This design comes from an exercise in tuning for small area and a short achievable clock period on the open sky130 flow, not from production work. Not every run is shown, and edits may drop behaviour that the tests do not exercise. No run shown here included a check of the RTL's function; only the layout flow was run. No activity file was given, so power comes from the tool's default toggle rates.

**Run 1: placed cells, one colour a class**

Scale: 2 px per µm.
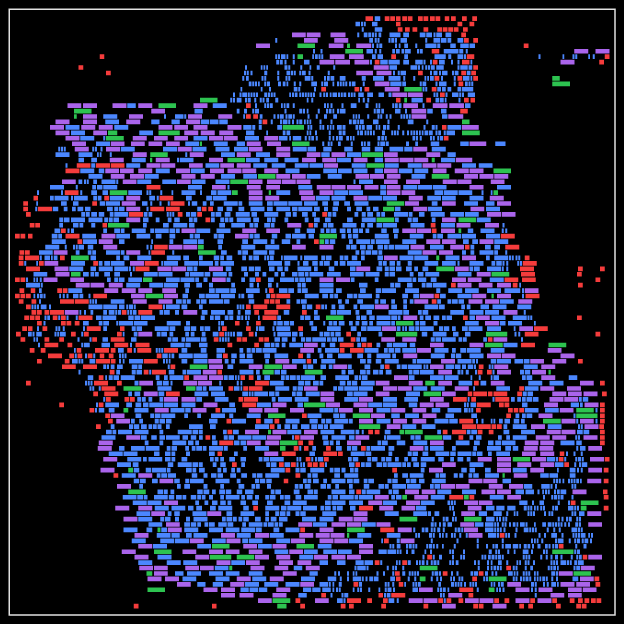
**Run 1: the worst timing path**

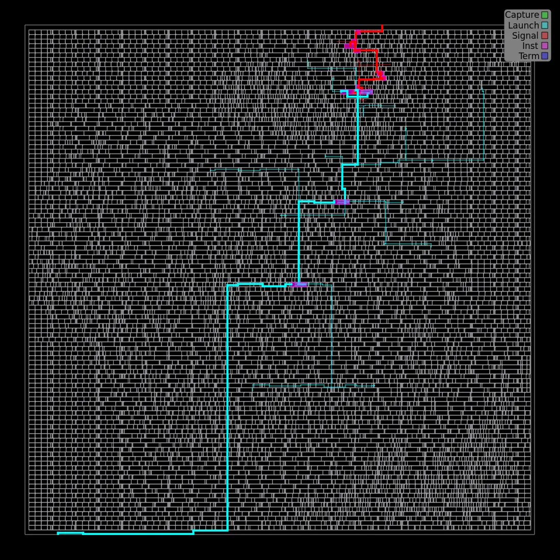
**Run 1: metal 2**

Scale: 2 px per µm.
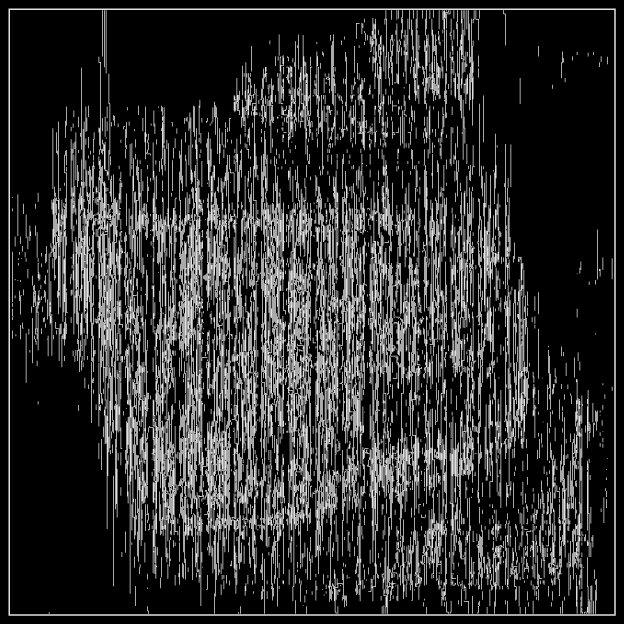
**design/flow/flow/run.sh**
```bash
#!/bin/bash
# Own layout flow: the standard ORFS flow (standard.sh), unchanged except that the
# port buffers that global placement inserts on every input and output use a plain buffer
# (buf_4) instead of the delay cell buffer_ports picks by default.
set -euo pipefail
export BUFFER_PORTS_ARGS="-buffer_cell sky130_fd_sc_hd__buf_4"
bash standard.sh finish > standard_flow.log 2>&1
```
**design/flow/config.mk**
```make
export PLATFORM = sky130hd
export DESIGN_NAME = mul32_pipe
export DESIGN_NICKNAME = mul32_pipe
export VERILOG_FILES = /design/flow/design.v
export SDC_FILE = /design/flow/constraint.sdc
export NUM_CORES = 4
export LEC_CHECK = 0
export ABC_AREA = 1
export CAP_MARGIN = 20
export CORE_MARGIN = 2
export CORE_UTILIZATION = 40
export SLEW_MARGIN = 20
export SYNTH_HIERARCHICAL = 1
```
**design/flow/design.v**
```verilog
module mul32_pipe(clk, rst, in_valid, a, b, out_valid, p);
  input clk, rst, in_valid;
  input [31:0] a, b;
  output out_valid;
  output [63:0] p;
  reg [2:0] vpipe;
  always @(posedge clk)
    if (rst) vpipe <= 3'd0;
    else vpipe <= {vpipe[1:0], in_valid};
  assign out_valid = vpipe[2];
  reg [305:0] rk1;
  reg [136:0] rk2;
  reg [64:0] rk3;
  wire n1 = b[1] & ~b[0];
  wire n2 = b[2] ^ b[1];
  wire n3 = (b[3] & ~b[2] & ~b[1]) | (~b[3] & b[2] & b[1]);
  wire n4 = b[4] ^ b[3];
  wire n5 = (b[5] & ~b[4] & ~b[3]) | (~b[5] & b[4] & b[3]);
  wire n6 = b[6] ^ b[5];
  wire n7 = (b[7] & ~b[6] & ~b[5]) | (~b[7] & b[6] & b[5]);
  wire n8 = b[8] ^ b[7];
  wire n9 = (b[9] & ~b[8] & ~b[7]) | (~b[9] & b[8] & b[7]);
  wire n10 = b[10] ^ b[9];
  wire n11 = (b[11] & ~b[10] & ~b[9]) | (~b[11] & b[10] & b[9]);
  wire n12 = b[12] ^ b[11];
  wire n13 = (b[13] & ~b[12] & ~b[11]) | (~b[13] & b[12] & b[11]);
  wire n14 = b[14] ^ b[13];
  wire n15 = (b[15] & ~b[14] & ~b[13]) | (~b[15] & b[14] & b[13]);
  wire n16 = b[16] ^ b[15];
  wire n17 = (b[17] & ~b[16] & ~b[15]) | (~b[17] & b[16] & b[15]);
  wire n18 = b[18] ^ b[17];
  wire n19 = (b[19] & ~b[18] & ~b[17]) | (~b[19] & b[18] & b[17]);
  wire n20 = b[20] ^ b[19];
  wire n21 = (b[21] & ~b[20] & ~b[19]) | (~b[21] & b[20] & b[19]);
  wire n22 = b[22] ^ b[21];
  wire n23 = (b[23] & ~b[22] & ~b[21]) | (~b[23] & b[22] & b[21]);
  wire n24 = b[24] ^ b[23];
  wire n25 = (b[25] & ~b[24] & ~b[23]) | (~b[25] & b[24] & b[23]);
  wire n26 = b[26] ^ b[25];
  wire n27 = (b[27] & ~b[26] & ~b[25]) | (~b[27] & b[26] & b[25]);
  wire n28 = b[28] ^ b[27];
  wire n29 = (b[29] & ~b[28] & ~b[27]) | (~b[29] & b[28] & b[27]);
  wire n30 = b[30] ^ b[29];
  wire n31 = (b[31] & ~b[30] & ~b[29]) | (~b[31] & b[30] & b[29]);
  wire n32 = ((b[0] & a[0])) ^ b[1];
  wire n33 = ((b[0] & a[1]) | (n1 & a[0])) ^ b[1];
  wire n34 = ((b[0] & a[2]) | (n1 & a[1])) ^ b[1];
  wire n35 = ((b[0] & a[3]) | (n1 & a[2])) ^ b[1];
  wire n36 = ((b[0] & a[4]) | (n1 & a[3])) ^ b[1];
  wire n37 = ((b[0] & a[5]) | (n1 & a[4])) ^ b[1];
  wire n38 = ((b[0] & a[6]) | (n1 & a[5])) ^ b[1];
  wire n39 = ((b[0] & a[7]) | (n1 & a[6])) ^ b[1];
  wire n40 = ((b[0] & a[8]) | (n1 & a[7])) ^ b[1];
  wire n41 = ((b[0] & a[9]) | (n1 & a[8])) ^ b[1];
  wire n42 = ((b[0] & a[10]) | (n1 & a[9])) ^ b[1];
  wire n43 = ((b[0] & a[11]) | (n1 & a[10])) ^ b[1];
  wire n44 = ((b[0] & a[12]) | (n1 & a[11])) ^ b[1];
  wire n45 = ((b[0] & a[13]) | (n1 & a[12])) ^ b[1];
  wire n46 = ((b[0] & a[14]) | (n1 & a[13])) ^ b[1];
  wire n47 = ((b[0] & a[15]) | (n1 & a[14])) ^ b[1];
  wire n48 = ((b[0] & a[16]) | (n1 & a[15])) ^ b[1];
  wire n49 = ((b[0] & a[17]) | (n1 & a[16])) ^ b[1];
  wire n50 = ((b[0] & a[18]) | (n1 & a[17])) ^ b[1];
  wire n51 = ((b[0] & a[19]) | (n1 & a[18])) ^ b[1];
  wire n52 = ((b[0] & a[20]) | (n1 & a[19])) ^ b[1];
  wire n53 = ((b[0] & a[21]) | (n1 & a[20])) ^ b[1];
  wire n54 = ((b[0] & a[22]) | (n1 & a[21])) ^ b[1];
  wire n55 = ((b[0] & a[23]) | (n1 & a[22])) ^ b[1];
  wire n56 = ((b[0] & a[24]) | (n1 & a[23])) ^ b[1];
  wire n57 = ((b[0] & a[25]) | (n1 & a[24])) ^ b[1];
  wire n58 = ((b[0] & a[26]) | (n1 & a[25])) ^ b[1];
  wire n59 = ((b[0] & a[27]) | (n1 & a[26])) ^ b[1];
  wire n60 = ((b[0] & a[28]) | (n1 & a[27])) ^ b[1];
  wire n61 = ((b[0] & a[29]) | (n1 & a[28])) ^ b[1];
  wire n62 = ((b[0] & a[30]) | (n1 & a[29])) ^ b[1];
  wire n63 = ((b[0] & a[31]) | (n1 & a[30])) ^ b[1];
  wire n64 = ((n1 & a[31])) ^ b[1];
  wire n65 = ~b[1];
  wire n66 = ((n2 & a[0])) ^ b[3];
  wire n67 = ((n2 & a[1]) | (n3 & a[0])) ^ b[3];
  wire n68 = ((n2 & a[2]) | (n3 & a[1])) ^ b[3];
  wire n69 = ((n2 & a[3]) | (n3 & a[2])) ^ b[3];
  wire n70 = ((n2 & a[4]) | (n3 & a[3])) ^ b[3];
  wire n71 = ((n2 & a[5]) | (n3 & a[4])) ^ b[3];
  wire n72 = ((n2 & a[6]) | (n3 & a[5])) ^ b[3];
  wire n73 = ((n2 & a[7]) | (n3 & a[6])) ^ b[3];
  wire n74 = ((n2 & a[8]) | (n3 & a[7])) ^ b[3];
  wire n75 = ((n2 & a[9]) | (n3 & a[8])) ^ b[3];
  wire n76 = ((n2 & a[10]) | (n3 & a[9])) ^ b[3];
  wire n77 = ((n2 & a[11]) | (n3 & a[10])) ^ b[3];
  wire n78 = ((n2 & a[12]) | (n3 & a[11])) ^ b[3];
  wire n79 = ((n2 & a[13]) | (n3 & a[12])) ^ b[3];
  wire n80 = ((n2 & a[14]) | (n3 & a[13])) ^ b[3];
  wire n81 = ((n2 & a[15]) | (n3 & a[14])) ^ b[3];
  wire n82 = ((n2 & a[16]) | (n3 & a[15])) ^ b[3];
  wire n83 = ((n2 & a[17]) | (n3 & a[16])) ^ b[3];
  wire n84 = ((n2 & a[18]) | (n3 & a[17])) ^ b[3];
  wire n85 = ((n2 & a[19]) | (n3 & a[18])) ^ b[3];
  wire n86 = ((n2 & a[20]) | (n3 & a[19])) ^ b[3];
  wire n87 = ((n2 & a[21]) | (n3 & a[20])) ^ b[3];
  wire n88 = ((n2 & a[22]) | (n3 & a[21])) ^ b[3];
  wire n89 = ((n2 & a[23]) | (n3 & a[22])) ^ b[3];
  wire n90 = ((n2 & a[24]) | (n3 & a[23])) ^ b[3];
  wire n91 = ((n2 & a[25]) | (n3 & a[24])) ^ b[3];
  wire n92 = ((n2 & a[26]) | (n3 & a[25])) ^ b[3];
  wire n93 = ((n2 & a[27]) | (n3 & a[26])) ^ b[3];
  wire n94 = ((n2 & a[28]) | (n3 & a[27])) ^ b[3];
  wire n95 = ((n2 & a[29]) | (n3 & a[28])) ^ b[3];
  wire n96 = ((n2 & a[30]) | (n3 & a[29])) ^ b[3];
  wire n97 = ((n2 & a[31]) | (n3 & a[30])) ^ b[3];
  wire n98 = ((n3 & a[31])) ^ b[3];
  wire n99 = ~b[3];
  wire n100 = ((n4 & a[0])) ^ b[5];
  wire n101 = ((n4 & a[1]) | (n5 & a[0])) ^ b[5];
  wire n102 = ((n4 & a[2]) | (n5 & a[1])) ^ b[5];
  wire n103 = ((n4 & a[3]) | (n5 & a[2])) ^ b[5];
  wire n104 = ((n4 & a[4]) | (n5 & a[3])) ^ b[5];
  wire n105 = ((n4 & a[5]) | (n5 & a[4])) ^ b[5];
  wire n106 = ((n4 & a[6]) | (n5 & a[5])) ^ b[5];
  wire n107 = ((n4 & a[7]) | (n5 & a[6])) ^ b[5];
  wire n108 = ((n4 & a[8]) | (n5 & a[7])) ^ b[5];
  wire n109 = ((n4 & a[9]) | (n5 & a[8])) ^ b[5];
  wire n110 = ((n4 & a[10]) | (n5 & a[9])) ^ b[5];
  wire n111 = ((n4 & a[11]) | (n5 & a[10])) ^ b[5];
  wire n112 = ((n4 & a[12]) | (n5 & a[11])) ^ b[5];
  wire n113 = ((n4 & a[13]) | (n5 & a[12])) ^ b[5];
  wire n114 = ((n4 & a[14]) | (n5 & a[13])) ^ b[5];
  wire n115 = ((n4 & a[15]) | (n5 & a[14])) ^ b[5];
  wire n116 = ((n4 & a[16]) | (n5 & a[15])) ^ b[5];
  wire n117 = ((n4 & a[17]) | (n5 & a[16])) ^ b[5];
  wire n118 = ((n4 & a[18]) | (n5 & a[17])) ^ b[5];
  wire n119 = ((n4 & a[19]) | (n5 & a[18])) ^ b[5];
  wire n120 = ((n4 & a[20]) | (n5 & a[19])) ^ b[5];
  wire n121 = ((n4 & a[21]) | (n5 & a[20])) ^ b[5];
  wire n122 = ((n4 & a[22]) | (n5 & a[21])) ^ b[5];
  wire n123 = ((n4 & a[23]) | (n5 & a[22])) ^ b[5];
  wire n124 = ((n4 & a[24]) | (n5 & a[23])) ^ b[5];
  wire n125 = ((n4 & a[25]) | (n5 & a[24])) ^ b[5];
  wire n126 = ((n4 & a[26]) | (n5 & a[25])) ^ b[5];
  wire n127 = ((n4 & a[27]) | (n5 & a[26])) ^ b[5];
  wire n128 = ((n4 & a[28]) | (n5 & a[27])) ^ b[5];
  wire n129 = ((n4 & a[29]) | (n5 & a[28])) ^ b[5];
  wire n130 = ((n4 & a[30]) | (n5 & a[29])) ^ b[5];
  wire n131 = ((n4 & a[31]) | (n5 & a[30])) ^ b[5];
  wire n132 = ((n5 & a[31])) ^ b[5];
  wire n133 = ~b[5];
  wire n134 = ((n6 & a[0])) ^ b[7];
  wire n135 = ((n6 & a[1]) | (n7 & a[0])) ^ b[7];
  wire n136 = ((n6 & a[2]) | (n7 & a[1])) ^ b[7];
  wire n137 = ((n6 & a[3]) | (n7 & a[2])) ^ b[7];
  wire n138 = ((n6 & a[4]) | (n7 & a[3])) ^ b[7];
  wire n139 = ((n6 & a[5]) | (n7 & a[4])) ^ b[7];
  wire n140 = ((n6 & a[6]) | (n7 & a[5])) ^ b[7];
  wire n141 = ((n6 & a[7]) | (n7 & a[6])) ^ b[7];
  wire n142 = ((n6 & a[8]) | (n7 & a[7])) ^ b[7];
  wire n143 = ((n6 & a[9]) | (n7 & a[8])) ^ b[7];
  wire n144 = ((n6 & a[10]) | (n7 & a[9])) ^ b[7];
  wire n145 = ((n6 & a[11]) | (n7 & a[10])) ^ b[7];
  wire n146 = ((n6 & a[12]) | (n7 & a[11])) ^ b[7];
  wire n147 = ((n6 & a[13]) | (n7 & a[12])) ^ b[7];
  wire n148 = ((n6 & a[14]) | (n7 & a[13])) ^ b[7];
  wire n149 = ((n6 & a[15]) | (n7 & a[14])) ^ b[7];
  wire n150 = ((n6 & a[16]) | (n7 & a[15])) ^ b[7];
  wire n151 = ((n6 & a[17]) | (n7 & a[16])) ^ b[7];
  wire n152 = ((n6 & a[18]) | (n7 & a[17])) ^ b[7];
  wire n153 = ((n6 & a[19]) | (n7 & a[18])) ^ b[7];
  wire n154 = ((n6 & a[20]) | (n7 & a[19])) ^ b[7];
  wire n155 = ((n6 & a[21]) | (n7 & a[20])) ^ b[7];
  wire n156 = ((n6 & a[22]) | (n7 & a[21])) ^ b[7];
  wire n157 = ((n6 & a[23]) | (n7 & a[22])) ^ b[7];
  wire n158 = ((n6 & a[24]) | (n7 & a[23])) ^ b[7];
  wire n159 = ((n6 & a[25]) | (n7 & a[24])) ^ b[7];
  wire n160 = ((n6 & a[26]) | (n7 & a[25])) ^ b[7];
  wire n161 = ((n6 & a[27]) | (n7 & a[26])) ^ b[7];
  wire n162 = ((n6 & a[28]) | (n7 & a[27])) ^ b[7];
  wire n163 = ((n6 & a[29]) | (n7 & a[28])) ^ b[7];
  wire n164 = ((n6 & a[30]) | (n7 & a[29])) ^ b[7];
  wire n165 = ((n6 & a[31]) | (n7 & a[30])) ^ b[7];
  wire n166 = ((n7 & a[31])) ^ b[7];
  wire n167 = ~b[7];
  wire n168 = ((n8 & a[0])) ^ b[9];
  wire n169 = ((n8 & a[1]) | (n9 & a[0])) ^ b[9];
  wire n170 = ((n8 & a[2]) | (n9 & a[1])) ^ b[9];
  wire n171 = ((n8 & a[3]) | (n9 & a[2])) ^ b[9];
  wire n172 = ((n8 & a[4]) | (n9 & a[3])) ^ b[9];
  wire n173 = ((n8 & a[5]) | (n9 & a[4])) ^ b[9];
  wire n174 = ((n8 & a[6]) | (n9 & a[5])) ^ b[9];
  wire n175 = ((n8 & a[7]) | (n9 & a[6])) ^ b[9];
  wire n176 = ((n8 & a[8]) | (n9 & a[7])) ^ b[9];
  wire n177 = ((n8 & a[9]) | (n9 & a[8])) ^ b[9];
  wire n178 = ((n8 & a[10]) | (n9 & a[9])) ^ b[9];
  wire n179 = ((n8 & a[11]) | (n9 & a[10])) ^ b[9];
  wire n180 = ((n8 & a[12]) | (n9 & a[11])) ^ b[9];
  wire n181 = ((n8 & a[13]) | (n9 & a[12])) ^ b[9];
  wire n182 = ((n8 & a[14]) | (n9 & a[13])) ^ b[9];
  wire n183 = ((n8 & a[15]) | (n9 & a[14])) ^ b[9];
  wire n184 = ((n8 & a[16]) | (n9 & a[15])) ^ b[9];
  wire n185 = ((n8 & a[17]) | (n9 & a[16])) ^ b[9];
  wire n186 = ((n8 & a[18]) | (n9 & a[17])) ^ b[9];
  wire n187 = ((n8 & a[19]) | (n9 & a[18])) ^ b[9];
  wire n188 = ((n8 & a[20]) | (n9 & a[19])) ^ b[9];
  wire n189 = ((n8 & a[21]) | (n9 & a[20])) ^ b[9];
  wire n190 = ((n8 & a[22]) | (n9 & a[21])) ^ b[9];
  wire n191 = ((n8 & a[23]) | (n9 & a[22])) ^ b[9];
  wire n192 = ((n8 & a[24]) | (n9 & a[23])) ^ b[9];
  wire n193 = ((n8 & a[25]) | (n9 & a[24])) ^ b[9];
  wire n194 = ((n8 & a[26]) | (n9 & a[25])) ^ b[9];
  wire n195 = ((n8 & a[27]) | (n9 & a[26])) ^ b[9];
  wire n196 = ((n8 & a[28]) | (n9 & a[27])) ^ b[9];
  wire n197 = ((n8 & a[29]) | (n9 & a[28])) ^ b[9];
  wire n198 = ((n8 & a[30]) | (n9 & a[29])) ^ b[9];
  wire n199 = ((n8 & a[31]) | (n9 & a[30])) ^ b[9];
  wire n200 = ((n9 & a[31])) ^ b[9];
  wire n201 = ~b[9];
  wire n202 = ((n10 & a[0])) ^ b[11];
  wire n203 = ((n10 & a[1]) | (n11 & a[0])) ^ b[11];
  wire n204 = ((n10 & a[2]) | (n11 & a[1])) ^ b[11];
  wire n205 = ((n10 & a[3]) | (n11 & a[2])) ^ b[11];
  wire n206 = ((n10 & a[4]) | (n11 & a[3])) ^ b[11];
  wire n207 = ((n10 & a[5]) | (n11 & a[4])) ^ b[11];
  wire n208 = ((n10 & a[6]) | (n11 & a[5])) ^ b[11];
  wire n209 = ((n10 & a[7]) | (n11 & a[6])) ^ b[11];
  wire n210 = ((n10 & a[8]) | (n11 & a[7])) ^ b[11];
  wire n211 = ((n10 & a[9]) | (n11 & a[8])) ^ b[11];
  wire n212 = ((n10 & a[10]) | (n11 & a[9])) ^ b[11];
  wire n213 = ((n10 & a[11]) | (n11 & a[10])) ^ b[11];
  wire n214 = ((n10 & a[12]) | (n11 & a[11])) ^ b[11];
  wire n215 = ((n10 & a[13]) | (n11 & a[12])) ^ b[11];
  wire n216 = ((n10 & a[14]) | (n11 & a[13])) ^ b[11];
  wire n217 = ((n10 & a[15]) | (n11 & a[14])) ^ b[11];
  wire n218 = ((n10 & a[16]) | (n11 & a[15])) ^ b[11];
  wire n219 = ((n10 & a[17]) | (n11 & a[16])) ^ b[11];
  wire n220 = ((n10 & a[18]) | (n11 & a[17])) ^ b[11];
  wire n221 = ((n10 & a[19]) | (n11 & a[18])) ^ b[11];
  wire n222 = ((n10 & a[20]) | (n11 & a[19])) ^ b[11];
  wire n223 = ((n10 & a[21]) | (n11 & a[20])) ^ b[11];
  wire n224 = ((n10 & a[22]) | (n11 & a[21])) ^ b[11];
  wire n225 = ((n10 & a[23]) | (n11 & a[22])) ^ b[11];
  wire n226 = ((n10 & a[24]) | (n11 & a[23])) ^ b[11];
  wire n227 = ((n10 & a[25]) | (n11 & a[24])) ^ b[11];
  wire n228 = ((n10 & a[26]) | (n11 & a[25])) ^ b[11];
  wire n229 = ((n10 & a[27]) | (n11 & a[26])) ^ b[11];
  wire n230 = ((n10 & a[28]) | (n11 & a[27])) ^ b[11];
  wire n231 = ((n10 & a[29]) | (n11 & a[28])) ^ b[11];
  wire n232 = ((n10 & a[30]) | (n11 & a[29])) ^ b[11];
  wire n233 = ((n10 & a[31]) | (n11 & a[30])) ^ b[11];
  wire n234 = ((n11 & a[31])) ^ b[11];
  wire n235 = ~b[11];
  wire n236 = ((n12 & a[0])) ^ b[13];
  wire n237 = ((n12 & a[1]) | (n13 & a[0])) ^ b[13];
  wire n238 = ((n12 & a[2]) | (n13 & a[1])) ^ b[13];
  wire n239 = ((n12 & a[3]) | (n13 & a[2])) ^ b[13];
  wire n240 = ((n12 & a[4]) | (n13 & a[3])) ^ b[13];
  wire n241 = ((n12 & a[5]) | (n13 & a[4])) ^ b[13];
  wire n242 = ((n12 & a[6]) | (n13 & a[5])) ^ b[13];
  wire n243 = ((n12 & a[7]) | (n13 & a[6])) ^ b[13];
  wire n244 = ((n12 & a[8]) | (n13 & a[7])) ^ b[13];
  wire n245 = ((n12 & a[9]) | (n13 & a[8])) ^ b[13];
  wire n246 = ((n12 & a[10]) | (n13 & a[9])) ^ b[13];
  wire n247 = ((n12 & a[11]) | (n13 & a[10])) ^ b[13];
  wire n248 = ((n12 & a[12]) | (n13 & a[11])) ^ b[13];
  wire n249 = ((n12 & a[13]) | (n13 & a[12])) ^ b[13];
  wire n250 = ((n12 & a[14]) | (n13 & a[13])) ^ b[13];
  wire n251 = ((n12 & a[15]) | (n13 & a[14])) ^ b[13];
  wire n252 = ((n12 & a[16]) | (n13 & a[15])) ^ b[13];
  wire n253 = ((n12 & a[17]) | (n13 & a[16])) ^ b[13];
  wire n254 = ((n12 & a[18]) | (n13 & a[17])) ^ b[13];
  wire n255 = ((n12 & a[19]) | (n13 & a[18])) ^ b[13];
  wire n256 = ((n12 & a[20]) | (n13 & a[19])) ^ b[13];
  wire n257 = ((n12 & a[21]) | (n13 & a[20])) ^ b[13];
  wire n258 = ((n12 & a[22]) | (n13 & a[21])) ^ b[13];
  wire n259 = ((n12 & a[23]) | (n13 & a[22])) ^ b[13];
  wire n260 = ((n12 & a[24]) | (n13 & a[23])) ^ b[13];
  wire n261 = ((n12 & a[25]) | (n13 & a[24])) ^ b[13];
  wire n262 = ((n12 & a[26]) | (n13 & a[25])) ^ b[13];
  wire n263 = ((n12 & a[27]) | (n13 & a[26])) ^ b[13];
  wire n264 = ((n12 & a[28]) | (n13 & a[27])) ^ b[13];
  wire n265 = ((n12 & a[29]) | (n13 & a[28])) ^ b[13];
  wire n266 = ((n12 & a[30]) | (n13 & a[29])) ^ b[13];
  wire n267 = ((n12 & a[31]) | (n13 & a[30])) ^ b[13];
  wire n268 = ((n13 & a[31])) ^ b[13];
  wire n269 = ~b[13];
  wire n270 = ((n14 & a[0])) ^ b[15];
  wire n271 = ((n14 & a[1]) | (n15 & a[0])) ^ b[15];
  wire n272 = ((n14 & a[2]) | (n15 & a[1])) ^ b[15];
  wire n273 = ((n14 & a[3]) | (n15 & a[2])) ^ b[15];
  wire n274 = ((n14 & a[4]) | (n15 & a[3])) ^ b[15];
  wire n275 = ((n14 & a[5]) | (n15 & a[4])) ^ b[15];
  wire n276 = ((n14 & a[6]) | (n15 & a[5])) ^ b[15];
  wire n277 = ((n14 & a[7]) | (n15 & a[6])) ^ b[15];
  wire n278 = ((n14 & a[8]) | (n15 & a[7])) ^ b[15];
  wire n279 = ((n14 & a[9]) | (n15 & a[8])) ^ b[15];
  wire n280 = ((n14 & a[10]) | (n15 & a[9])) ^ b[15];
  wire n281 = ((n14 & a[11]) | (n15 & a[10])) ^ b[15];
  wire n282 = ((n14 & a[12]) | (n15 & a[11])) ^ b[15];
  wire n283 = ((n14 & a[13]) | (n15 & a[12])) ^ b[15];
  wire n284 = ((n14 & a[14]) | (n15 & a[13])) ^ b[15];
  wire n285 = ((n14 & a[15]) | (n15 & a[14])) ^ b[15];
  wire n286 = ((n14 & a[16]) | (n15 & a[15])) ^ b[15];
  wire n287 = ((n14 & a[17]) | (n15 & a[16])) ^ b[15];
  wire n288 = ((n14 & a[18]) | (n15 & a[17])) ^ b[15];
  wire n289 = ((n14 & a[19]) | (n15 & a[18])) ^ b[15];
  wire n290 = ((n14 & a[20]) | (n15 & a[19])) ^ b[15];
  wire n291 = ((n14 & a[21]) | (n15 & a[20])) ^ b[15];
  wire n292 = ((n14 & a[22]) | (n15 & a[21])) ^ b[15];
  wire n293 = ((n14 & a[23]) | (n15 & a[22])) ^ b[15];
  wire n294 = ((n14 & a[24]) | (n15 & a[23])) ^ b[15];
  wire n295 = ((n14 & a[25]) | (n15 & a[24])) ^ b[15];
  wire n296 = ((n14 & a[26]) | (n15 & a[25])) ^ b[15];
  wire n297 = ((n14 & a[27]) | (n15 & a[26])) ^ b[15];
  wire n298 = ((n14 & a[28]) | (n15 & a[27])) ^ b[15];
  wire n299 = ((n14 & a[29]) | (n15 & a[28])) ^ b[15];
  wire n300 = ((n14 & a[30]) | (n15 & a[29])) ^ b[15];
  wire n301 = ((n14 & a[31]) | (n15 & a[30])) ^ b[15];
  wire n302 = ((n15 & a[31])) ^ b[15];
  wire n303 = ~b[15];
  wire n304 = ((n16 & a[0])) ^ b[17];
  wire n305 = ((n16 & a[1]) | (n17 & a[0])) ^ b[17];
  wire n306 = ((n16 & a[2]) | (n17 & a[1])) ^ b[17];
  wire n307 = ((n16 & a[3]) | (n17 & a[2])) ^ b[17];
  wire n308 = ((n16 & a[4]) | (n17 & a[3])) ^ b[17];
  wire n309 = ((n16 & a[5]) | (n17 & a[4])) ^ b[17];
  wire n310 = ((n16 & a[6]) | (n17 & a[5])) ^ b[17];
  wire n311 = ((n16 & a[7]) | (n17 & a[6])) ^ b[17];
  wire n312 = ((n16 & a[8]) | (n17 & a[7])) ^ b[17];
  wire n313 = ((n16 & a[9]) | (n17 & a[8])) ^ b[17];
  wire n314 = ((n16 & a[10]) | (n17 & a[9])) ^ b[17];
  wire n315 = ((n16 & a[11]) | (n17 & a[10])) ^ b[17];
  wire n316 = ((n16 & a[12]) | (n17 & a[11])) ^ b[17];
  wire n317 = ((n16 & a[13]) | (n17 & a[12])) ^ b[17];
  wire n318 = ((n16 & a[14]) | (n17 & a[13])) ^ b[17];
  wire n319 = ((n16 & a[15]) | (n17 & a[14])) ^ b[17];
  wire n320 = ((n16 & a[16]) | (n17 & a[15])) ^ b[17];
  wire n321 = ((n16 & a[17]) | (n17 & a[16])) ^ b[17];
  wire n322 = ((n16 & a[18]) | (n17 & a[17])) ^ b[17];
  wire n323 = ((n16 & a[19]) | (n17 & a[18])) ^ b[17];
  wire n324 = ((n16 & a[20]) | (n17 & a[19])) ^ b[17];
  wire n325 = ((n16 & a[21]) | (n17 & a[20])) ^ b[17];
  wire n326 = ((n16 & a[22]) | (n17 & a[21])) ^ b[17];
  wire n327 = ((n16 & a[23]) | (n17 & a[22])) ^ b[17];
  wire n328 = ((n16 & a[24]) | (n17 & a[23])) ^ b[17];
  wire n329 = ((n16 & a[25]) | (n17 & a[24])) ^ b[17];
  wire n330 = ((n16 & a[26]) | (n17 & a[25])) ^ b[17];
  wire n331 = ((n16 & a[27]) | (n17 & a[26])) ^ b[17];
  wire n332 = ((n16 & a[28]) | (n17 & a[27])) ^ b[17];
  wire n333 = ((n16 & a[29]) | (n17 & a[28])) ^ b[17];
  wire n334 = ((n16 & a[30]) | (n17 & a[29])) ^ b[17];
  wire n335 = ((n16 & a[31]) | (n17 & a[30])) ^ b[17];
  wire n336 = ((n17 & a[31])) ^ b[17];
  wire n337 = ~b[17];
  wire n338 = ((n18 & a[0])) ^ b[19];
  wire n339 = ((n18 & a[1]) | (n19 & a[0])) ^ b[19];
  wire n340 = ((n18 & a[2]) | (n19 & a[1])) ^ b[19];
  wire n341 = ((n18 & a[3]) | (n19 & a[2])) ^ b[19];
  wire n342 = ((n18 & a[4]) | (n19 & a[3])) ^ b[19];
  wire n343 = ((n18 & a[5]) | (n19 & a[4])) ^ b[19];
  wire n344 = ((n18 & a[6]) | (n19 & a[5])) ^ b[19];
  wire n345 = ((n18 & a[7]) | (n19 & a[6])) ^ b[19];
  wire n346 = ((n18 & a[8]) | (n19 & a[7])) ^ b[19];
  wire n347 = ((n18 & a[9]) | (n19 & a[8])) ^ b[19];
  wire n348 = ((n18 & a[10]) | (n19 & a[9])) ^ b[19];
  wire n349 = ((n18 & a[11]) | (n19 & a[10])) ^ b[19];
  wire n350 = ((n18 & a[12]) | (n19 & a[11])) ^ b[19];
  wire n351 = ((n18 & a[13]) | (n19 & a[12])) ^ b[19];
  wire n352 = ((n18 & a[14]) | (n19 & a[13])) ^ b[19];
  wire n353 = ((n18 & a[15]) | (n19 & a[14])) ^ b[19];
  wire n354 = ((n18 & a[16]) | (n19 & a[15])) ^ b[19];
  wire n355 = ((n18 & a[17]) | (n19 & a[16])) ^ b[19];
  wire n356 = ((n18 & a[18]) | (n19 & a[17])) ^ b[19];
  wire n357 = ((n18 & a[19]) | (n19 & a[18])) ^ b[19];
  wire n358 = ((n18 & a[20]) | (n19 & a[19])) ^ b[19];
  wire n359 = ((n18 & a[21]) | (n19 & a[20])) ^ b[19];
  wire n360 = ((n18 & a[22]) | (n19 & a[21])) ^ b[19];
  wire n361 = ((n18 & a[23]) | (n19 & a[22])) ^ b[19];
  wire n362 = ((n18 & a[24]) | (n19 & a[23])) ^ b[19];
  wire n363 = ((n18 & a[25]) | (n19 & a[24])) ^ b[19];
  wire n364 = ((n18 & a[26]) | (n19 & a[25])) ^ b[19];
  wire n365 = ((n18 & a[27]) | (n19 & a[26])) ^ b[19];
  wire n366 = ((n18 & a[28]) | (n19 & a[27])) ^ b[19];
  wire n367 = ((n18 & a[29]) | (n19 & a[28])) ^ b[19];
  wire n368 = ((n18 & a[30]) | (n19 & a[29])) ^ b[19];
  wire n369 = ((n18 & a[31]) | (n19 & a[30])) ^ b[19];
  wire n370 = ((n19 & a[31])) ^ b[19];
  wire n371 = ~b[19];
  wire n372 = ((n20 & a[0])) ^ b[21];
  wire n373 = ((n20 & a[1]) | (n21 & a[0])) ^ b[21];
  wire n374 = ((n20 & a[2]) | (n21 & a[1])) ^ b[21];
  wire n375 = ((n20 & a[3]) | (n21 & a[2])) ^ b[21];
  wire n376 = ((n20 & a[4]) | (n21 & a[3])) ^ b[21];
  wire n377 = ((n20 & a[5]) | (n21 & a[4])) ^ b[21];
  wire n378 = ((n20 & a[6]) | (n21 & a[5])) ^ b[21];
  wire n379 = ((n20 & a[7]) | (n21 & a[6])) ^ b[21];
  wire n380 = ((n20 & a[8]) | (n21 & a[7])) ^ b[21];
  wire n381 = ((n20 & a[9]) | (n21 & a[8])) ^ b[21];
  wire n382 = ((n20 & a[10]) | (n21 & a[9])) ^ b[21];
  wire n383 = ((n20 & a[11]) | (n21 & a[10])) ^ b[21];
  wire n384 = ((n20 & a[12]) | (n21 & a[11])) ^ b[21];
  wire n385 = ((n20 & a[13]) | (n21 & a[12])) ^ b[21];
  wire n386 = ((n20 & a[14]) | (n21 & a[13])) ^ b[21];
  wire n387 = ((n20 & a[15]) | (n21 & a[14])) ^ b[21];
  wire n388 = ((n20 & a[16]) | (n21 & a[15])) ^ b[21];
  wire n389 = ((n20 & a[17]) | (n21 & a[16])) ^ b[21];
  wire n390 = ((n20 & a[18]) | (n21 & a[17])) ^ b[21];
  wire n391 = ((n20 & a[19]) | (n21 & a[18])) ^ b[21];
  wire n392 = ((n20 & a[20]) | (n21 & a[19])) ^ b[21];
  wire n393 = ((n20 & a[21]) | (n21 & a[20])) ^ b[21];
  wire n394 = ((n20 & a[22]) | (n21 & a[21])) ^ b[21];
  wire n395 = ((n20 & a[23]) | (n21 & a[22])) ^ b[21];
  wire n396 = ((n20 & a[24]) | (n21 & a[23])) ^ b[21];
  wire n397 = ((n20 & a[25]) | (n21 & a[24])) ^ b[21];
  wire n398 = ((n20 & a[26]) | (n21 & a[25])) ^ b[21];
  wire n399 = ((n20 & a[27]) | (n21 & a[26])) ^ b[21];
  wire n400 = ((n20 & a[28]) | (n21 & a[27])) ^ b[21];
  wire n401 = ((n20 & a[29]) | (n21 & a[28])) ^ b[21];
  wire n402 = ((n20 & a[30]) | (n21 & a[29])) ^ b[21];
  wire n403 = ((n20 & a[31]) | (n21 & a[30])) ^ b[21];
  wire n404 = ((n21 & a[31])) ^ b[21];
  wire n405 = ~b[21];
  wire n406 = ((n22 & a[0])) ^ b[23];
  wire n407 = ((n22 & a[1]) | (n23 & a[0])) ^ b[23];
  wire n408 = ((n22 & a[2]) | (n23 & a[1])) ^ b[23];
  wire n409 = ((n22 & a[3]) | (n23 & a[2])) ^ b[23];
  wire n410 = ((n22 & a[4]) | (n23 & a[3])) ^ b[23];
  wire n411 = ((n22 & a[5]) | (n23 & a[4])) ^ b[23];
  wire n412 = ((n22 & a[6]) | (n23 & a[5])) ^ b[23];
  wire n413 = ((n22 & a[7]) | (n23 & a[6])) ^ b[23];
  wire n414 = ((n22 & a[8]) | (n23 & a[7])) ^ b[23];
  wire n415 = ((n22 & a[9]) | (n23 & a[8])) ^ b[23];
  wire n416 = ((n22 & a[10]) | (n23 & a[9])) ^ b[23];
  wire n417 = ((n22 & a[11]) | (n23 & a[10])) ^ b[23];
  wire n418 = ((n22 & a[12]) | (n23 & a[11])) ^ b[23];
  wire n419 = ((n22 & a[13]) | (n23 & a[12])) ^ b[23];
  wire n420 = ((n22 & a[14]) | (n23 & a[13])) ^ b[23];
  wire n421 = ((n22 & a[15]) | (n23 & a[14])) ^ b[23];
  wire n422 = ((n22 & a[16]) | (n23 & a[15])) ^ b[23];
  wire n423 = ((n22 & a[17]) | (n23 & a[16])) ^ b[23];
  wire n424 = ((n22 & a[18]) | (n23 & a[17])) ^ b[23];
  wire n425 = ((n22 & a[19]) | (n23 & a[18])) ^ b[23];
  wire n426 = ((n22 & a[20]) | (n23 & a[19])) ^ b[23];
  wire n427 = ((n22 & a[21]) | (n23 & a[20])) ^ b[23];
  wire n428 = ((n22 & a[22]) | (n23 & a[21])) ^ b[23];
  wire n429 = ((n22 & a[23]) | (n23 & a[22])) ^ b[23];
  wire n430 = ((n22 & a[24]) | (n23 & a[23])) ^ b[23];
  wire n431 = ((n22 & a[25]) | (n23 & a[24])) ^ b[23];
  wire n432 = ((n22 & a[26]) | (n23 & a[25])) ^ b[23];
  wire n433 = ((n22 & a[27]) | (n23 & a[26])) ^ b[23];
  wire n434 = ((n22 & a[28]) | (n23 & a[27])) ^ b[23];
  wire n435 = ((n22 & a[29]) | (n23 & a[28])) ^ b[23];
  wire n436 = ((n22 & a[30]) | (n23 & a[29])) ^ b[23];
  wire n437 = ((n22 & a[31]) | (n23 & a[30])) ^ b[23];
  wire n438 = ((n23 & a[31])) ^ b[23];
  wire n439 = ~b[23];
  wire n440 = ((n24 & a[0])) ^ b[25];
  wire n441 = ((n24 & a[1]) | (n25 & a[0])) ^ b[25];
  wire n442 = ((n24 & a[2]) | (n25 & a[1])) ^ b[25];
  wire n443 = ((n24 & a[3]) | (n25 & a[2])) ^ b[25];
  wire n444 = ((n24 & a[4]) | (n25 & a[3])) ^ b[25];
  wire n445 = ((n24 & a[5]) | (n25 & a[4])) ^ b[25];
  wire n446 = ((n24 & a[6]) | (n25 & a[5])) ^ b[25];
  wire n447 = ((n24 & a[7]) | (n25 & a[6])) ^ b[25];
  wire n448 = ((n24 & a[8]) | (n25 & a[7])) ^ b[25];
  wire n449 = ((n24 & a[9]) | (n25 & a[8])) ^ b[25];
  wire n450 = ((n24 & a[10]) | (n25 & a[9])) ^ b[25];
  wire n451 = ((n24 & a[11]) | (n25 & a[10])) ^ b[25];
  wire n452 = ((n24 & a[12]) | (n25 & a[11])) ^ b[25];
  wire n453 = ((n24 & a[13]) | (n25 & a[12])) ^ b[25];
  wire n454 = ((n24 & a[14]) | (n25 & a[13])) ^ b[25];
  wire n455 = ((n24 & a[15]) | (n25 & a[14])) ^ b[25];
  wire n456 = ((n24 & a[16]) | (n25 & a[15])) ^ b[25];
  wire n457 = ((n24 & a[17]) | (n25 & a[16])) ^ b[25];
  wire n458 = ((n24 & a[18]) | (n25 & a[17])) ^ b[25];
  wire n459 = ((n24 & a[19]) | (n25 & a[18])) ^ b[25];
  wire n460 = ((n24 & a[20]) | (n25 & a[19])) ^ b[25];
  wire n461 = ((n24 & a[21]) | (n25 & a[20])) ^ b[25];
  wire n462 = ((n24 & a[22]) | (n25 & a[21])) ^ b[25];
  wire n463 = ((n24 & a[23]) | (n25 & a[22])) ^ b[25];
  wire n464 = ((n24 & a[24]) | (n25 & a[23])) ^ b[25];
  wire n465 = ((n24 & a[25]) | (n25 & a[24])) ^ b[25];
  wire n466 = ((n24 & a[26]) | (n25 & a[25])) ^ b[25];
  wire n467 = ((n24 & a[27]) | (n25 & a[26])) ^ b[25];
  wire n468 = ((n24 & a[28]) | (n25 & a[27])) ^ b[25];
  wire n469 = ((n24 & a[29]) | (n25 & a[28])) ^ b[25];
  wire n470 = ((n24 & a[30]) | (n25 & a[29])) ^ b[25];
  wire n471 = ((n24 & a[31]) | (n25 & a[30])) ^ b[25];
  wire n472 = ((n25 & a[31])) ^ b[25];
  wire n473 = ~b[25];
  wire n474 = ((n26 & a[0])) ^ b[27];
  wire n475 = ((n26 & a[1]) | (n27 & a[0])) ^ b[27];
  wire n476 = ((n26 & a[2]) | (n27 & a[1])) ^ b[27];
  wire n477 = ((n26 & a[3]) | (n27 & a[2])) ^ b[27];
  wire n478 = ((n26 & a[4]) | (n27 & a[3])) ^ b[27];
  wire n479 = ((n26 & a[5]) | (n27 & a[4])) ^ b[27];
  wire n480 = ((n26 & a[6]) | (n27 & a[5])) ^ b[27];
  wire n481 = ((n26 & a[7]) | (n27 & a[6])) ^ b[27];
  wire n482 = ((n26 & a[8]) | (n27 & a[7])) ^ b[27];
  wire n483 = ((n26 & a[9]) | (n27 & a[8])) ^ b[27];
  wire n484 = ((n26 & a[10]) | (n27 & a[9])) ^ b[27];
  wire n485 = ((n26 & a[11]) | (n27 & a[10])) ^ b[27];
  wire n486 = ((n26 & a[12]) | (n27 & a[11])) ^ b[27];
  wire n487 = ((n26 & a[13]) | (n27 & a[12])) ^ b[27];
  wire n488 = ((n26 & a[14]) | (n27 & a[13])) ^ b[27];
  wire n489 = ((n26 & a[15]) | (n27 & a[14])) ^ b[27];
  wire n490 = ((n26 & a[16]) | (n27 & a[15])) ^ b[27];
  wire n491 = ((n26 & a[17]) | (n27 & a[16])) ^ b[27];
  wire n492 = ((n26 & a[18]) | (n27 & a[17])) ^ b[27];
  wire n493 = ((n26 & a[19]) | (n27 & a[18])) ^ b[27];
  wire n494 = ((n26 & a[20]) | (n27 & a[19])) ^ b[27];
  wire n495 = ((n26 & a[21]) | (n27 & a[20])) ^ b[27];
  wire n496 = ((n26 & a[22]) | (n27 & a[21])) ^ b[27];
  wire n497 = ((n26 & a[23]) | (n27 & a[22])) ^ b[27];
  wire n498 = ((n26 & a[24]) | (n27 & a[23])) ^ b[27];
  wire n499 = ((n26 & a[25]) | (n27 & a[24])) ^ b[27];
  wire n500 = ((n26 & a[26]) | (n27 & a[25])) ^ b[27];
  wire n501 = ((n26 & a[27]) | (n27 & a[26])) ^ b[27];
  wire n502 = ((n26 & a[28]) | (n27 & a[27])) ^ b[27];
  wire n503 = ((n26 & a[29]) | (n27 & a[28])) ^ b[27];
  wire n504 = ((n26 & a[30]) | (n27 & a[29])) ^ b[27];
  wire n505 = ((n26 & a[31]) | (n27 & a[30])) ^ b[27];
  wire n506 = ((n27 & a[31])) ^ b[27];
  wire n507 = ~b[27];
  wire n508 = ((n28 & a[0])) ^ b[29];
  wire n509 = ((n28 & a[1]) | (n29 & a[0])) ^ b[29];
  wire n510 = ((n28 & a[2]) | (n29 & a[1])) ^ b[29];
  wire n511 = ((n28 & a[3]) | (n29 & a[2])) ^ b[29];
  wire n512 = ((n28 & a[4]) | (n29 & a[3])) ^ b[29];
  wire n513 = ((n28 & a[5]) | (n29 & a[4])) ^ b[29];
  wire n514 = ((n28 & a[6]) | (n29 & a[5])) ^ b[29];
  wire n515 = ((n28 & a[7]) | (n29 & a[6])) ^ b[29];
  wire n516 = ((n28 & a[8]) | (n29 & a[7])) ^ b[29];
  wire n517 = ((n28 & a[9]) | (n29 & a[8])) ^ b[29];
  wire n518 = ((n28 & a[10]) | (n29 & a[9])) ^ b[29];
  wire n519 = ((n28 & a[11]) | (n29 & a[10])) ^ b[29];
  wire n520 = ((n28 & a[12]) | (n29 & a[11])) ^ b[29];
  wire n521 = ((n28 & a[13]) | (n29 & a[12])) ^ b[29];
  wire n522 = ((n28 & a[14]) | (n29 & a[13])) ^ b[29];
  wire n523 = ((n28 & a[15]) | (n29 & a[14])) ^ b[29];
  wire n524 = ((n28 & a[16]) | (n29 & a[15])) ^ b[29];
  wire n525 = ((n28 & a[17]) | (n29 & a[16])) ^ b[29];
  wire n526 = ((n28 & a[18]) | (n29 & a[17])) ^ b[29];
  wire n527 = ((n28 & a[19]) | (n29 & a[18])) ^ b[29];
  wire n528 = ((n28 & a[20]) | (n29 & a[19])) ^ b[29];
  wire n529 = ((n28 & a[21]) | (n29 & a[20])) ^ b[29];
  wire n530 = ((n28 & a[22]) | (n29 & a[21])) ^ b[29];
  wire n531 = ((n28 & a[23]) | (n29 & a[22])) ^ b[29];
  wire n532 = ((n28 & a[24]) | (n29 & a[23])) ^ b[29];
  wire n533 = ((n28 & a[25]) | (n29 & a[24])) ^ b[29];
  wire n534 = ((n28 & a[26]) | (n29 & a[25])) ^ b[29];
  wire n535 = ((n28 & a[27]) | (n29 & a[26])) ^ b[29];
  wire n536 = ((n28 & a[28]) | (n29 & a[27])) ^ b[29];
  wire n537 = ((n28 & a[29]) | (n29 & a[28])) ^ b[29];
  wire n538 = ((n28 & a[30]) | (n29 & a[29])) ^ b[29];
  wire n539 = ((n28 & a[31]) | (n29 & a[30])) ^ b[29];
  wire n540 = ((n29 & a[31])) ^ b[29];
  wire n541 = ~b[29];
  wire n542 = ((n30 & a[0])) ^ b[31];
  wire n543 = ((n30 & a[1]) | (n31 & a[0])) ^ b[31];
  wire n544 = ((n30 & a[2]) | (n31 & a[1])) ^ b[31];
  wire n545 = ((n30 & a[3]) | (n31 & a[2])) ^ b[31];
  wire n546 = ((n30 & a[4]) | (n31 & a[3])) ^ b[31];
  wire n547 = ((n30 & a[5]) | (n31 & a[4])) ^ b[31];
  wire n548 = ((n30 & a[6]) | (n31 & a[5])) ^ b[31];
  wire n549 = ((n30 & a[7]) | (n31 & a[6])) ^ b[31];
  wire n550 = ((n30 & a[8]) | (n31 & a[7])) ^ b[31];
  wire n551 = ((n30 & a[9]) | (n31 & a[8])) ^ b[31];
  wire n552 = ((n30 & a[10]) | (n31 & a[9])) ^ b[31];
  wire n553 = ((n30 & a[11]) | (n31 & a[10])) ^ b[31];
  wire n554 = ((n30 & a[12]) | (n31 & a[11])) ^ b[31];
  wire n555 = ((n30 & a[13]) | (n31 & a[12])) ^ b[31];
  wire n556 = ((n30 & a[14]) | (n31 & a[13])) ^ b[31];
  wire n557 = ((n30 & a[15]) | (n31 & a[14])) ^ b[31];
  wire n558 = ((n30 & a[16]) | (n31 & a[15])) ^ b[31];
  wire n559 = ((n30 & a[17]) | (n31 & a[16])) ^ b[31];
  wire n560 = ((n30 & a[18]) | (n31 & a[17])) ^ b[31];
  wire n561 = ((n30 & a[19]) | (n31 & a[18])) ^ b[31];
  wire n562 = ((n30 & a[20]) | (n31 & a[19])) ^ b[31];
  wire n563 = ((n30 & a[21]) | (n31 & a[20])) ^ b[31];
  wire n564 = ((n30 & a[22]) | (n31 & a[21])) ^ b[31];
  wire n565 = ((n30 & a[23]) | (n31 & a[22])) ^ b[31];
  wire n566 = ((n30 & a[24]) | (n31 & a[23])) ^ b[31];
  wire n567 = ((n30 & a[25]) | (n31 & a[24])) ^ b[31];
  wire n568 = ((n30 & a[26]) | (n31 & a[25])) ^ b[31];
  wire n569 = ((n30 & a[27]) | (n31 & a[26])) ^ b[31];
  wire n570 = ((n30 & a[28]) | (n31 & a[27])) ^ b[31];
  wire n571 = ((n30 & a[29]) | (n31 & a[28])) ^ b[31];
  wire n572 = ((n30 & a[30]) | (n31 & a[29])) ^ b[31];
  wire n573 = ((n30 & a[31]) | (n31 & a[30])) ^ b[31];
  wire n574 = ((n31 & a[31])) ^ b[31];
  wire n575 = ~b[31];
  wire n576 = a[0] & b[31];
  wire n577 = a[1] & b[31];
  wire n578 = a[2] & b[31];
  wire n579 = a[3] & b[31];
  wire n580 = a[4] & b[31];
  wire n581 = a[5] & b[31];
  wire n582 = a[6] & b[31];
  wire n583 = a[7] & b[31];
  wire n584 = a[8] & b[31];
  wire n585 = a[9] & b[31];
  wire n586 = a[10] & b[31];
  wire n587 = a[11] & b[31];
  wire n588 = a[12] & b[31];
  wire n589 = a[13] & b[31];
  wire n590 = a[14] & b[31];
  wire n591 = a[15] & b[31];
  wire n592 = a[16] & b[31];
  wire n593 = a[17] & b[31];
  wire n594 = a[18] & b[31];
  wire n595 = a[19] & b[31];
  wire n596 = a[20] & b[31];
  wire n597 = a[21] & b[31];
  wire n598 = a[22] & b[31];
  wire n599 = a[23] & b[31];
  wire n600 = a[24] & b[31];
  wire n601 = a[25] & b[31];
  wire n602 = a[26] & b[31];
  wire n603 = a[27] & b[31];
  wire n604 = a[28] & b[31];
  wire n605 = a[29] & b[31];
  wire n606 = a[30] & b[31];
  wire n607 = a[31] & b[31];
  wire fs608, fc608;
  mul_fa u608(b[3], n34, n66, fs608, fc608);
  wire fs609, fc609;
  mul_fa u609(b[5], n36, n68, fs609, fc609);
  wire fs610, fc610;
  mul_fa u610(n37, n69, n101, fs610, fc610);
  wire fs611, fc611;
  mul_fa u611(b[7], n38, n70, fs611, fc611);
  wire fs612, fc612;
  mul_fa u612(n39, n71, n103, fs612, fc612);
  wire fs613, fc613;
  mul_fa u613(b[9], n40, n72, fs613, fc613);
  wire fs614, fc614;
  mul_fa u614(n104, n136, n168, fs614, fc614);
  wire fs615, fc615;
  mul_fa u615(n41, n73, n105, fs615, fc615);
  wire fs616, fc616;
  mul_fa u616(b[11], n42, n74, fs616, fc616);
  wire fs617, fc617;
  mul_fa u617(n106, n138, n170, fs617, fc617);
  wire fs618, fc618;
  mul_fa u618(n43, n75, n107, fs618, fc618);
  wire fs619, fc619;
  mul_fa u619(n139, n171, n203, fs619, fc619);
  wire fs620, fc620;
  mul_fa u620(b[13], n44, n76, fs620, fc620);
  wire fs621, fc621;
  mul_fa u621(n108, n140, n172, fs621, fc621);
  wire fs622, fc622;
  mul_fa u622(n45, n77, n109, fs622, fc622);
  wire fs623, fc623;
  mul_fa u623(n141, n173, n205, fs623, fc623);
  wire fs624, fc624;
  mul_fa u624(b[15], n46, n78, fs624, fc624);
  wire fs625, fc625;
  mul_fa u625(n110, n142, n174, fs625, fc625);
  wire fs626, fc626;
  mul_fa u626(n206, n238, n270, fs626, fc626);
  wire fs627, fc627;
  mul_fa u627(n47, n79, n111, fs627, fc627);
  wire fs628, fc628;
  mul_fa u628(n143, n175, n207, fs628, fc628);
  wire fs629, fc629;
  mul_fa u629(b[17], n48, n80, fs629, fc629);
  wire fs630, fc630;
  mul_fa u630(n112, n144, n176, fs630, fc630);
  wire fs631, fc631;
  mul_fa u631(n208, n240, n272, fs631, fc631);
  wire fs632, fc632;
  mul_fa u632(n49, n81, n113, fs632, fc632);
  wire fs633, fc633;
  mul_fa u633(n145, n177, n209, fs633, fc633);
  wire fs634, fc634;
  mul_fa u634(n241, n273, n305, fs634, fc634);
  wire fs635, fc635;
  mul_fa u635(b[19], n50, n82, fs635, fc635);
  wire fs636, fc636;
  mul_fa u636(n114, n146, n178, fs636, fc636);
  wire fs637, fc637;
  mul_fa u637(n210, n242, n274, fs637, fc637);
  wire fs638, fc638;
  mul_fa u638(n51, n83, n115, fs638, fc638);
  wire fs639, fc639;
  mul_fa u639(n147, n179, n211, fs639, fc639);
  wire fs640, fc640;
  mul_fa u640(n243, n275, n307, fs640, fc640);
  wire fs641, fc641;
  mul_fa u641(b[21], n52, n84, fs641, fc641);
  wire fs642, fc642;
  mul_fa u642(n116, n148, n180, fs642, fc642);
  wire fs643, fc643;
  mul_fa u643(n212, n244, n276, fs643, fc643);
  wire fs644, fc644;
  mul_fa u644(n308, n340, n372, fs644, fc644);
  wire fs645, fc645;
  mul_fa u645(n53, n85, n117, fs645, fc645);
  wire fs646, fc646;
  mul_fa u646(n149, n181, n213, fs646, fc646);
  wire fs647, fc647;
  mul_fa u647(n245, n277, n309, fs647, fc647);
  wire fs648, fc648;
  mul_fa u648(b[23], n54, n86, fs648, fc648);
  wire fs649, fc649;
  mul_fa u649(n118, n150, n182, fs649, fc649);
  wire fs650, fc650;
  mul_fa u650(n214, n246, n278, fs650, fc650);
  wire fs651, fc651;
  mul_fa u651(n310, n342, n374, fs651, fc651);
  wire fs652, fc652;
  mul_fa u652(n55, n87, n119, fs652, fc652);
  wire fs653, fc653;
  mul_fa u653(n151, n183, n215, fs653, fc653);
  wire fs654, fc654;
  mul_fa u654(n247, n279, n311, fs654, fc654);
  wire fs655, fc655;
  mul_fa u655(n343, n375, n407, fs655, fc655);
  wire fs656, fc656;
  mul_fa u656(b[25], n56, n88, fs656, fc656);
  wire fs657, fc657;
  mul_fa u657(n120, n152, n184, fs657, fc657);
  wire fs658, fc658;
  mul_fa u658(n216, n248, n280, fs658, fc658);
  wire fs659, fc659;
  mul_fa u659(n312, n344, n376, fs659, fc659);
  wire fs660, fc660;
  mul_fa u660(n57, n89, n121, fs660, fc660);
  wire fs661, fc661;
  mul_fa u661(n153, n185, n217, fs661, fc661);
  wire fs662, fc662;
  mul_fa u662(n249, n281, n313, fs662, fc662);
  wire fs663, fc663;
  mul_fa u663(n345, n377, n409, fs663, fc663);
  wire fs664, fc664;
  mul_fa u664(b[27], n58, n90, fs664, fc664);
  wire fs665, fc665;
  mul_fa u665(n122, n154, n186, fs665, fc665);
  wire fs666, fc666;
  mul_fa u666(n218, n250, n282, fs666, fc666);
  wire fs667, fc667;
  mul_fa u667(n314, n346, n378, fs667, fc667);
  wire fs668, fc668;
  mul_fa u668(n410, n442, n474, fs668, fc668);
  wire fs669, fc669;
  mul_fa u669(n59, n91, n123, fs669, fc669);
  wire fs670, fc670;
  mul_fa u670(n155, n187, n219, fs670, fc670);
  wire fs671, fc671;
  mul_fa u671(n251, n283, n315, fs671, fc671);
  wire fs672, fc672;
  mul_fa u672(n347, n379, n411, fs672, fc672);
  wire fs673, fc673;
  mul_fa u673(b[29], n60, n92, fs673, fc673);
  wire fs674, fc674;
  mul_fa u674(n124, n156, n188, fs674, fc674);
  wire fs675, fc675;
  mul_fa u675(n220, n252, n284, fs675, fc675);
  wire fs676, fc676;
  mul_fa u676(n316, n348, n380, fs676, fc676);
  wire fs677, fc677;
  mul_fa u677(n412, n444, n476, fs677, fc677);
  wire fs678, fc678;
  mul_fa u678(n61, n93, n125, fs678, fc678);
  wire fs679, fc679;
  mul_fa u679(n157, n189, n221, fs679, fc679);
  wire fs680, fc680;
  mul_fa u680(n253, n285, n317, fs680, fc680);
  wire fs681, fc681;
  mul_fa u681(n349, n381, n413, fs681, fc681);
  wire fs682, fc682;
  mul_fa u682(n445, n477, n509, fs682, fc682);
  wire fs683, fc683;
  mul_fa u683(b[31], n62, n94, fs683, fc683);
  wire fs684, fc684;
  mul_fa u684(n126, n158, n190, fs684, fc684);
  wire fs685, fc685;
  mul_fa u685(n222, n254, n286, fs685, fc685);
  wire fs686, fc686;
  mul_fa u686(n318, n350, n382, fs686, fc686);
  wire fs687, fc687;
  mul_fa u687(n414, n446, n478, fs687, fc687);
  wire fs688, fc688;
  mul_fa u688(n63, n95, n127, fs688, fc688);
  wire fs689, fc689;
  mul_fa u689(n159, n191, n223, fs689, fc689);
  wire fs690, fc690;
  mul_fa u690(n255, n287, n319, fs690, fc690);
  wire fs691, fc691;
  mul_fa u691(n351, n383, n415, fs691, fc691);
  wire fs692, fc692;
  mul_fa u692(n447, n479, n511, fs692, fc692);
  wire fs693, fc693;
  mul_fa u693(n64, n96, n128, fs693, fc693);
  wire fs694, fc694;
  mul_fa u694(n160, n192, n224, fs694, fc694);
  wire fs695, fc695;
  mul_fa u695(n256, n288, n320, fs695, fc695);
  wire fs696, fc696;
  mul_fa u696(n352, n384, n416, fs696, fc696);
  wire fs697, fc697;
  mul_fa u697(n448, n480, n512, fs697, fc697);
  wire fs698, fc698;
  mul_fa u698(n65, n97, n129, fs698, fc698);
  wire fs699, fc699;
  mul_fa u699(n161, n193, n225, fs699, fc699);
  wire fs700, fc700;
  mul_fa u700(n257, n289, n321, fs700, fc700);
  wire fs701, fc701;
  mul_fa u701(n353, n385, n417, fs701, fc701);
  wire fs702, fc702;
  mul_fa u702(n449, n481, n513, fs702, fc702);
  wire fs703, fc703;
  mul_fa u703(n545, n577, 1'b1, fs703, fc703);
  wire fs704, fc704;
  mul_fa u704(n98, n130, n162, fs704, fc704);
  wire fs705, fc705;
  mul_fa u705(n194, n226, n258, fs705, fc705);
  wire fs706, fc706;
  mul_fa u706(n290, n322, n354, fs706, fc706);
  wire fs707, fc707;
  mul_fa u707(n386, n418, n450, fs707, fc707);
  wire fs708, fc708;
  mul_fa u708(n482, n514, n546, fs708, fc708);
  wire fs709, fc709;
  mul_fa u709(n99, n131, n163, fs709, fc709);
  wire fs710, fc710;
  mul_fa u710(n195, n227, n259, fs710, fc710);
  wire fs711, fc711;
  mul_fa u711(n291, n323, n355, fs711, fc711);
  wire fs712, fc712;
  mul_fa u712(n387, n419, n451, fs712, fc712);
  wire fs713, fc713;
  mul_fa u713(n483, n515, n547, fs713, fc713);
  wire fs714, fc714;
  mul_fa u714(n132, n164, n196, fs714, fc714);
  wire fs715, fc715;
  mul_fa u715(n228, n260, n292, fs715, fc715);
  wire fs716, fc716;
  mul_fa u716(n324, n356, n388, fs716, fc716);
  wire fs717, fc717;
  mul_fa u717(n420, n452, n484, fs717, fc717);
  wire fs718, fc718;
  mul_fa u718(n516, n548, n580, fs718, fc718);
  wire fs719, fc719;
  mul_fa u719(n133, n165, n197, fs719, fc719);
  wire fs720, fc720;
  mul_fa u720(n229, n261, n293, fs720, fc720);
  wire fs721, fc721;
  mul_fa u721(n325, n357, n389, fs721, fc721);
  wire fs722, fc722;
  mul_fa u722(n421, n453, n485, fs722, fc722);
  wire fs723, fc723;
  mul_fa u723(n517, n549, n581, fs723, fc723);
  wire fs724, fc724;
  mul_fa u724(n166, n198, n230, fs724, fc724);
  wire fs725, fc725;
  mul_fa u725(n262, n294, n326, fs725, fc725);
  wire fs726, fc726;
  mul_fa u726(n358, n390, n422, fs726, fc726);
  wire fs727, fc727;
  mul_fa u727(n454, n486, n518, fs727, fc727);
  wire fs728, fc728;
  mul_fa u728(n550, n582, 1'b1, fs728, fc728);
  wire fs729, fc729;
  mul_fa u729(n167, n199, n231, fs729, fc729);
  wire fs730, fc730;
  mul_fa u730(n263, n295, n327, fs730, fc730);
  wire fs731, fc731;
  mul_fa u731(n359, n391, n423, fs731, fc731);
  wire fs732, fc732;
  mul_fa u732(n455, n487, n519, fs732, fc732);
  wire fs733, fc733;
  mul_fa u733(n200, n232, n264, fs733, fc733);
  wire fs734, fc734;
  mul_fa u734(n296, n328, n360, fs734, fc734);
  wire fs735, fc735;
  mul_fa u735(n392, n424, n456, fs735, fc735);
  wire fs736, fc736;
  mul_fa u736(n488, n520, n552, fs736, fc736);
  wire fs737, fc737;
  mul_fa u737(n201, n233, n265, fs737, fc737);
  wire fs738, fc738;
  mul_fa u738(n297, n329, n361, fs738, fc738);
  wire fs739, fc739;
  mul_fa u739(n393, n425, n457, fs739, fc739);
  wire fs740, fc740;
  mul_fa u740(n489, n521, n553, fs740, fc740);
  wire fs741, fc741;
  mul_fa u741(n234, n266, n298, fs741, fc741);
  wire fs742, fc742;
  mul_fa u742(n330, n362, n394, fs742, fc742);
  wire fs743, fc743;
  mul_fa u743(n426, n458, n490, fs743, fc743);
  wire fs744, fc744;
  mul_fa u744(n522, n554, n586, fs744, fc744);
  wire fs745, fc745;
  mul_fa u745(n235, n267, n299, fs745, fc745);
  wire fs746, fc746;
  mul_fa u746(n331, n363, n395, fs746, fc746);
  wire fs747, fc747;
  mul_fa u747(n427, n459, n491, fs747, fc747);
  wire fs748, fc748;
  mul_fa u748(n523, n555, n587, fs748, fc748);
  wire fs749, fc749;
  mul_fa u749(n268, n300, n332, fs749, fc749);
  wire fs750, fc750;
  mul_fa u750(n364, n396, n428, fs750, fc750);
  wire fs751, fc751;
  mul_fa u751(n460, n492, n524, fs751, fc751);
  wire fs752, fc752;
  mul_fa u752(n556, n588, 1'b1, fs752, fc752);
  wire fs753, fc753;
  mul_fa u753(n269, n301, n333, fs753, fc753);
  wire fs754, fc754;
  mul_fa u754(n365, n397, n429, fs754, fc754);
  wire fs755, fc755;
  mul_fa u755(n461, n493, n525, fs755, fc755);
  wire fs756, fc756;
  mul_fa u756(n302, n334, n366, fs756, fc756);
  wire fs757, fc757;
  mul_fa u757(n398, n430, n462, fs757, fc757);
  wire fs758, fc758;
  mul_fa u758(n494, n526, n558, fs758, fc758);
  wire fs759, fc759;
  mul_fa u759(n303, n335, n367, fs759, fc759);
  wire fs760, fc760;
  mul_fa u760(n399, n431, n463, fs760, fc760);
  wire fs761, fc761;
  mul_fa u761(n495, n527, n559, fs761, fc761);
  wire fs762, fc762;
  mul_fa u762(n336, n368, n400, fs762, fc762);
  wire fs763, fc763;
  mul_fa u763(n432, n464, n496, fs763, fc763);
  wire fs764, fc764;
  mul_fa u764(n528, n560, n592, fs764, fc764);
  wire fs765, fc765;
  mul_fa u765(n337, n369, n401, fs765, fc765);
  wire fs766, fc766;
  mul_fa u766(n433, n465, n497, fs766, fc766);
  wire fs767, fc767;
  mul_fa u767(n529, n561, n593, fs767, fc767);
  wire fs768, fc768;
  mul_fa u768(n370, n402, n434, fs768, fc768);
  wire fs769, fc769;
  mul_fa u769(n466, n498, n530, fs769, fc769);
  wire fs770, fc770;
  mul_fa u770(n562, n594, 1'b1, fs770, fc770);
  wire fs771, fc771;
  mul_fa u771(n371, n403, n435, fs771, fc771);
  wire fs772, fc772;
  mul_fa u772(n467, n499, n531, fs772, fc772);
  wire fs773, fc773;
  mul_fa u773(n404, n436, n468, fs773, fc773);
  wire fs774, fc774;
  mul_fa u774(n500, n532, n564, fs774, fc774);
  wire fs775, fc775;
  mul_fa u775(n405, n437, n469, fs775, fc775);
  wire fs776, fc776;
  mul_fa u776(n501, n533, n565, fs776, fc776);
  wire fs777, fc777;
  mul_fa u777(n438, n470, n502, fs777, fc777);
  wire fs778, fc778;
  mul_fa u778(n534, n566, n598, fs778, fc778);
  wire fs779, fc779;
  mul_fa u779(n439, n471, n503, fs779, fc779);
  wire fs780, fc780;
  mul_fa u780(n535, n567, n599, fs780, fc780);
  wire fs781, fc781;
  mul_fa u781(n472, n504, n536, fs781, fc781);
  wire fs782, fc782;
  mul_fa u782(n568, n600, 1'b1, fs782, fc782);
  wire fs783, fc783;
  mul_fa u783(n473, n505, n537, fs783, fc783);
  wire fs784, fc784;
  mul_fa u784(n506, n538, n570, fs784, fc784);
  wire fs785, fc785;
  mul_fa u785(n507, n539, n571, fs785, fc785);
  wire fs786, fc786;
  mul_fa u786(n540, n572, n604, fs786, fc786);
  wire fs787, fc787;
  mul_fa u787(n541, n573, n605, fs787, fc787);
  wire fs788, fc788;
  mul_fa u788(n574, n606, 1'b1, fs788, fc788);
  wire fs789, fc789;
  mul_fa u789(n35, n67, fc608, fs789, fc789);
  wire fs790, fc790;
  mul_fa u790(n102, n134, fc610, fs790, fc790);
  wire fs791, fc791;
  mul_fa u791(n135, fc611, fs612, fs791, fc791);
  wire fs792, fc792;
  mul_fa u792(fc612, fs613, fs614, fs792, fc792);
  wire fs793, fc793;
  mul_fa u793(n137, n169, fc613, fs793, fc793);
  wire fs794, fc794;
  mul_fa u794(n202, fc615, fs616, fs794, fc794);
  wire fs795, fc795;
  mul_fa u795(fc616, fc617, fs618, fs795, fc795);
  wire fs796, fc796;
  mul_fa u796(n204, n236, fc618, fs796, fc796);
  wire fs797, fc797;
  mul_fa u797(fc619, fs620, fs621, fs797, fc797);
  wire fs798, fc798;
  mul_fa u798(n237, fc620, fc621, fs798, fc798);
  wire fs799, fc799;
  mul_fa u799(fc622, fc623, fs624, fs799, fc799);
  wire fs800, fc800;
  mul_fa u800(n239, n271, fc624, fs800, fc800);
  wire fs801, fc801;
  mul_fa u801(fc625, fc626, fs627, fs801, fc801);
  wire fs802, fc802;
  mul_fa u802(n304, fc627, fc628, fs802, fc802);
  wire fs803, fc803;
  mul_fa u803(fs629, fs630, fs631, fs803, fc803);
  wire fs804, fc804;
  mul_fa u804(fc629, fc630, fc631, fs804, fc804);
  wire fs805, fc805;
  mul_fa u805(fs632, fs633, fs634, fs805, fc805);
  wire fs806, fc806;
  mul_fa u806(n306, n338, fc632, fs806, fc806);
  wire fs807, fc807;
  mul_fa u807(fc633, fc634, fs635, fs807, fc807);
  wire fs808, fc808;
  mul_fa u808(n339, fc635, fc636, fs808, fc808);
  wire fs809, fc809;
  mul_fa u809(fc637, fs638, fs639, fs809, fc809);
  wire fs810, fc810;
  mul_fa u810(fc638, fc639, fc640, fs810, fc810);
  wire fs811, fc811;
  mul_fa u811(fs641, fs642, fs643, fs811, fc811);
  wire fs812, fc812;
  mul_fa u812(n341, n373, fc641, fs812, fc812);
  wire fs813, fc813;
  mul_fa u813(fc642, fc643, fc644, fs813, fc813);
  wire fs814, fc814;
  mul_fa u814(fs645, fs646, fs647, fs814, fc814);
  wire fs815, fc815;
  mul_fa u815(n406, fc645, fc646, fs815, fc815);
  wire fs816, fc816;
  mul_fa u816(fc647, fs648, fs649, fs816, fc816);
  wire fs817, fc817;
  mul_fa u817(fc648, fc649, fc650, fs817, fc817);
  wire fs818, fc818;
  mul_fa u818(fc651, fs652, fs653, fs818, fc818);
  wire fs819, fc819;
  mul_fa u819(n408, n440, fc652, fs819, fc819);
  wire fs820, fc820;
  mul_fa u820(fc653, fc654, fc655, fs820, fc820);
  wire fs821, fc821;
  mul_fa u821(fs656, fs657, fs658, fs821, fc821);
  wire fs822, fc822;
  mul_fa u822(n441, fc656, fc657, fs822, fc822);
  wire fs823, fc823;
  mul_fa u823(fc658, fc659, fs660, fs823, fc823);
  wire fs824, fc824;
  mul_fa u824(fs661, fs662, fs663, fs824, fc824);
  wire fs825, fc825;
  mul_fa u825(fc660, fc661, fc662, fs825, fc825);
  wire fs826, fc826;
  mul_fa u826(fc663, fs664, fs665, fs826, fc826);
  wire fs827, fc827;
  mul_fa u827(fs666, fs667, fs668, fs827, fc827);
  wire fs828, fc828;
  mul_fa u828(n443, n475, fc664, fs828, fc828);
  wire fs829, fc829;
  mul_fa u829(fc665, fc666, fc667, fs829, fc829);
  wire fs830, fc830;
  mul_fa u830(fc668, fs669, fs670, fs830, fc830);
  wire fs831, fc831;
  mul_fa u831(n508, fc669, fc670, fs831, fc831);
  wire fs832, fc832;
  mul_fa u832(fc671, fc672, fs673, fs832, fc832);
  wire fs833, fc833;
  mul_fa u833(fs674, fs675, fs676, fs833, fc833);
  wire fs834, fc834;
  mul_fa u834(fc673, fc674, fc675, fs834, fc834);
  wire fs835, fc835;
  mul_fa u835(fc676, fc677, fs678, fs835, fc835);
  wire fs836, fc836;
  mul_fa u836(fs679, fs680, fs681, fs836, fc836);
  wire fs837, fc837;
  mul_fa u837(n510, n542, fc678, fs837, fc837);
  wire fs838, fc838;
  mul_fa u838(fc679, fc680, fc681, fs838, fc838);
  wire fs839, fc839;
  mul_fa u839(fc682, fs683, fs684, fs839, fc839);
  wire fs840, fc840;
  mul_fa u840(fs685, fs686, fs687, fs840, fc840);
  wire fs841, fc841;
  mul_fa u841(n543, fc683, fc684, fs841, fc841);
  wire fs842, fc842;
  mul_fa u842(fc685, fc686, fc687, fs842, fc842);
  wire fs843, fc843;
  mul_fa u843(fs688, fs689, fs690, fs843, fc843);
  wire fs844, fc844;
  mul_fa u844(n544, n576, fc688, fs844, fc844);
  wire fs845, fc845;
  mul_fa u845(fc689, fc690, fc691, fs845, fc845);
  wire fs846, fc846;
  mul_fa u846(fc692, fs693, fs694, fs846, fc846);
  wire fs847, fc847;
  mul_fa u847(fs695, fs696, fs697, fs847, fc847);
  wire fs848, fc848;
  mul_fa u848(fc693, fc694, fc695, fs848, fc848);
  wire fs849, fc849;
  mul_fa u849(fc696, fc697, fs698, fs849, fc849);
  wire fs850, fc850;
  mul_fa u850(fs699, fs700, fs701, fs850, fc850);
  wire fs851, fc851;
  mul_fa u851(n578, 1'b1, fc698, fs851, fc851);
  wire fs852, fc852;
  mul_fa u852(fc699, fc700, fc701, fs852, fc852);
  wire fs853, fc853;
  mul_fa u853(fc702, fc703, fs704, fs853, fc853);
  wire fs854, fc854;
  mul_fa u854(fs705, fs706, fs707, fs854, fc854);
  wire fs855, fc855;
  mul_fa u855(n579, fc704, fc705, fs855, fc855);
  wire fs856, fc856;
  mul_fa u856(fc706, fc707, fc708, fs856, fc856);
  wire fs857, fc857;
  mul_fa u857(fs709, fs710, fs711, fs857, fc857);
  wire fs858, fc858;
  mul_fa u858(1'b1, fc709, fc710, fs858, fc858);
  wire fs859, fc859;
  mul_fa u859(fc711, fc712, fc713, fs859, fc859);
  wire fs860, fc860;
  mul_fa u860(fs714, fs715, fs716, fs860, fc860);
  wire fs861, fc861;
  mul_fa u861(fc714, fc715, fc716, fs861, fc861);
  wire fs862, fc862;
  mul_fa u862(fc717, fc718, fs719, fs862, fc862);
  wire fs863, fc863;
  mul_fa u863(fs720, fs721, fs722, fs863, fc863);
  wire fs864, fc864;
  mul_fa u864(fc719, fc720, fc721, fs864, fc864);
  wire fs865, fc865;
  mul_fa u865(fc722, fc723, fs724, fs865, fc865);
  wire fs866, fc866;
  mul_fa u866(fs725, fs726, fs727, fs866, fc866);
  wire fs867, fc867;
  mul_fa u867(n551, n583, fc724, fs867, fc867);
  wire fs868, fc868;
  mul_fa u868(fc725, fc726, fc727, fs868, fc868);
  wire fs869, fc869;
  mul_fa u869(fc728, fs729, fs730, fs869, fc869);
  wire fs870, fc870;
  mul_fa u870(n584, 1'b1, fc729, fs870, fc870);
  wire fs871, fc871;
  mul_fa u871(fc730, fc731, fc732, fs871, fc871);
  wire fs872, fc872;
  mul_fa u872(fs733, fs734, fs735, fs872, fc872);
  wire fs873, fc873;
  mul_fa u873(n585, fc733, fc734, fs873, fc873);
  wire fs874, fc874;
  mul_fa u874(fc735, fc736, fs737, fs874, fc874);
  wire fs875, fc875;
  mul_fa u875(fs738, fs739, fs740, fs875, fc875);
  wire fs876, fc876;
  mul_fa u876(1'b1, fc737, fc738, fs876, fc876);
  wire fs877, fc877;
  mul_fa u877(fc739, fc740, fs741, fs877, fc877);
  wire fs878, fc878;
  mul_fa u878(fs742, fs743, fs744, fs878, fc878);
  wire fs879, fc879;
  mul_fa u879(fc741, fc742, fc743, fs879, fc879);
  wire fs880, fc880;
  mul_fa u880(fc744, fs745, fs746, fs880, fc880);
  wire fs881, fc881;
  mul_fa u881(fc745, fc746, fc747, fs881, fc881);
  wire fs882, fc882;
  mul_fa u882(fc748, fs749, fs750, fs882, fc882);
  wire fs883, fc883;
  mul_fa u883(n557, n589, fc749, fs883, fc883);
  wire fs884, fc884;
  mul_fa u884(fc750, fc751, fc752, fs884, fc884);
  wire fs885, fc885;
  mul_fa u885(fs753, fs754, fs755, fs885, fc885);
  wire fs886, fc886;
  mul_fa u886(n590, 1'b1, fc753, fs886, fc886);
  wire fs887, fc887;
  mul_fa u887(fc754, fc755, fs756, fs887, fc887);
  wire fs888, fc888;
  mul_fa u888(n591, fc756, fc757, fs888, fc888);
  wire fs889, fc889;
  mul_fa u889(fc758, fs759, fs760, fs889, fc889);
  wire fs890, fc890;
  mul_fa u890(1'b1, fc759, fc760, fs890, fc890);
  wire fs891, fc891;
  mul_fa u891(fc761, fs762, fs763, fs891, fc891);
  wire fs892, fc892;
  mul_fa u892(fc762, fc763, fc764, fs892, fc892);
  wire fs893, fc893;
  mul_fa u893(fs765, fs766, fs767, fs893, fc893);
  wire fs894, fc894;
  mul_fa u894(fc765, fc766, fc767, fs894, fc894);
  wire fs895, fc895;
  mul_fa u895(fs768, fs769, fs770, fs895, fc895);
  wire fs896, fc896;
  mul_fa u896(n563, n595, fc768, fs896, fc896);
  wire fs897, fc897;
  mul_fa u897(fc769, fc770, fs771, fs897, fc897);
  wire fs898, fc898;
  mul_fa u898(n596, 1'b1, fc771, fs898, fc898);
  wire fs899, fc899;
  mul_fa u899(fc772, fs773, fs774, fs899, fc899);
  wire fs900, fc900;
  mul_fa u900(n597, fc773, fc774, fs900, fc900);
  wire fs901, fc901;
  mul_fa u901(1'b1, fc775, fc776, fs901, fc901);
  wire fs902, fc902;
  mul_fa u902(fc777, fc778, fs779, fs902, fc902);
  wire fs903, fc903;
  mul_fa u903(fc779, fc780, fs781, fs903, fc903);
  wire fs904, fc904;
  mul_fa u904(n569, n601, fc781, fs904, fc904);
  wire fs905, fc905;
  mul_fa u905(n602, 1'b1, fc783, fs905, fc905);
  wire fs906, fc906;
  mul_fa u906(n603, fc784, fs785, fs906, fc906);
  wire fs907, fc907;
  mul_fa u907(1'b1, fc785, fs786, fs907, fc907);
  wire fs908, fc908;
  mul_fa u908(n575, n607, fc788, fs908, fc908);
  wire fs909, fc909;
  mul_fa u909(rk1[5], rk1[6], rk1[7], fs909, fc909);
  wire fs910, fc910;
  mul_fa u910(rk1[16], rk1[17], rk1[18], fs910, fc910);
  wire fs911, fc911;
  mul_fa u911(rk1[20], rk1[21], rk1[22], fs911, fc911);
  wire fs912, fc912;
  mul_fa u912(rk1[23], rk1[24], rk1[25], fs912, fc912);
  wire fs913, fc913;
  mul_fa u913(rk1[26], rk1[27], rk1[28], fs913, fc913);
  wire fs914, fc914;
  mul_fa u914(rk1[29], rk1[30], rk1[31], fs914, fc914);
  wire fs915, fc915;
  mul_fa u915(rk1[34], rk1[35], rk1[36], fs915, fc915);
  wire fs916, fc916;
  mul_fa u916(rk1[38], rk1[39], rk1[40], fs916, fc916);
  wire fs917, fc917;
  mul_fa u917(rk1[42], rk1[43], rk1[44], fs917, fc917);
  wire fs918, fc918;
  mul_fa u918(rk1[46], rk1[47], rk1[48], fs918, fc918);
  wire fs919, fc919;
  mul_fa u919(rk1[50], rk1[51], rk1[52], fs919, fc919);
  wire fs920, fc920;
  mul_fa u920(rk1[53], rk1[54], rk1[55], fs920, fc920);
  wire fs921, fc921;
  mul_fa u921(rk1[56], rk1[57], rk1[58], fs921, fc921);
  wire fs922, fc922;
  mul_fa u922(rk1[61], rk1[62], rk1[63], fs922, fc922);
  wire fs923, fc923;
  mul_fa u923(rk1[66], rk1[67], rk1[68], fs923, fc923);
  wire fs924, fc924;
  mul_fa u924(rk1[71], rk1[72], rk1[73], fs924, fc924);
  wire fs925, fc925;
  mul_fa u925(rk1[74], rk1[75], rk1[76], fs925, fc925);
  wire fs926, fc926;
  mul_fa u926(rk1[78], rk1[79], rk1[80], fs926, fc926);
  wire fs927, fc927;
  mul_fa u927(rk1[81], rk1[82], rk1[83], fs927, fc927);
  wire fs928, fc928;
  mul_fa u928(rk1[84], rk1[85], rk1[86], fs928, fc928);
  wire fs929, fc929;
  mul_fa u929(rk1[87], rk1[88], rk1[89], fs929, fc929);
  wire fs930, fc930;
  mul_fa u930(rk1[90], rk1[91], rk1[92], fs930, fc930);
  wire fs931, fc931;
  mul_fa u931(rk1[93], rk1[94], rk1[95], fs931, fc931);
  wire fs932, fc932;
  mul_fa u932(rk1[96], rk1[97], rk1[98], fs932, fc932);
  wire fs933, fc933;
  mul_fa u933(rk1[99], rk1[100], rk1[101], fs933, fc933);
  wire fs934, fc934;
  mul_fa u934(rk1[102], rk1[103], rk1[104], fs934, fc934);
  wire fs935, fc935;
  mul_fa u935(rk1[105], rk1[106], rk1[107], fs935, fc935);
  wire fs936, fc936;
  mul_fa u936(rk1[110], rk1[111], rk1[112], fs936, fc936);
  wire fs937, fc937;
  mul_fa u937(rk1[113], rk1[114], rk1[115], fs937, fc937);
  wire fs938, fc938;
  mul_fa u938(rk1[117], rk1[118], rk1[119], fs938, fc938);
  wire fs939, fc939;
  mul_fa u939(rk1[120], rk1[121], rk1[122], fs939, fc939);
  wire fs940, fc940;
  mul_fa u940(rk1[124], rk1[125], rk1[126], fs940, fc940);
  wire fs941, fc941;
  mul_fa u941(rk1[127], rk1[128], rk1[129], fs941, fc941);
  wire fs942, fc942;
  mul_fa u942(rk1[131], rk1[132], rk1[133], fs942, fc942);
  wire fs943, fc943;
  mul_fa u943(rk1[134], rk1[135], rk1[136], fs943, fc943);
  wire fs944, fc944;
  mul_fa u944(rk1[137], rk1[138], rk1[139], fs944, fc944);
  wire fs945, fc945;
  mul_fa u945(rk1[140], rk1[141], rk1[142], fs945, fc945);
  wire fs946, fc946;
  mul_fa u946(rk1[143], rk1[144], rk1[145], fs946, fc946);
  wire fs947, fc947;
  mul_fa u947(rk1[147], rk1[148], rk1[149], fs947, fc947);
  wire fs948, fc948;
  mul_fa u948(rk1[150], rk1[151], rk1[152], fs948, fc948);
  wire fs949, fc949;
  mul_fa u949(rk1[153], rk1[154], rk1[155], fs949, fc949);
  wire fs950, fc950;
  mul_fa u950(rk1[156], rk1[157], rk1[158], fs950, fc950);
  wire fs951, fc951;
  mul_fa u951(rk1[159], rk1[160], rk1[161], fs951, fc951);
  wire hs952, hc952;
  mul_ha u952(rk1[162], rk1[163], hs952, hc952);
  wire fs953, fc953;
  mul_fa u953(rk1[164], rk1[165], rk1[166], fs953, fc953);
  wire fs954, fc954;
  mul_fa u954(rk1[167], rk1[168], rk1[169], fs954, fc954);
  wire fs955, fc955;
  mul_fa u955(rk1[170], rk1[171], rk1[172], fs955, fc955);
  wire fs956, fc956;
  mul_fa u956(rk1[173], rk1[174], rk1[175], fs956, fc956);
  wire fs957, fc957;
  mul_fa u957(rk1[176], rk1[177], rk1[178], fs957, fc957);
  wire hs958, hc958;
  mul_ha u958(rk1[179], rk1[180], hs958, hc958);
  wire fs959, fc959;
  mul_fa u959(rk1[181], rk1[182], rk1[183], fs959, fc959);
  wire fs960, fc960;
  mul_fa u960(rk1[184], rk1[185], rk1[186], fs960, fc960);
  wire fs961, fc961;
  mul_fa u961(rk1[188], rk1[189], rk1[190], fs961, fc961);
  wire fs962, fc962;
  mul_fa u962(rk1[191], rk1[192], rk1[193], fs962, fc962);
  wire fs963, fc963;
  mul_fa u963(rk1[195], rk1[196], rk1[197], fs963, fc963);
  wire fs964, fc964;
  mul_fa u964(rk1[198], rk1[199], rk1[200], fs964, fc964);
  wire fs965, fc965;
  mul_fa u965(rk1[203], rk1[204], rk1[205], fs965, fc965);
  wire fs966, fc966;
  mul_fa u966(rk1[206], rk1[207], rk1[208], fs966, fc966);
  wire fs967, fc967;
  mul_fa u967(rk1[210], rk1[211], rk1[212], fs967, fc967);
  wire fs968, fc968;
  mul_fa u968(rk1[213], rk1[214], rk1[215], fs968, fc968);
  wire fs969, fc969;
  mul_fa u969(rk1[216], rk1[217], rk1[218], fs969, fc969);
  wire fs970, fc970;
  mul_fa u970(rk1[219], rk1[220], rk1[221], fs970, fc970);
  wire fs971, fc971;
  mul_fa u971(rk1[222], rk1[223], rk1[224], fs971, fc971);
  wire fs972, fc972;
  mul_fa u972(rk1[225], rk1[226], rk1[227], fs972, fc972);
  wire fs973, fc973;
  mul_fa u973(rk1[229], rk1[230], rk1[231], fs973, fc973);
  wire fs974, fc974;
  mul_fa u974(rk1[232], rk1[233], rk1[234], fs974, fc974);
  wire fs975, fc975;
  mul_fa u975(rk1[235], rk1[236], rk1[237], fs975, fc975);
  wire fs976, fc976;
  mul_fa u976(rk1[240], rk1[241], rk1[242], fs976, fc976);
  wire fs977, fc977;
  mul_fa u977(rk1[243], rk1[244], rk1[245], fs977, fc977);
  wire fs978, fc978;
  mul_fa u978(rk1[247], rk1[248], rk1[249], fs978, fc978);
  wire fs979, fc979;
  mul_fa u979(rk1[252], rk1[253], rk1[254], fs979, fc979);
  wire fs980, fc980;
  mul_fa u980(rk1[257], rk1[258], rk1[259], fs980, fc980);
  wire fs981, fc981;
  mul_fa u981(rk1[261], rk1[262], rk1[263], fs981, fc981);
  wire fs982, fc982;
  mul_fa u982(rk1[265], rk1[266], rk1[267], fs982, fc982);
  wire fs983, fc983;
  mul_fa u983(rk1[270], rk1[271], rk1[272], fs983, fc983);
  wire fs984, fc984;
  mul_fa u984(rk1[274], rk1[275], rk1[276], fs984, fc984);
  wire fs985, fc985;
  mul_fa u985(rk1[279], rk1[280], rk1[281], fs985, fc985);
  wire fs986, fc986;
  mul_fa u986(rk1[283], rk1[284], rk1[285], fs986, fc986);
  wire fs987, fc987;
  mul_fa u987(rk1[286], rk1[287], rk1[288], fs987, fc987);
  wire fs988, fc988;
  mul_fa u988(rk1[289], rk1[290], rk1[291], fs988, fc988);
  wire fs989, fc989;
  mul_fa u989(rk1[293], rk1[294], rk1[295], fs989, fc989);
  wire fs990, fc990;
  mul_fa u990(rk1[300], rk1[301], rk1[302], fs990, fc990);
  wire fs991, fc991;
  mul_fa u991(rk1[8], rk1[9], fc909, fs991, fc991);
  wire fs992, fc992;
  mul_fa u992(rk1[32], rk1[33], fc913, fs992, fc992);
  wire fs993, fc993;
  mul_fa u993(rk1[37], fc914, fs915, fs993, fc993);
  wire fs994, fc994;
  mul_fa u994(rk1[41], fc915, fs916, fs994, fc994);
  wire fs995, fc995;
  mul_fa u995(rk1[45], fc916, fs917, fs995, fc995);
  wire fs996, fc996;
  mul_fa u996(rk1[49], fc917, fs918, fs996, fc996);
  wire fs997, fc997;
  mul_fa u997(fc918, fs919, fs920, fs997, fc997);
  wire fs998, fc998;
  mul_fa u998(rk1[59], rk1[60], fc919, fs998, fc998);
  wire fs999, fc999;
  mul_fa u999(rk1[64], rk1[65], fc921, fs999, fc999);
  wire fs1000, fc1000;
  mul_fa u1000(rk1[69], rk1[70], fc922, fs1000, fc1000);
  wire fs1001, fc1001;
  mul_fa u1001(rk1[77], fc923, fs924, fs1001, fc1001);
  wire fs1002, fc1002;
  mul_fa u1002(fc924, fc925, fs926, fs1002, fc1002);
  wire fs1003, fc1003;
  mul_fa u1003(fc926, fc927, fs928, fs1003, fc1003);
  wire fs1004, fc1004;
  mul_fa u1004(fc928, fc929, fs930, fs1004, fc1004);
  wire fs1005, fc1005;
  mul_fa u1005(fc930, fc931, fs932, fs1005, fc1005);
  wire fs1006, fc1006;
  mul_fa u1006(rk1[108], rk1[109], fc932, fs1006, fc1006);
  wire fs1007, fc1007;
  mul_fa u1007(fc933, fs934, fs935, fs1007, fc1007);
  wire fs1008, fc1008;
  mul_fa u1008(rk1[116], fc934, fc935, fs1008, fc1008);
  wire hs1009, hc1009;
  mul_ha u1009(fs936, fs937, hs1009, hc1009);
  wire fs1010, fc1010;
  mul_fa u1010(rk1[123], fc936, fc937, fs1010, fc1010);
  wire hs1011, hc1011;
  mul_ha u1011(fs938, fs939, hs1011, hc1011);
  wire fs1012, fc1012;
  mul_fa u1012(rk1[130], fc938, fc939, fs1012, fc1012);
  wire hs1013, hc1013;
  mul_ha u1013(fs940, fs941, hs1013, hc1013);
  wire fs1014, fc1014;
  mul_fa u1014(fc940, fc941, fs942, fs1014, fc1014);
  wire hs1015, hc1015;
  mul_ha u1015(fs943, fs944, hs1015, hc1015);
  wire fs1016, fc1016;
  mul_fa u1016(rk1[146], fc942, fc943, fs1016, fc1016);
  wire fs1017, fc1017;
  mul_fa u1017(fc944, fs945, fs946, fs1017, fc1017);
  wire fs1018, fc1018;
  mul_fa u1018(fc945, fc946, fs947, fs1018, fc1018);
  wire hs1019, hc1019;
  mul_ha u1019(fs948, fs949, hs1019, hc1019);
  wire fs1020, fc1020;
  mul_fa u1020(hs952, fc947, fc948, fs1020, fc1020);
  wire fs1021, fc1021;
  mul_fa u1021(fc949, fs950, fs951, fs1021, fc1021);
  wire fs1022, fc1022;
  mul_fa u1022(hc952, fc950, fc951, fs1022, fc1022);
  wire fs1023, fc1023;
  mul_fa u1023(fs953, fs954, fs955, fs1023, fc1023);
  wire fs1024, fc1024;
  mul_fa u1024(hs958, fc953, fc954, fs1024, fc1024);
  wire fs1025, fc1025;
  mul_fa u1025(fc955, fs956, fs957, fs1025, fc1025);
  wire fs1026, fc1026;
  mul_fa u1026(rk1[187], hc958, fc956, fs1026, fc1026);
  wire fs1027, fc1027;
  mul_fa u1027(fc957, fs959, fs960, fs1027, fc1027);
  wire fs1028, fc1028;
  mul_fa u1028(rk1[194], fc959, fc960, fs1028, fc1028);
  wire hs1029, hc1029;
  mul_ha u1029(fs961, fs962, hs1029, hc1029);
  wire fs1030, fc1030;
  mul_fa u1030(rk1[201], rk1[202], fc961, fs1030, fc1030);
  wire fs1031, fc1031;
  mul_fa u1031(fc962, fs963, fs964, fs1031, fc1031);
  wire fs1032, fc1032;
  mul_fa u1032(rk1[209], fc963, fc964, fs1032, fc1032);
  wire hs1033, hc1033;
  mul_ha u1033(fs965, fs966, hs1033, hc1033);
  wire fs1034, fc1034;
  mul_fa u1034(fc965, fc966, fs967, fs1034, fc1034);
  wire fs1035, fc1035;
  mul_fa u1035(fc967, fc968, fs969, fs1035, fc1035);
  wire fs1036, fc1036;
  mul_fa u1036(rk1[228], fc969, fc970, fs1036, fc1036);
  wire fs1037, fc1037;
  mul_fa u1037(fc971, fc972, fs973, fs1037, fc1037);
  wire fs1038, fc1038;
  mul_fa u1038(rk1[238], rk1[239], fc973, fs1038, fc1038);
  wire fs1039, fc1039;
  mul_fa u1039(rk1[246], fc975, fs976, fs1039, fc1039);
  wire fs1040, fc1040;
  mul_fa u1040(rk1[250], rk1[251], fc976, fs1040, fc1040);
  wire fs1041, fc1041;
  mul_fa u1041(rk1[255], rk1[256], fc978, fs1041, fc1041);
  wire fs1042, fc1042;
  mul_fa u1042(rk1[260], fc979, fs980, fs1042, fc1042);
  wire fs1043, fc1043;
  mul_fa u1043(rk1[264], fc980, fs981, fs1043, fc1043);
  wire fs1044, fc1044;
  mul_fa u1044(rk1[268], rk1[269], fc981, fs1044, fc1044);
  wire fs1045, fc1045;
  mul_fa u1045(rk1[273], fc982, fs983, fs1045, fc1045);
  wire fs1046, fc1046;
  mul_fa u1046(rk1[277], rk1[278], fc983, fs1046, fc1046);
  wire fs1047, fc1047;
  mul_fa u1047(rk1[282], fc984, fs985, fs1047, fc1047);
  wire fs1048, fc1048;
  mul_fa u1048(rk1[292], fc987, fs988, fs1048, fc1048);
  wire fs1049, fc1049;
  mul_fa u1049(rk1[296], rk1[297], fc989, fs1049, fc1049);
  wire fs1050, fc1050;
  mul_fa u1050(rk1[303], rk1[304], fc990, fs1050, fc1050);
  wire fs1051, fc1051;
  mul_fa u1051(rk1[10], rk1[11], fc991, fs1051, fc1051);
  wire fs1052, fc1052;
  mul_fa u1052(fc920, fs921, fc997, fs1052, fc1052);
  wire fs1053, fc1053;
  mul_fa u1053(fs922, fc998, fs999, fs1053, fc1053);
  wire fs1054, fc1054;
  mul_fa u1054(fs923, fc999, fs1000, fs1054, fc1054);
  wire fs1055, fc1055;
  mul_fa u1055(fs925, fc1000, fs1001, fs1055, fc1055);
  wire fs1056, fc1056;
  mul_fa u1056(fs927, fc1001, fs1002, fs1056, fc1056);
  wire fs1057, fc1057;
  mul_fa u1057(fs929, fc1002, fs1003, fs1057, fc1057);
  wire fs1058, fc1058;
  mul_fa u1058(fs931, fc1003, fs1004, fs1058, fc1058);
  wire fs1059, fc1059;
  mul_fa u1059(fs933, fc1004, fs1005, fs1059, fc1059);
  wire fs1060, fc1060;
  mul_fa u1060(fc1005, fs1006, fs1007, fs1060, fc1060);
  wire fs1061, fc1061;
  mul_fa u1061(hs1009, fc1006, fc1007, fs1061, fc1061);
  wire fs1062, fc1062;
  mul_fa u1062(hc1009, hs1011, fc1008, fs1062, fc1062);
  wire fs1063, fc1063;
  mul_fa u1063(hc1011, hs1013, fc1010, fs1063, fc1063);
  wire fs1064, fc1064;
  mul_fa u1064(hc1013, hs1015, fc1012, fs1064, fc1064);
  wire fs1065, fc1065;
  mul_fa u1065(hc1015, fc1014, fs1016, fs1065, fc1065);
  wire fs1066, fc1066;
  mul_fa u1066(hs1019, fc1016, fc1017, fs1066, fc1066);
  wire fs1067, fc1067;
  mul_fa u1067(hc1019, fc1018, fs1020, fs1067, fc1067);
  wire fs1068, fc1068;
  mul_fa u1068(fc1020, fc1021, fs1022, fs1068, fc1068);
  wire fs1069, fc1069;
  mul_fa u1069(fc1022, fc1023, fs1024, fs1069, fc1069);
  wire fs1070, fc1070;
  mul_fa u1070(fc1024, fc1025, fs1026, fs1070, fc1070);
  wire fs1071, fc1071;
  mul_fa u1071(hs1029, fc1026, fc1027, fs1071, fc1071);
  wire fs1072, fc1072;
  mul_fa u1072(hc1029, fc1028, fs1030, fs1072, fc1072);
  wire fs1073, fc1073;
  mul_fa u1073(hs1033, fc1030, fc1031, fs1073, fc1073);
  wire fs1074, fc1074;
  mul_fa u1074(fs968, hc1033, fc1032, fs1074, fc1074);
  wire fs1075, fc1075;
  mul_fa u1075(fs970, fc1034, fs1035, fs1075, fc1075);
  wire fs1076, fc1076;
  mul_fa u1076(fs971, fs972, fc1035, fs1076, fc1076);
  wire fs1077, fc1077;
  mul_fa u1077(fs974, fc1036, fs1037, fs1077, fc1077);
  wire fs1078, fc1078;
  mul_fa u1078(fc974, fs975, fc1037, fs1078, fc1078);
  wire fs1079, fc1079;
  mul_fa u1079(fs977, fc1038, fs1039, fs1079, fc1079);
  wire fs1080, fc1080;
  mul_fa u1080(fc977, fs978, fc1039, fs1080, fc1080);
  wire fs1081, fc1081;
  mul_fa u1081(fs979, fc1040, fs1041, fs1081, fc1081);
  wire fs1082, fc1082;
  mul_fa u1082(fs982, fc1043, fs1044, fs1082, fc1082);
  wire fs1083, fc1083;
  mul_fa u1083(fs984, fc1045, fs1046, fs1083, fc1083);
  wire fs1084, fc1084;
  mul_fa u1084(fc985, fs986, fc1047, fs1084, fc1084);
  wire fs1085, fc1085;
  mul_fa u1085(fc988, fs989, fc1048, fs1085, fc1085);
  wire fs1086, fc1086;
  mul_fa u1086(rk1[298], rk1[299], fc1049, fs1086, fc1086);
  wire fs1087, fc1087;
  mul_fa u1087(rk2[8], rk2[9], rk2[10], fs1087, fc1087);
  wire hs1088, hc1088;
  mul_ha u1088(rk2[11], rk2[12], hs1088, hc1088);
  wire hs1089, hc1089;
  mul_ha u1089(rk2[13], rk2[14], hs1089, hc1089);
  wire hs1090, hc1090;
  mul_ha u1090(rk2[15], rk2[16], hs1090, hc1090);
  wire hs1091, hc1091;
  mul_ha u1091(rk2[17], rk2[18], hs1091, hc1091);
  wire hs1092, hc1092;
  mul_ha u1092(rk2[19], rk2[20], hs1092, hc1092);
  wire hs1093, hc1093;
  mul_ha u1093(rk2[21], rk2[22], hs1093, hc1093);
  wire hs1094, hc1094;
  mul_ha u1094(rk2[23], rk2[24], hs1094, hc1094);
  wire hs1095, hc1095;
  mul_ha u1095(rk2[25], rk2[26], hs1095, hc1095);
  wire hs1096, hc1096;
  mul_ha u1096(rk2[27], rk2[28], hs1096, hc1096);
  wire hs1097, hc1097;
  mul_ha u1097(rk2[29], rk2[30], hs1097, hc1097);
  wire hs1098, hc1098;
  mul_ha u1098(rk2[31], rk2[32], hs1098, hc1098);
  wire hs1099, hc1099;
  mul_ha u1099(rk2[33], rk2[34], hs1099, hc1099);
  wire hs1100, hc1100;
  mul_ha u1100(rk2[35], rk2[36], hs1100, hc1100);
  wire hs1101, hc1101;
  mul_ha u1101(rk2[37], rk2[38], hs1101, hc1101);
  wire hs1102, hc1102;
  mul_ha u1102(rk2[39], rk2[40], hs1102, hc1102);
  wire hs1103, hc1103;
  mul_ha u1103(rk2[41], rk2[42], hs1103, hc1103);
  wire hs1104, hc1104;
  mul_ha u1104(rk2[43], rk2[44], hs1104, hc1104);
  wire hs1105, hc1105;
  mul_ha u1105(rk2[45], rk2[46], hs1105, hc1105);
  wire hs1106, hc1106;
  mul_ha u1106(rk2[47], rk2[48], hs1106, hc1106);
  wire hs1107, hc1107;
  mul_ha u1107(rk2[49], rk2[50], hs1107, hc1107);
  wire fs1108, fc1108;
  mul_fa u1108(rk2[51], rk2[52], rk2[53], fs1108, fc1108);
  wire fs1109, fc1109;
  mul_fa u1109(rk2[54], rk2[55], rk2[56], fs1109, fc1109);
  wire fs1110, fc1110;
  mul_fa u1110(rk2[57], rk2[58], rk2[59], fs1110, fc1110);
  wire fs1111, fc1111;
  mul_fa u1111(rk2[60], rk2[61], rk2[62], fs1111, fc1111);
  wire fs1112, fc1112;
  mul_fa u1112(rk2[63], rk2[64], rk2[65], fs1112, fc1112);
  wire fs1113, fc1113;
  mul_fa u1113(rk2[66], rk2[67], rk2[68], fs1113, fc1113);
  wire fs1114, fc1114;
  mul_fa u1114(rk2[69], rk2[70], rk2[71], fs1114, fc1114);
  wire fs1115, fc1115;
  mul_fa u1115(rk2[72], rk2[73], rk2[74], fs1115, fc1115);
  wire fs1116, fc1116;
  mul_fa u1116(rk2[75], rk2[76], rk2[77], fs1116, fc1116);
  wire fs1117, fc1117;
  mul_fa u1117(rk2[78], rk2[79], rk2[80], fs1117, fc1117);
  wire fs1118, fc1118;
  mul_fa u1118(rk2[81], rk2[82], rk2[83], fs1118, fc1118);
  wire fs1119, fc1119;
  mul_fa u1119(rk2[84], rk2[85], rk2[86], fs1119, fc1119);
  wire fs1120, fc1120;
  mul_fa u1120(rk2[87], rk2[88], rk2[89], fs1120, fc1120);
  wire fs1121, fc1121;
  mul_fa u1121(rk2[90], rk2[91], rk2[92], fs1121, fc1121);
  wire hs1122, hc1122;
  mul_ha u1122(rk2[93], rk2[94], hs1122, hc1122);
  wire fs1123, fc1123;
  mul_fa u1123(rk2[95], rk2[96], rk2[97], fs1123, fc1123);
  wire hs1124, hc1124;
  mul_ha u1124(rk2[98], rk2[99], hs1124, hc1124);
  wire fs1125, fc1125;
  mul_fa u1125(rk2[100], rk2[101], rk2[102], fs1125, fc1125);
  wire hs1126, hc1126;
  mul_ha u1126(rk2[103], rk2[104], hs1126, hc1126);
  wire fs1127, fc1127;
  mul_fa u1127(rk2[105], rk2[106], rk2[107], fs1127, fc1127);
  wire hs1128, hc1128;
  mul_ha u1128(rk2[108], rk2[109], hs1128, hc1128);
  wire fs1129, fc1129;
  mul_fa u1129(rk2[110], rk2[111], rk2[112], fs1129, fc1129);
  wire hs1130, hc1130;
  mul_ha u1130(rk2[113], rk2[114], hs1130, hc1130);
  wire fs1131, fc1131;
  mul_fa u1131(rk2[116], rk2[117], rk2[118], fs1131, fc1131);
  wire fs1132, fc1132;
  mul_fa u1132(rk2[120], rk2[121], rk2[122], fs1132, fc1132);
  wire fs1133, fc1133;
  mul_fa u1133(rk2[124], rk2[125], rk2[126], fs1133, fc1133);
  wire [36:0] s1134;
  wire [35:0] s1134x = {fc1114, fc1113, fc1112, fc1111, fc1110, fc1109, fc1108, hc1107, hc1106, hc1105, hc1104, hc1103, hc1102, hc1101, hc1100, hc1099, hc1098, hc1097, hc1096, hc1095, hc1094, hc1093, hc1092, hc1091, hc1090, hc1089, hc1088, fc1087, fs1087, rk2[7], rk2[6], rk2[5], rk2[4], rk2[3], rk2[2], rk2[0]};
  wire [35:0] s1134y = {fs1115, fs1114, fs1113, fs1112, fs1111, fs1110, fs1109, fs1108, hs1107, hs1106, hs1105, hs1104, hs1103, hs1102, hs1101, hs1100, hs1099, hs1098, hs1097, hs1096, hs1095, hs1094, hs1093, hs1092, hs1091, hs1090, hs1089, hs1088, 1'b0, 1'b0, 1'b0, 1'b0, 1'b0, 1'b0, 1'b0, rk2[1]};
  wire [35:0] s1134_g0 = s1134x & s1134y;
  wire [35:0] s1134_p0 = s1134x ^ s1134y;
  wire s1134_G1 = s1134_g0[1] | (s1134_p0[1] & s1134_g0[0]);
  wire s1134_P1 = s1134_p0[1] & s1134_p0[0];
  wire s1134_G2 = s1134_g0[2] | (s1134_p0[2] & s1134_g0[1]);
  wire s1134_P2 = s1134_p0[2] & s1134_p0[1];
  wire s1134_G3 = s1134_g0[3] | (s1134_p0[3] & s1134_g0[2]);
  wire s1134_P3 = s1134_p0[3] & s1134_p0[2];
  wire s1134_G4 = s1134_g0[4] | (s1134_p0[4] & s1134_g0[3]);
  wire s1134_P4 = s1134_p0[4] & s1134_p0[3];
  wire s1134_G5 = s1134_g0[5] | (s1134_p0[5] & s1134_g0[4]);
  wire s1134_P5 = s1134_p0[5] & s1134_p0[4];
  wire s1134_G6 = s1134_g0[6] | (s1134_p0[6] & s1134_g0[5]);
  wire s1134_P6 = s1134_p0[6] & s1134_p0[5];
  wire s1134_G7 = s1134_g0[7] | (s1134_p0[7] & s1134_g0[6]);
  wire s1134_P7 = s1134_p0[7] & s1134_p0[6];
  wire s1134_G8 = s1134_g0[8] | (s1134_p0[8] & s1134_g0[7]);
  wire s1134_P8 = s1134_p0[8] & s1134_p0[7];
  wire s1134_G9 = s1134_g0[9] | (s1134_p0[9] & s1134_g0[8]);
  wire s1134_P9 = s1134_p0[9] & s1134_p0[8];
  wire s1134_G10 = s1134_g0[10] | (s1134_p0[10] & s1134_g0[9]);
  wire s1134_P10 = s1134_p0[10] & s1134_p0[9];
  wire s1134_G11 = s1134_g0[11] | (s1134_p0[11] & s1134_g0[10]);
  wire s1134_P11 = s1134_p0[11] & s1134_p0[10];
  wire s1134_G12 = s1134_g0[12] | (s1134_p0[12] & s1134_g0[11]);
  wire s1134_P12 = s1134_p0[12] & s1134_p0[11];
  wire s1134_G13 = s1134_g0[13] | (s1134_p0[13] & s1134_g0[12]);
  wire s1134_P13 = s1134_p0[13] & s1134_p0[12];
  wire s1134_G14 = s1134_g0[14] | (s1134_p0[14] & s1134_g0[13]);
  wire s1134_P14 = s1134_p0[14] & s1134_p0[13];
  wire s1134_G15 = s1134_g0[15] | (s1134_p0[15] & s1134_g0[14]);
  wire s1134_P15 = s1134_p0[15] & s1134_p0[14];
  wire s1134_G16 = s1134_g0[16] | (s1134_p0[16] & s1134_g0[15]);
  wire s1134_P16 = s1134_p0[16] & s1134_p0[15];
  wire s1134_G17 = s1134_g0[17] | (s1134_p0[17] & s1134_g0[16]);
  wire s1134_P17 = s1134_p0[17] & s1134_p0[16];
  wire s1134_G18 = s1134_g0[18] | (s1134_p0[18] & s1134_g0[17]);
  wire s1134_P18 = s1134_p0[18] & s1134_p0[17];
  wire s1134_G19 = s1134_g0[19] | (s1134_p0[19] & s1134_g0[18]);
  wire s1134_P19 = s1134_p0[19] & s1134_p0[18];
  wire s1134_G20 = s1134_g0[20] | (s1134_p0[20] & s1134_g0[19]);
  wire s1134_P20 = s1134_p0[20] & s1134_p0[19];
  wire s1134_G21 = s1134_g0[21] | (s1134_p0[21] & s1134_g0[20]);
  wire s1134_P21 = s1134_p0[21] & s1134_p0[20];
  wire s1134_G22 = s1134_g0[22] | (s1134_p0[22] & s1134_g0[21]);
  wire s1134_P22 = s1134_p0[22] & s1134_p0[21];
  wire s1134_G23 = s1134_g0[23] | (s1134_p0[23] & s1134_g0[22]);
  wire s1134_P23 = s1134_p0[23] & s1134_p0[22];
  wire s1134_G24 = s1134_g0[24] | (s1134_p0[24] & s1134_g0[23]);
  wire s1134_P24 = s1134_p0[24] & s1134_p0[23];
  wire s1134_G25 = s1134_g0[25] | (s1134_p0[25] & s1134_g0[24]);
  wire s1134_P25 = s1134_p0[25] & s1134_p0[24];
  wire s1134_G26 = s1134_g0[26] | (s1134_p0[26] & s1134_g0[25]);
  wire s1134_P26 = s1134_p0[26] & s1134_p0[25];
  wire s1134_G27 = s1134_g0[27] | (s1134_p0[27] & s1134_g0[26]);
  wire s1134_P27 = s1134_p0[27] & s1134_p0[26];
  wire s1134_G28 = s1134_g0[28] | (s1134_p0[28] & s1134_g0[27]);
  wire s1134_P28 = s1134_p0[28] & s1134_p0[27];
  wire s1134_G29 = s1134_g0[29] | (s1134_p0[29] & s1134_g0[28]);
  wire s1134_P29 = s1134_p0[29] & s1134_p0[28];
  wire s1134_G30 = s1134_g0[30] | (s1134_p0[30] & s1134_g0[29]);
  wire s1134_P30 = s1134_p0[30] & s1134_p0[29];
  wire s1134_G31 = s1134_g0[31] | (s1134_p0[31] & s1134_g0[30]);
  wire s1134_P31 = s1134_p0[31] & s1134_p0[30];
  wire s1134_G32 = s1134_g0[32] | (s1134_p0[32] & s1134_g0[31]);
  wire s1134_P32 = s1134_p0[32] & s1134_p0[31];
  wire s1134_G33 = s1134_g0[33] | (s1134_p0[33] & s1134_g0[32]);
  wire s1134_P33 = s1134_p0[33] & s1134_p0[32];
  wire s1134_G34 = s1134_g0[34] | (s1134_p0[34] & s1134_g0[33]);
  wire s1134_P34 = s1134_p0[34] & s1134_p0[33];
  wire s1134_G35 = s1134_g0[35] | (s1134_p0[35] & s1134_g0[34]);
  wire s1134_P35 = s1134_p0[35] & s1134_p0[34];
  wire s1134_G36 = s1134_G2 | (s1134_P2 & s1134_g0[0]);
  wire s1134_P36 = s1134_P2 & s1134_p0[0];
  wire s1134_G37 = s1134_G3 | (s1134_P3 & s1134_G1);
  wire s1134_P37 = s1134_P3 & s1134_P1;
  wire s1134_G38 = s1134_G4 | (s1134_P4 & s1134_G2);
  wire s1134_P38 = s1134_P4 & s1134_P2;
  wire s1134_G39 = s1134_G5 | (s1134_P5 & s1134_G3);
  wire s1134_P39 = s1134_P5 & s1134_P3;
  wire s1134_G40 = s1134_G6 | (s1134_P6 & s1134_G4);
  wire s1134_P40 = s1134_P6 & s1134_P4;
  wire s1134_G41 = s1134_G7 | (s1134_P7 & s1134_G5);
  wire s1134_P41 = s1134_P7 & s1134_P5;
  wire s1134_G42 = s1134_G8 | (s1134_P8 & s1134_G6);
  wire s1134_P42 = s1134_P8 & s1134_P6;
  wire s1134_G43 = s1134_G9 | (s1134_P9 & s1134_G7);
  wire s1134_P43 = s1134_P9 & s1134_P7;
  wire s1134_G44 = s1134_G10 | (s1134_P10 & s1134_G8);
  wire s1134_P44 = s1134_P10 & s1134_P8;
  wire s1134_G45 = s1134_G11 | (s1134_P11 & s1134_G9);
  wire s1134_P45 = s1134_P11 & s1134_P9;
  wire s1134_G46 = s1134_G12 | (s1134_P12 & s1134_G10);
  wire s1134_P46 = s1134_P12 & s1134_P10;
  wire s1134_G47 = s1134_G13 | (s1134_P13 & s1134_G11);
  wire s1134_P47 = s1134_P13 & s1134_P11;
  wire s1134_G48 = s1134_G14 | (s1134_P14 & s1134_G12);
  wire s1134_P48 = s1134_P14 & s1134_P12;
  wire s1134_G49 = s1134_G15 | (s1134_P15 & s1134_G13);
  wire s1134_P49 = s1134_P15 & s1134_P13;
  wire s1134_G50 = s1134_G16 | (s1134_P16 & s1134_G14);
  wire s1134_P50 = s1134_P16 & s1134_P14;
  wire s1134_G51 = s1134_G17 | (s1134_P17 & s1134_G15);
  wire s1134_P51 = s1134_P17 & s1134_P15;
  wire s1134_G52 = s1134_G18 | (s1134_P18 & s1134_G16);
  wire s1134_P52 = s1134_P18 & s1134_P16;
  wire s1134_G53 = s1134_G19 | (s1134_P19 & s1134_G17);
  wire s1134_P53 = s1134_P19 & s1134_P17;
  wire s1134_G54 = s1134_G20 | (s1134_P20 & s1134_G18);
  wire s1134_P54 = s1134_P20 & s1134_P18;
  wire s1134_G55 = s1134_G21 | (s1134_P21 & s1134_G19);
  wire s1134_P55 = s1134_P21 & s1134_P19;
  wire s1134_G56 = s1134_G22 | (s1134_P22 & s1134_G20);
  wire s1134_P56 = s1134_P22 & s1134_P20;
  wire s1134_G57 = s1134_G23 | (s1134_P23 & s1134_G21);
  wire s1134_P57 = s1134_P23 & s1134_P21;
  wire s1134_G58 = s1134_G24 | (s1134_P24 & s1134_G22);
  wire s1134_P58 = s1134_P24 & s1134_P22;
  wire s1134_G59 = s1134_G25 | (s1134_P25 & s1134_G23);
  wire s1134_P59 = s1134_P25 & s1134_P23;
  wire s1134_G60 = s1134_G26 | (s1134_P26 & s1134_G24);
  wire s1134_P60 = s1134_P26 & s1134_P24;
  wire s1134_G61 = s1134_G27 | (s1134_P27 & s1134_G25);
  wire s1134_P61 = s1134_P27 & s1134_P25;
  wire s1134_G62 = s1134_G28 | (s1134_P28 & s1134_G26);
  wire s1134_P62 = s1134_P28 & s1134_P26;
  wire s1134_G63 = s1134_G29 | (s1134_P29 & s1134_G27);
  wire s1134_P63 = s1134_P29 & s1134_P27;
  wire s1134_G64 = s1134_G30 | (s1134_P30 & s1134_G28);
  wire s1134_P64 = s1134_P30 & s1134_P28;
  wire s1134_G65 = s1134_G31 | (s1134_P31 & s1134_G29);
  wire s1134_P65 = s1134_P31 & s1134_P29;
  wire s1134_G66 = s1134_G32 | (s1134_P32 & s1134_G30);
  wire s1134_P66 = s1134_P32 & s1134_P30;
  wire s1134_G67 = s1134_G33 | (s1134_P33 & s1134_G31);
  wire s1134_P67 = s1134_P33 & s1134_P31;
  wire s1134_G68 = s1134_G34 | (s1134_P34 & s1134_G32);
  wire s1134_P68 = s1134_P34 & s1134_P32;
  wire s1134_G69 = s1134_G35 | (s1134_P35 & s1134_G33);
  wire s1134_P69 = s1134_P35 & s1134_P33;
  wire s1134_G70 = s1134_G38 | (s1134_P38 & s1134_g0[0]);
  wire s1134_P70 = s1134_P38 & s1134_p0[0];
  wire s1134_G71 = s1134_G39 | (s1134_P39 & s1134_G1);
  wire s1134_P71 = s1134_P39 & s1134_P1;
  wire s1134_G72 = s1134_G40 | (s1134_P40 & s1134_G36);
  wire s1134_P72 = s1134_P40 & s1134_P36;
  wire s1134_G73 = s1134_G41 | (s1134_P41 & s1134_G37);
  wire s1134_P73 = s1134_P41 & s1134_P37;
  wire s1134_G74 = s1134_G42 | (s1134_P42 & s1134_G38);
  wire s1134_P74 = s1134_P42 & s1134_P38;
  wire s1134_G75 = s1134_G43 | (s1134_P43 & s1134_G39);
  wire s1134_P75 = s1134_P43 & s1134_P39;
  wire s1134_G76 = s1134_G44 | (s1134_P44 & s1134_G40);
  wire s1134_P76 = s1134_P44 & s1134_P40;
  wire s1134_G77 = s1134_G45 | (s1134_P45 & s1134_G41);
  wire s1134_P77 = s1134_P45 & s1134_P41;
  wire s1134_G78 = s1134_G46 | (s1134_P46 & s1134_G42);
  wire s1134_P78 = s1134_P46 & s1134_P42;
  wire s1134_G79 = s1134_G47 | (s1134_P47 & s1134_G43);
  wire s1134_P79 = s1134_P47 & s1134_P43;
  wire s1134_G80 = s1134_G48 | (s1134_P48 & s1134_G44);
  wire s1134_P80 = s1134_P48 & s1134_P44;
  wire s1134_G81 = s1134_G49 | (s1134_P49 & s1134_G45);
  wire s1134_P81 = s1134_P49 & s1134_P45;
  wire s1134_G82 = s1134_G50 | (s1134_P50 & s1134_G46);
  wire s1134_P82 = s1134_P50 & s1134_P46;
  wire s1134_G83 = s1134_G51 | (s1134_P51 & s1134_G47);
  wire s1134_P83 = s1134_P51 & s1134_P47;
  wire s1134_G84 = s1134_G52 | (s1134_P52 & s1134_G48);
  wire s1134_P84 = s1134_P52 & s1134_P48;
  wire s1134_G85 = s1134_G53 | (s1134_P53 & s1134_G49);
  wire s1134_P85 = s1134_P53 & s1134_P49;
  wire s1134_G86 = s1134_G54 | (s1134_P54 & s1134_G50);
  wire s1134_P86 = s1134_P54 & s1134_P50;
  wire s1134_G87 = s1134_G55 | (s1134_P55 & s1134_G51);
  wire s1134_P87 = s1134_P55 & s1134_P51;
  wire s1134_G88 = s1134_G56 | (s1134_P56 & s1134_G52);
  wire s1134_P88 = s1134_P56 & s1134_P52;
  wire s1134_G89 = s1134_G57 | (s1134_P57 & s1134_G53);
  wire s1134_P89 = s1134_P57 & s1134_P53;
  wire s1134_G90 = s1134_G58 | (s1134_P58 & s1134_G54);
  wire s1134_P90 = s1134_P58 & s1134_P54;
  wire s1134_G91 = s1134_G59 | (s1134_P59 & s1134_G55);
  wire s1134_P91 = s1134_P59 & s1134_P55;
  wire s1134_G92 = s1134_G60 | (s1134_P60 & s1134_G56);
  wire s1134_P92 = s1134_P60 & s1134_P56;
  wire s1134_G93 = s1134_G61 | (s1134_P61 & s1134_G57);
  wire s1134_P93 = s1134_P61 & s1134_P57;
  wire s1134_G94 = s1134_G62 | (s1134_P62 & s1134_G58);
  wire s1134_P94 = s1134_P62 & s1134_P58;
  wire s1134_G95 = s1134_G63 | (s1134_P63 & s1134_G59);
  wire s1134_P95 = s1134_P63 & s1134_P59;
  wire s1134_G96 = s1134_G64 | (s1134_P64 & s1134_G60);
  wire s1134_P96 = s1134_P64 & s1134_P60;
  wire s1134_G97 = s1134_G65 | (s1134_P65 & s1134_G61);
  wire s1134_P97 = s1134_P65 & s1134_P61;
  wire s1134_G98 = s1134_G66 | (s1134_P66 & s1134_G62);
  wire s1134_P98 = s1134_P66 & s1134_P62;
  wire s1134_G99 = s1134_G67 | (s1134_P67 & s1134_G63);
  wire s1134_P99 = s1134_P67 & s1134_P63;
  wire s1134_G100 = s1134_G68 | (s1134_P68 & s1134_G64);
  wire s1134_P100 = s1134_P68 & s1134_P64;
  wire s1134_G101 = s1134_G69 | (s1134_P69 & s1134_G65);
  wire s1134_P101 = s1134_P69 & s1134_P65;
  wire s1134_G102 = s1134_G74 | (s1134_P74 & s1134_g0[0]);
  wire s1134_P102 = s1134_P74 & s1134_p0[0];
  wire s1134_G103 = s1134_G75 | (s1134_P75 & s1134_G1);
  wire s1134_P103 = s1134_P75 & s1134_P1;
  wire s1134_G104 = s1134_G76 | (s1134_P76 & s1134_G36);
  wire s1134_P104 = s1134_P76 & s1134_P36;
  wire s1134_G105 = s1134_G77 | (s1134_P77 & s1134_G37);
  wire s1134_P105 = s1134_P77 & s1134_P37;
  wire s1134_G106 = s1134_G78 | (s1134_P78 & s1134_G70);
  wire s1134_P106 = s1134_P78 & s1134_P70;
  wire s1134_G107 = s1134_G79 | (s1134_P79 & s1134_G71);
  wire s1134_P107 = s1134_P79 & s1134_P71;
  wire s1134_G108 = s1134_G80 | (s1134_P80 & s1134_G72);
  wire s1134_P108 = s1134_P80 & s1134_P72;
  wire s1134_G109 = s1134_G81 | (s1134_P81 & s1134_G73);
  wire s1134_P109 = s1134_P81 & s1134_P73;
  wire s1134_G110 = s1134_G82 | (s1134_P82 & s1134_G74);
  wire s1134_P110 = s1134_P82 & s1134_P74;
  wire s1134_G111 = s1134_G83 | (s1134_P83 & s1134_G75);
  wire s1134_P111 = s1134_P83 & s1134_P75;
  wire s1134_G112 = s1134_G84 | (s1134_P84 & s1134_G76);
  wire s1134_P112 = s1134_P84 & s1134_P76;
  wire s1134_G113 = s1134_G85 | (s1134_P85 & s1134_G77);
  wire s1134_P113 = s1134_P85 & s1134_P77;
  wire s1134_G114 = s1134_G86 | (s1134_P86 & s1134_G78);
  wire s1134_P114 = s1134_P86 & s1134_P78;
  wire s1134_G115 = s1134_G87 | (s1134_P87 & s1134_G79);
  wire s1134_P115 = s1134_P87 & s1134_P79;
  wire s1134_G116 = s1134_G88 | (s1134_P88 & s1134_G80);
  wire s1134_P116 = s1134_P88 & s1134_P80;
  wire s1134_G117 = s1134_G89 | (s1134_P89 & s1134_G81);
  wire s1134_P117 = s1134_P89 & s1134_P81;
  wire s1134_G118 = s1134_G90 | (s1134_P90 & s1134_G82);
  wire s1134_P118 = s1134_P90 & s1134_P82;
  wire s1134_G119 = s1134_G91 | (s1134_P91 & s1134_G83);
  wire s1134_P119 = s1134_P91 & s1134_P83;
  wire s1134_G120 = s1134_G92 | (s1134_P92 & s1134_G84);
  wire s1134_P120 = s1134_P92 & s1134_P84;
  wire s1134_G121 = s1134_G93 | (s1134_P93 & s1134_G85);
  wire s1134_P121 = s1134_P93 & s1134_P85;
  wire s1134_G122 = s1134_G94 | (s1134_P94 & s1134_G86);
  wire s1134_P122 = s1134_P94 & s1134_P86;
  wire s1134_G123 = s1134_G95 | (s1134_P95 & s1134_G87);
  wire s1134_P123 = s1134_P95 & s1134_P87;
  wire s1134_G124 = s1134_G96 | (s1134_P96 & s1134_G88);
  wire s1134_P124 = s1134_P96 & s1134_P88;
  wire s1134_G125 = s1134_G97 | (s1134_P97 & s1134_G89);
  wire s1134_P125 = s1134_P97 & s1134_P89;
  wire s1134_G126 = s1134_G98 | (s1134_P98 & s1134_G90);
  wire s1134_P126 = s1134_P98 & s1134_P90;
  wire s1134_G127 = s1134_G99 | (s1134_P99 & s1134_G91);
  wire s1134_P127 = s1134_P99 & s1134_P91;
  wire s1134_G128 = s1134_G100 | (s1134_P100 & s1134_G92);
  wire s1134_P128 = s1134_P100 & s1134_P92;
  wire s1134_G129 = s1134_G101 | (s1134_P101 & s1134_G93);
  wire s1134_P129 = s1134_P101 & s1134_P93;
  wire s1134_G130 = s1134_G110 | (s1134_P110 & s1134_g0[0]);
  wire s1134_P130 = s1134_P110 & s1134_p0[0];
  wire s1134_G131 = s1134_G111 | (s1134_P111 & s1134_G1);
  wire s1134_P131 = s1134_P111 & s1134_P1;
  wire s1134_G132 = s1134_G112 | (s1134_P112 & s1134_G36);
  wire s1134_P132 = s1134_P112 & s1134_P36;
  wire s1134_G133 = s1134_G113 | (s1134_P113 & s1134_G37);
  wire s1134_P133 = s1134_P113 & s1134_P37;
  wire s1134_G134 = s1134_G114 | (s1134_P114 & s1134_G70);
  wire s1134_P134 = s1134_P114 & s1134_P70;
  wire s1134_G135 = s1134_G115 | (s1134_P115 & s1134_G71);
  wire s1134_P135 = s1134_P115 & s1134_P71;
  wire s1134_G136 = s1134_G116 | (s1134_P116 & s1134_G72);
  wire s1134_P136 = s1134_P116 & s1134_P72;
  wire s1134_G137 = s1134_G117 | (s1134_P117 & s1134_G73);
  wire s1134_P137 = s1134_P117 & s1134_P73;
  wire s1134_G138 = s1134_G118 | (s1134_P118 & s1134_G102);
  wire s1134_P138 = s1134_P118 & s1134_P102;
  wire s1134_G139 = s1134_G119 | (s1134_P119 & s1134_G103);
  wire s1134_P139 = s1134_P119 & s1134_P103;
  wire s1134_G140 = s1134_G120 | (s1134_P120 & s1134_G104);
  wire s1134_P140 = s1134_P120 & s1134_P104;
  wire s1134_G141 = s1134_G121 | (s1134_P121 & s1134_G105);
  wire s1134_P141 = s1134_P121 & s1134_P105;
  wire s1134_G142 = s1134_G122 | (s1134_P122 & s1134_G106);
  wire s1134_P142 = s1134_P122 & s1134_P106;
  wire s1134_G143 = s1134_G123 | (s1134_P123 & s1134_G107);
  wire s1134_P143 = s1134_P123 & s1134_P107;
  wire s1134_G144 = s1134_G124 | (s1134_P124 & s1134_G108);
  wire s1134_P144 = s1134_P124 & s1134_P108;
  wire s1134_G145 = s1134_G125 | (s1134_P125 & s1134_G109);
  wire s1134_P145 = s1134_P125 & s1134_P109;
  wire s1134_G146 = s1134_G126 | (s1134_P126 & s1134_G110);
  wire s1134_P146 = s1134_P126 & s1134_P110;
  wire s1134_G147 = s1134_G127 | (s1134_P127 & s1134_G111);
  wire s1134_P147 = s1134_P127 & s1134_P111;
  wire s1134_G148 = s1134_G128 | (s1134_P128 & s1134_G112);
  wire s1134_P148 = s1134_P128 & s1134_P112;
  wire s1134_G149 = s1134_G129 | (s1134_P129 & s1134_G113);
  wire s1134_P149 = s1134_P129 & s1134_P113;
  wire s1134_G150 = s1134_G146 | (s1134_P146 & s1134_g0[0]);
  wire s1134_P150 = s1134_P146 & s1134_p0[0];
  wire s1134_G151 = s1134_G147 | (s1134_P147 & s1134_G1);
  wire s1134_P151 = s1134_P147 & s1134_P1;
  wire s1134_G152 = s1134_G148 | (s1134_P148 & s1134_G36);
  wire s1134_P152 = s1134_P148 & s1134_P36;
  wire s1134_G153 = s1134_G149 | (s1134_P149 & s1134_G37);
  wire s1134_P153 = s1134_P149 & s1134_P37;
  assign s1134[0] = s1134_p0[0] ^ 1'b0;
  assign s1134[1] = s1134_p0[1] ^ s1134_g0[0];
  assign s1134[2] = s1134_p0[2] ^ s1134_G1;
  assign s1134[3] = s1134_p0[3] ^ s1134_G36;
  assign s1134[4] = s1134_p0[4] ^ s1134_G37;
  assign s1134[5] = s1134_p0[5] ^ s1134_G70;
  assign s1134[6] = s1134_p0[6] ^ s1134_G71;
  assign s1134[7] = s1134_p0[7] ^ s1134_G72;
  assign s1134[8] = s1134_p0[8] ^ s1134_G73;
  assign s1134[9] = s1134_p0[9] ^ s1134_G102;
  assign s1134[10] = s1134_p0[10] ^ s1134_G103;
  assign s1134[11] = s1134_p0[11] ^ s1134_G104;
  assign s1134[12] = s1134_p0[12] ^ s1134_G105;
  assign s1134[13] = s1134_p0[13] ^ s1134_G106;
  assign s1134[14] = s1134_p0[14] ^ s1134_G107;
  assign s1134[15] = s1134_p0[15] ^ s1134_G108;
  assign s1134[16] = s1134_p0[16] ^ s1134_G109;
  assign s1134[17] = s1134_p0[17] ^ s1134_G130;
  assign s1134[18] = s1134_p0[18] ^ s1134_G131;
  assign s1134[19] = s1134_p0[19] ^ s1134_G132;
  assign s1134[20] = s1134_p0[20] ^ s1134_G133;
  assign s1134[21] = s1134_p0[21] ^ s1134_G134;
  assign s1134[22] = s1134_p0[22] ^ s1134_G135;
  assign s1134[23] = s1134_p0[23] ^ s1134_G136;
  assign s1134[24] = s1134_p0[24] ^ s1134_G137;
  assign s1134[25] = s1134_p0[25] ^ s1134_G138;
  assign s1134[26] = s1134_p0[26] ^ s1134_G139;
  assign s1134[27] = s1134_p0[27] ^ s1134_G140;
  assign s1134[28] = s1134_p0[28] ^ s1134_G141;
  assign s1134[29] = s1134_p0[29] ^ s1134_G142;
  assign s1134[30] = s1134_p0[30] ^ s1134_G143;
  assign s1134[31] = s1134_p0[31] ^ s1134_G144;
  assign s1134[32] = s1134_p0[32] ^ s1134_G145;
  assign s1134[33] = s1134_p0[33] ^ s1134_G150;
  assign s1134[34] = s1134_p0[34] ^ s1134_G151;
  assign s1134[35] = s1134_p0[35] ^ s1134_G152;
  assign s1134[36] = s1134_G153;
  wire [28:0] s1135;
  wire [27:0] s1135x = {rk2[135], rk2[134], rk2[132], rk2[131], rk2[129], rk2[128], fc1133, fs1133, fc1132, fs1132, fc1131, fs1131, hc1130, fc1129, hc1128, fc1127, hc1126, fc1125, hc1124, fc1123, hc1122, fc1121, fc1120, fc1119, fc1118, fc1117, fc1116, fc1115};
  wire [27:0] s1135y = {rk2[136], 1'b0, rk2[133], 1'b0, rk2[130], 1'b0, rk2[127], 1'b0, rk2[123], 1'b0, rk2[119], 1'b0, rk2[115], hs1130, fs1129, hs1128, fs1127, hs1126, fs1125, hs1124, fs1123, hs1122, fs1121, fs1120, fs1119, fs1118, fs1117, fs1116};
  wire [27:0] s1135_g0 = s1135x & s1135y;
  wire [27:0] s1135_p0 = s1135x ^ s1135y;
  wire s1135_G1 = s1135_g0[1] | (s1135_p0[1] & s1135_g0[0]);
  wire s1135_P1 = s1135_p0[1] & s1135_p0[0];
  wire s1135_G2 = s1135_g0[2] | (s1135_p0[2] & s1135_g0[1]);
  wire s1135_P2 = s1135_p0[2] & s1135_p0[1];
  wire s1135_G3 = s1135_g0[3] | (s1135_p0[3] & s1135_g0[2]);
  wire s1135_P3 = s1135_p0[3] & s1135_p0[2];
  wire s1135_G4 = s1135_g0[4] | (s1135_p0[4] & s1135_g0[3]);
  wire s1135_P4 = s1135_p0[4] & s1135_p0[3];
  wire s1135_G5 = s1135_g0[5] | (s1135_p0[5] & s1135_g0[4]);
  wire s1135_P5 = s1135_p0[5] & s1135_p0[4];
  wire s1135_G6 = s1135_g0[6] | (s1135_p0[6] & s1135_g0[5]);
  wire s1135_P6 = s1135_p0[6] & s1135_p0[5];
  wire s1135_G7 = s1135_g0[7] | (s1135_p0[7] & s1135_g0[6]);
  wire s1135_P7 = s1135_p0[7] & s1135_p0[6];
  wire s1135_G8 = s1135_g0[8] | (s1135_p0[8] & s1135_g0[7]);
  wire s1135_P8 = s1135_p0[8] & s1135_p0[7];
  wire s1135_G9 = s1135_g0[9] | (s1135_p0[9] & s1135_g0[8]);
  wire s1135_P9 = s1135_p0[9] & s1135_p0[8];
  wire s1135_G10 = s1135_g0[10] | (s1135_p0[10] & s1135_g0[9]);
  wire s1135_P10 = s1135_p0[10] & s1135_p0[9];
  wire s1135_G11 = s1135_g0[11] | (s1135_p0[11] & s1135_g0[10]);
  wire s1135_P11 = s1135_p0[11] & s1135_p0[10];
  wire s1135_G12 = s1135_g0[12] | (s1135_p0[12] & s1135_g0[11]);
  wire s1135_P12 = s1135_p0[12] & s1135_p0[11];
  wire s1135_G13 = s1135_g0[13] | (s1135_p0[13] & s1135_g0[12]);
  wire s1135_P13 = s1135_p0[13] & s1135_p0[12];
  wire s1135_G14 = s1135_g0[14] | (s1135_p0[14] & s1135_g0[13]);
  wire s1135_P14 = s1135_p0[14] & s1135_p0[13];
  wire s1135_G15 = s1135_g0[15] | (s1135_p0[15] & s1135_g0[14]);
  wire s1135_P15 = s1135_p0[15] & s1135_p0[14];
  wire s1135_G16 = s1135_g0[16] | (s1135_p0[16] & s1135_g0[15]);
  wire s1135_P16 = s1135_p0[16] & s1135_p0[15];
  wire s1135_G17 = s1135_g0[17] | (s1135_p0[17] & s1135_g0[16]);
  wire s1135_P17 = s1135_p0[17] & s1135_p0[16];
  wire s1135_G18 = s1135_g0[18] | (s1135_p0[18] & s1135_g0[17]);
  wire s1135_P18 = s1135_p0[18] & s1135_p0[17];
  wire s1135_G19 = s1135_g0[19] | (s1135_p0[19] & s1135_g0[18]);
  wire s1135_P19 = s1135_p0[19] & s1135_p0[18];
  wire s1135_G20 = s1135_g0[20] | (s1135_p0[20] & s1135_g0[19]);
  wire s1135_P20 = s1135_p0[20] & s1135_p0[19];
  wire s1135_G21 = s1135_g0[21] | (s1135_p0[21] & s1135_g0[20]);
  wire s1135_P21 = s1135_p0[21] & s1135_p0[20];
  wire s1135_G22 = s1135_g0[22] | (s1135_p0[22] & s1135_g0[21]);
  wire s1135_P22 = s1135_p0[22] & s1135_p0[21];
  wire s1135_G23 = s1135_g0[23] | (s1135_p0[23] & s1135_g0[22]);
  wire s1135_P23 = s1135_p0[23] & s1135_p0[22];
  wire s1135_G24 = s1135_g0[24] | (s1135_p0[24] & s1135_g0[23]);
  wire s1135_P24 = s1135_p0[24] & s1135_p0[23];
  wire s1135_G25 = s1135_g0[25] | (s1135_p0[25] & s1135_g0[24]);
  wire s1135_P25 = s1135_p0[25] & s1135_p0[24];
  wire s1135_G26 = s1135_g0[26] | (s1135_p0[26] & s1135_g0[25]);
  wire s1135_P26 = s1135_p0[26] & s1135_p0[25];
  wire s1135_G27 = s1135_g0[27] | (s1135_p0[27] & s1135_g0[26]);
  wire s1135_P27 = s1135_p0[27] & s1135_p0[26];
  wire s1135_G28 = s1135_G2 | (s1135_P2 & s1135_g0[0]);
  wire s1135_P28 = s1135_P2 & s1135_p0[0];
  wire s1135_G29 = s1135_G3 | (s1135_P3 & s1135_G1);
  wire s1135_P29 = s1135_P3 & s1135_P1;
  wire s1135_G30 = s1135_G4 | (s1135_P4 & s1135_G2);
  wire s1135_P30 = s1135_P4 & s1135_P2;
  wire s1135_G31 = s1135_G5 | (s1135_P5 & s1135_G3);
  wire s1135_P31 = s1135_P5 & s1135_P3;
  wire s1135_G32 = s1135_G6 | (s1135_P6 & s1135_G4);
  wire s1135_P32 = s1135_P6 & s1135_P4;
  wire s1135_G33 = s1135_G7 | (s1135_P7 & s1135_G5);
  wire s1135_P33 = s1135_P7 & s1135_P5;
  wire s1135_G34 = s1135_G8 | (s1135_P8 & s1135_G6);
  wire s1135_P34 = s1135_P8 & s1135_P6;
  wire s1135_G35 = s1135_G9 | (s1135_P9 & s1135_G7);
  wire s1135_P35 = s1135_P9 & s1135_P7;
  wire s1135_G36 = s1135_G10 | (s1135_P10 & s1135_G8);
  wire s1135_P36 = s1135_P10 & s1135_P8;
  wire s1135_G37 = s1135_G11 | (s1135_P11 & s1135_G9);
  wire s1135_P37 = s1135_P11 & s1135_P9;
  wire s1135_G38 = s1135_G12 | (s1135_P12 & s1135_G10);
  wire s1135_P38 = s1135_P12 & s1135_P10;
  wire s1135_G39 = s1135_G13 | (s1135_P13 & s1135_G11);
  wire s1135_P39 = s1135_P13 & s1135_P11;
  wire s1135_G40 = s1135_G14 | (s1135_P14 & s1135_G12);
  wire s1135_P40 = s1135_P14 & s1135_P12;
  wire s1135_G41 = s1135_G15 | (s1135_P15 & s1135_G13);
  wire s1135_P41 = s1135_P15 & s1135_P13;
  wire s1135_G42 = s1135_G16 | (s1135_P16 & s1135_G14);
  wire s1135_P42 = s1135_P16 & s1135_P14;
  wire s1135_G43 = s1135_G17 | (s1135_P17 & s1135_G15);
  wire s1135_P43 = s1135_P17 & s1135_P15;
  wire s1135_G44 = s1135_G18 | (s1135_P18 & s1135_G16);
  wire s1135_P44 = s1135_P18 & s1135_P16;
  wire s1135_G45 = s1135_G19 | (s1135_P19 & s1135_G17);
  wire s1135_P45 = s1135_P19 & s1135_P17;
  wire s1135_G46 = s1135_G20 | (s1135_P20 & s1135_G18);
  wire s1135_P46 = s1135_P20 & s1135_P18;
  wire s1135_G47 = s1135_G21 | (s1135_P21 & s1135_G19);
  wire s1135_P47 = s1135_P21 & s1135_P19;
  wire s1135_G48 = s1135_G22 | (s1135_P22 & s1135_G20);
  wire s1135_P48 = s1135_P22 & s1135_P20;
  wire s1135_G49 = s1135_G23 | (s1135_P23 & s1135_G21);
  wire s1135_P49 = s1135_P23 & s1135_P21;
  wire s1135_G50 = s1135_G24 | (s1135_P24 & s1135_G22);
  wire s1135_P50 = s1135_P24 & s1135_P22;
  wire s1135_G51 = s1135_G25 | (s1135_P25 & s1135_G23);
  wire s1135_P51 = s1135_P25 & s1135_P23;
  wire s1135_G52 = s1135_G26 | (s1135_P26 & s1135_G24);
  wire s1135_P52 = s1135_P26 & s1135_P24;
  wire s1135_G53 = s1135_G27 | (s1135_P27 & s1135_G25);
  wire s1135_P53 = s1135_P27 & s1135_P25;
  wire s1135_G54 = s1135_G30 | (s1135_P30 & s1135_g0[0]);
  wire s1135_P54 = s1135_P30 & s1135_p0[0];
  wire s1135_G55 = s1135_G31 | (s1135_P31 & s1135_G1);
  wire s1135_P55 = s1135_P31 & s1135_P1;
  wire s1135_G56 = s1135_G32 | (s1135_P32 & s1135_G28);
  wire s1135_P56 = s1135_P32 & s1135_P28;
  wire s1135_G57 = s1135_G33 | (s1135_P33 & s1135_G29);
  wire s1135_P57 = s1135_P33 & s1135_P29;
  wire s1135_G58 = s1135_G34 | (s1135_P34 & s1135_G30);
  wire s1135_P58 = s1135_P34 & s1135_P30;
  wire s1135_G59 = s1135_G35 | (s1135_P35 & s1135_G31);
  wire s1135_P59 = s1135_P35 & s1135_P31;
  wire s1135_G60 = s1135_G36 | (s1135_P36 & s1135_G32);
  wire s1135_P60 = s1135_P36 & s1135_P32;
  wire s1135_G61 = s1135_G37 | (s1135_P37 & s1135_G33);
  wire s1135_P61 = s1135_P37 & s1135_P33;
  wire s1135_G62 = s1135_G38 | (s1135_P38 & s1135_G34);
  wire s1135_P62 = s1135_P38 & s1135_P34;
  wire s1135_G63 = s1135_G39 | (s1135_P39 & s1135_G35);
  wire s1135_P63 = s1135_P39 & s1135_P35;
  wire s1135_G64 = s1135_G40 | (s1135_P40 & s1135_G36);
  wire s1135_P64 = s1135_P40 & s1135_P36;
  wire s1135_G65 = s1135_G41 | (s1135_P41 & s1135_G37);
  wire s1135_P65 = s1135_P41 & s1135_P37;
  wire s1135_G66 = s1135_G42 | (s1135_P42 & s1135_G38);
  wire s1135_P66 = s1135_P42 & s1135_P38;
  wire s1135_G67 = s1135_G43 | (s1135_P43 & s1135_G39);
  wire s1135_P67 = s1135_P43 & s1135_P39;
  wire s1135_G68 = s1135_G44 | (s1135_P44 & s1135_G40);
  wire s1135_P68 = s1135_P44 & s1135_P40;
  wire s1135_G69 = s1135_G45 | (s1135_P45 & s1135_G41);
  wire s1135_P69 = s1135_P45 & s1135_P41;
  wire s1135_G70 = s1135_G46 | (s1135_P46 & s1135_G42);
  wire s1135_P70 = s1135_P46 & s1135_P42;
  wire s1135_G71 = s1135_G47 | (s1135_P47 & s1135_G43);
  wire s1135_P71 = s1135_P47 & s1135_P43;
  wire s1135_G72 = s1135_G48 | (s1135_P48 & s1135_G44);
  wire s1135_P72 = s1135_P48 & s1135_P44;
  wire s1135_G73 = s1135_G49 | (s1135_P49 & s1135_G45);
  wire s1135_P73 = s1135_P49 & s1135_P45;
  wire s1135_G74 = s1135_G50 | (s1135_P50 & s1135_G46);
  wire s1135_P74 = s1135_P50 & s1135_P46;
  wire s1135_G75 = s1135_G51 | (s1135_P51 & s1135_G47);
  wire s1135_P75 = s1135_P51 & s1135_P47;
  wire s1135_G76 = s1135_G52 | (s1135_P52 & s1135_G48);
  wire s1135_P76 = s1135_P52 & s1135_P48;
  wire s1135_G77 = s1135_G53 | (s1135_P53 & s1135_G49);
  wire s1135_P77 = s1135_P53 & s1135_P49;
  wire s1135_G78 = s1135_G58 | (s1135_P58 & s1135_g0[0]);
  wire s1135_P78 = s1135_P58 & s1135_p0[0];
  wire s1135_G79 = s1135_G59 | (s1135_P59 & s1135_G1);
  wire s1135_P79 = s1135_P59 & s1135_P1;
  wire s1135_G80 = s1135_G60 | (s1135_P60 & s1135_G28);
  wire s1135_P80 = s1135_P60 & s1135_P28;
  wire s1135_G81 = s1135_G61 | (s1135_P61 & s1135_G29);
  wire s1135_P81 = s1135_P61 & s1135_P29;
  wire s1135_G82 = s1135_G62 | (s1135_P62 & s1135_G54);
  wire s1135_P82 = s1135_P62 & s1135_P54;
  wire s1135_G83 = s1135_G63 | (s1135_P63 & s1135_G55);
  wire s1135_P83 = s1135_P63 & s1135_P55;
  wire s1135_G84 = s1135_G64 | (s1135_P64 & s1135_G56);
  wire s1135_P84 = s1135_P64 & s1135_P56;
  wire s1135_G85 = s1135_G65 | (s1135_P65 & s1135_G57);
  wire s1135_P85 = s1135_P65 & s1135_P57;
  wire s1135_G86 = s1135_G66 | (s1135_P66 & s1135_G58);
  wire s1135_P86 = s1135_P66 & s1135_P58;
  wire s1135_G87 = s1135_G67 | (s1135_P67 & s1135_G59);
  wire s1135_P87 = s1135_P67 & s1135_P59;
  wire s1135_G88 = s1135_G68 | (s1135_P68 & s1135_G60);
  wire s1135_P88 = s1135_P68 & s1135_P60;
  wire s1135_G89 = s1135_G69 | (s1135_P69 & s1135_G61);
  wire s1135_P89 = s1135_P69 & s1135_P61;
  wire s1135_G90 = s1135_G70 | (s1135_P70 & s1135_G62);
  wire s1135_P90 = s1135_P70 & s1135_P62;
  wire s1135_G91 = s1135_G71 | (s1135_P71 & s1135_G63);
  wire s1135_P91 = s1135_P71 & s1135_P63;
  wire s1135_G92 = s1135_G72 | (s1135_P72 & s1135_G64);
  wire s1135_P92 = s1135_P72 & s1135_P64;
  wire s1135_G93 = s1135_G73 | (s1135_P73 & s1135_G65);
  wire s1135_P93 = s1135_P73 & s1135_P65;
  wire s1135_G94 = s1135_G74 | (s1135_P74 & s1135_G66);
  wire s1135_P94 = s1135_P74 & s1135_P66;
  wire s1135_G95 = s1135_G75 | (s1135_P75 & s1135_G67);
  wire s1135_P95 = s1135_P75 & s1135_P67;
  wire s1135_G96 = s1135_G76 | (s1135_P76 & s1135_G68);
  wire s1135_P96 = s1135_P76 & s1135_P68;
  wire s1135_G97 = s1135_G77 | (s1135_P77 & s1135_G69);
  wire s1135_P97 = s1135_P77 & s1135_P69;
  wire s1135_G98 = s1135_G86 | (s1135_P86 & s1135_g0[0]);
  wire s1135_P98 = s1135_P86 & s1135_p0[0];
  wire s1135_G99 = s1135_G87 | (s1135_P87 & s1135_G1);
  wire s1135_P99 = s1135_P87 & s1135_P1;
  wire s1135_G100 = s1135_G88 | (s1135_P88 & s1135_G28);
  wire s1135_P100 = s1135_P88 & s1135_P28;
  wire s1135_G101 = s1135_G89 | (s1135_P89 & s1135_G29);
  wire s1135_P101 = s1135_P89 & s1135_P29;
  wire s1135_G102 = s1135_G90 | (s1135_P90 & s1135_G54);
  wire s1135_P102 = s1135_P90 & s1135_P54;
  wire s1135_G103 = s1135_G91 | (s1135_P91 & s1135_G55);
  wire s1135_P103 = s1135_P91 & s1135_P55;
  wire s1135_G104 = s1135_G92 | (s1135_P92 & s1135_G56);
  wire s1135_P104 = s1135_P92 & s1135_P56;
  wire s1135_G105 = s1135_G93 | (s1135_P93 & s1135_G57);
  wire s1135_P105 = s1135_P93 & s1135_P57;
  wire s1135_G106 = s1135_G94 | (s1135_P94 & s1135_G78);
  wire s1135_P106 = s1135_P94 & s1135_P78;
  wire s1135_G107 = s1135_G95 | (s1135_P95 & s1135_G79);
  wire s1135_P107 = s1135_P95 & s1135_P79;
  wire s1135_G108 = s1135_G96 | (s1135_P96 & s1135_G80);
  wire s1135_P108 = s1135_P96 & s1135_P80;
  wire s1135_G109 = s1135_G97 | (s1135_P97 & s1135_G81);
  wire s1135_P109 = s1135_P97 & s1135_P81;
  assign s1135[0] = s1135_p0[0] ^ 1'b0;
  assign s1135[1] = s1135_p0[1] ^ s1135_g0[0];
  assign s1135[2] = s1135_p0[2] ^ s1135_G1;
  assign s1135[3] = s1135_p0[3] ^ s1135_G28;
  assign s1135[4] = s1135_p0[4] ^ s1135_G29;
  assign s1135[5] = s1135_p0[5] ^ s1135_G54;
  assign s1135[6] = s1135_p0[6] ^ s1135_G55;
  assign s1135[7] = s1135_p0[7] ^ s1135_G56;
  assign s1135[8] = s1135_p0[8] ^ s1135_G57;
  assign s1135[9] = s1135_p0[9] ^ s1135_G78;
  assign s1135[10] = s1135_p0[10] ^ s1135_G79;
  assign s1135[11] = s1135_p0[11] ^ s1135_G80;
  assign s1135[12] = s1135_p0[12] ^ s1135_G81;
  assign s1135[13] = s1135_p0[13] ^ s1135_G82;
  assign s1135[14] = s1135_p0[14] ^ s1135_G83;
  assign s1135[15] = s1135_p0[15] ^ s1135_G84;
  assign s1135[16] = s1135_p0[16] ^ s1135_G85;
  assign s1135[17] = s1135_p0[17] ^ s1135_G98;
  assign s1135[18] = s1135_p0[18] ^ s1135_G99;
  assign s1135[19] = s1135_p0[19] ^ s1135_G100;
  assign s1135[20] = s1135_p0[20] ^ s1135_G101;
  assign s1135[21] = s1135_p0[21] ^ s1135_G102;
  assign s1135[22] = s1135_p0[22] ^ s1135_G103;
  assign s1135[23] = s1135_p0[23] ^ s1135_G104;
  assign s1135[24] = s1135_p0[24] ^ s1135_G105;
  assign s1135[25] = s1135_p0[25] ^ s1135_G106;
  assign s1135[26] = s1135_p0[26] ^ s1135_G107;
  assign s1135[27] = s1135_p0[27] ^ s1135_G108;
  assign s1135[28] = s1135_G109;
  wire n1136 = rk3[37] & rk3[36];
  wire n1137 = rk3[38] & rk3[37];
  wire n1138 = rk3[39] & rk3[38];
  wire n1139 = rk3[40] & rk3[39];
  wire n1140 = rk3[41] & rk3[40];
  wire n1141 = rk3[42] & rk3[41];
  wire n1142 = rk3[43] & rk3[42];
  wire n1143 = rk3[44] & rk3[43];
  wire n1144 = rk3[45] & rk3[44];
  wire n1145 = rk3[46] & rk3[45];
  wire n1146 = rk3[47] & rk3[46];
  wire n1147 = rk3[48] & rk3[47];
  wire n1148 = rk3[49] & rk3[48];
  wire n1149 = rk3[50] & rk3[49];
  wire n1150 = rk3[51] & rk3[50];
  wire n1151 = rk3[52] & rk3[51];
  wire n1152 = rk3[53] & rk3[52];
  wire n1153 = rk3[54] & rk3[53];
  wire n1154 = rk3[55] & rk3[54];
  wire n1155 = rk3[56] & rk3[55];
  wire n1156 = rk3[57] & rk3[56];
  wire n1157 = rk3[58] & rk3[57];
  wire n1158 = rk3[59] & rk3[58];
  wire n1159 = rk3[60] & rk3[59];
  wire n1160 = rk3[61] & rk3[60];
  wire n1161 = rk3[62] & rk3[61];
  wire n1162 = rk3[63] & rk3[62];
  wire n1163 = n1137 & rk3[36];
  wire n1164 = n1138 & n1136;
  wire n1165 = n1139 & n1137;
  wire n1166 = n1140 & n1138;
  wire n1167 = n1141 & n1139;
  wire n1168 = n1142 & n1140;
  wire n1169 = n1143 & n1141;
  wire n1170 = n1144 & n1142;
  wire n1171 = n1145 & n1143;
  wire n1172 = n1146 & n1144;
  wire n1173 = n1147 & n1145;
  wire n1174 = n1148 & n1146;
  wire n1175 = n1149 & n1147;
  wire n1176 = n1150 & n1148;
  wire n1177 = n1151 & n1149;
  wire n1178 = n1152 & n1150;
  wire n1179 = n1153 & n1151;
  wire n1180 = n1154 & n1152;
  wire n1181 = n1155 & n1153;
  wire n1182 = n1156 & n1154;
  wire n1183 = n1157 & n1155;
  wire n1184 = n1158 & n1156;
  wire n1185 = n1159 & n1157;
  wire n1186 = n1160 & n1158;
  wire n1187 = n1161 & n1159;
  wire n1188 = n1162 & n1160;
  wire n1189 = n1165 & rk3[36];
  wire n1190 = n1166 & n1136;
  wire n1191 = n1167 & n1163;
  wire n1192 = n1168 & n1164;
  wire n1193 = n1169 & n1165;
  wire n1194 = n1170 & n1166;
  wire n1195 = n1171 & n1167;
  wire n1196 = n1172 & n1168;
  wire n1197 = n1173 & n1169;
  wire n1198 = n1174 & n1170;
  wire n1199 = n1175 & n1171;
  wire n1200 = n1176 & n1172;
  wire n1201 = n1177 & n1173;
  wire n1202 = n1178 & n1174;
  wire n1203 = n1179 & n1175;
  wire n1204 = n1180 & n1176;
  wire n1205 = n1181 & n1177;
  wire n1206 = n1182 & n1178;
  wire n1207 = n1183 & n1179;
  wire n1208 = n1184 & n1180;
  wire n1209 = n1185 & n1181;
  wire n1210 = n1186 & n1182;
  wire n1211 = n1187 & n1183;
  wire n1212 = n1188 & n1184;
  wire n1213 = n1193 & rk3[36];
  wire n1214 = n1194 & n1136;
  wire n1215 = n1195 & n1163;
  wire n1216 = n1196 & n1164;
  wire n1217 = n1197 & n1189;
  wire n1218 = n1198 & n1190;
  wire n1219 = n1199 & n1191;
  wire n1220 = n1200 & n1192;
  wire n1221 = n1201 & n1193;
  wire n1222 = n1202 & n1194;
  wire n1223 = n1203 & n1195;
  wire n1224 = n1204 & n1196;
  wire n1225 = n1205 & n1197;
  wire n1226 = n1206 & n1198;
  wire n1227 = n1207 & n1199;
  wire n1228 = n1208 & n1200;
  wire n1229 = n1209 & n1201;
  wire n1230 = n1210 & n1202;
  wire n1231 = n1211 & n1203;
  wire n1232 = n1212 & n1204;
  wire n1233 = n1221 & rk3[36];
  wire n1234 = n1222 & n1136;
  wire n1235 = n1223 & n1163;
  wire n1236 = n1224 & n1164;
  wire n1237 = n1225 & n1189;
  wire n1238 = n1226 & n1190;
  wire n1239 = n1227 & n1191;
  wire n1240 = n1228 & n1192;
  wire n1241 = n1229 & n1213;
  wire n1242 = n1230 & n1214;
  wire n1243 = n1231 & n1215;
  wire n1244 = n1232 & n1216;
  wire n1245 = rk3[36] ^ rk3[64];
  wire n1246 = rk3[37] ^ (rk3[64] & rk3[36]);
  wire n1247 = rk3[38] ^ (rk3[64] & n1136);
  wire n1248 = rk3[39] ^ (rk3[64] & n1163);
  wire n1249 = rk3[40] ^ (rk3[64] & n1164);
  wire n1250 = rk3[41] ^ (rk3[64] & n1189);
  wire n1251 = rk3[42] ^ (rk3[64] & n1190);
  wire n1252 = rk3[43] ^ (rk3[64] & n1191);
  wire n1253 = rk3[44] ^ (rk3[64] & n1192);
  wire n1254 = rk3[45] ^ (rk3[64] & n1213);
  wire n1255 = rk3[46] ^ (rk3[64] & n1214);
  wire n1256 = rk3[47] ^ (rk3[64] & n1215);
  wire n1257 = rk3[48] ^ (rk3[64] & n1216);
  wire n1258 = rk3[49] ^ (rk3[64] & n1217);
  wire n1259 = rk3[50] ^ (rk3[64] & n1218);
  wire n1260 = rk3[51] ^ (rk3[64] & n1219);
  wire n1261 = rk3[52] ^ (rk3[64] & n1220);
  wire n1262 = rk3[53] ^ (rk3[64] & n1233);
  wire n1263 = rk3[54] ^ (rk3[64] & n1234);
  wire n1264 = rk3[55] ^ (rk3[64] & n1235);
  wire n1265 = rk3[56] ^ (rk3[64] & n1236);
  wire n1266 = rk3[57] ^ (rk3[64] & n1237);
  wire n1267 = rk3[58] ^ (rk3[64] & n1238);
  wire n1268 = rk3[59] ^ (rk3[64] & n1239);
  wire n1269 = rk3[60] ^ (rk3[64] & n1240);
  wire n1270 = rk3[61] ^ (rk3[64] & n1241);
  wire n1271 = rk3[62] ^ (rk3[64] & n1242);
  wire n1272 = rk3[63] ^ (rk3[64] & n1243);
  always @(posedge clk) rk1 <= {fs908, fs788, fc787, fs787, fc786, fc907, fs907, fc906, fs906, fc905, fs784, fs905, fc904, fs783, fc782, fs904, fc903, fs782, fs903, fc902, fs780, fs902, fc901, fs778, fs777, fs901, fc900, fs776, fs775, fs900, fc899, fc898, fs899, fs898, fc897, fc896, fs772, fs897, fs896, fc895, fc894, fs895, fs894, fc893, fc892, fs893, fs892, fc891, fc890, fs764, fs891, fs890, fc889, fc888, fs761, fs889, fs888, fc887, fc886, fs758, fs757, fs887, fs886, fc885, fc884, fc883, fs885, fs884, fs883, fc882, fc881, fs752, fs751, fs882, fs881, fc880, fc879, fs748, fs747, fs880, fs879, fc878, fc877, fc876, fs878, fs877, fs876, fc875, fc874, fc873, fs875, fs874, fs873, fc872, fc871, fc870, fs736, fs872, fs871, fs870, fc869, fc868, fc867, fs732, fs731, fs869, fs868, fs867, fc866, fc865, fc864, fs728, fs866, fs865, fs864, fc863, fc862, fc861, fs723, fs863, fs862, fs861, fc860, fc859, fc858, fs718, fs717, fs860, fs859, fs858, fc857, fc856, fc855, fs713, fs712, fs857, fs856, fs855, fc854, fc853, fc852, fc851, fs708, fs854, fs853, fs852, fs851, fc850, fc849, fc848, fs703, fs702, fs850, fs849, fs848, fc847, fc846, fc845, fc844, fs847, fs846, fs845, fs844, fc843, fc842, fc841, fs692, fs691, fs843, fs842, fs841, fc840, fc839, fc838, fc837, fs840, fs839, fs838, fs837, fc836, fc835, fc834, fs682, fs836, fs835, fs834, fc833, fc832, fc831, fs677, fs833, fs832, fs831, fc830, fc829, fc828, fs672, fs671, fs830, fs829, fs828, fc827, fc826, fc825, fs827, fs826, fs825, fc824, fc823, fc822, fs824, fs823, fs822, fc821, fc820, fc819, fs659, fs821, fs820, fs819, fc818, fc817, fs655, fs654, fs818, fs817, fc816, fc815, fs651, fs650, fs816, fs815, fc814, fc813, fc812, fs814, fs813, fs812, fc811, fc810, fs644, fs811, fs810, fc809, fc808, fs640, fs809, fs808, fc807, fc806, fs637, fs636, fs807, fs806, fc805, fc804, fs805, fs804, fc803, fc802, fs803, fs802, fc801, fc800, fs628, fs801, fs800, fc799, fs626, fs625, fs799, fc798, fs623, fs622, fs798, fc797, fc796, fs797, fs796, fc795, fs619, fs795, fc794, fs617, fs794, fc793, fs615, fc614, fs793, fc792, fs792, fc791, fs791, fc790, fs611, fs790, fs610, fc609, fs609, n100, fc789, fs789, fs608, n33, n32, b[1]};
  always @(posedge clk) rk2 <= {fc1050, rk1[305], fs1050, fs990, fc1086, fs1086, fs1049, fc1085, fs1085, fs1048, fs987, fc986, fc1084, fs1084, fs1047, fc1046, fc1083, fs1083, fs1045, fc1044, fc1082, fs1082, fs1043, fc1042, fs1042, fc1041, fc1081, fs1081, fc1080, fs1040, fs1080, fc1079, fs1079, fc1078, fs1038, fs1078, fc1077, fs1077, fc1076, fs1036, fs1076, fc1075, fs1075, fc1074, fs1034, fs1074, fc1073, fs1032, fs1073, fc1072, fs1031, fs1072, fc1071, fs1028, fs1071, fc1070, fs1027, fs1070, fc1069, fs1025, fs1069, fc1068, fs1023, fs1068, fc1067, fs1021, fs1067, fc1066, fs1018, fs1066, fc1065, fs1017, fs1065, fc1064, fs1014, fs1064, fc1063, fs1012, fs1063, fc1062, fs1010, fs1062, fc1061, fs1008, fs1061, fc1060, fs1060, fc1059, fs1059, fc1058, fs1058, fc1057, fs1057, fc1056, fs1056, fc1055, fs1055, fc1054, fs1054, fc1053, fs1053, fc1052, fs998, fs1052, fs997, fc996, fs996, fc995, fs995, fc994, fs994, fc993, fs993, fc992, fs992, fs914, fs913, fc912, fs912, fc911, fs911, fc910, fs910, rk1[19], rk1[15], rk1[14], rk1[13], rk1[12], fc1051, fs1051, fs991, fs909, rk1[4], rk1[3], rk1[2], rk1[1], rk1[0]};
  always @(posedge clk) rk3 <= {s1134[36], s1135[27], s1135[26], s1135[25], s1135[24], s1135[23], s1135[22], s1135[21], s1135[20], s1135[19], s1135[18], s1135[17], s1135[16], s1135[15], s1135[14], s1135[13], s1135[12], s1135[11], s1135[10], s1135[9], s1135[8], s1135[7], s1135[6], s1135[5], s1135[4], s1135[3], s1135[2], s1135[1], s1135[0], s1134[35], s1134[34], s1134[33], s1134[32], s1134[31], s1134[30], s1134[29], s1134[28], s1134[27], s1134[26], s1134[25], s1134[24], s1134[23], s1134[22], s1134[21], s1134[20], s1134[19], s1134[18], s1134[17], s1134[16], s1134[15], s1134[14], s1134[13], s1134[12], s1134[11], s1134[10], s1134[9], s1134[8], s1134[7], s1134[6], s1134[5], s1134[4], s1134[3], s1134[2], s1134[1], s1134[0]};
  assign p = {n1272, n1271, n1270, n1269, n1268, n1267, n1266, n1265, n1264, n1263, n1262, n1261, n1260, n1259, n1258, n1257, n1256, n1255, n1254, n1253, n1252, n1251, n1250, n1249, n1248, n1247, n1246, n1245, rk3[35], rk3[34], rk3[33], rk3[32], rk3[31], rk3[30], rk3[29], rk3[28], rk3[27], rk3[26], rk3[25], rk3[24], rk3[23], rk3[22], rk3[21], rk3[20], rk3[19], rk3[18], rk3[17], rk3[16], rk3[15], rk3[14], rk3[13], rk3[12], rk3[11], rk3[10], rk3[9], rk3[8], rk3[7], rk3[6], rk3[5], rk3[4], rk3[3], rk3[2], rk3[1], rk3[0]};
endmodule
module mul_fa(x, y, z, s, c);
  input x, y, z;
  output s, c;
  assign s = x ^ y ^ z;
  assign c = (x & y) | (y & z) | (x & z);
endmodule
module mul_xor2(x, y, s);
  input x, y;
  output s;
  assign s = x ^ y;
endmodule
module mul_maj3(x, y, z, c);
  input x, y, z;
  output c;
  assign c = (x & y) | (y & z) | (x & z);
endmodule
module mul_ao21(g, p, c, y);
  input g, p, c;
  output y;
  assign y = g | (p & c);
endmodule
module mul_enc(b1, b0, bm, one, two);
  input b1, b0, bm;
  output one, two;
  assign one = b0 ^ bm;
  assign two = (b1 & ~b0 & ~bm) | (~b1 & b0 & bm);
endmodule
module mul_ha(x, y, s, c);
  input x, y;
  output s, c;
  assign s = x ^ y;
  assign c = x & y;
endmodule
```
**design/flow/constraint.sdc**
```tcl
create_clock -name core_clock -period 2.5 [get_ports {clk}]
set_input_delay 0.5000 -clock core_clock [delete_from_list [all_inputs] [get_ports {clk}]]
set_output_delay 0.5000 -clock core_clock [all_outputs]
set_load 0.01 [all_outputs]
```
**design/flow/standard.sh**
```bash
#!/bin/bash
# synth_recipe.tcl (not shown) runs the flow's synth.tcl, then flattens the netlist and writes it again
# the make line also repeats each setting of config.mk as NAME=value (left out here)
make -C /OpenROAD-flow-scripts/flow DESIGN_CONFIG=/design/flow/config.mk WORK_HOME=/design/flow/orfs CLKGATE_MAP_FILE= SYNTH_SCRIPT=/design/flow/synth_recipe.tcl "${@:-finish}"
```
==> notes.md, run 1 <==
The post-layout instance area is 42280 µm², and the layout-stage area growth over the synthesis result is 18.91%. The H-tree was split into 2 levels. Non-clock buffering overhead in the final layout: 10.20%. STA classifies the critical path endpoint as an output port. The final route contains 27570 vias. The reported combinational group power came out at 35.1 mW. Hold repair after CTS inserted 0 buffers.

Global routing used 25.61% of the available tracks. Of the total standard cell area in the layout, the sequential portion is 24.29%. For the final database, setup skew stands at 34.68 ps.

The clock buffer instance count of the final layout came out at 71. The critical path in this run is classified as reg2out. The tools report the post-layout net count as 4432. The CTS root buffer is clkbuf_16. The floorplan step defined a core boundary enclosing 88240 µm². By count the netlist is led by xor2_1, dfxtp_1, o22ai_1. The logs give 0 for the max-cap violation count and 91280 µm² for the die area. Final setup violation count: 4. The number of detailed-route iterations in the first pass was 7; the arithmetic-cell share of the synthesized area counting full adders, half adders and majority gates was 30.79%.

The run gives 0 as the count of final hold-check violations. Averaged over all synthesized cells, the footprint is 9.865 µm². Dividing total power by cell area gives a power density of 1406 nW/µm². The cell type group with the largest total delay on the critical path is simple AND/OR/NAND/NOR gates.

The layout has 8057 filler cells. Combinational cells account for 59.0% of the total power. Summing all flip-flop and latch instances after layout gives 10270 µm². After synthesis the netlist holds a flip-flop and latch count of 511. The worst setup path is launched from a flop. After synthesis, the largest family of logic cells by area is adder cells. The post-synthesis compound-gate area fraction is 10.48%. Setup repair after global routing could not meet its margin everywhere. The group with the largest share of power was combinational cells.

The critical path contains buffers and inverters numbering 2 combined. The flow inserted 1165 tap cells. In this run the remaining antenna-violating nets after routing total 0. The logs give 58 for the TritonCTS buffer count and 28.77% for the share of synthesized area occupied by flip-flops and latches. In this run the worst hold path is classified as in2reg.

The routed design has 115800 µm of wire. The instance count of the mapped netlist is 3604, and the leakage power total is 18.81 nW. After the first detailed-routing iteration, the DRC count stood at 2936. For the sequential group, total power comes out at 15.1 mW.

The final routed wire length divided by cell count was 23.15 µm. Sorting the synthesized cells by area gives the leading types as dfxtp_1, fa_1, xor2_1, o22ai_1, nand2_1. For this run, asynchronously set or reset flops after synthesis account for 0%.

The simple-gate share of the synthesized area came out at 8.580%. The final RePlAce weighted congestion came out at 0.9277. The run finished, with violations left.

The clock network burns 15.7% of the power. Of all cell types, the one taking the most synthesized area is dfxtp_1. Cell type taking the most area: multi-input gates. Clock sink count: 511.

The area fraction of the dominant cell type after synthesis was 28.77%; the placement-stage worst setup slack was -341.2 ps. For the pin with the worst max-slew slack, the measured transition is 795.2 ps. The proportion of layout cells with a drive suffix above 1 is 17.08%. The smallest clock period supported by the final layout is computed as 2516 ps. The tools report the max-slew violation count as 0.

Entering global routing, the biggest net connects 47 pins. The floorplan step set the die width to 302.1 µm. Traced cell by cell, the critical path runs through nand2_2 > nor2_2 > nand2_1 > nor2_2 > nand3_2 > buf_4 > xnor2_2 > buf_4. Buffer count excluding the clock tree in the final layout: 432. TritonCTS built the clock tree. The HPWL after detailed placement is 84390 µm. Static timing analysis puts the maximum clock frequency at 397.4 MHz. The number of antenna cells inserted is 1. The effective utilization at floorplan is 40.29%. Measured against the total synthesized area, the mux share comes to 0%. The most common cell in the synthesized netlist is xor2_1. After layout, the worst path uses 100.7% of the clock period. The non-clock inverters instantiated in the layout total 271. For the worst-skew pair, the clock arrives at the later sink with an insertion delay of 650 ps. Once placement finished, the instance area stood at 39730 µm². The design has 511 sequential cells.

In this run, synthesis inferred 0 flip-flops with an integrated enable. Summing all multi-input logic gate instances after layout gives 23090 µm². Clock-pin slew was measured on the worst setup and hold paths at 60 ps. The fraction of power spent switching nets is 44.93%. The clock network power is 9.33 mW, and the maximum clock insertion buffer count is 3. Critical-path maximum fanout: 4. The number of global-route vias before repair came out at 28590. The final worst slack was -16.26 ps; the number of top-level design ports was 132. The portion of total power attributed to sequential cells came out at 25.3%. The largest single stage delay on the critical path is 370 ps. STA puts the critical path data required time at 2000 ps. The tools report the worst-case headroom to the max-slew limit as 46.81%. The run did not pass the layout checks because of negative setup slack. Summed over all nets, the switching power comes to 26.71 mW.

The floorplan has 109 rows. The internal portion of the total power is 32.74 mW.
## Picture notes: 'placed cells, one colour a class'
legend:
  red:
    class: other buffers and delay cells
    cells: 432
    share_of_their_area: 11%
  green:
    class: clock drivers and dummy loads
    cells: 110
    share_of_their_area: 5.2%
  purple:
    class: flip-flops
    cells: 511
    share_of_their_area: 25%
  blue:
    class: all other logic
    cells: 2783
    share_of_their_area: 59%

## Picture notes: 'the worst timing path'
total negative slack for setup checks: -46.35 ps
final standard cell utilization of the core: 47.91%

## Picture notes: 'metal 2'
longest straight run: 96.9 µm
wire length on this layer: 50.4 mm
main direction: vertical
nets with wire on the layer: 3698
share of all routed wire: 44%

## run 1: per-layer routing
layer  track usage [%]  share of wire [%]  vias to the layer above  wire [µm]
met5            0.4141              0.049                        -         57
met4             9.795                4.2                        4       4830
met3             6.507                 11                      303      12530
met2             38.47                 44                     1602      50430
met1             35.49                 41                    13600      47960
li1                  -                  -                    12050          -
## run 1: sequential cells by signal, indices dropped and copies added, names as in the netlist
signal / cells
vpipe: 3
rk1: 306
rk3: 65
rk2: 137
## run 1: metrics by stage
| stage | power [mW] | hold slack, ps | setup TNS [ps] | cells | utilization [%] |
|---|---|---|---|---|---|
| 2_1_floorplan | 36.98 | 309.6 | -352.4 | 3619 | - |
| 3_3_place_gp | 49.14 | 311.2 | -36610 | 4871 | 45.02 |
| 3_5_place_dp | 49.72 | 312.1 | -40000 | 4871 | 45.02 |
| 4_1_cts | 59.55 | 15.71 | -393.2 | 4994 | 47.69 |
| 5_1_grt | 64.89 | 25.98 | -1235 | 5002 | 47.91 |
| 6_report | 59.45 | 46.63 | -46.35 | 5002 | 47.91 |
## run 1: per-module statistics from Yosys (local to each module, per instance)
module      cells  copies in the design
mul32_pipe   3078                     1
mul_fa          1                   492
mul_ha          1                    34
## run 1: timing repair
item	in CTS	in global routing
setup buffers	13	7
pin swaps	17	26
endpoints found under the setup margin	20	28
resized for setup	45	52
## run 1: path summary, 6_finish.rpt
kind	end	depth (start not counted)	slack, ps	start
worst max-delay path	p[55]	8	-20	rk3[45]
worst min-delay path	vpipe[1]	2	50	rst
worst max register to register	rk3[64]	9	110	rk2[55]
worst min register to register	rk2[12]	0	320	rk1[15]
## run 1: layout by cell type (no fill, tap or decap), drive strengths merged, types with 4 or more instances in the layout
| cell type | Yosys | layout |
|---|---|---|
| xor2 | 554 | 554 |
| dfxtp | 511 | 511 |
| o22ai | 497 | 497 |
| fa | 493 | 493 |
| nand2 | 456 | 456 |
| buf | 225 | 432 |
| inv | 270 | 277 |
| nor2 | 168 | 168 |
| ha | 86 | 86 |
| clkbuf | 100 | 71 |
| nand3 | 70 | 70 |
| a21oi | 58 | 58 |
| o21ai | 32 | 32 |
| nand4 | 23 | 23 |
| nor3 | 19 | 19 |
| conb | 1 | 16 |
| clkinv | 1 | 15 |
| xnor2 | 14 | 14 |
| bufinv | 0 | 11 |
| o21bai | 9 | 9 |
| clkinvlp | 0 | 7 |
| and2 | 4 | 4 |
| nand3b | 4 | 4 |
**Run 1: wires at chosen ports, followed through buffers**

Scale: 1 px per µm.
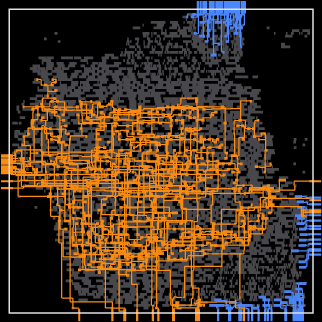

## Run 2: large edit since run 1, in outline
design/flow/design.v: 2447 -> 2310 lines; modules unchanged: 6
  mul32_pipe: edited, 2414 -> 2277 lines
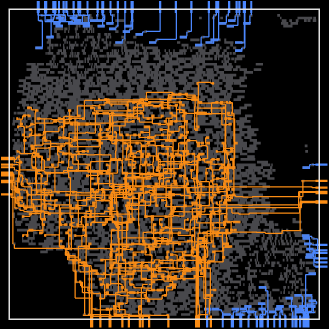
**Above:** run 2 (wires at chosen ports, followed through buffers).
Scale: 1 px per µm.
legend:
  orange:
    port: b
    bits: 32
    direction: input
    end_cells: 636
    buffers: 78
    wire: 13300 µm
  blue:
    port: p
    bits: 64
    direction: output
    end_cells: 64
    buffers: 64
    wire: 1350 µm

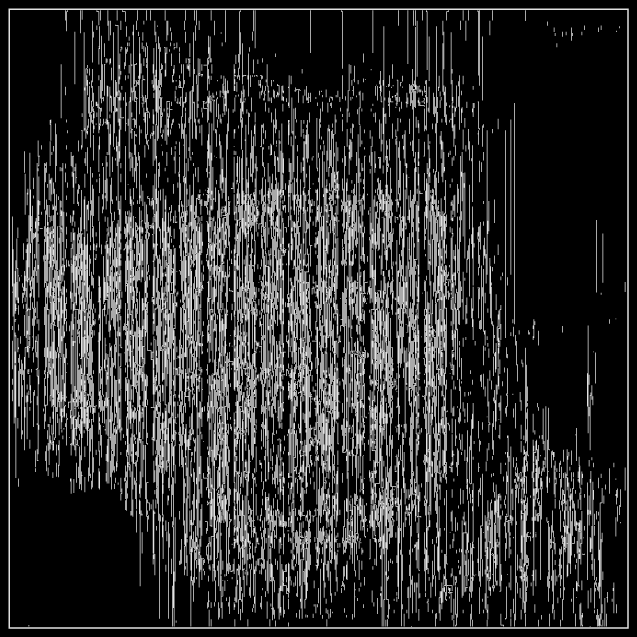
**Above:** run 2 (metal 2).
Scale: 2 px per µm.
nets with wire on the layer: 3654
longest straight run: 111 µm

==> notes.md, run 2 <==
The run finished with no timing, DRC or antenna violations. TritonCTS buffer count: 72 (+24%). The max-slew violation count is 0 (unchanged), and the number of enable-type register cells in the synthesized netlist is 0 (unchanged). The worst hold path belongs to the class in2reg. Aggregate negative setup slack: 0 ps (+46.35 ps). For the overall routing resource usage, the log shows 24.94% (-0.67 points). Capture endpoint of the worst hold path: vpipe[0]. By area the synthesized netlist is led by dfxtp_1, fa_1, xor2_1, o22ai_1, o22ai_2. The clock network power is 11.4 mW (+22%), and the area fraction of the dominant cell type after synthesis is 32.59% (+3.8 points).

The critical-path maximum fanout is 5 (+1), and the core footprint is 91800 µm² (+4.0%). For the global-route wire length before repair, the log shows 175500 µm. The combined buffer and inverter count along the critical path was 0 (-2).

For the reported combinational group power, the log shows 29.7 mW (-15%). The run gives 50.9% (-8.1 points) as the combinational group share of total power. The initial detailed-routing violation count was 2300 (-22%); the share of the clock period used by the worst path was 91.43% (-9.2 points). The largest share of the power goes to combinational cells. The count of final hold-check violations was 0 (unchanged); the internal reg-to-reg setup slack was 210 ps (+100 ps).

Die area: 95220 µm² (+4.3%). The logs give 214.3 ps (+230.5 ps) for the final worst slack and 32.59% (+3.8 points) for the share of synthesized area occupied by flip-flops and latches. Placement-stage worst setup slack: -311.9 ps (+29.29 ps). At the worst endpoint, the arrival time is 2800 ps. The hold buffer count at CTS is 1 (+1).

The run gives 26590 (-3.5%) as the via total after detailed routing. The number of global-route vias before repair is 27990 (-2.1%). The effective utilization at floorplan was 40.42% (+0.13 points). Broken down by cell family, the worst path's largest delay share belongs to compound AO/OA/AOI/OAI gates.

The tools report the clock sink count as 604 (+18%). Most common library cell in the layout ignoring fill and taps: dfxtp_1. The tools report the startpoint of the worst register-to-register path as rk2[30]. The design internal power was 33.78 mW (+3.2%); the post-layout net count was 4302 (-2.9%). The run gives 85680 µm (+1.5%) as the HPWL reported at the end of detailed placement. The critical path endpoint category is a flop. The delay of the slowest critical-path stage works out to 410 ps (+40 ps). The logs give 132 (unchanged) for the number of top-level design ports and 437.5 MHz (+10%) for the peak clock frequency supported by timing.

The sort of element at the start of the critical path is a flop. The run gives 24.51 mW (-8.2%) as the net switching power. In this run the critical register-to-register path is captured at rk3[92]. The cell count along the critical path works out to 8 (unchanged). Average via count per standard cell: 5.357. The clock insertion delay at the later pin of the skew report is 670 ps (+20 ps), and the portion of total power attributed to sequential cells is 29.6% (+4.3 points). The logs give 22810 µm² (-1.2%) for the total area of multi-input combinational cells and 0 (unchanged) for the post-route antenna net violation count. The required time reported for the critical path endpoint came out at 3020 ps (+1020 ps). Most used standard cell by instance count after synthesis: dfxtp_1. The pin slew with the least headroom to its limit was 694.1 ps (-101.2 ps); the proportion of layout cells with a drive suffix above 1 was 19.42% (+2.3 points). The maximum clock insertion buffer count is 3 (unchanged). The tools report the worst-case clock skew as 33.71 ps (-0.9630 ps).

The signal on the critical path passes through ha_1 > ha_1 > a21oi_1 > o21ai_0 > a21oi_1 > nand3_1 > nand2_1 > nand3_1. The tools report the critical hold path startpoint as in_valid. The final RePlAce weighted congestion is 0.9023 (-2.7%). Biggest area consumer among synthesized cells: dfxtp_1. Critical path class: reg2reg. The flip-flop count of the largest register, all copies and words added is 306 (unchanged).

The logs give 116700 µm (+0.74%) for the wire length reported by the detailed router and 17.2 mW (+14%) for the power in sequential cells. The post-synthesis area per instance is 10.82 µm² (+9.7%), and the number of rows created at floorplan is 111 (+1.8%). The max-cap violation count was 0 (unchanged). The largest registers in the layout are rk1 x306, rk2 x137, rk3 x93. The number of fill cells is 8447 (+4.8%). The share of flip-flops with an asynchronous set or reset after synthesis was 0% (unchanged). The clock share of power is 19.5% (+3.8 points).

The largest net degree at the start of global routing was 39 (-17%). During synthesis, Yosys emitted a total of 7 warnings. The worst-case headroom to the max-slew limit is 53.73% (+6.9 points). The logs give 12090 µm² (+18%) for the sequential cell area and 19.17 nW (+1.9%) for the leakage power total. The chip width is 308.6 µm (+2.1%), and the number of instances on the worst hold path is 3 (+1). Synthesis-stage register bit count: 604 (+18%). The final setup violation count was 0 (-4). The power density over the cells was 1324 nW/µm² (-5.9%); the number of gates resized after cts was 0 (-100%). The tools report the source of the critical timing path as rk2[30].

From synthesis to final layout, the design area changed by 18.67%. TritonCTS built the clock tree. The tools report the post-CTS setup buffer count as 0 (-13). The critical path ends at rk3[92]. The fraction of power spent switching nets is 42.05% (-2.9 points). For the H-tree level count, the log shows 3 (+1). The commonest cells after synthesis are dfxtp_1, xor2_1, fa_1. The final period demand of the worst path came out at 2286 ps (-230.5 ps). The final routed wire length divided by cell count came out at 23.50 µm (+1.5%). Setup repair after global routing left no endpoint under its margin. CTS root buffer: clkbuf_16.

The number of detailed-route iterations in the first pass is 5 (-2). The instance count of the mapped netlist is 3428 (-4.9%), and the path depth of the worst reg2reg path is 8 (-1). The top cell types in the final layout, fill and taps aside, are dfxtp_1, xor2_1, fa_1.

Ranked by flip-flop count, first place goes to rk1. The clock transition at the registers of the reported paths was 60 ps (about the same).
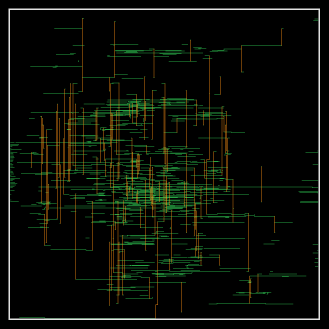
**Above:** run 2 (signal wires by layer).
Scale: 1 px per µm. Only two layers are drawn.
legend:
  orange:
    layer: met4
    wire_length: 5100 µm
  green:
    layer: met3
    wire_length: 9970 µm

## run 2: cell types whose count changed after synthesis, moves of 23 or more
| cell | change |
|---|---|
| buf_2 | -28 |
| buf_4 | -39 |
| o22ai_2 | +108 |
| o21ai_0 | +23 |
| clkbuf_1 | -44 |
| nor2_2 | +35 |
| nand2_1 | -124 |
| dfxtp_1 | +93 |
| inv_1 | -50 |
| o22ai_1 | -109 |
| buf_6 | +30 |
| nor2_1 | -73 |
## run 2: per-stage QoR
| step | hold slack (ps) | std cells | util, % | total power [mW] | instance area [µm²] |
|---|---|---|---|---|---|
| after floorplan | 309.6 | 3443 | - | 34.81 | 37200 |
| after global placement | 311.0 | 4825 | 45.12 | 47.01 | 41420 |
| after detailed placement | 312.1 | 4825 | 45.12 | 47.39 | 41420 |
| after CTS | 9.171 | 4960 | 47.95 | 59.01 | 44020 |
| after global routing | 65.33 | 4963 | 47.96 | 63.17 | 44030 |
| final | 54.15 | 4964 | 47.97 | 58.29 | 44030 |
## run 2: cells by family (layout without fill, tap and decap cells)
logic type	after synthesis	count (layout)	synth area share, %
AO/OA/AOI/OAI	643	643	12.48
flip-flops	604	604	32.59
adder cells (fa/ha/maj)	578	578	29.46
AND/OR/NAND/NOR	557	557	6.346
XOR/XNOR	547	547	12.91
buffers and inverters	498	772	6.198
other	1	20	0.01011
## run 2: per-module statistics from Yosys (local to each module, per instance)
module / area, µm² / flip-flops and latches / cells
mul_ha: 12.51 / 0 / 1
mul_ao21: 11.26 / 0 / 3
mul32_pipe: 26820 / 604 / 2899
mul_fa: 20.02 / 0 / 1
## run 2: metal layers
| layer | part of all wire (%) | GRT usage (%) | routed length [µm] | vias up |
|---|---|---|---|---|
| met2 | 46 | 39.79 | 53740 | 1225 |
| met5 | 0 | 1.163 | 0 | - |
| met3 | 8.5 | 5.358 | 9966 | 294 |
| li1 | - | - | - | 11750 |
| met1 | 41 | 32.54 | 47850 | 13330 |
| met4 | 4.4 | 11.07 | 5103 | 0 |
## run 2: cell type report
type | count | share of cell area, %
Sequential cell | 604 | 27.46
Inverter | 237 | 2.020
Clock buffer | 87 | 4.401
Antenna cell | 4 | 0.02273
Clock inverter | 47 | 1.486
Tap cell | 1243 | 3.532
Multi-Input combinational cell | 2341 | 51.79
Timing Repair Buffer | 401 | 9.286

afterwards: timing with drivers on the ports:
Ports are ideal in the flow. The routed layouts listed here were re-timed in OpenROAD. Step 1: set_driving_cell puts a clkbuf_16 on clk and a buf_2 on each other input, an assumption about the parent block. Step 2, shift: input delay + t, output delay - t, t = (earliest + latest rising clock arrival at the registers) / 2. This alone moves slack from input paths to output paths. Three values: ideal, step 1, step 2; two values: the first two.
run	shift t [ns]	setup slack, ns	worst setup path at the end	latest minus earliest clock arrival (ns)	pins driven straight from the clock port
run 1	0.697	-0.016 / -0.082 / -0.420	input to register	0.035 / 0.035	1
run 2	0.723	0.214 / 0.214 / -0.440	input to register	0.046 / 0.046	1
Met with ideal ports but missed after step 2: setup timing in run 2. The setup slack of run 2, which loses most, moves by 0.000 ns with the drivers and by -0.654 ns with both steps.
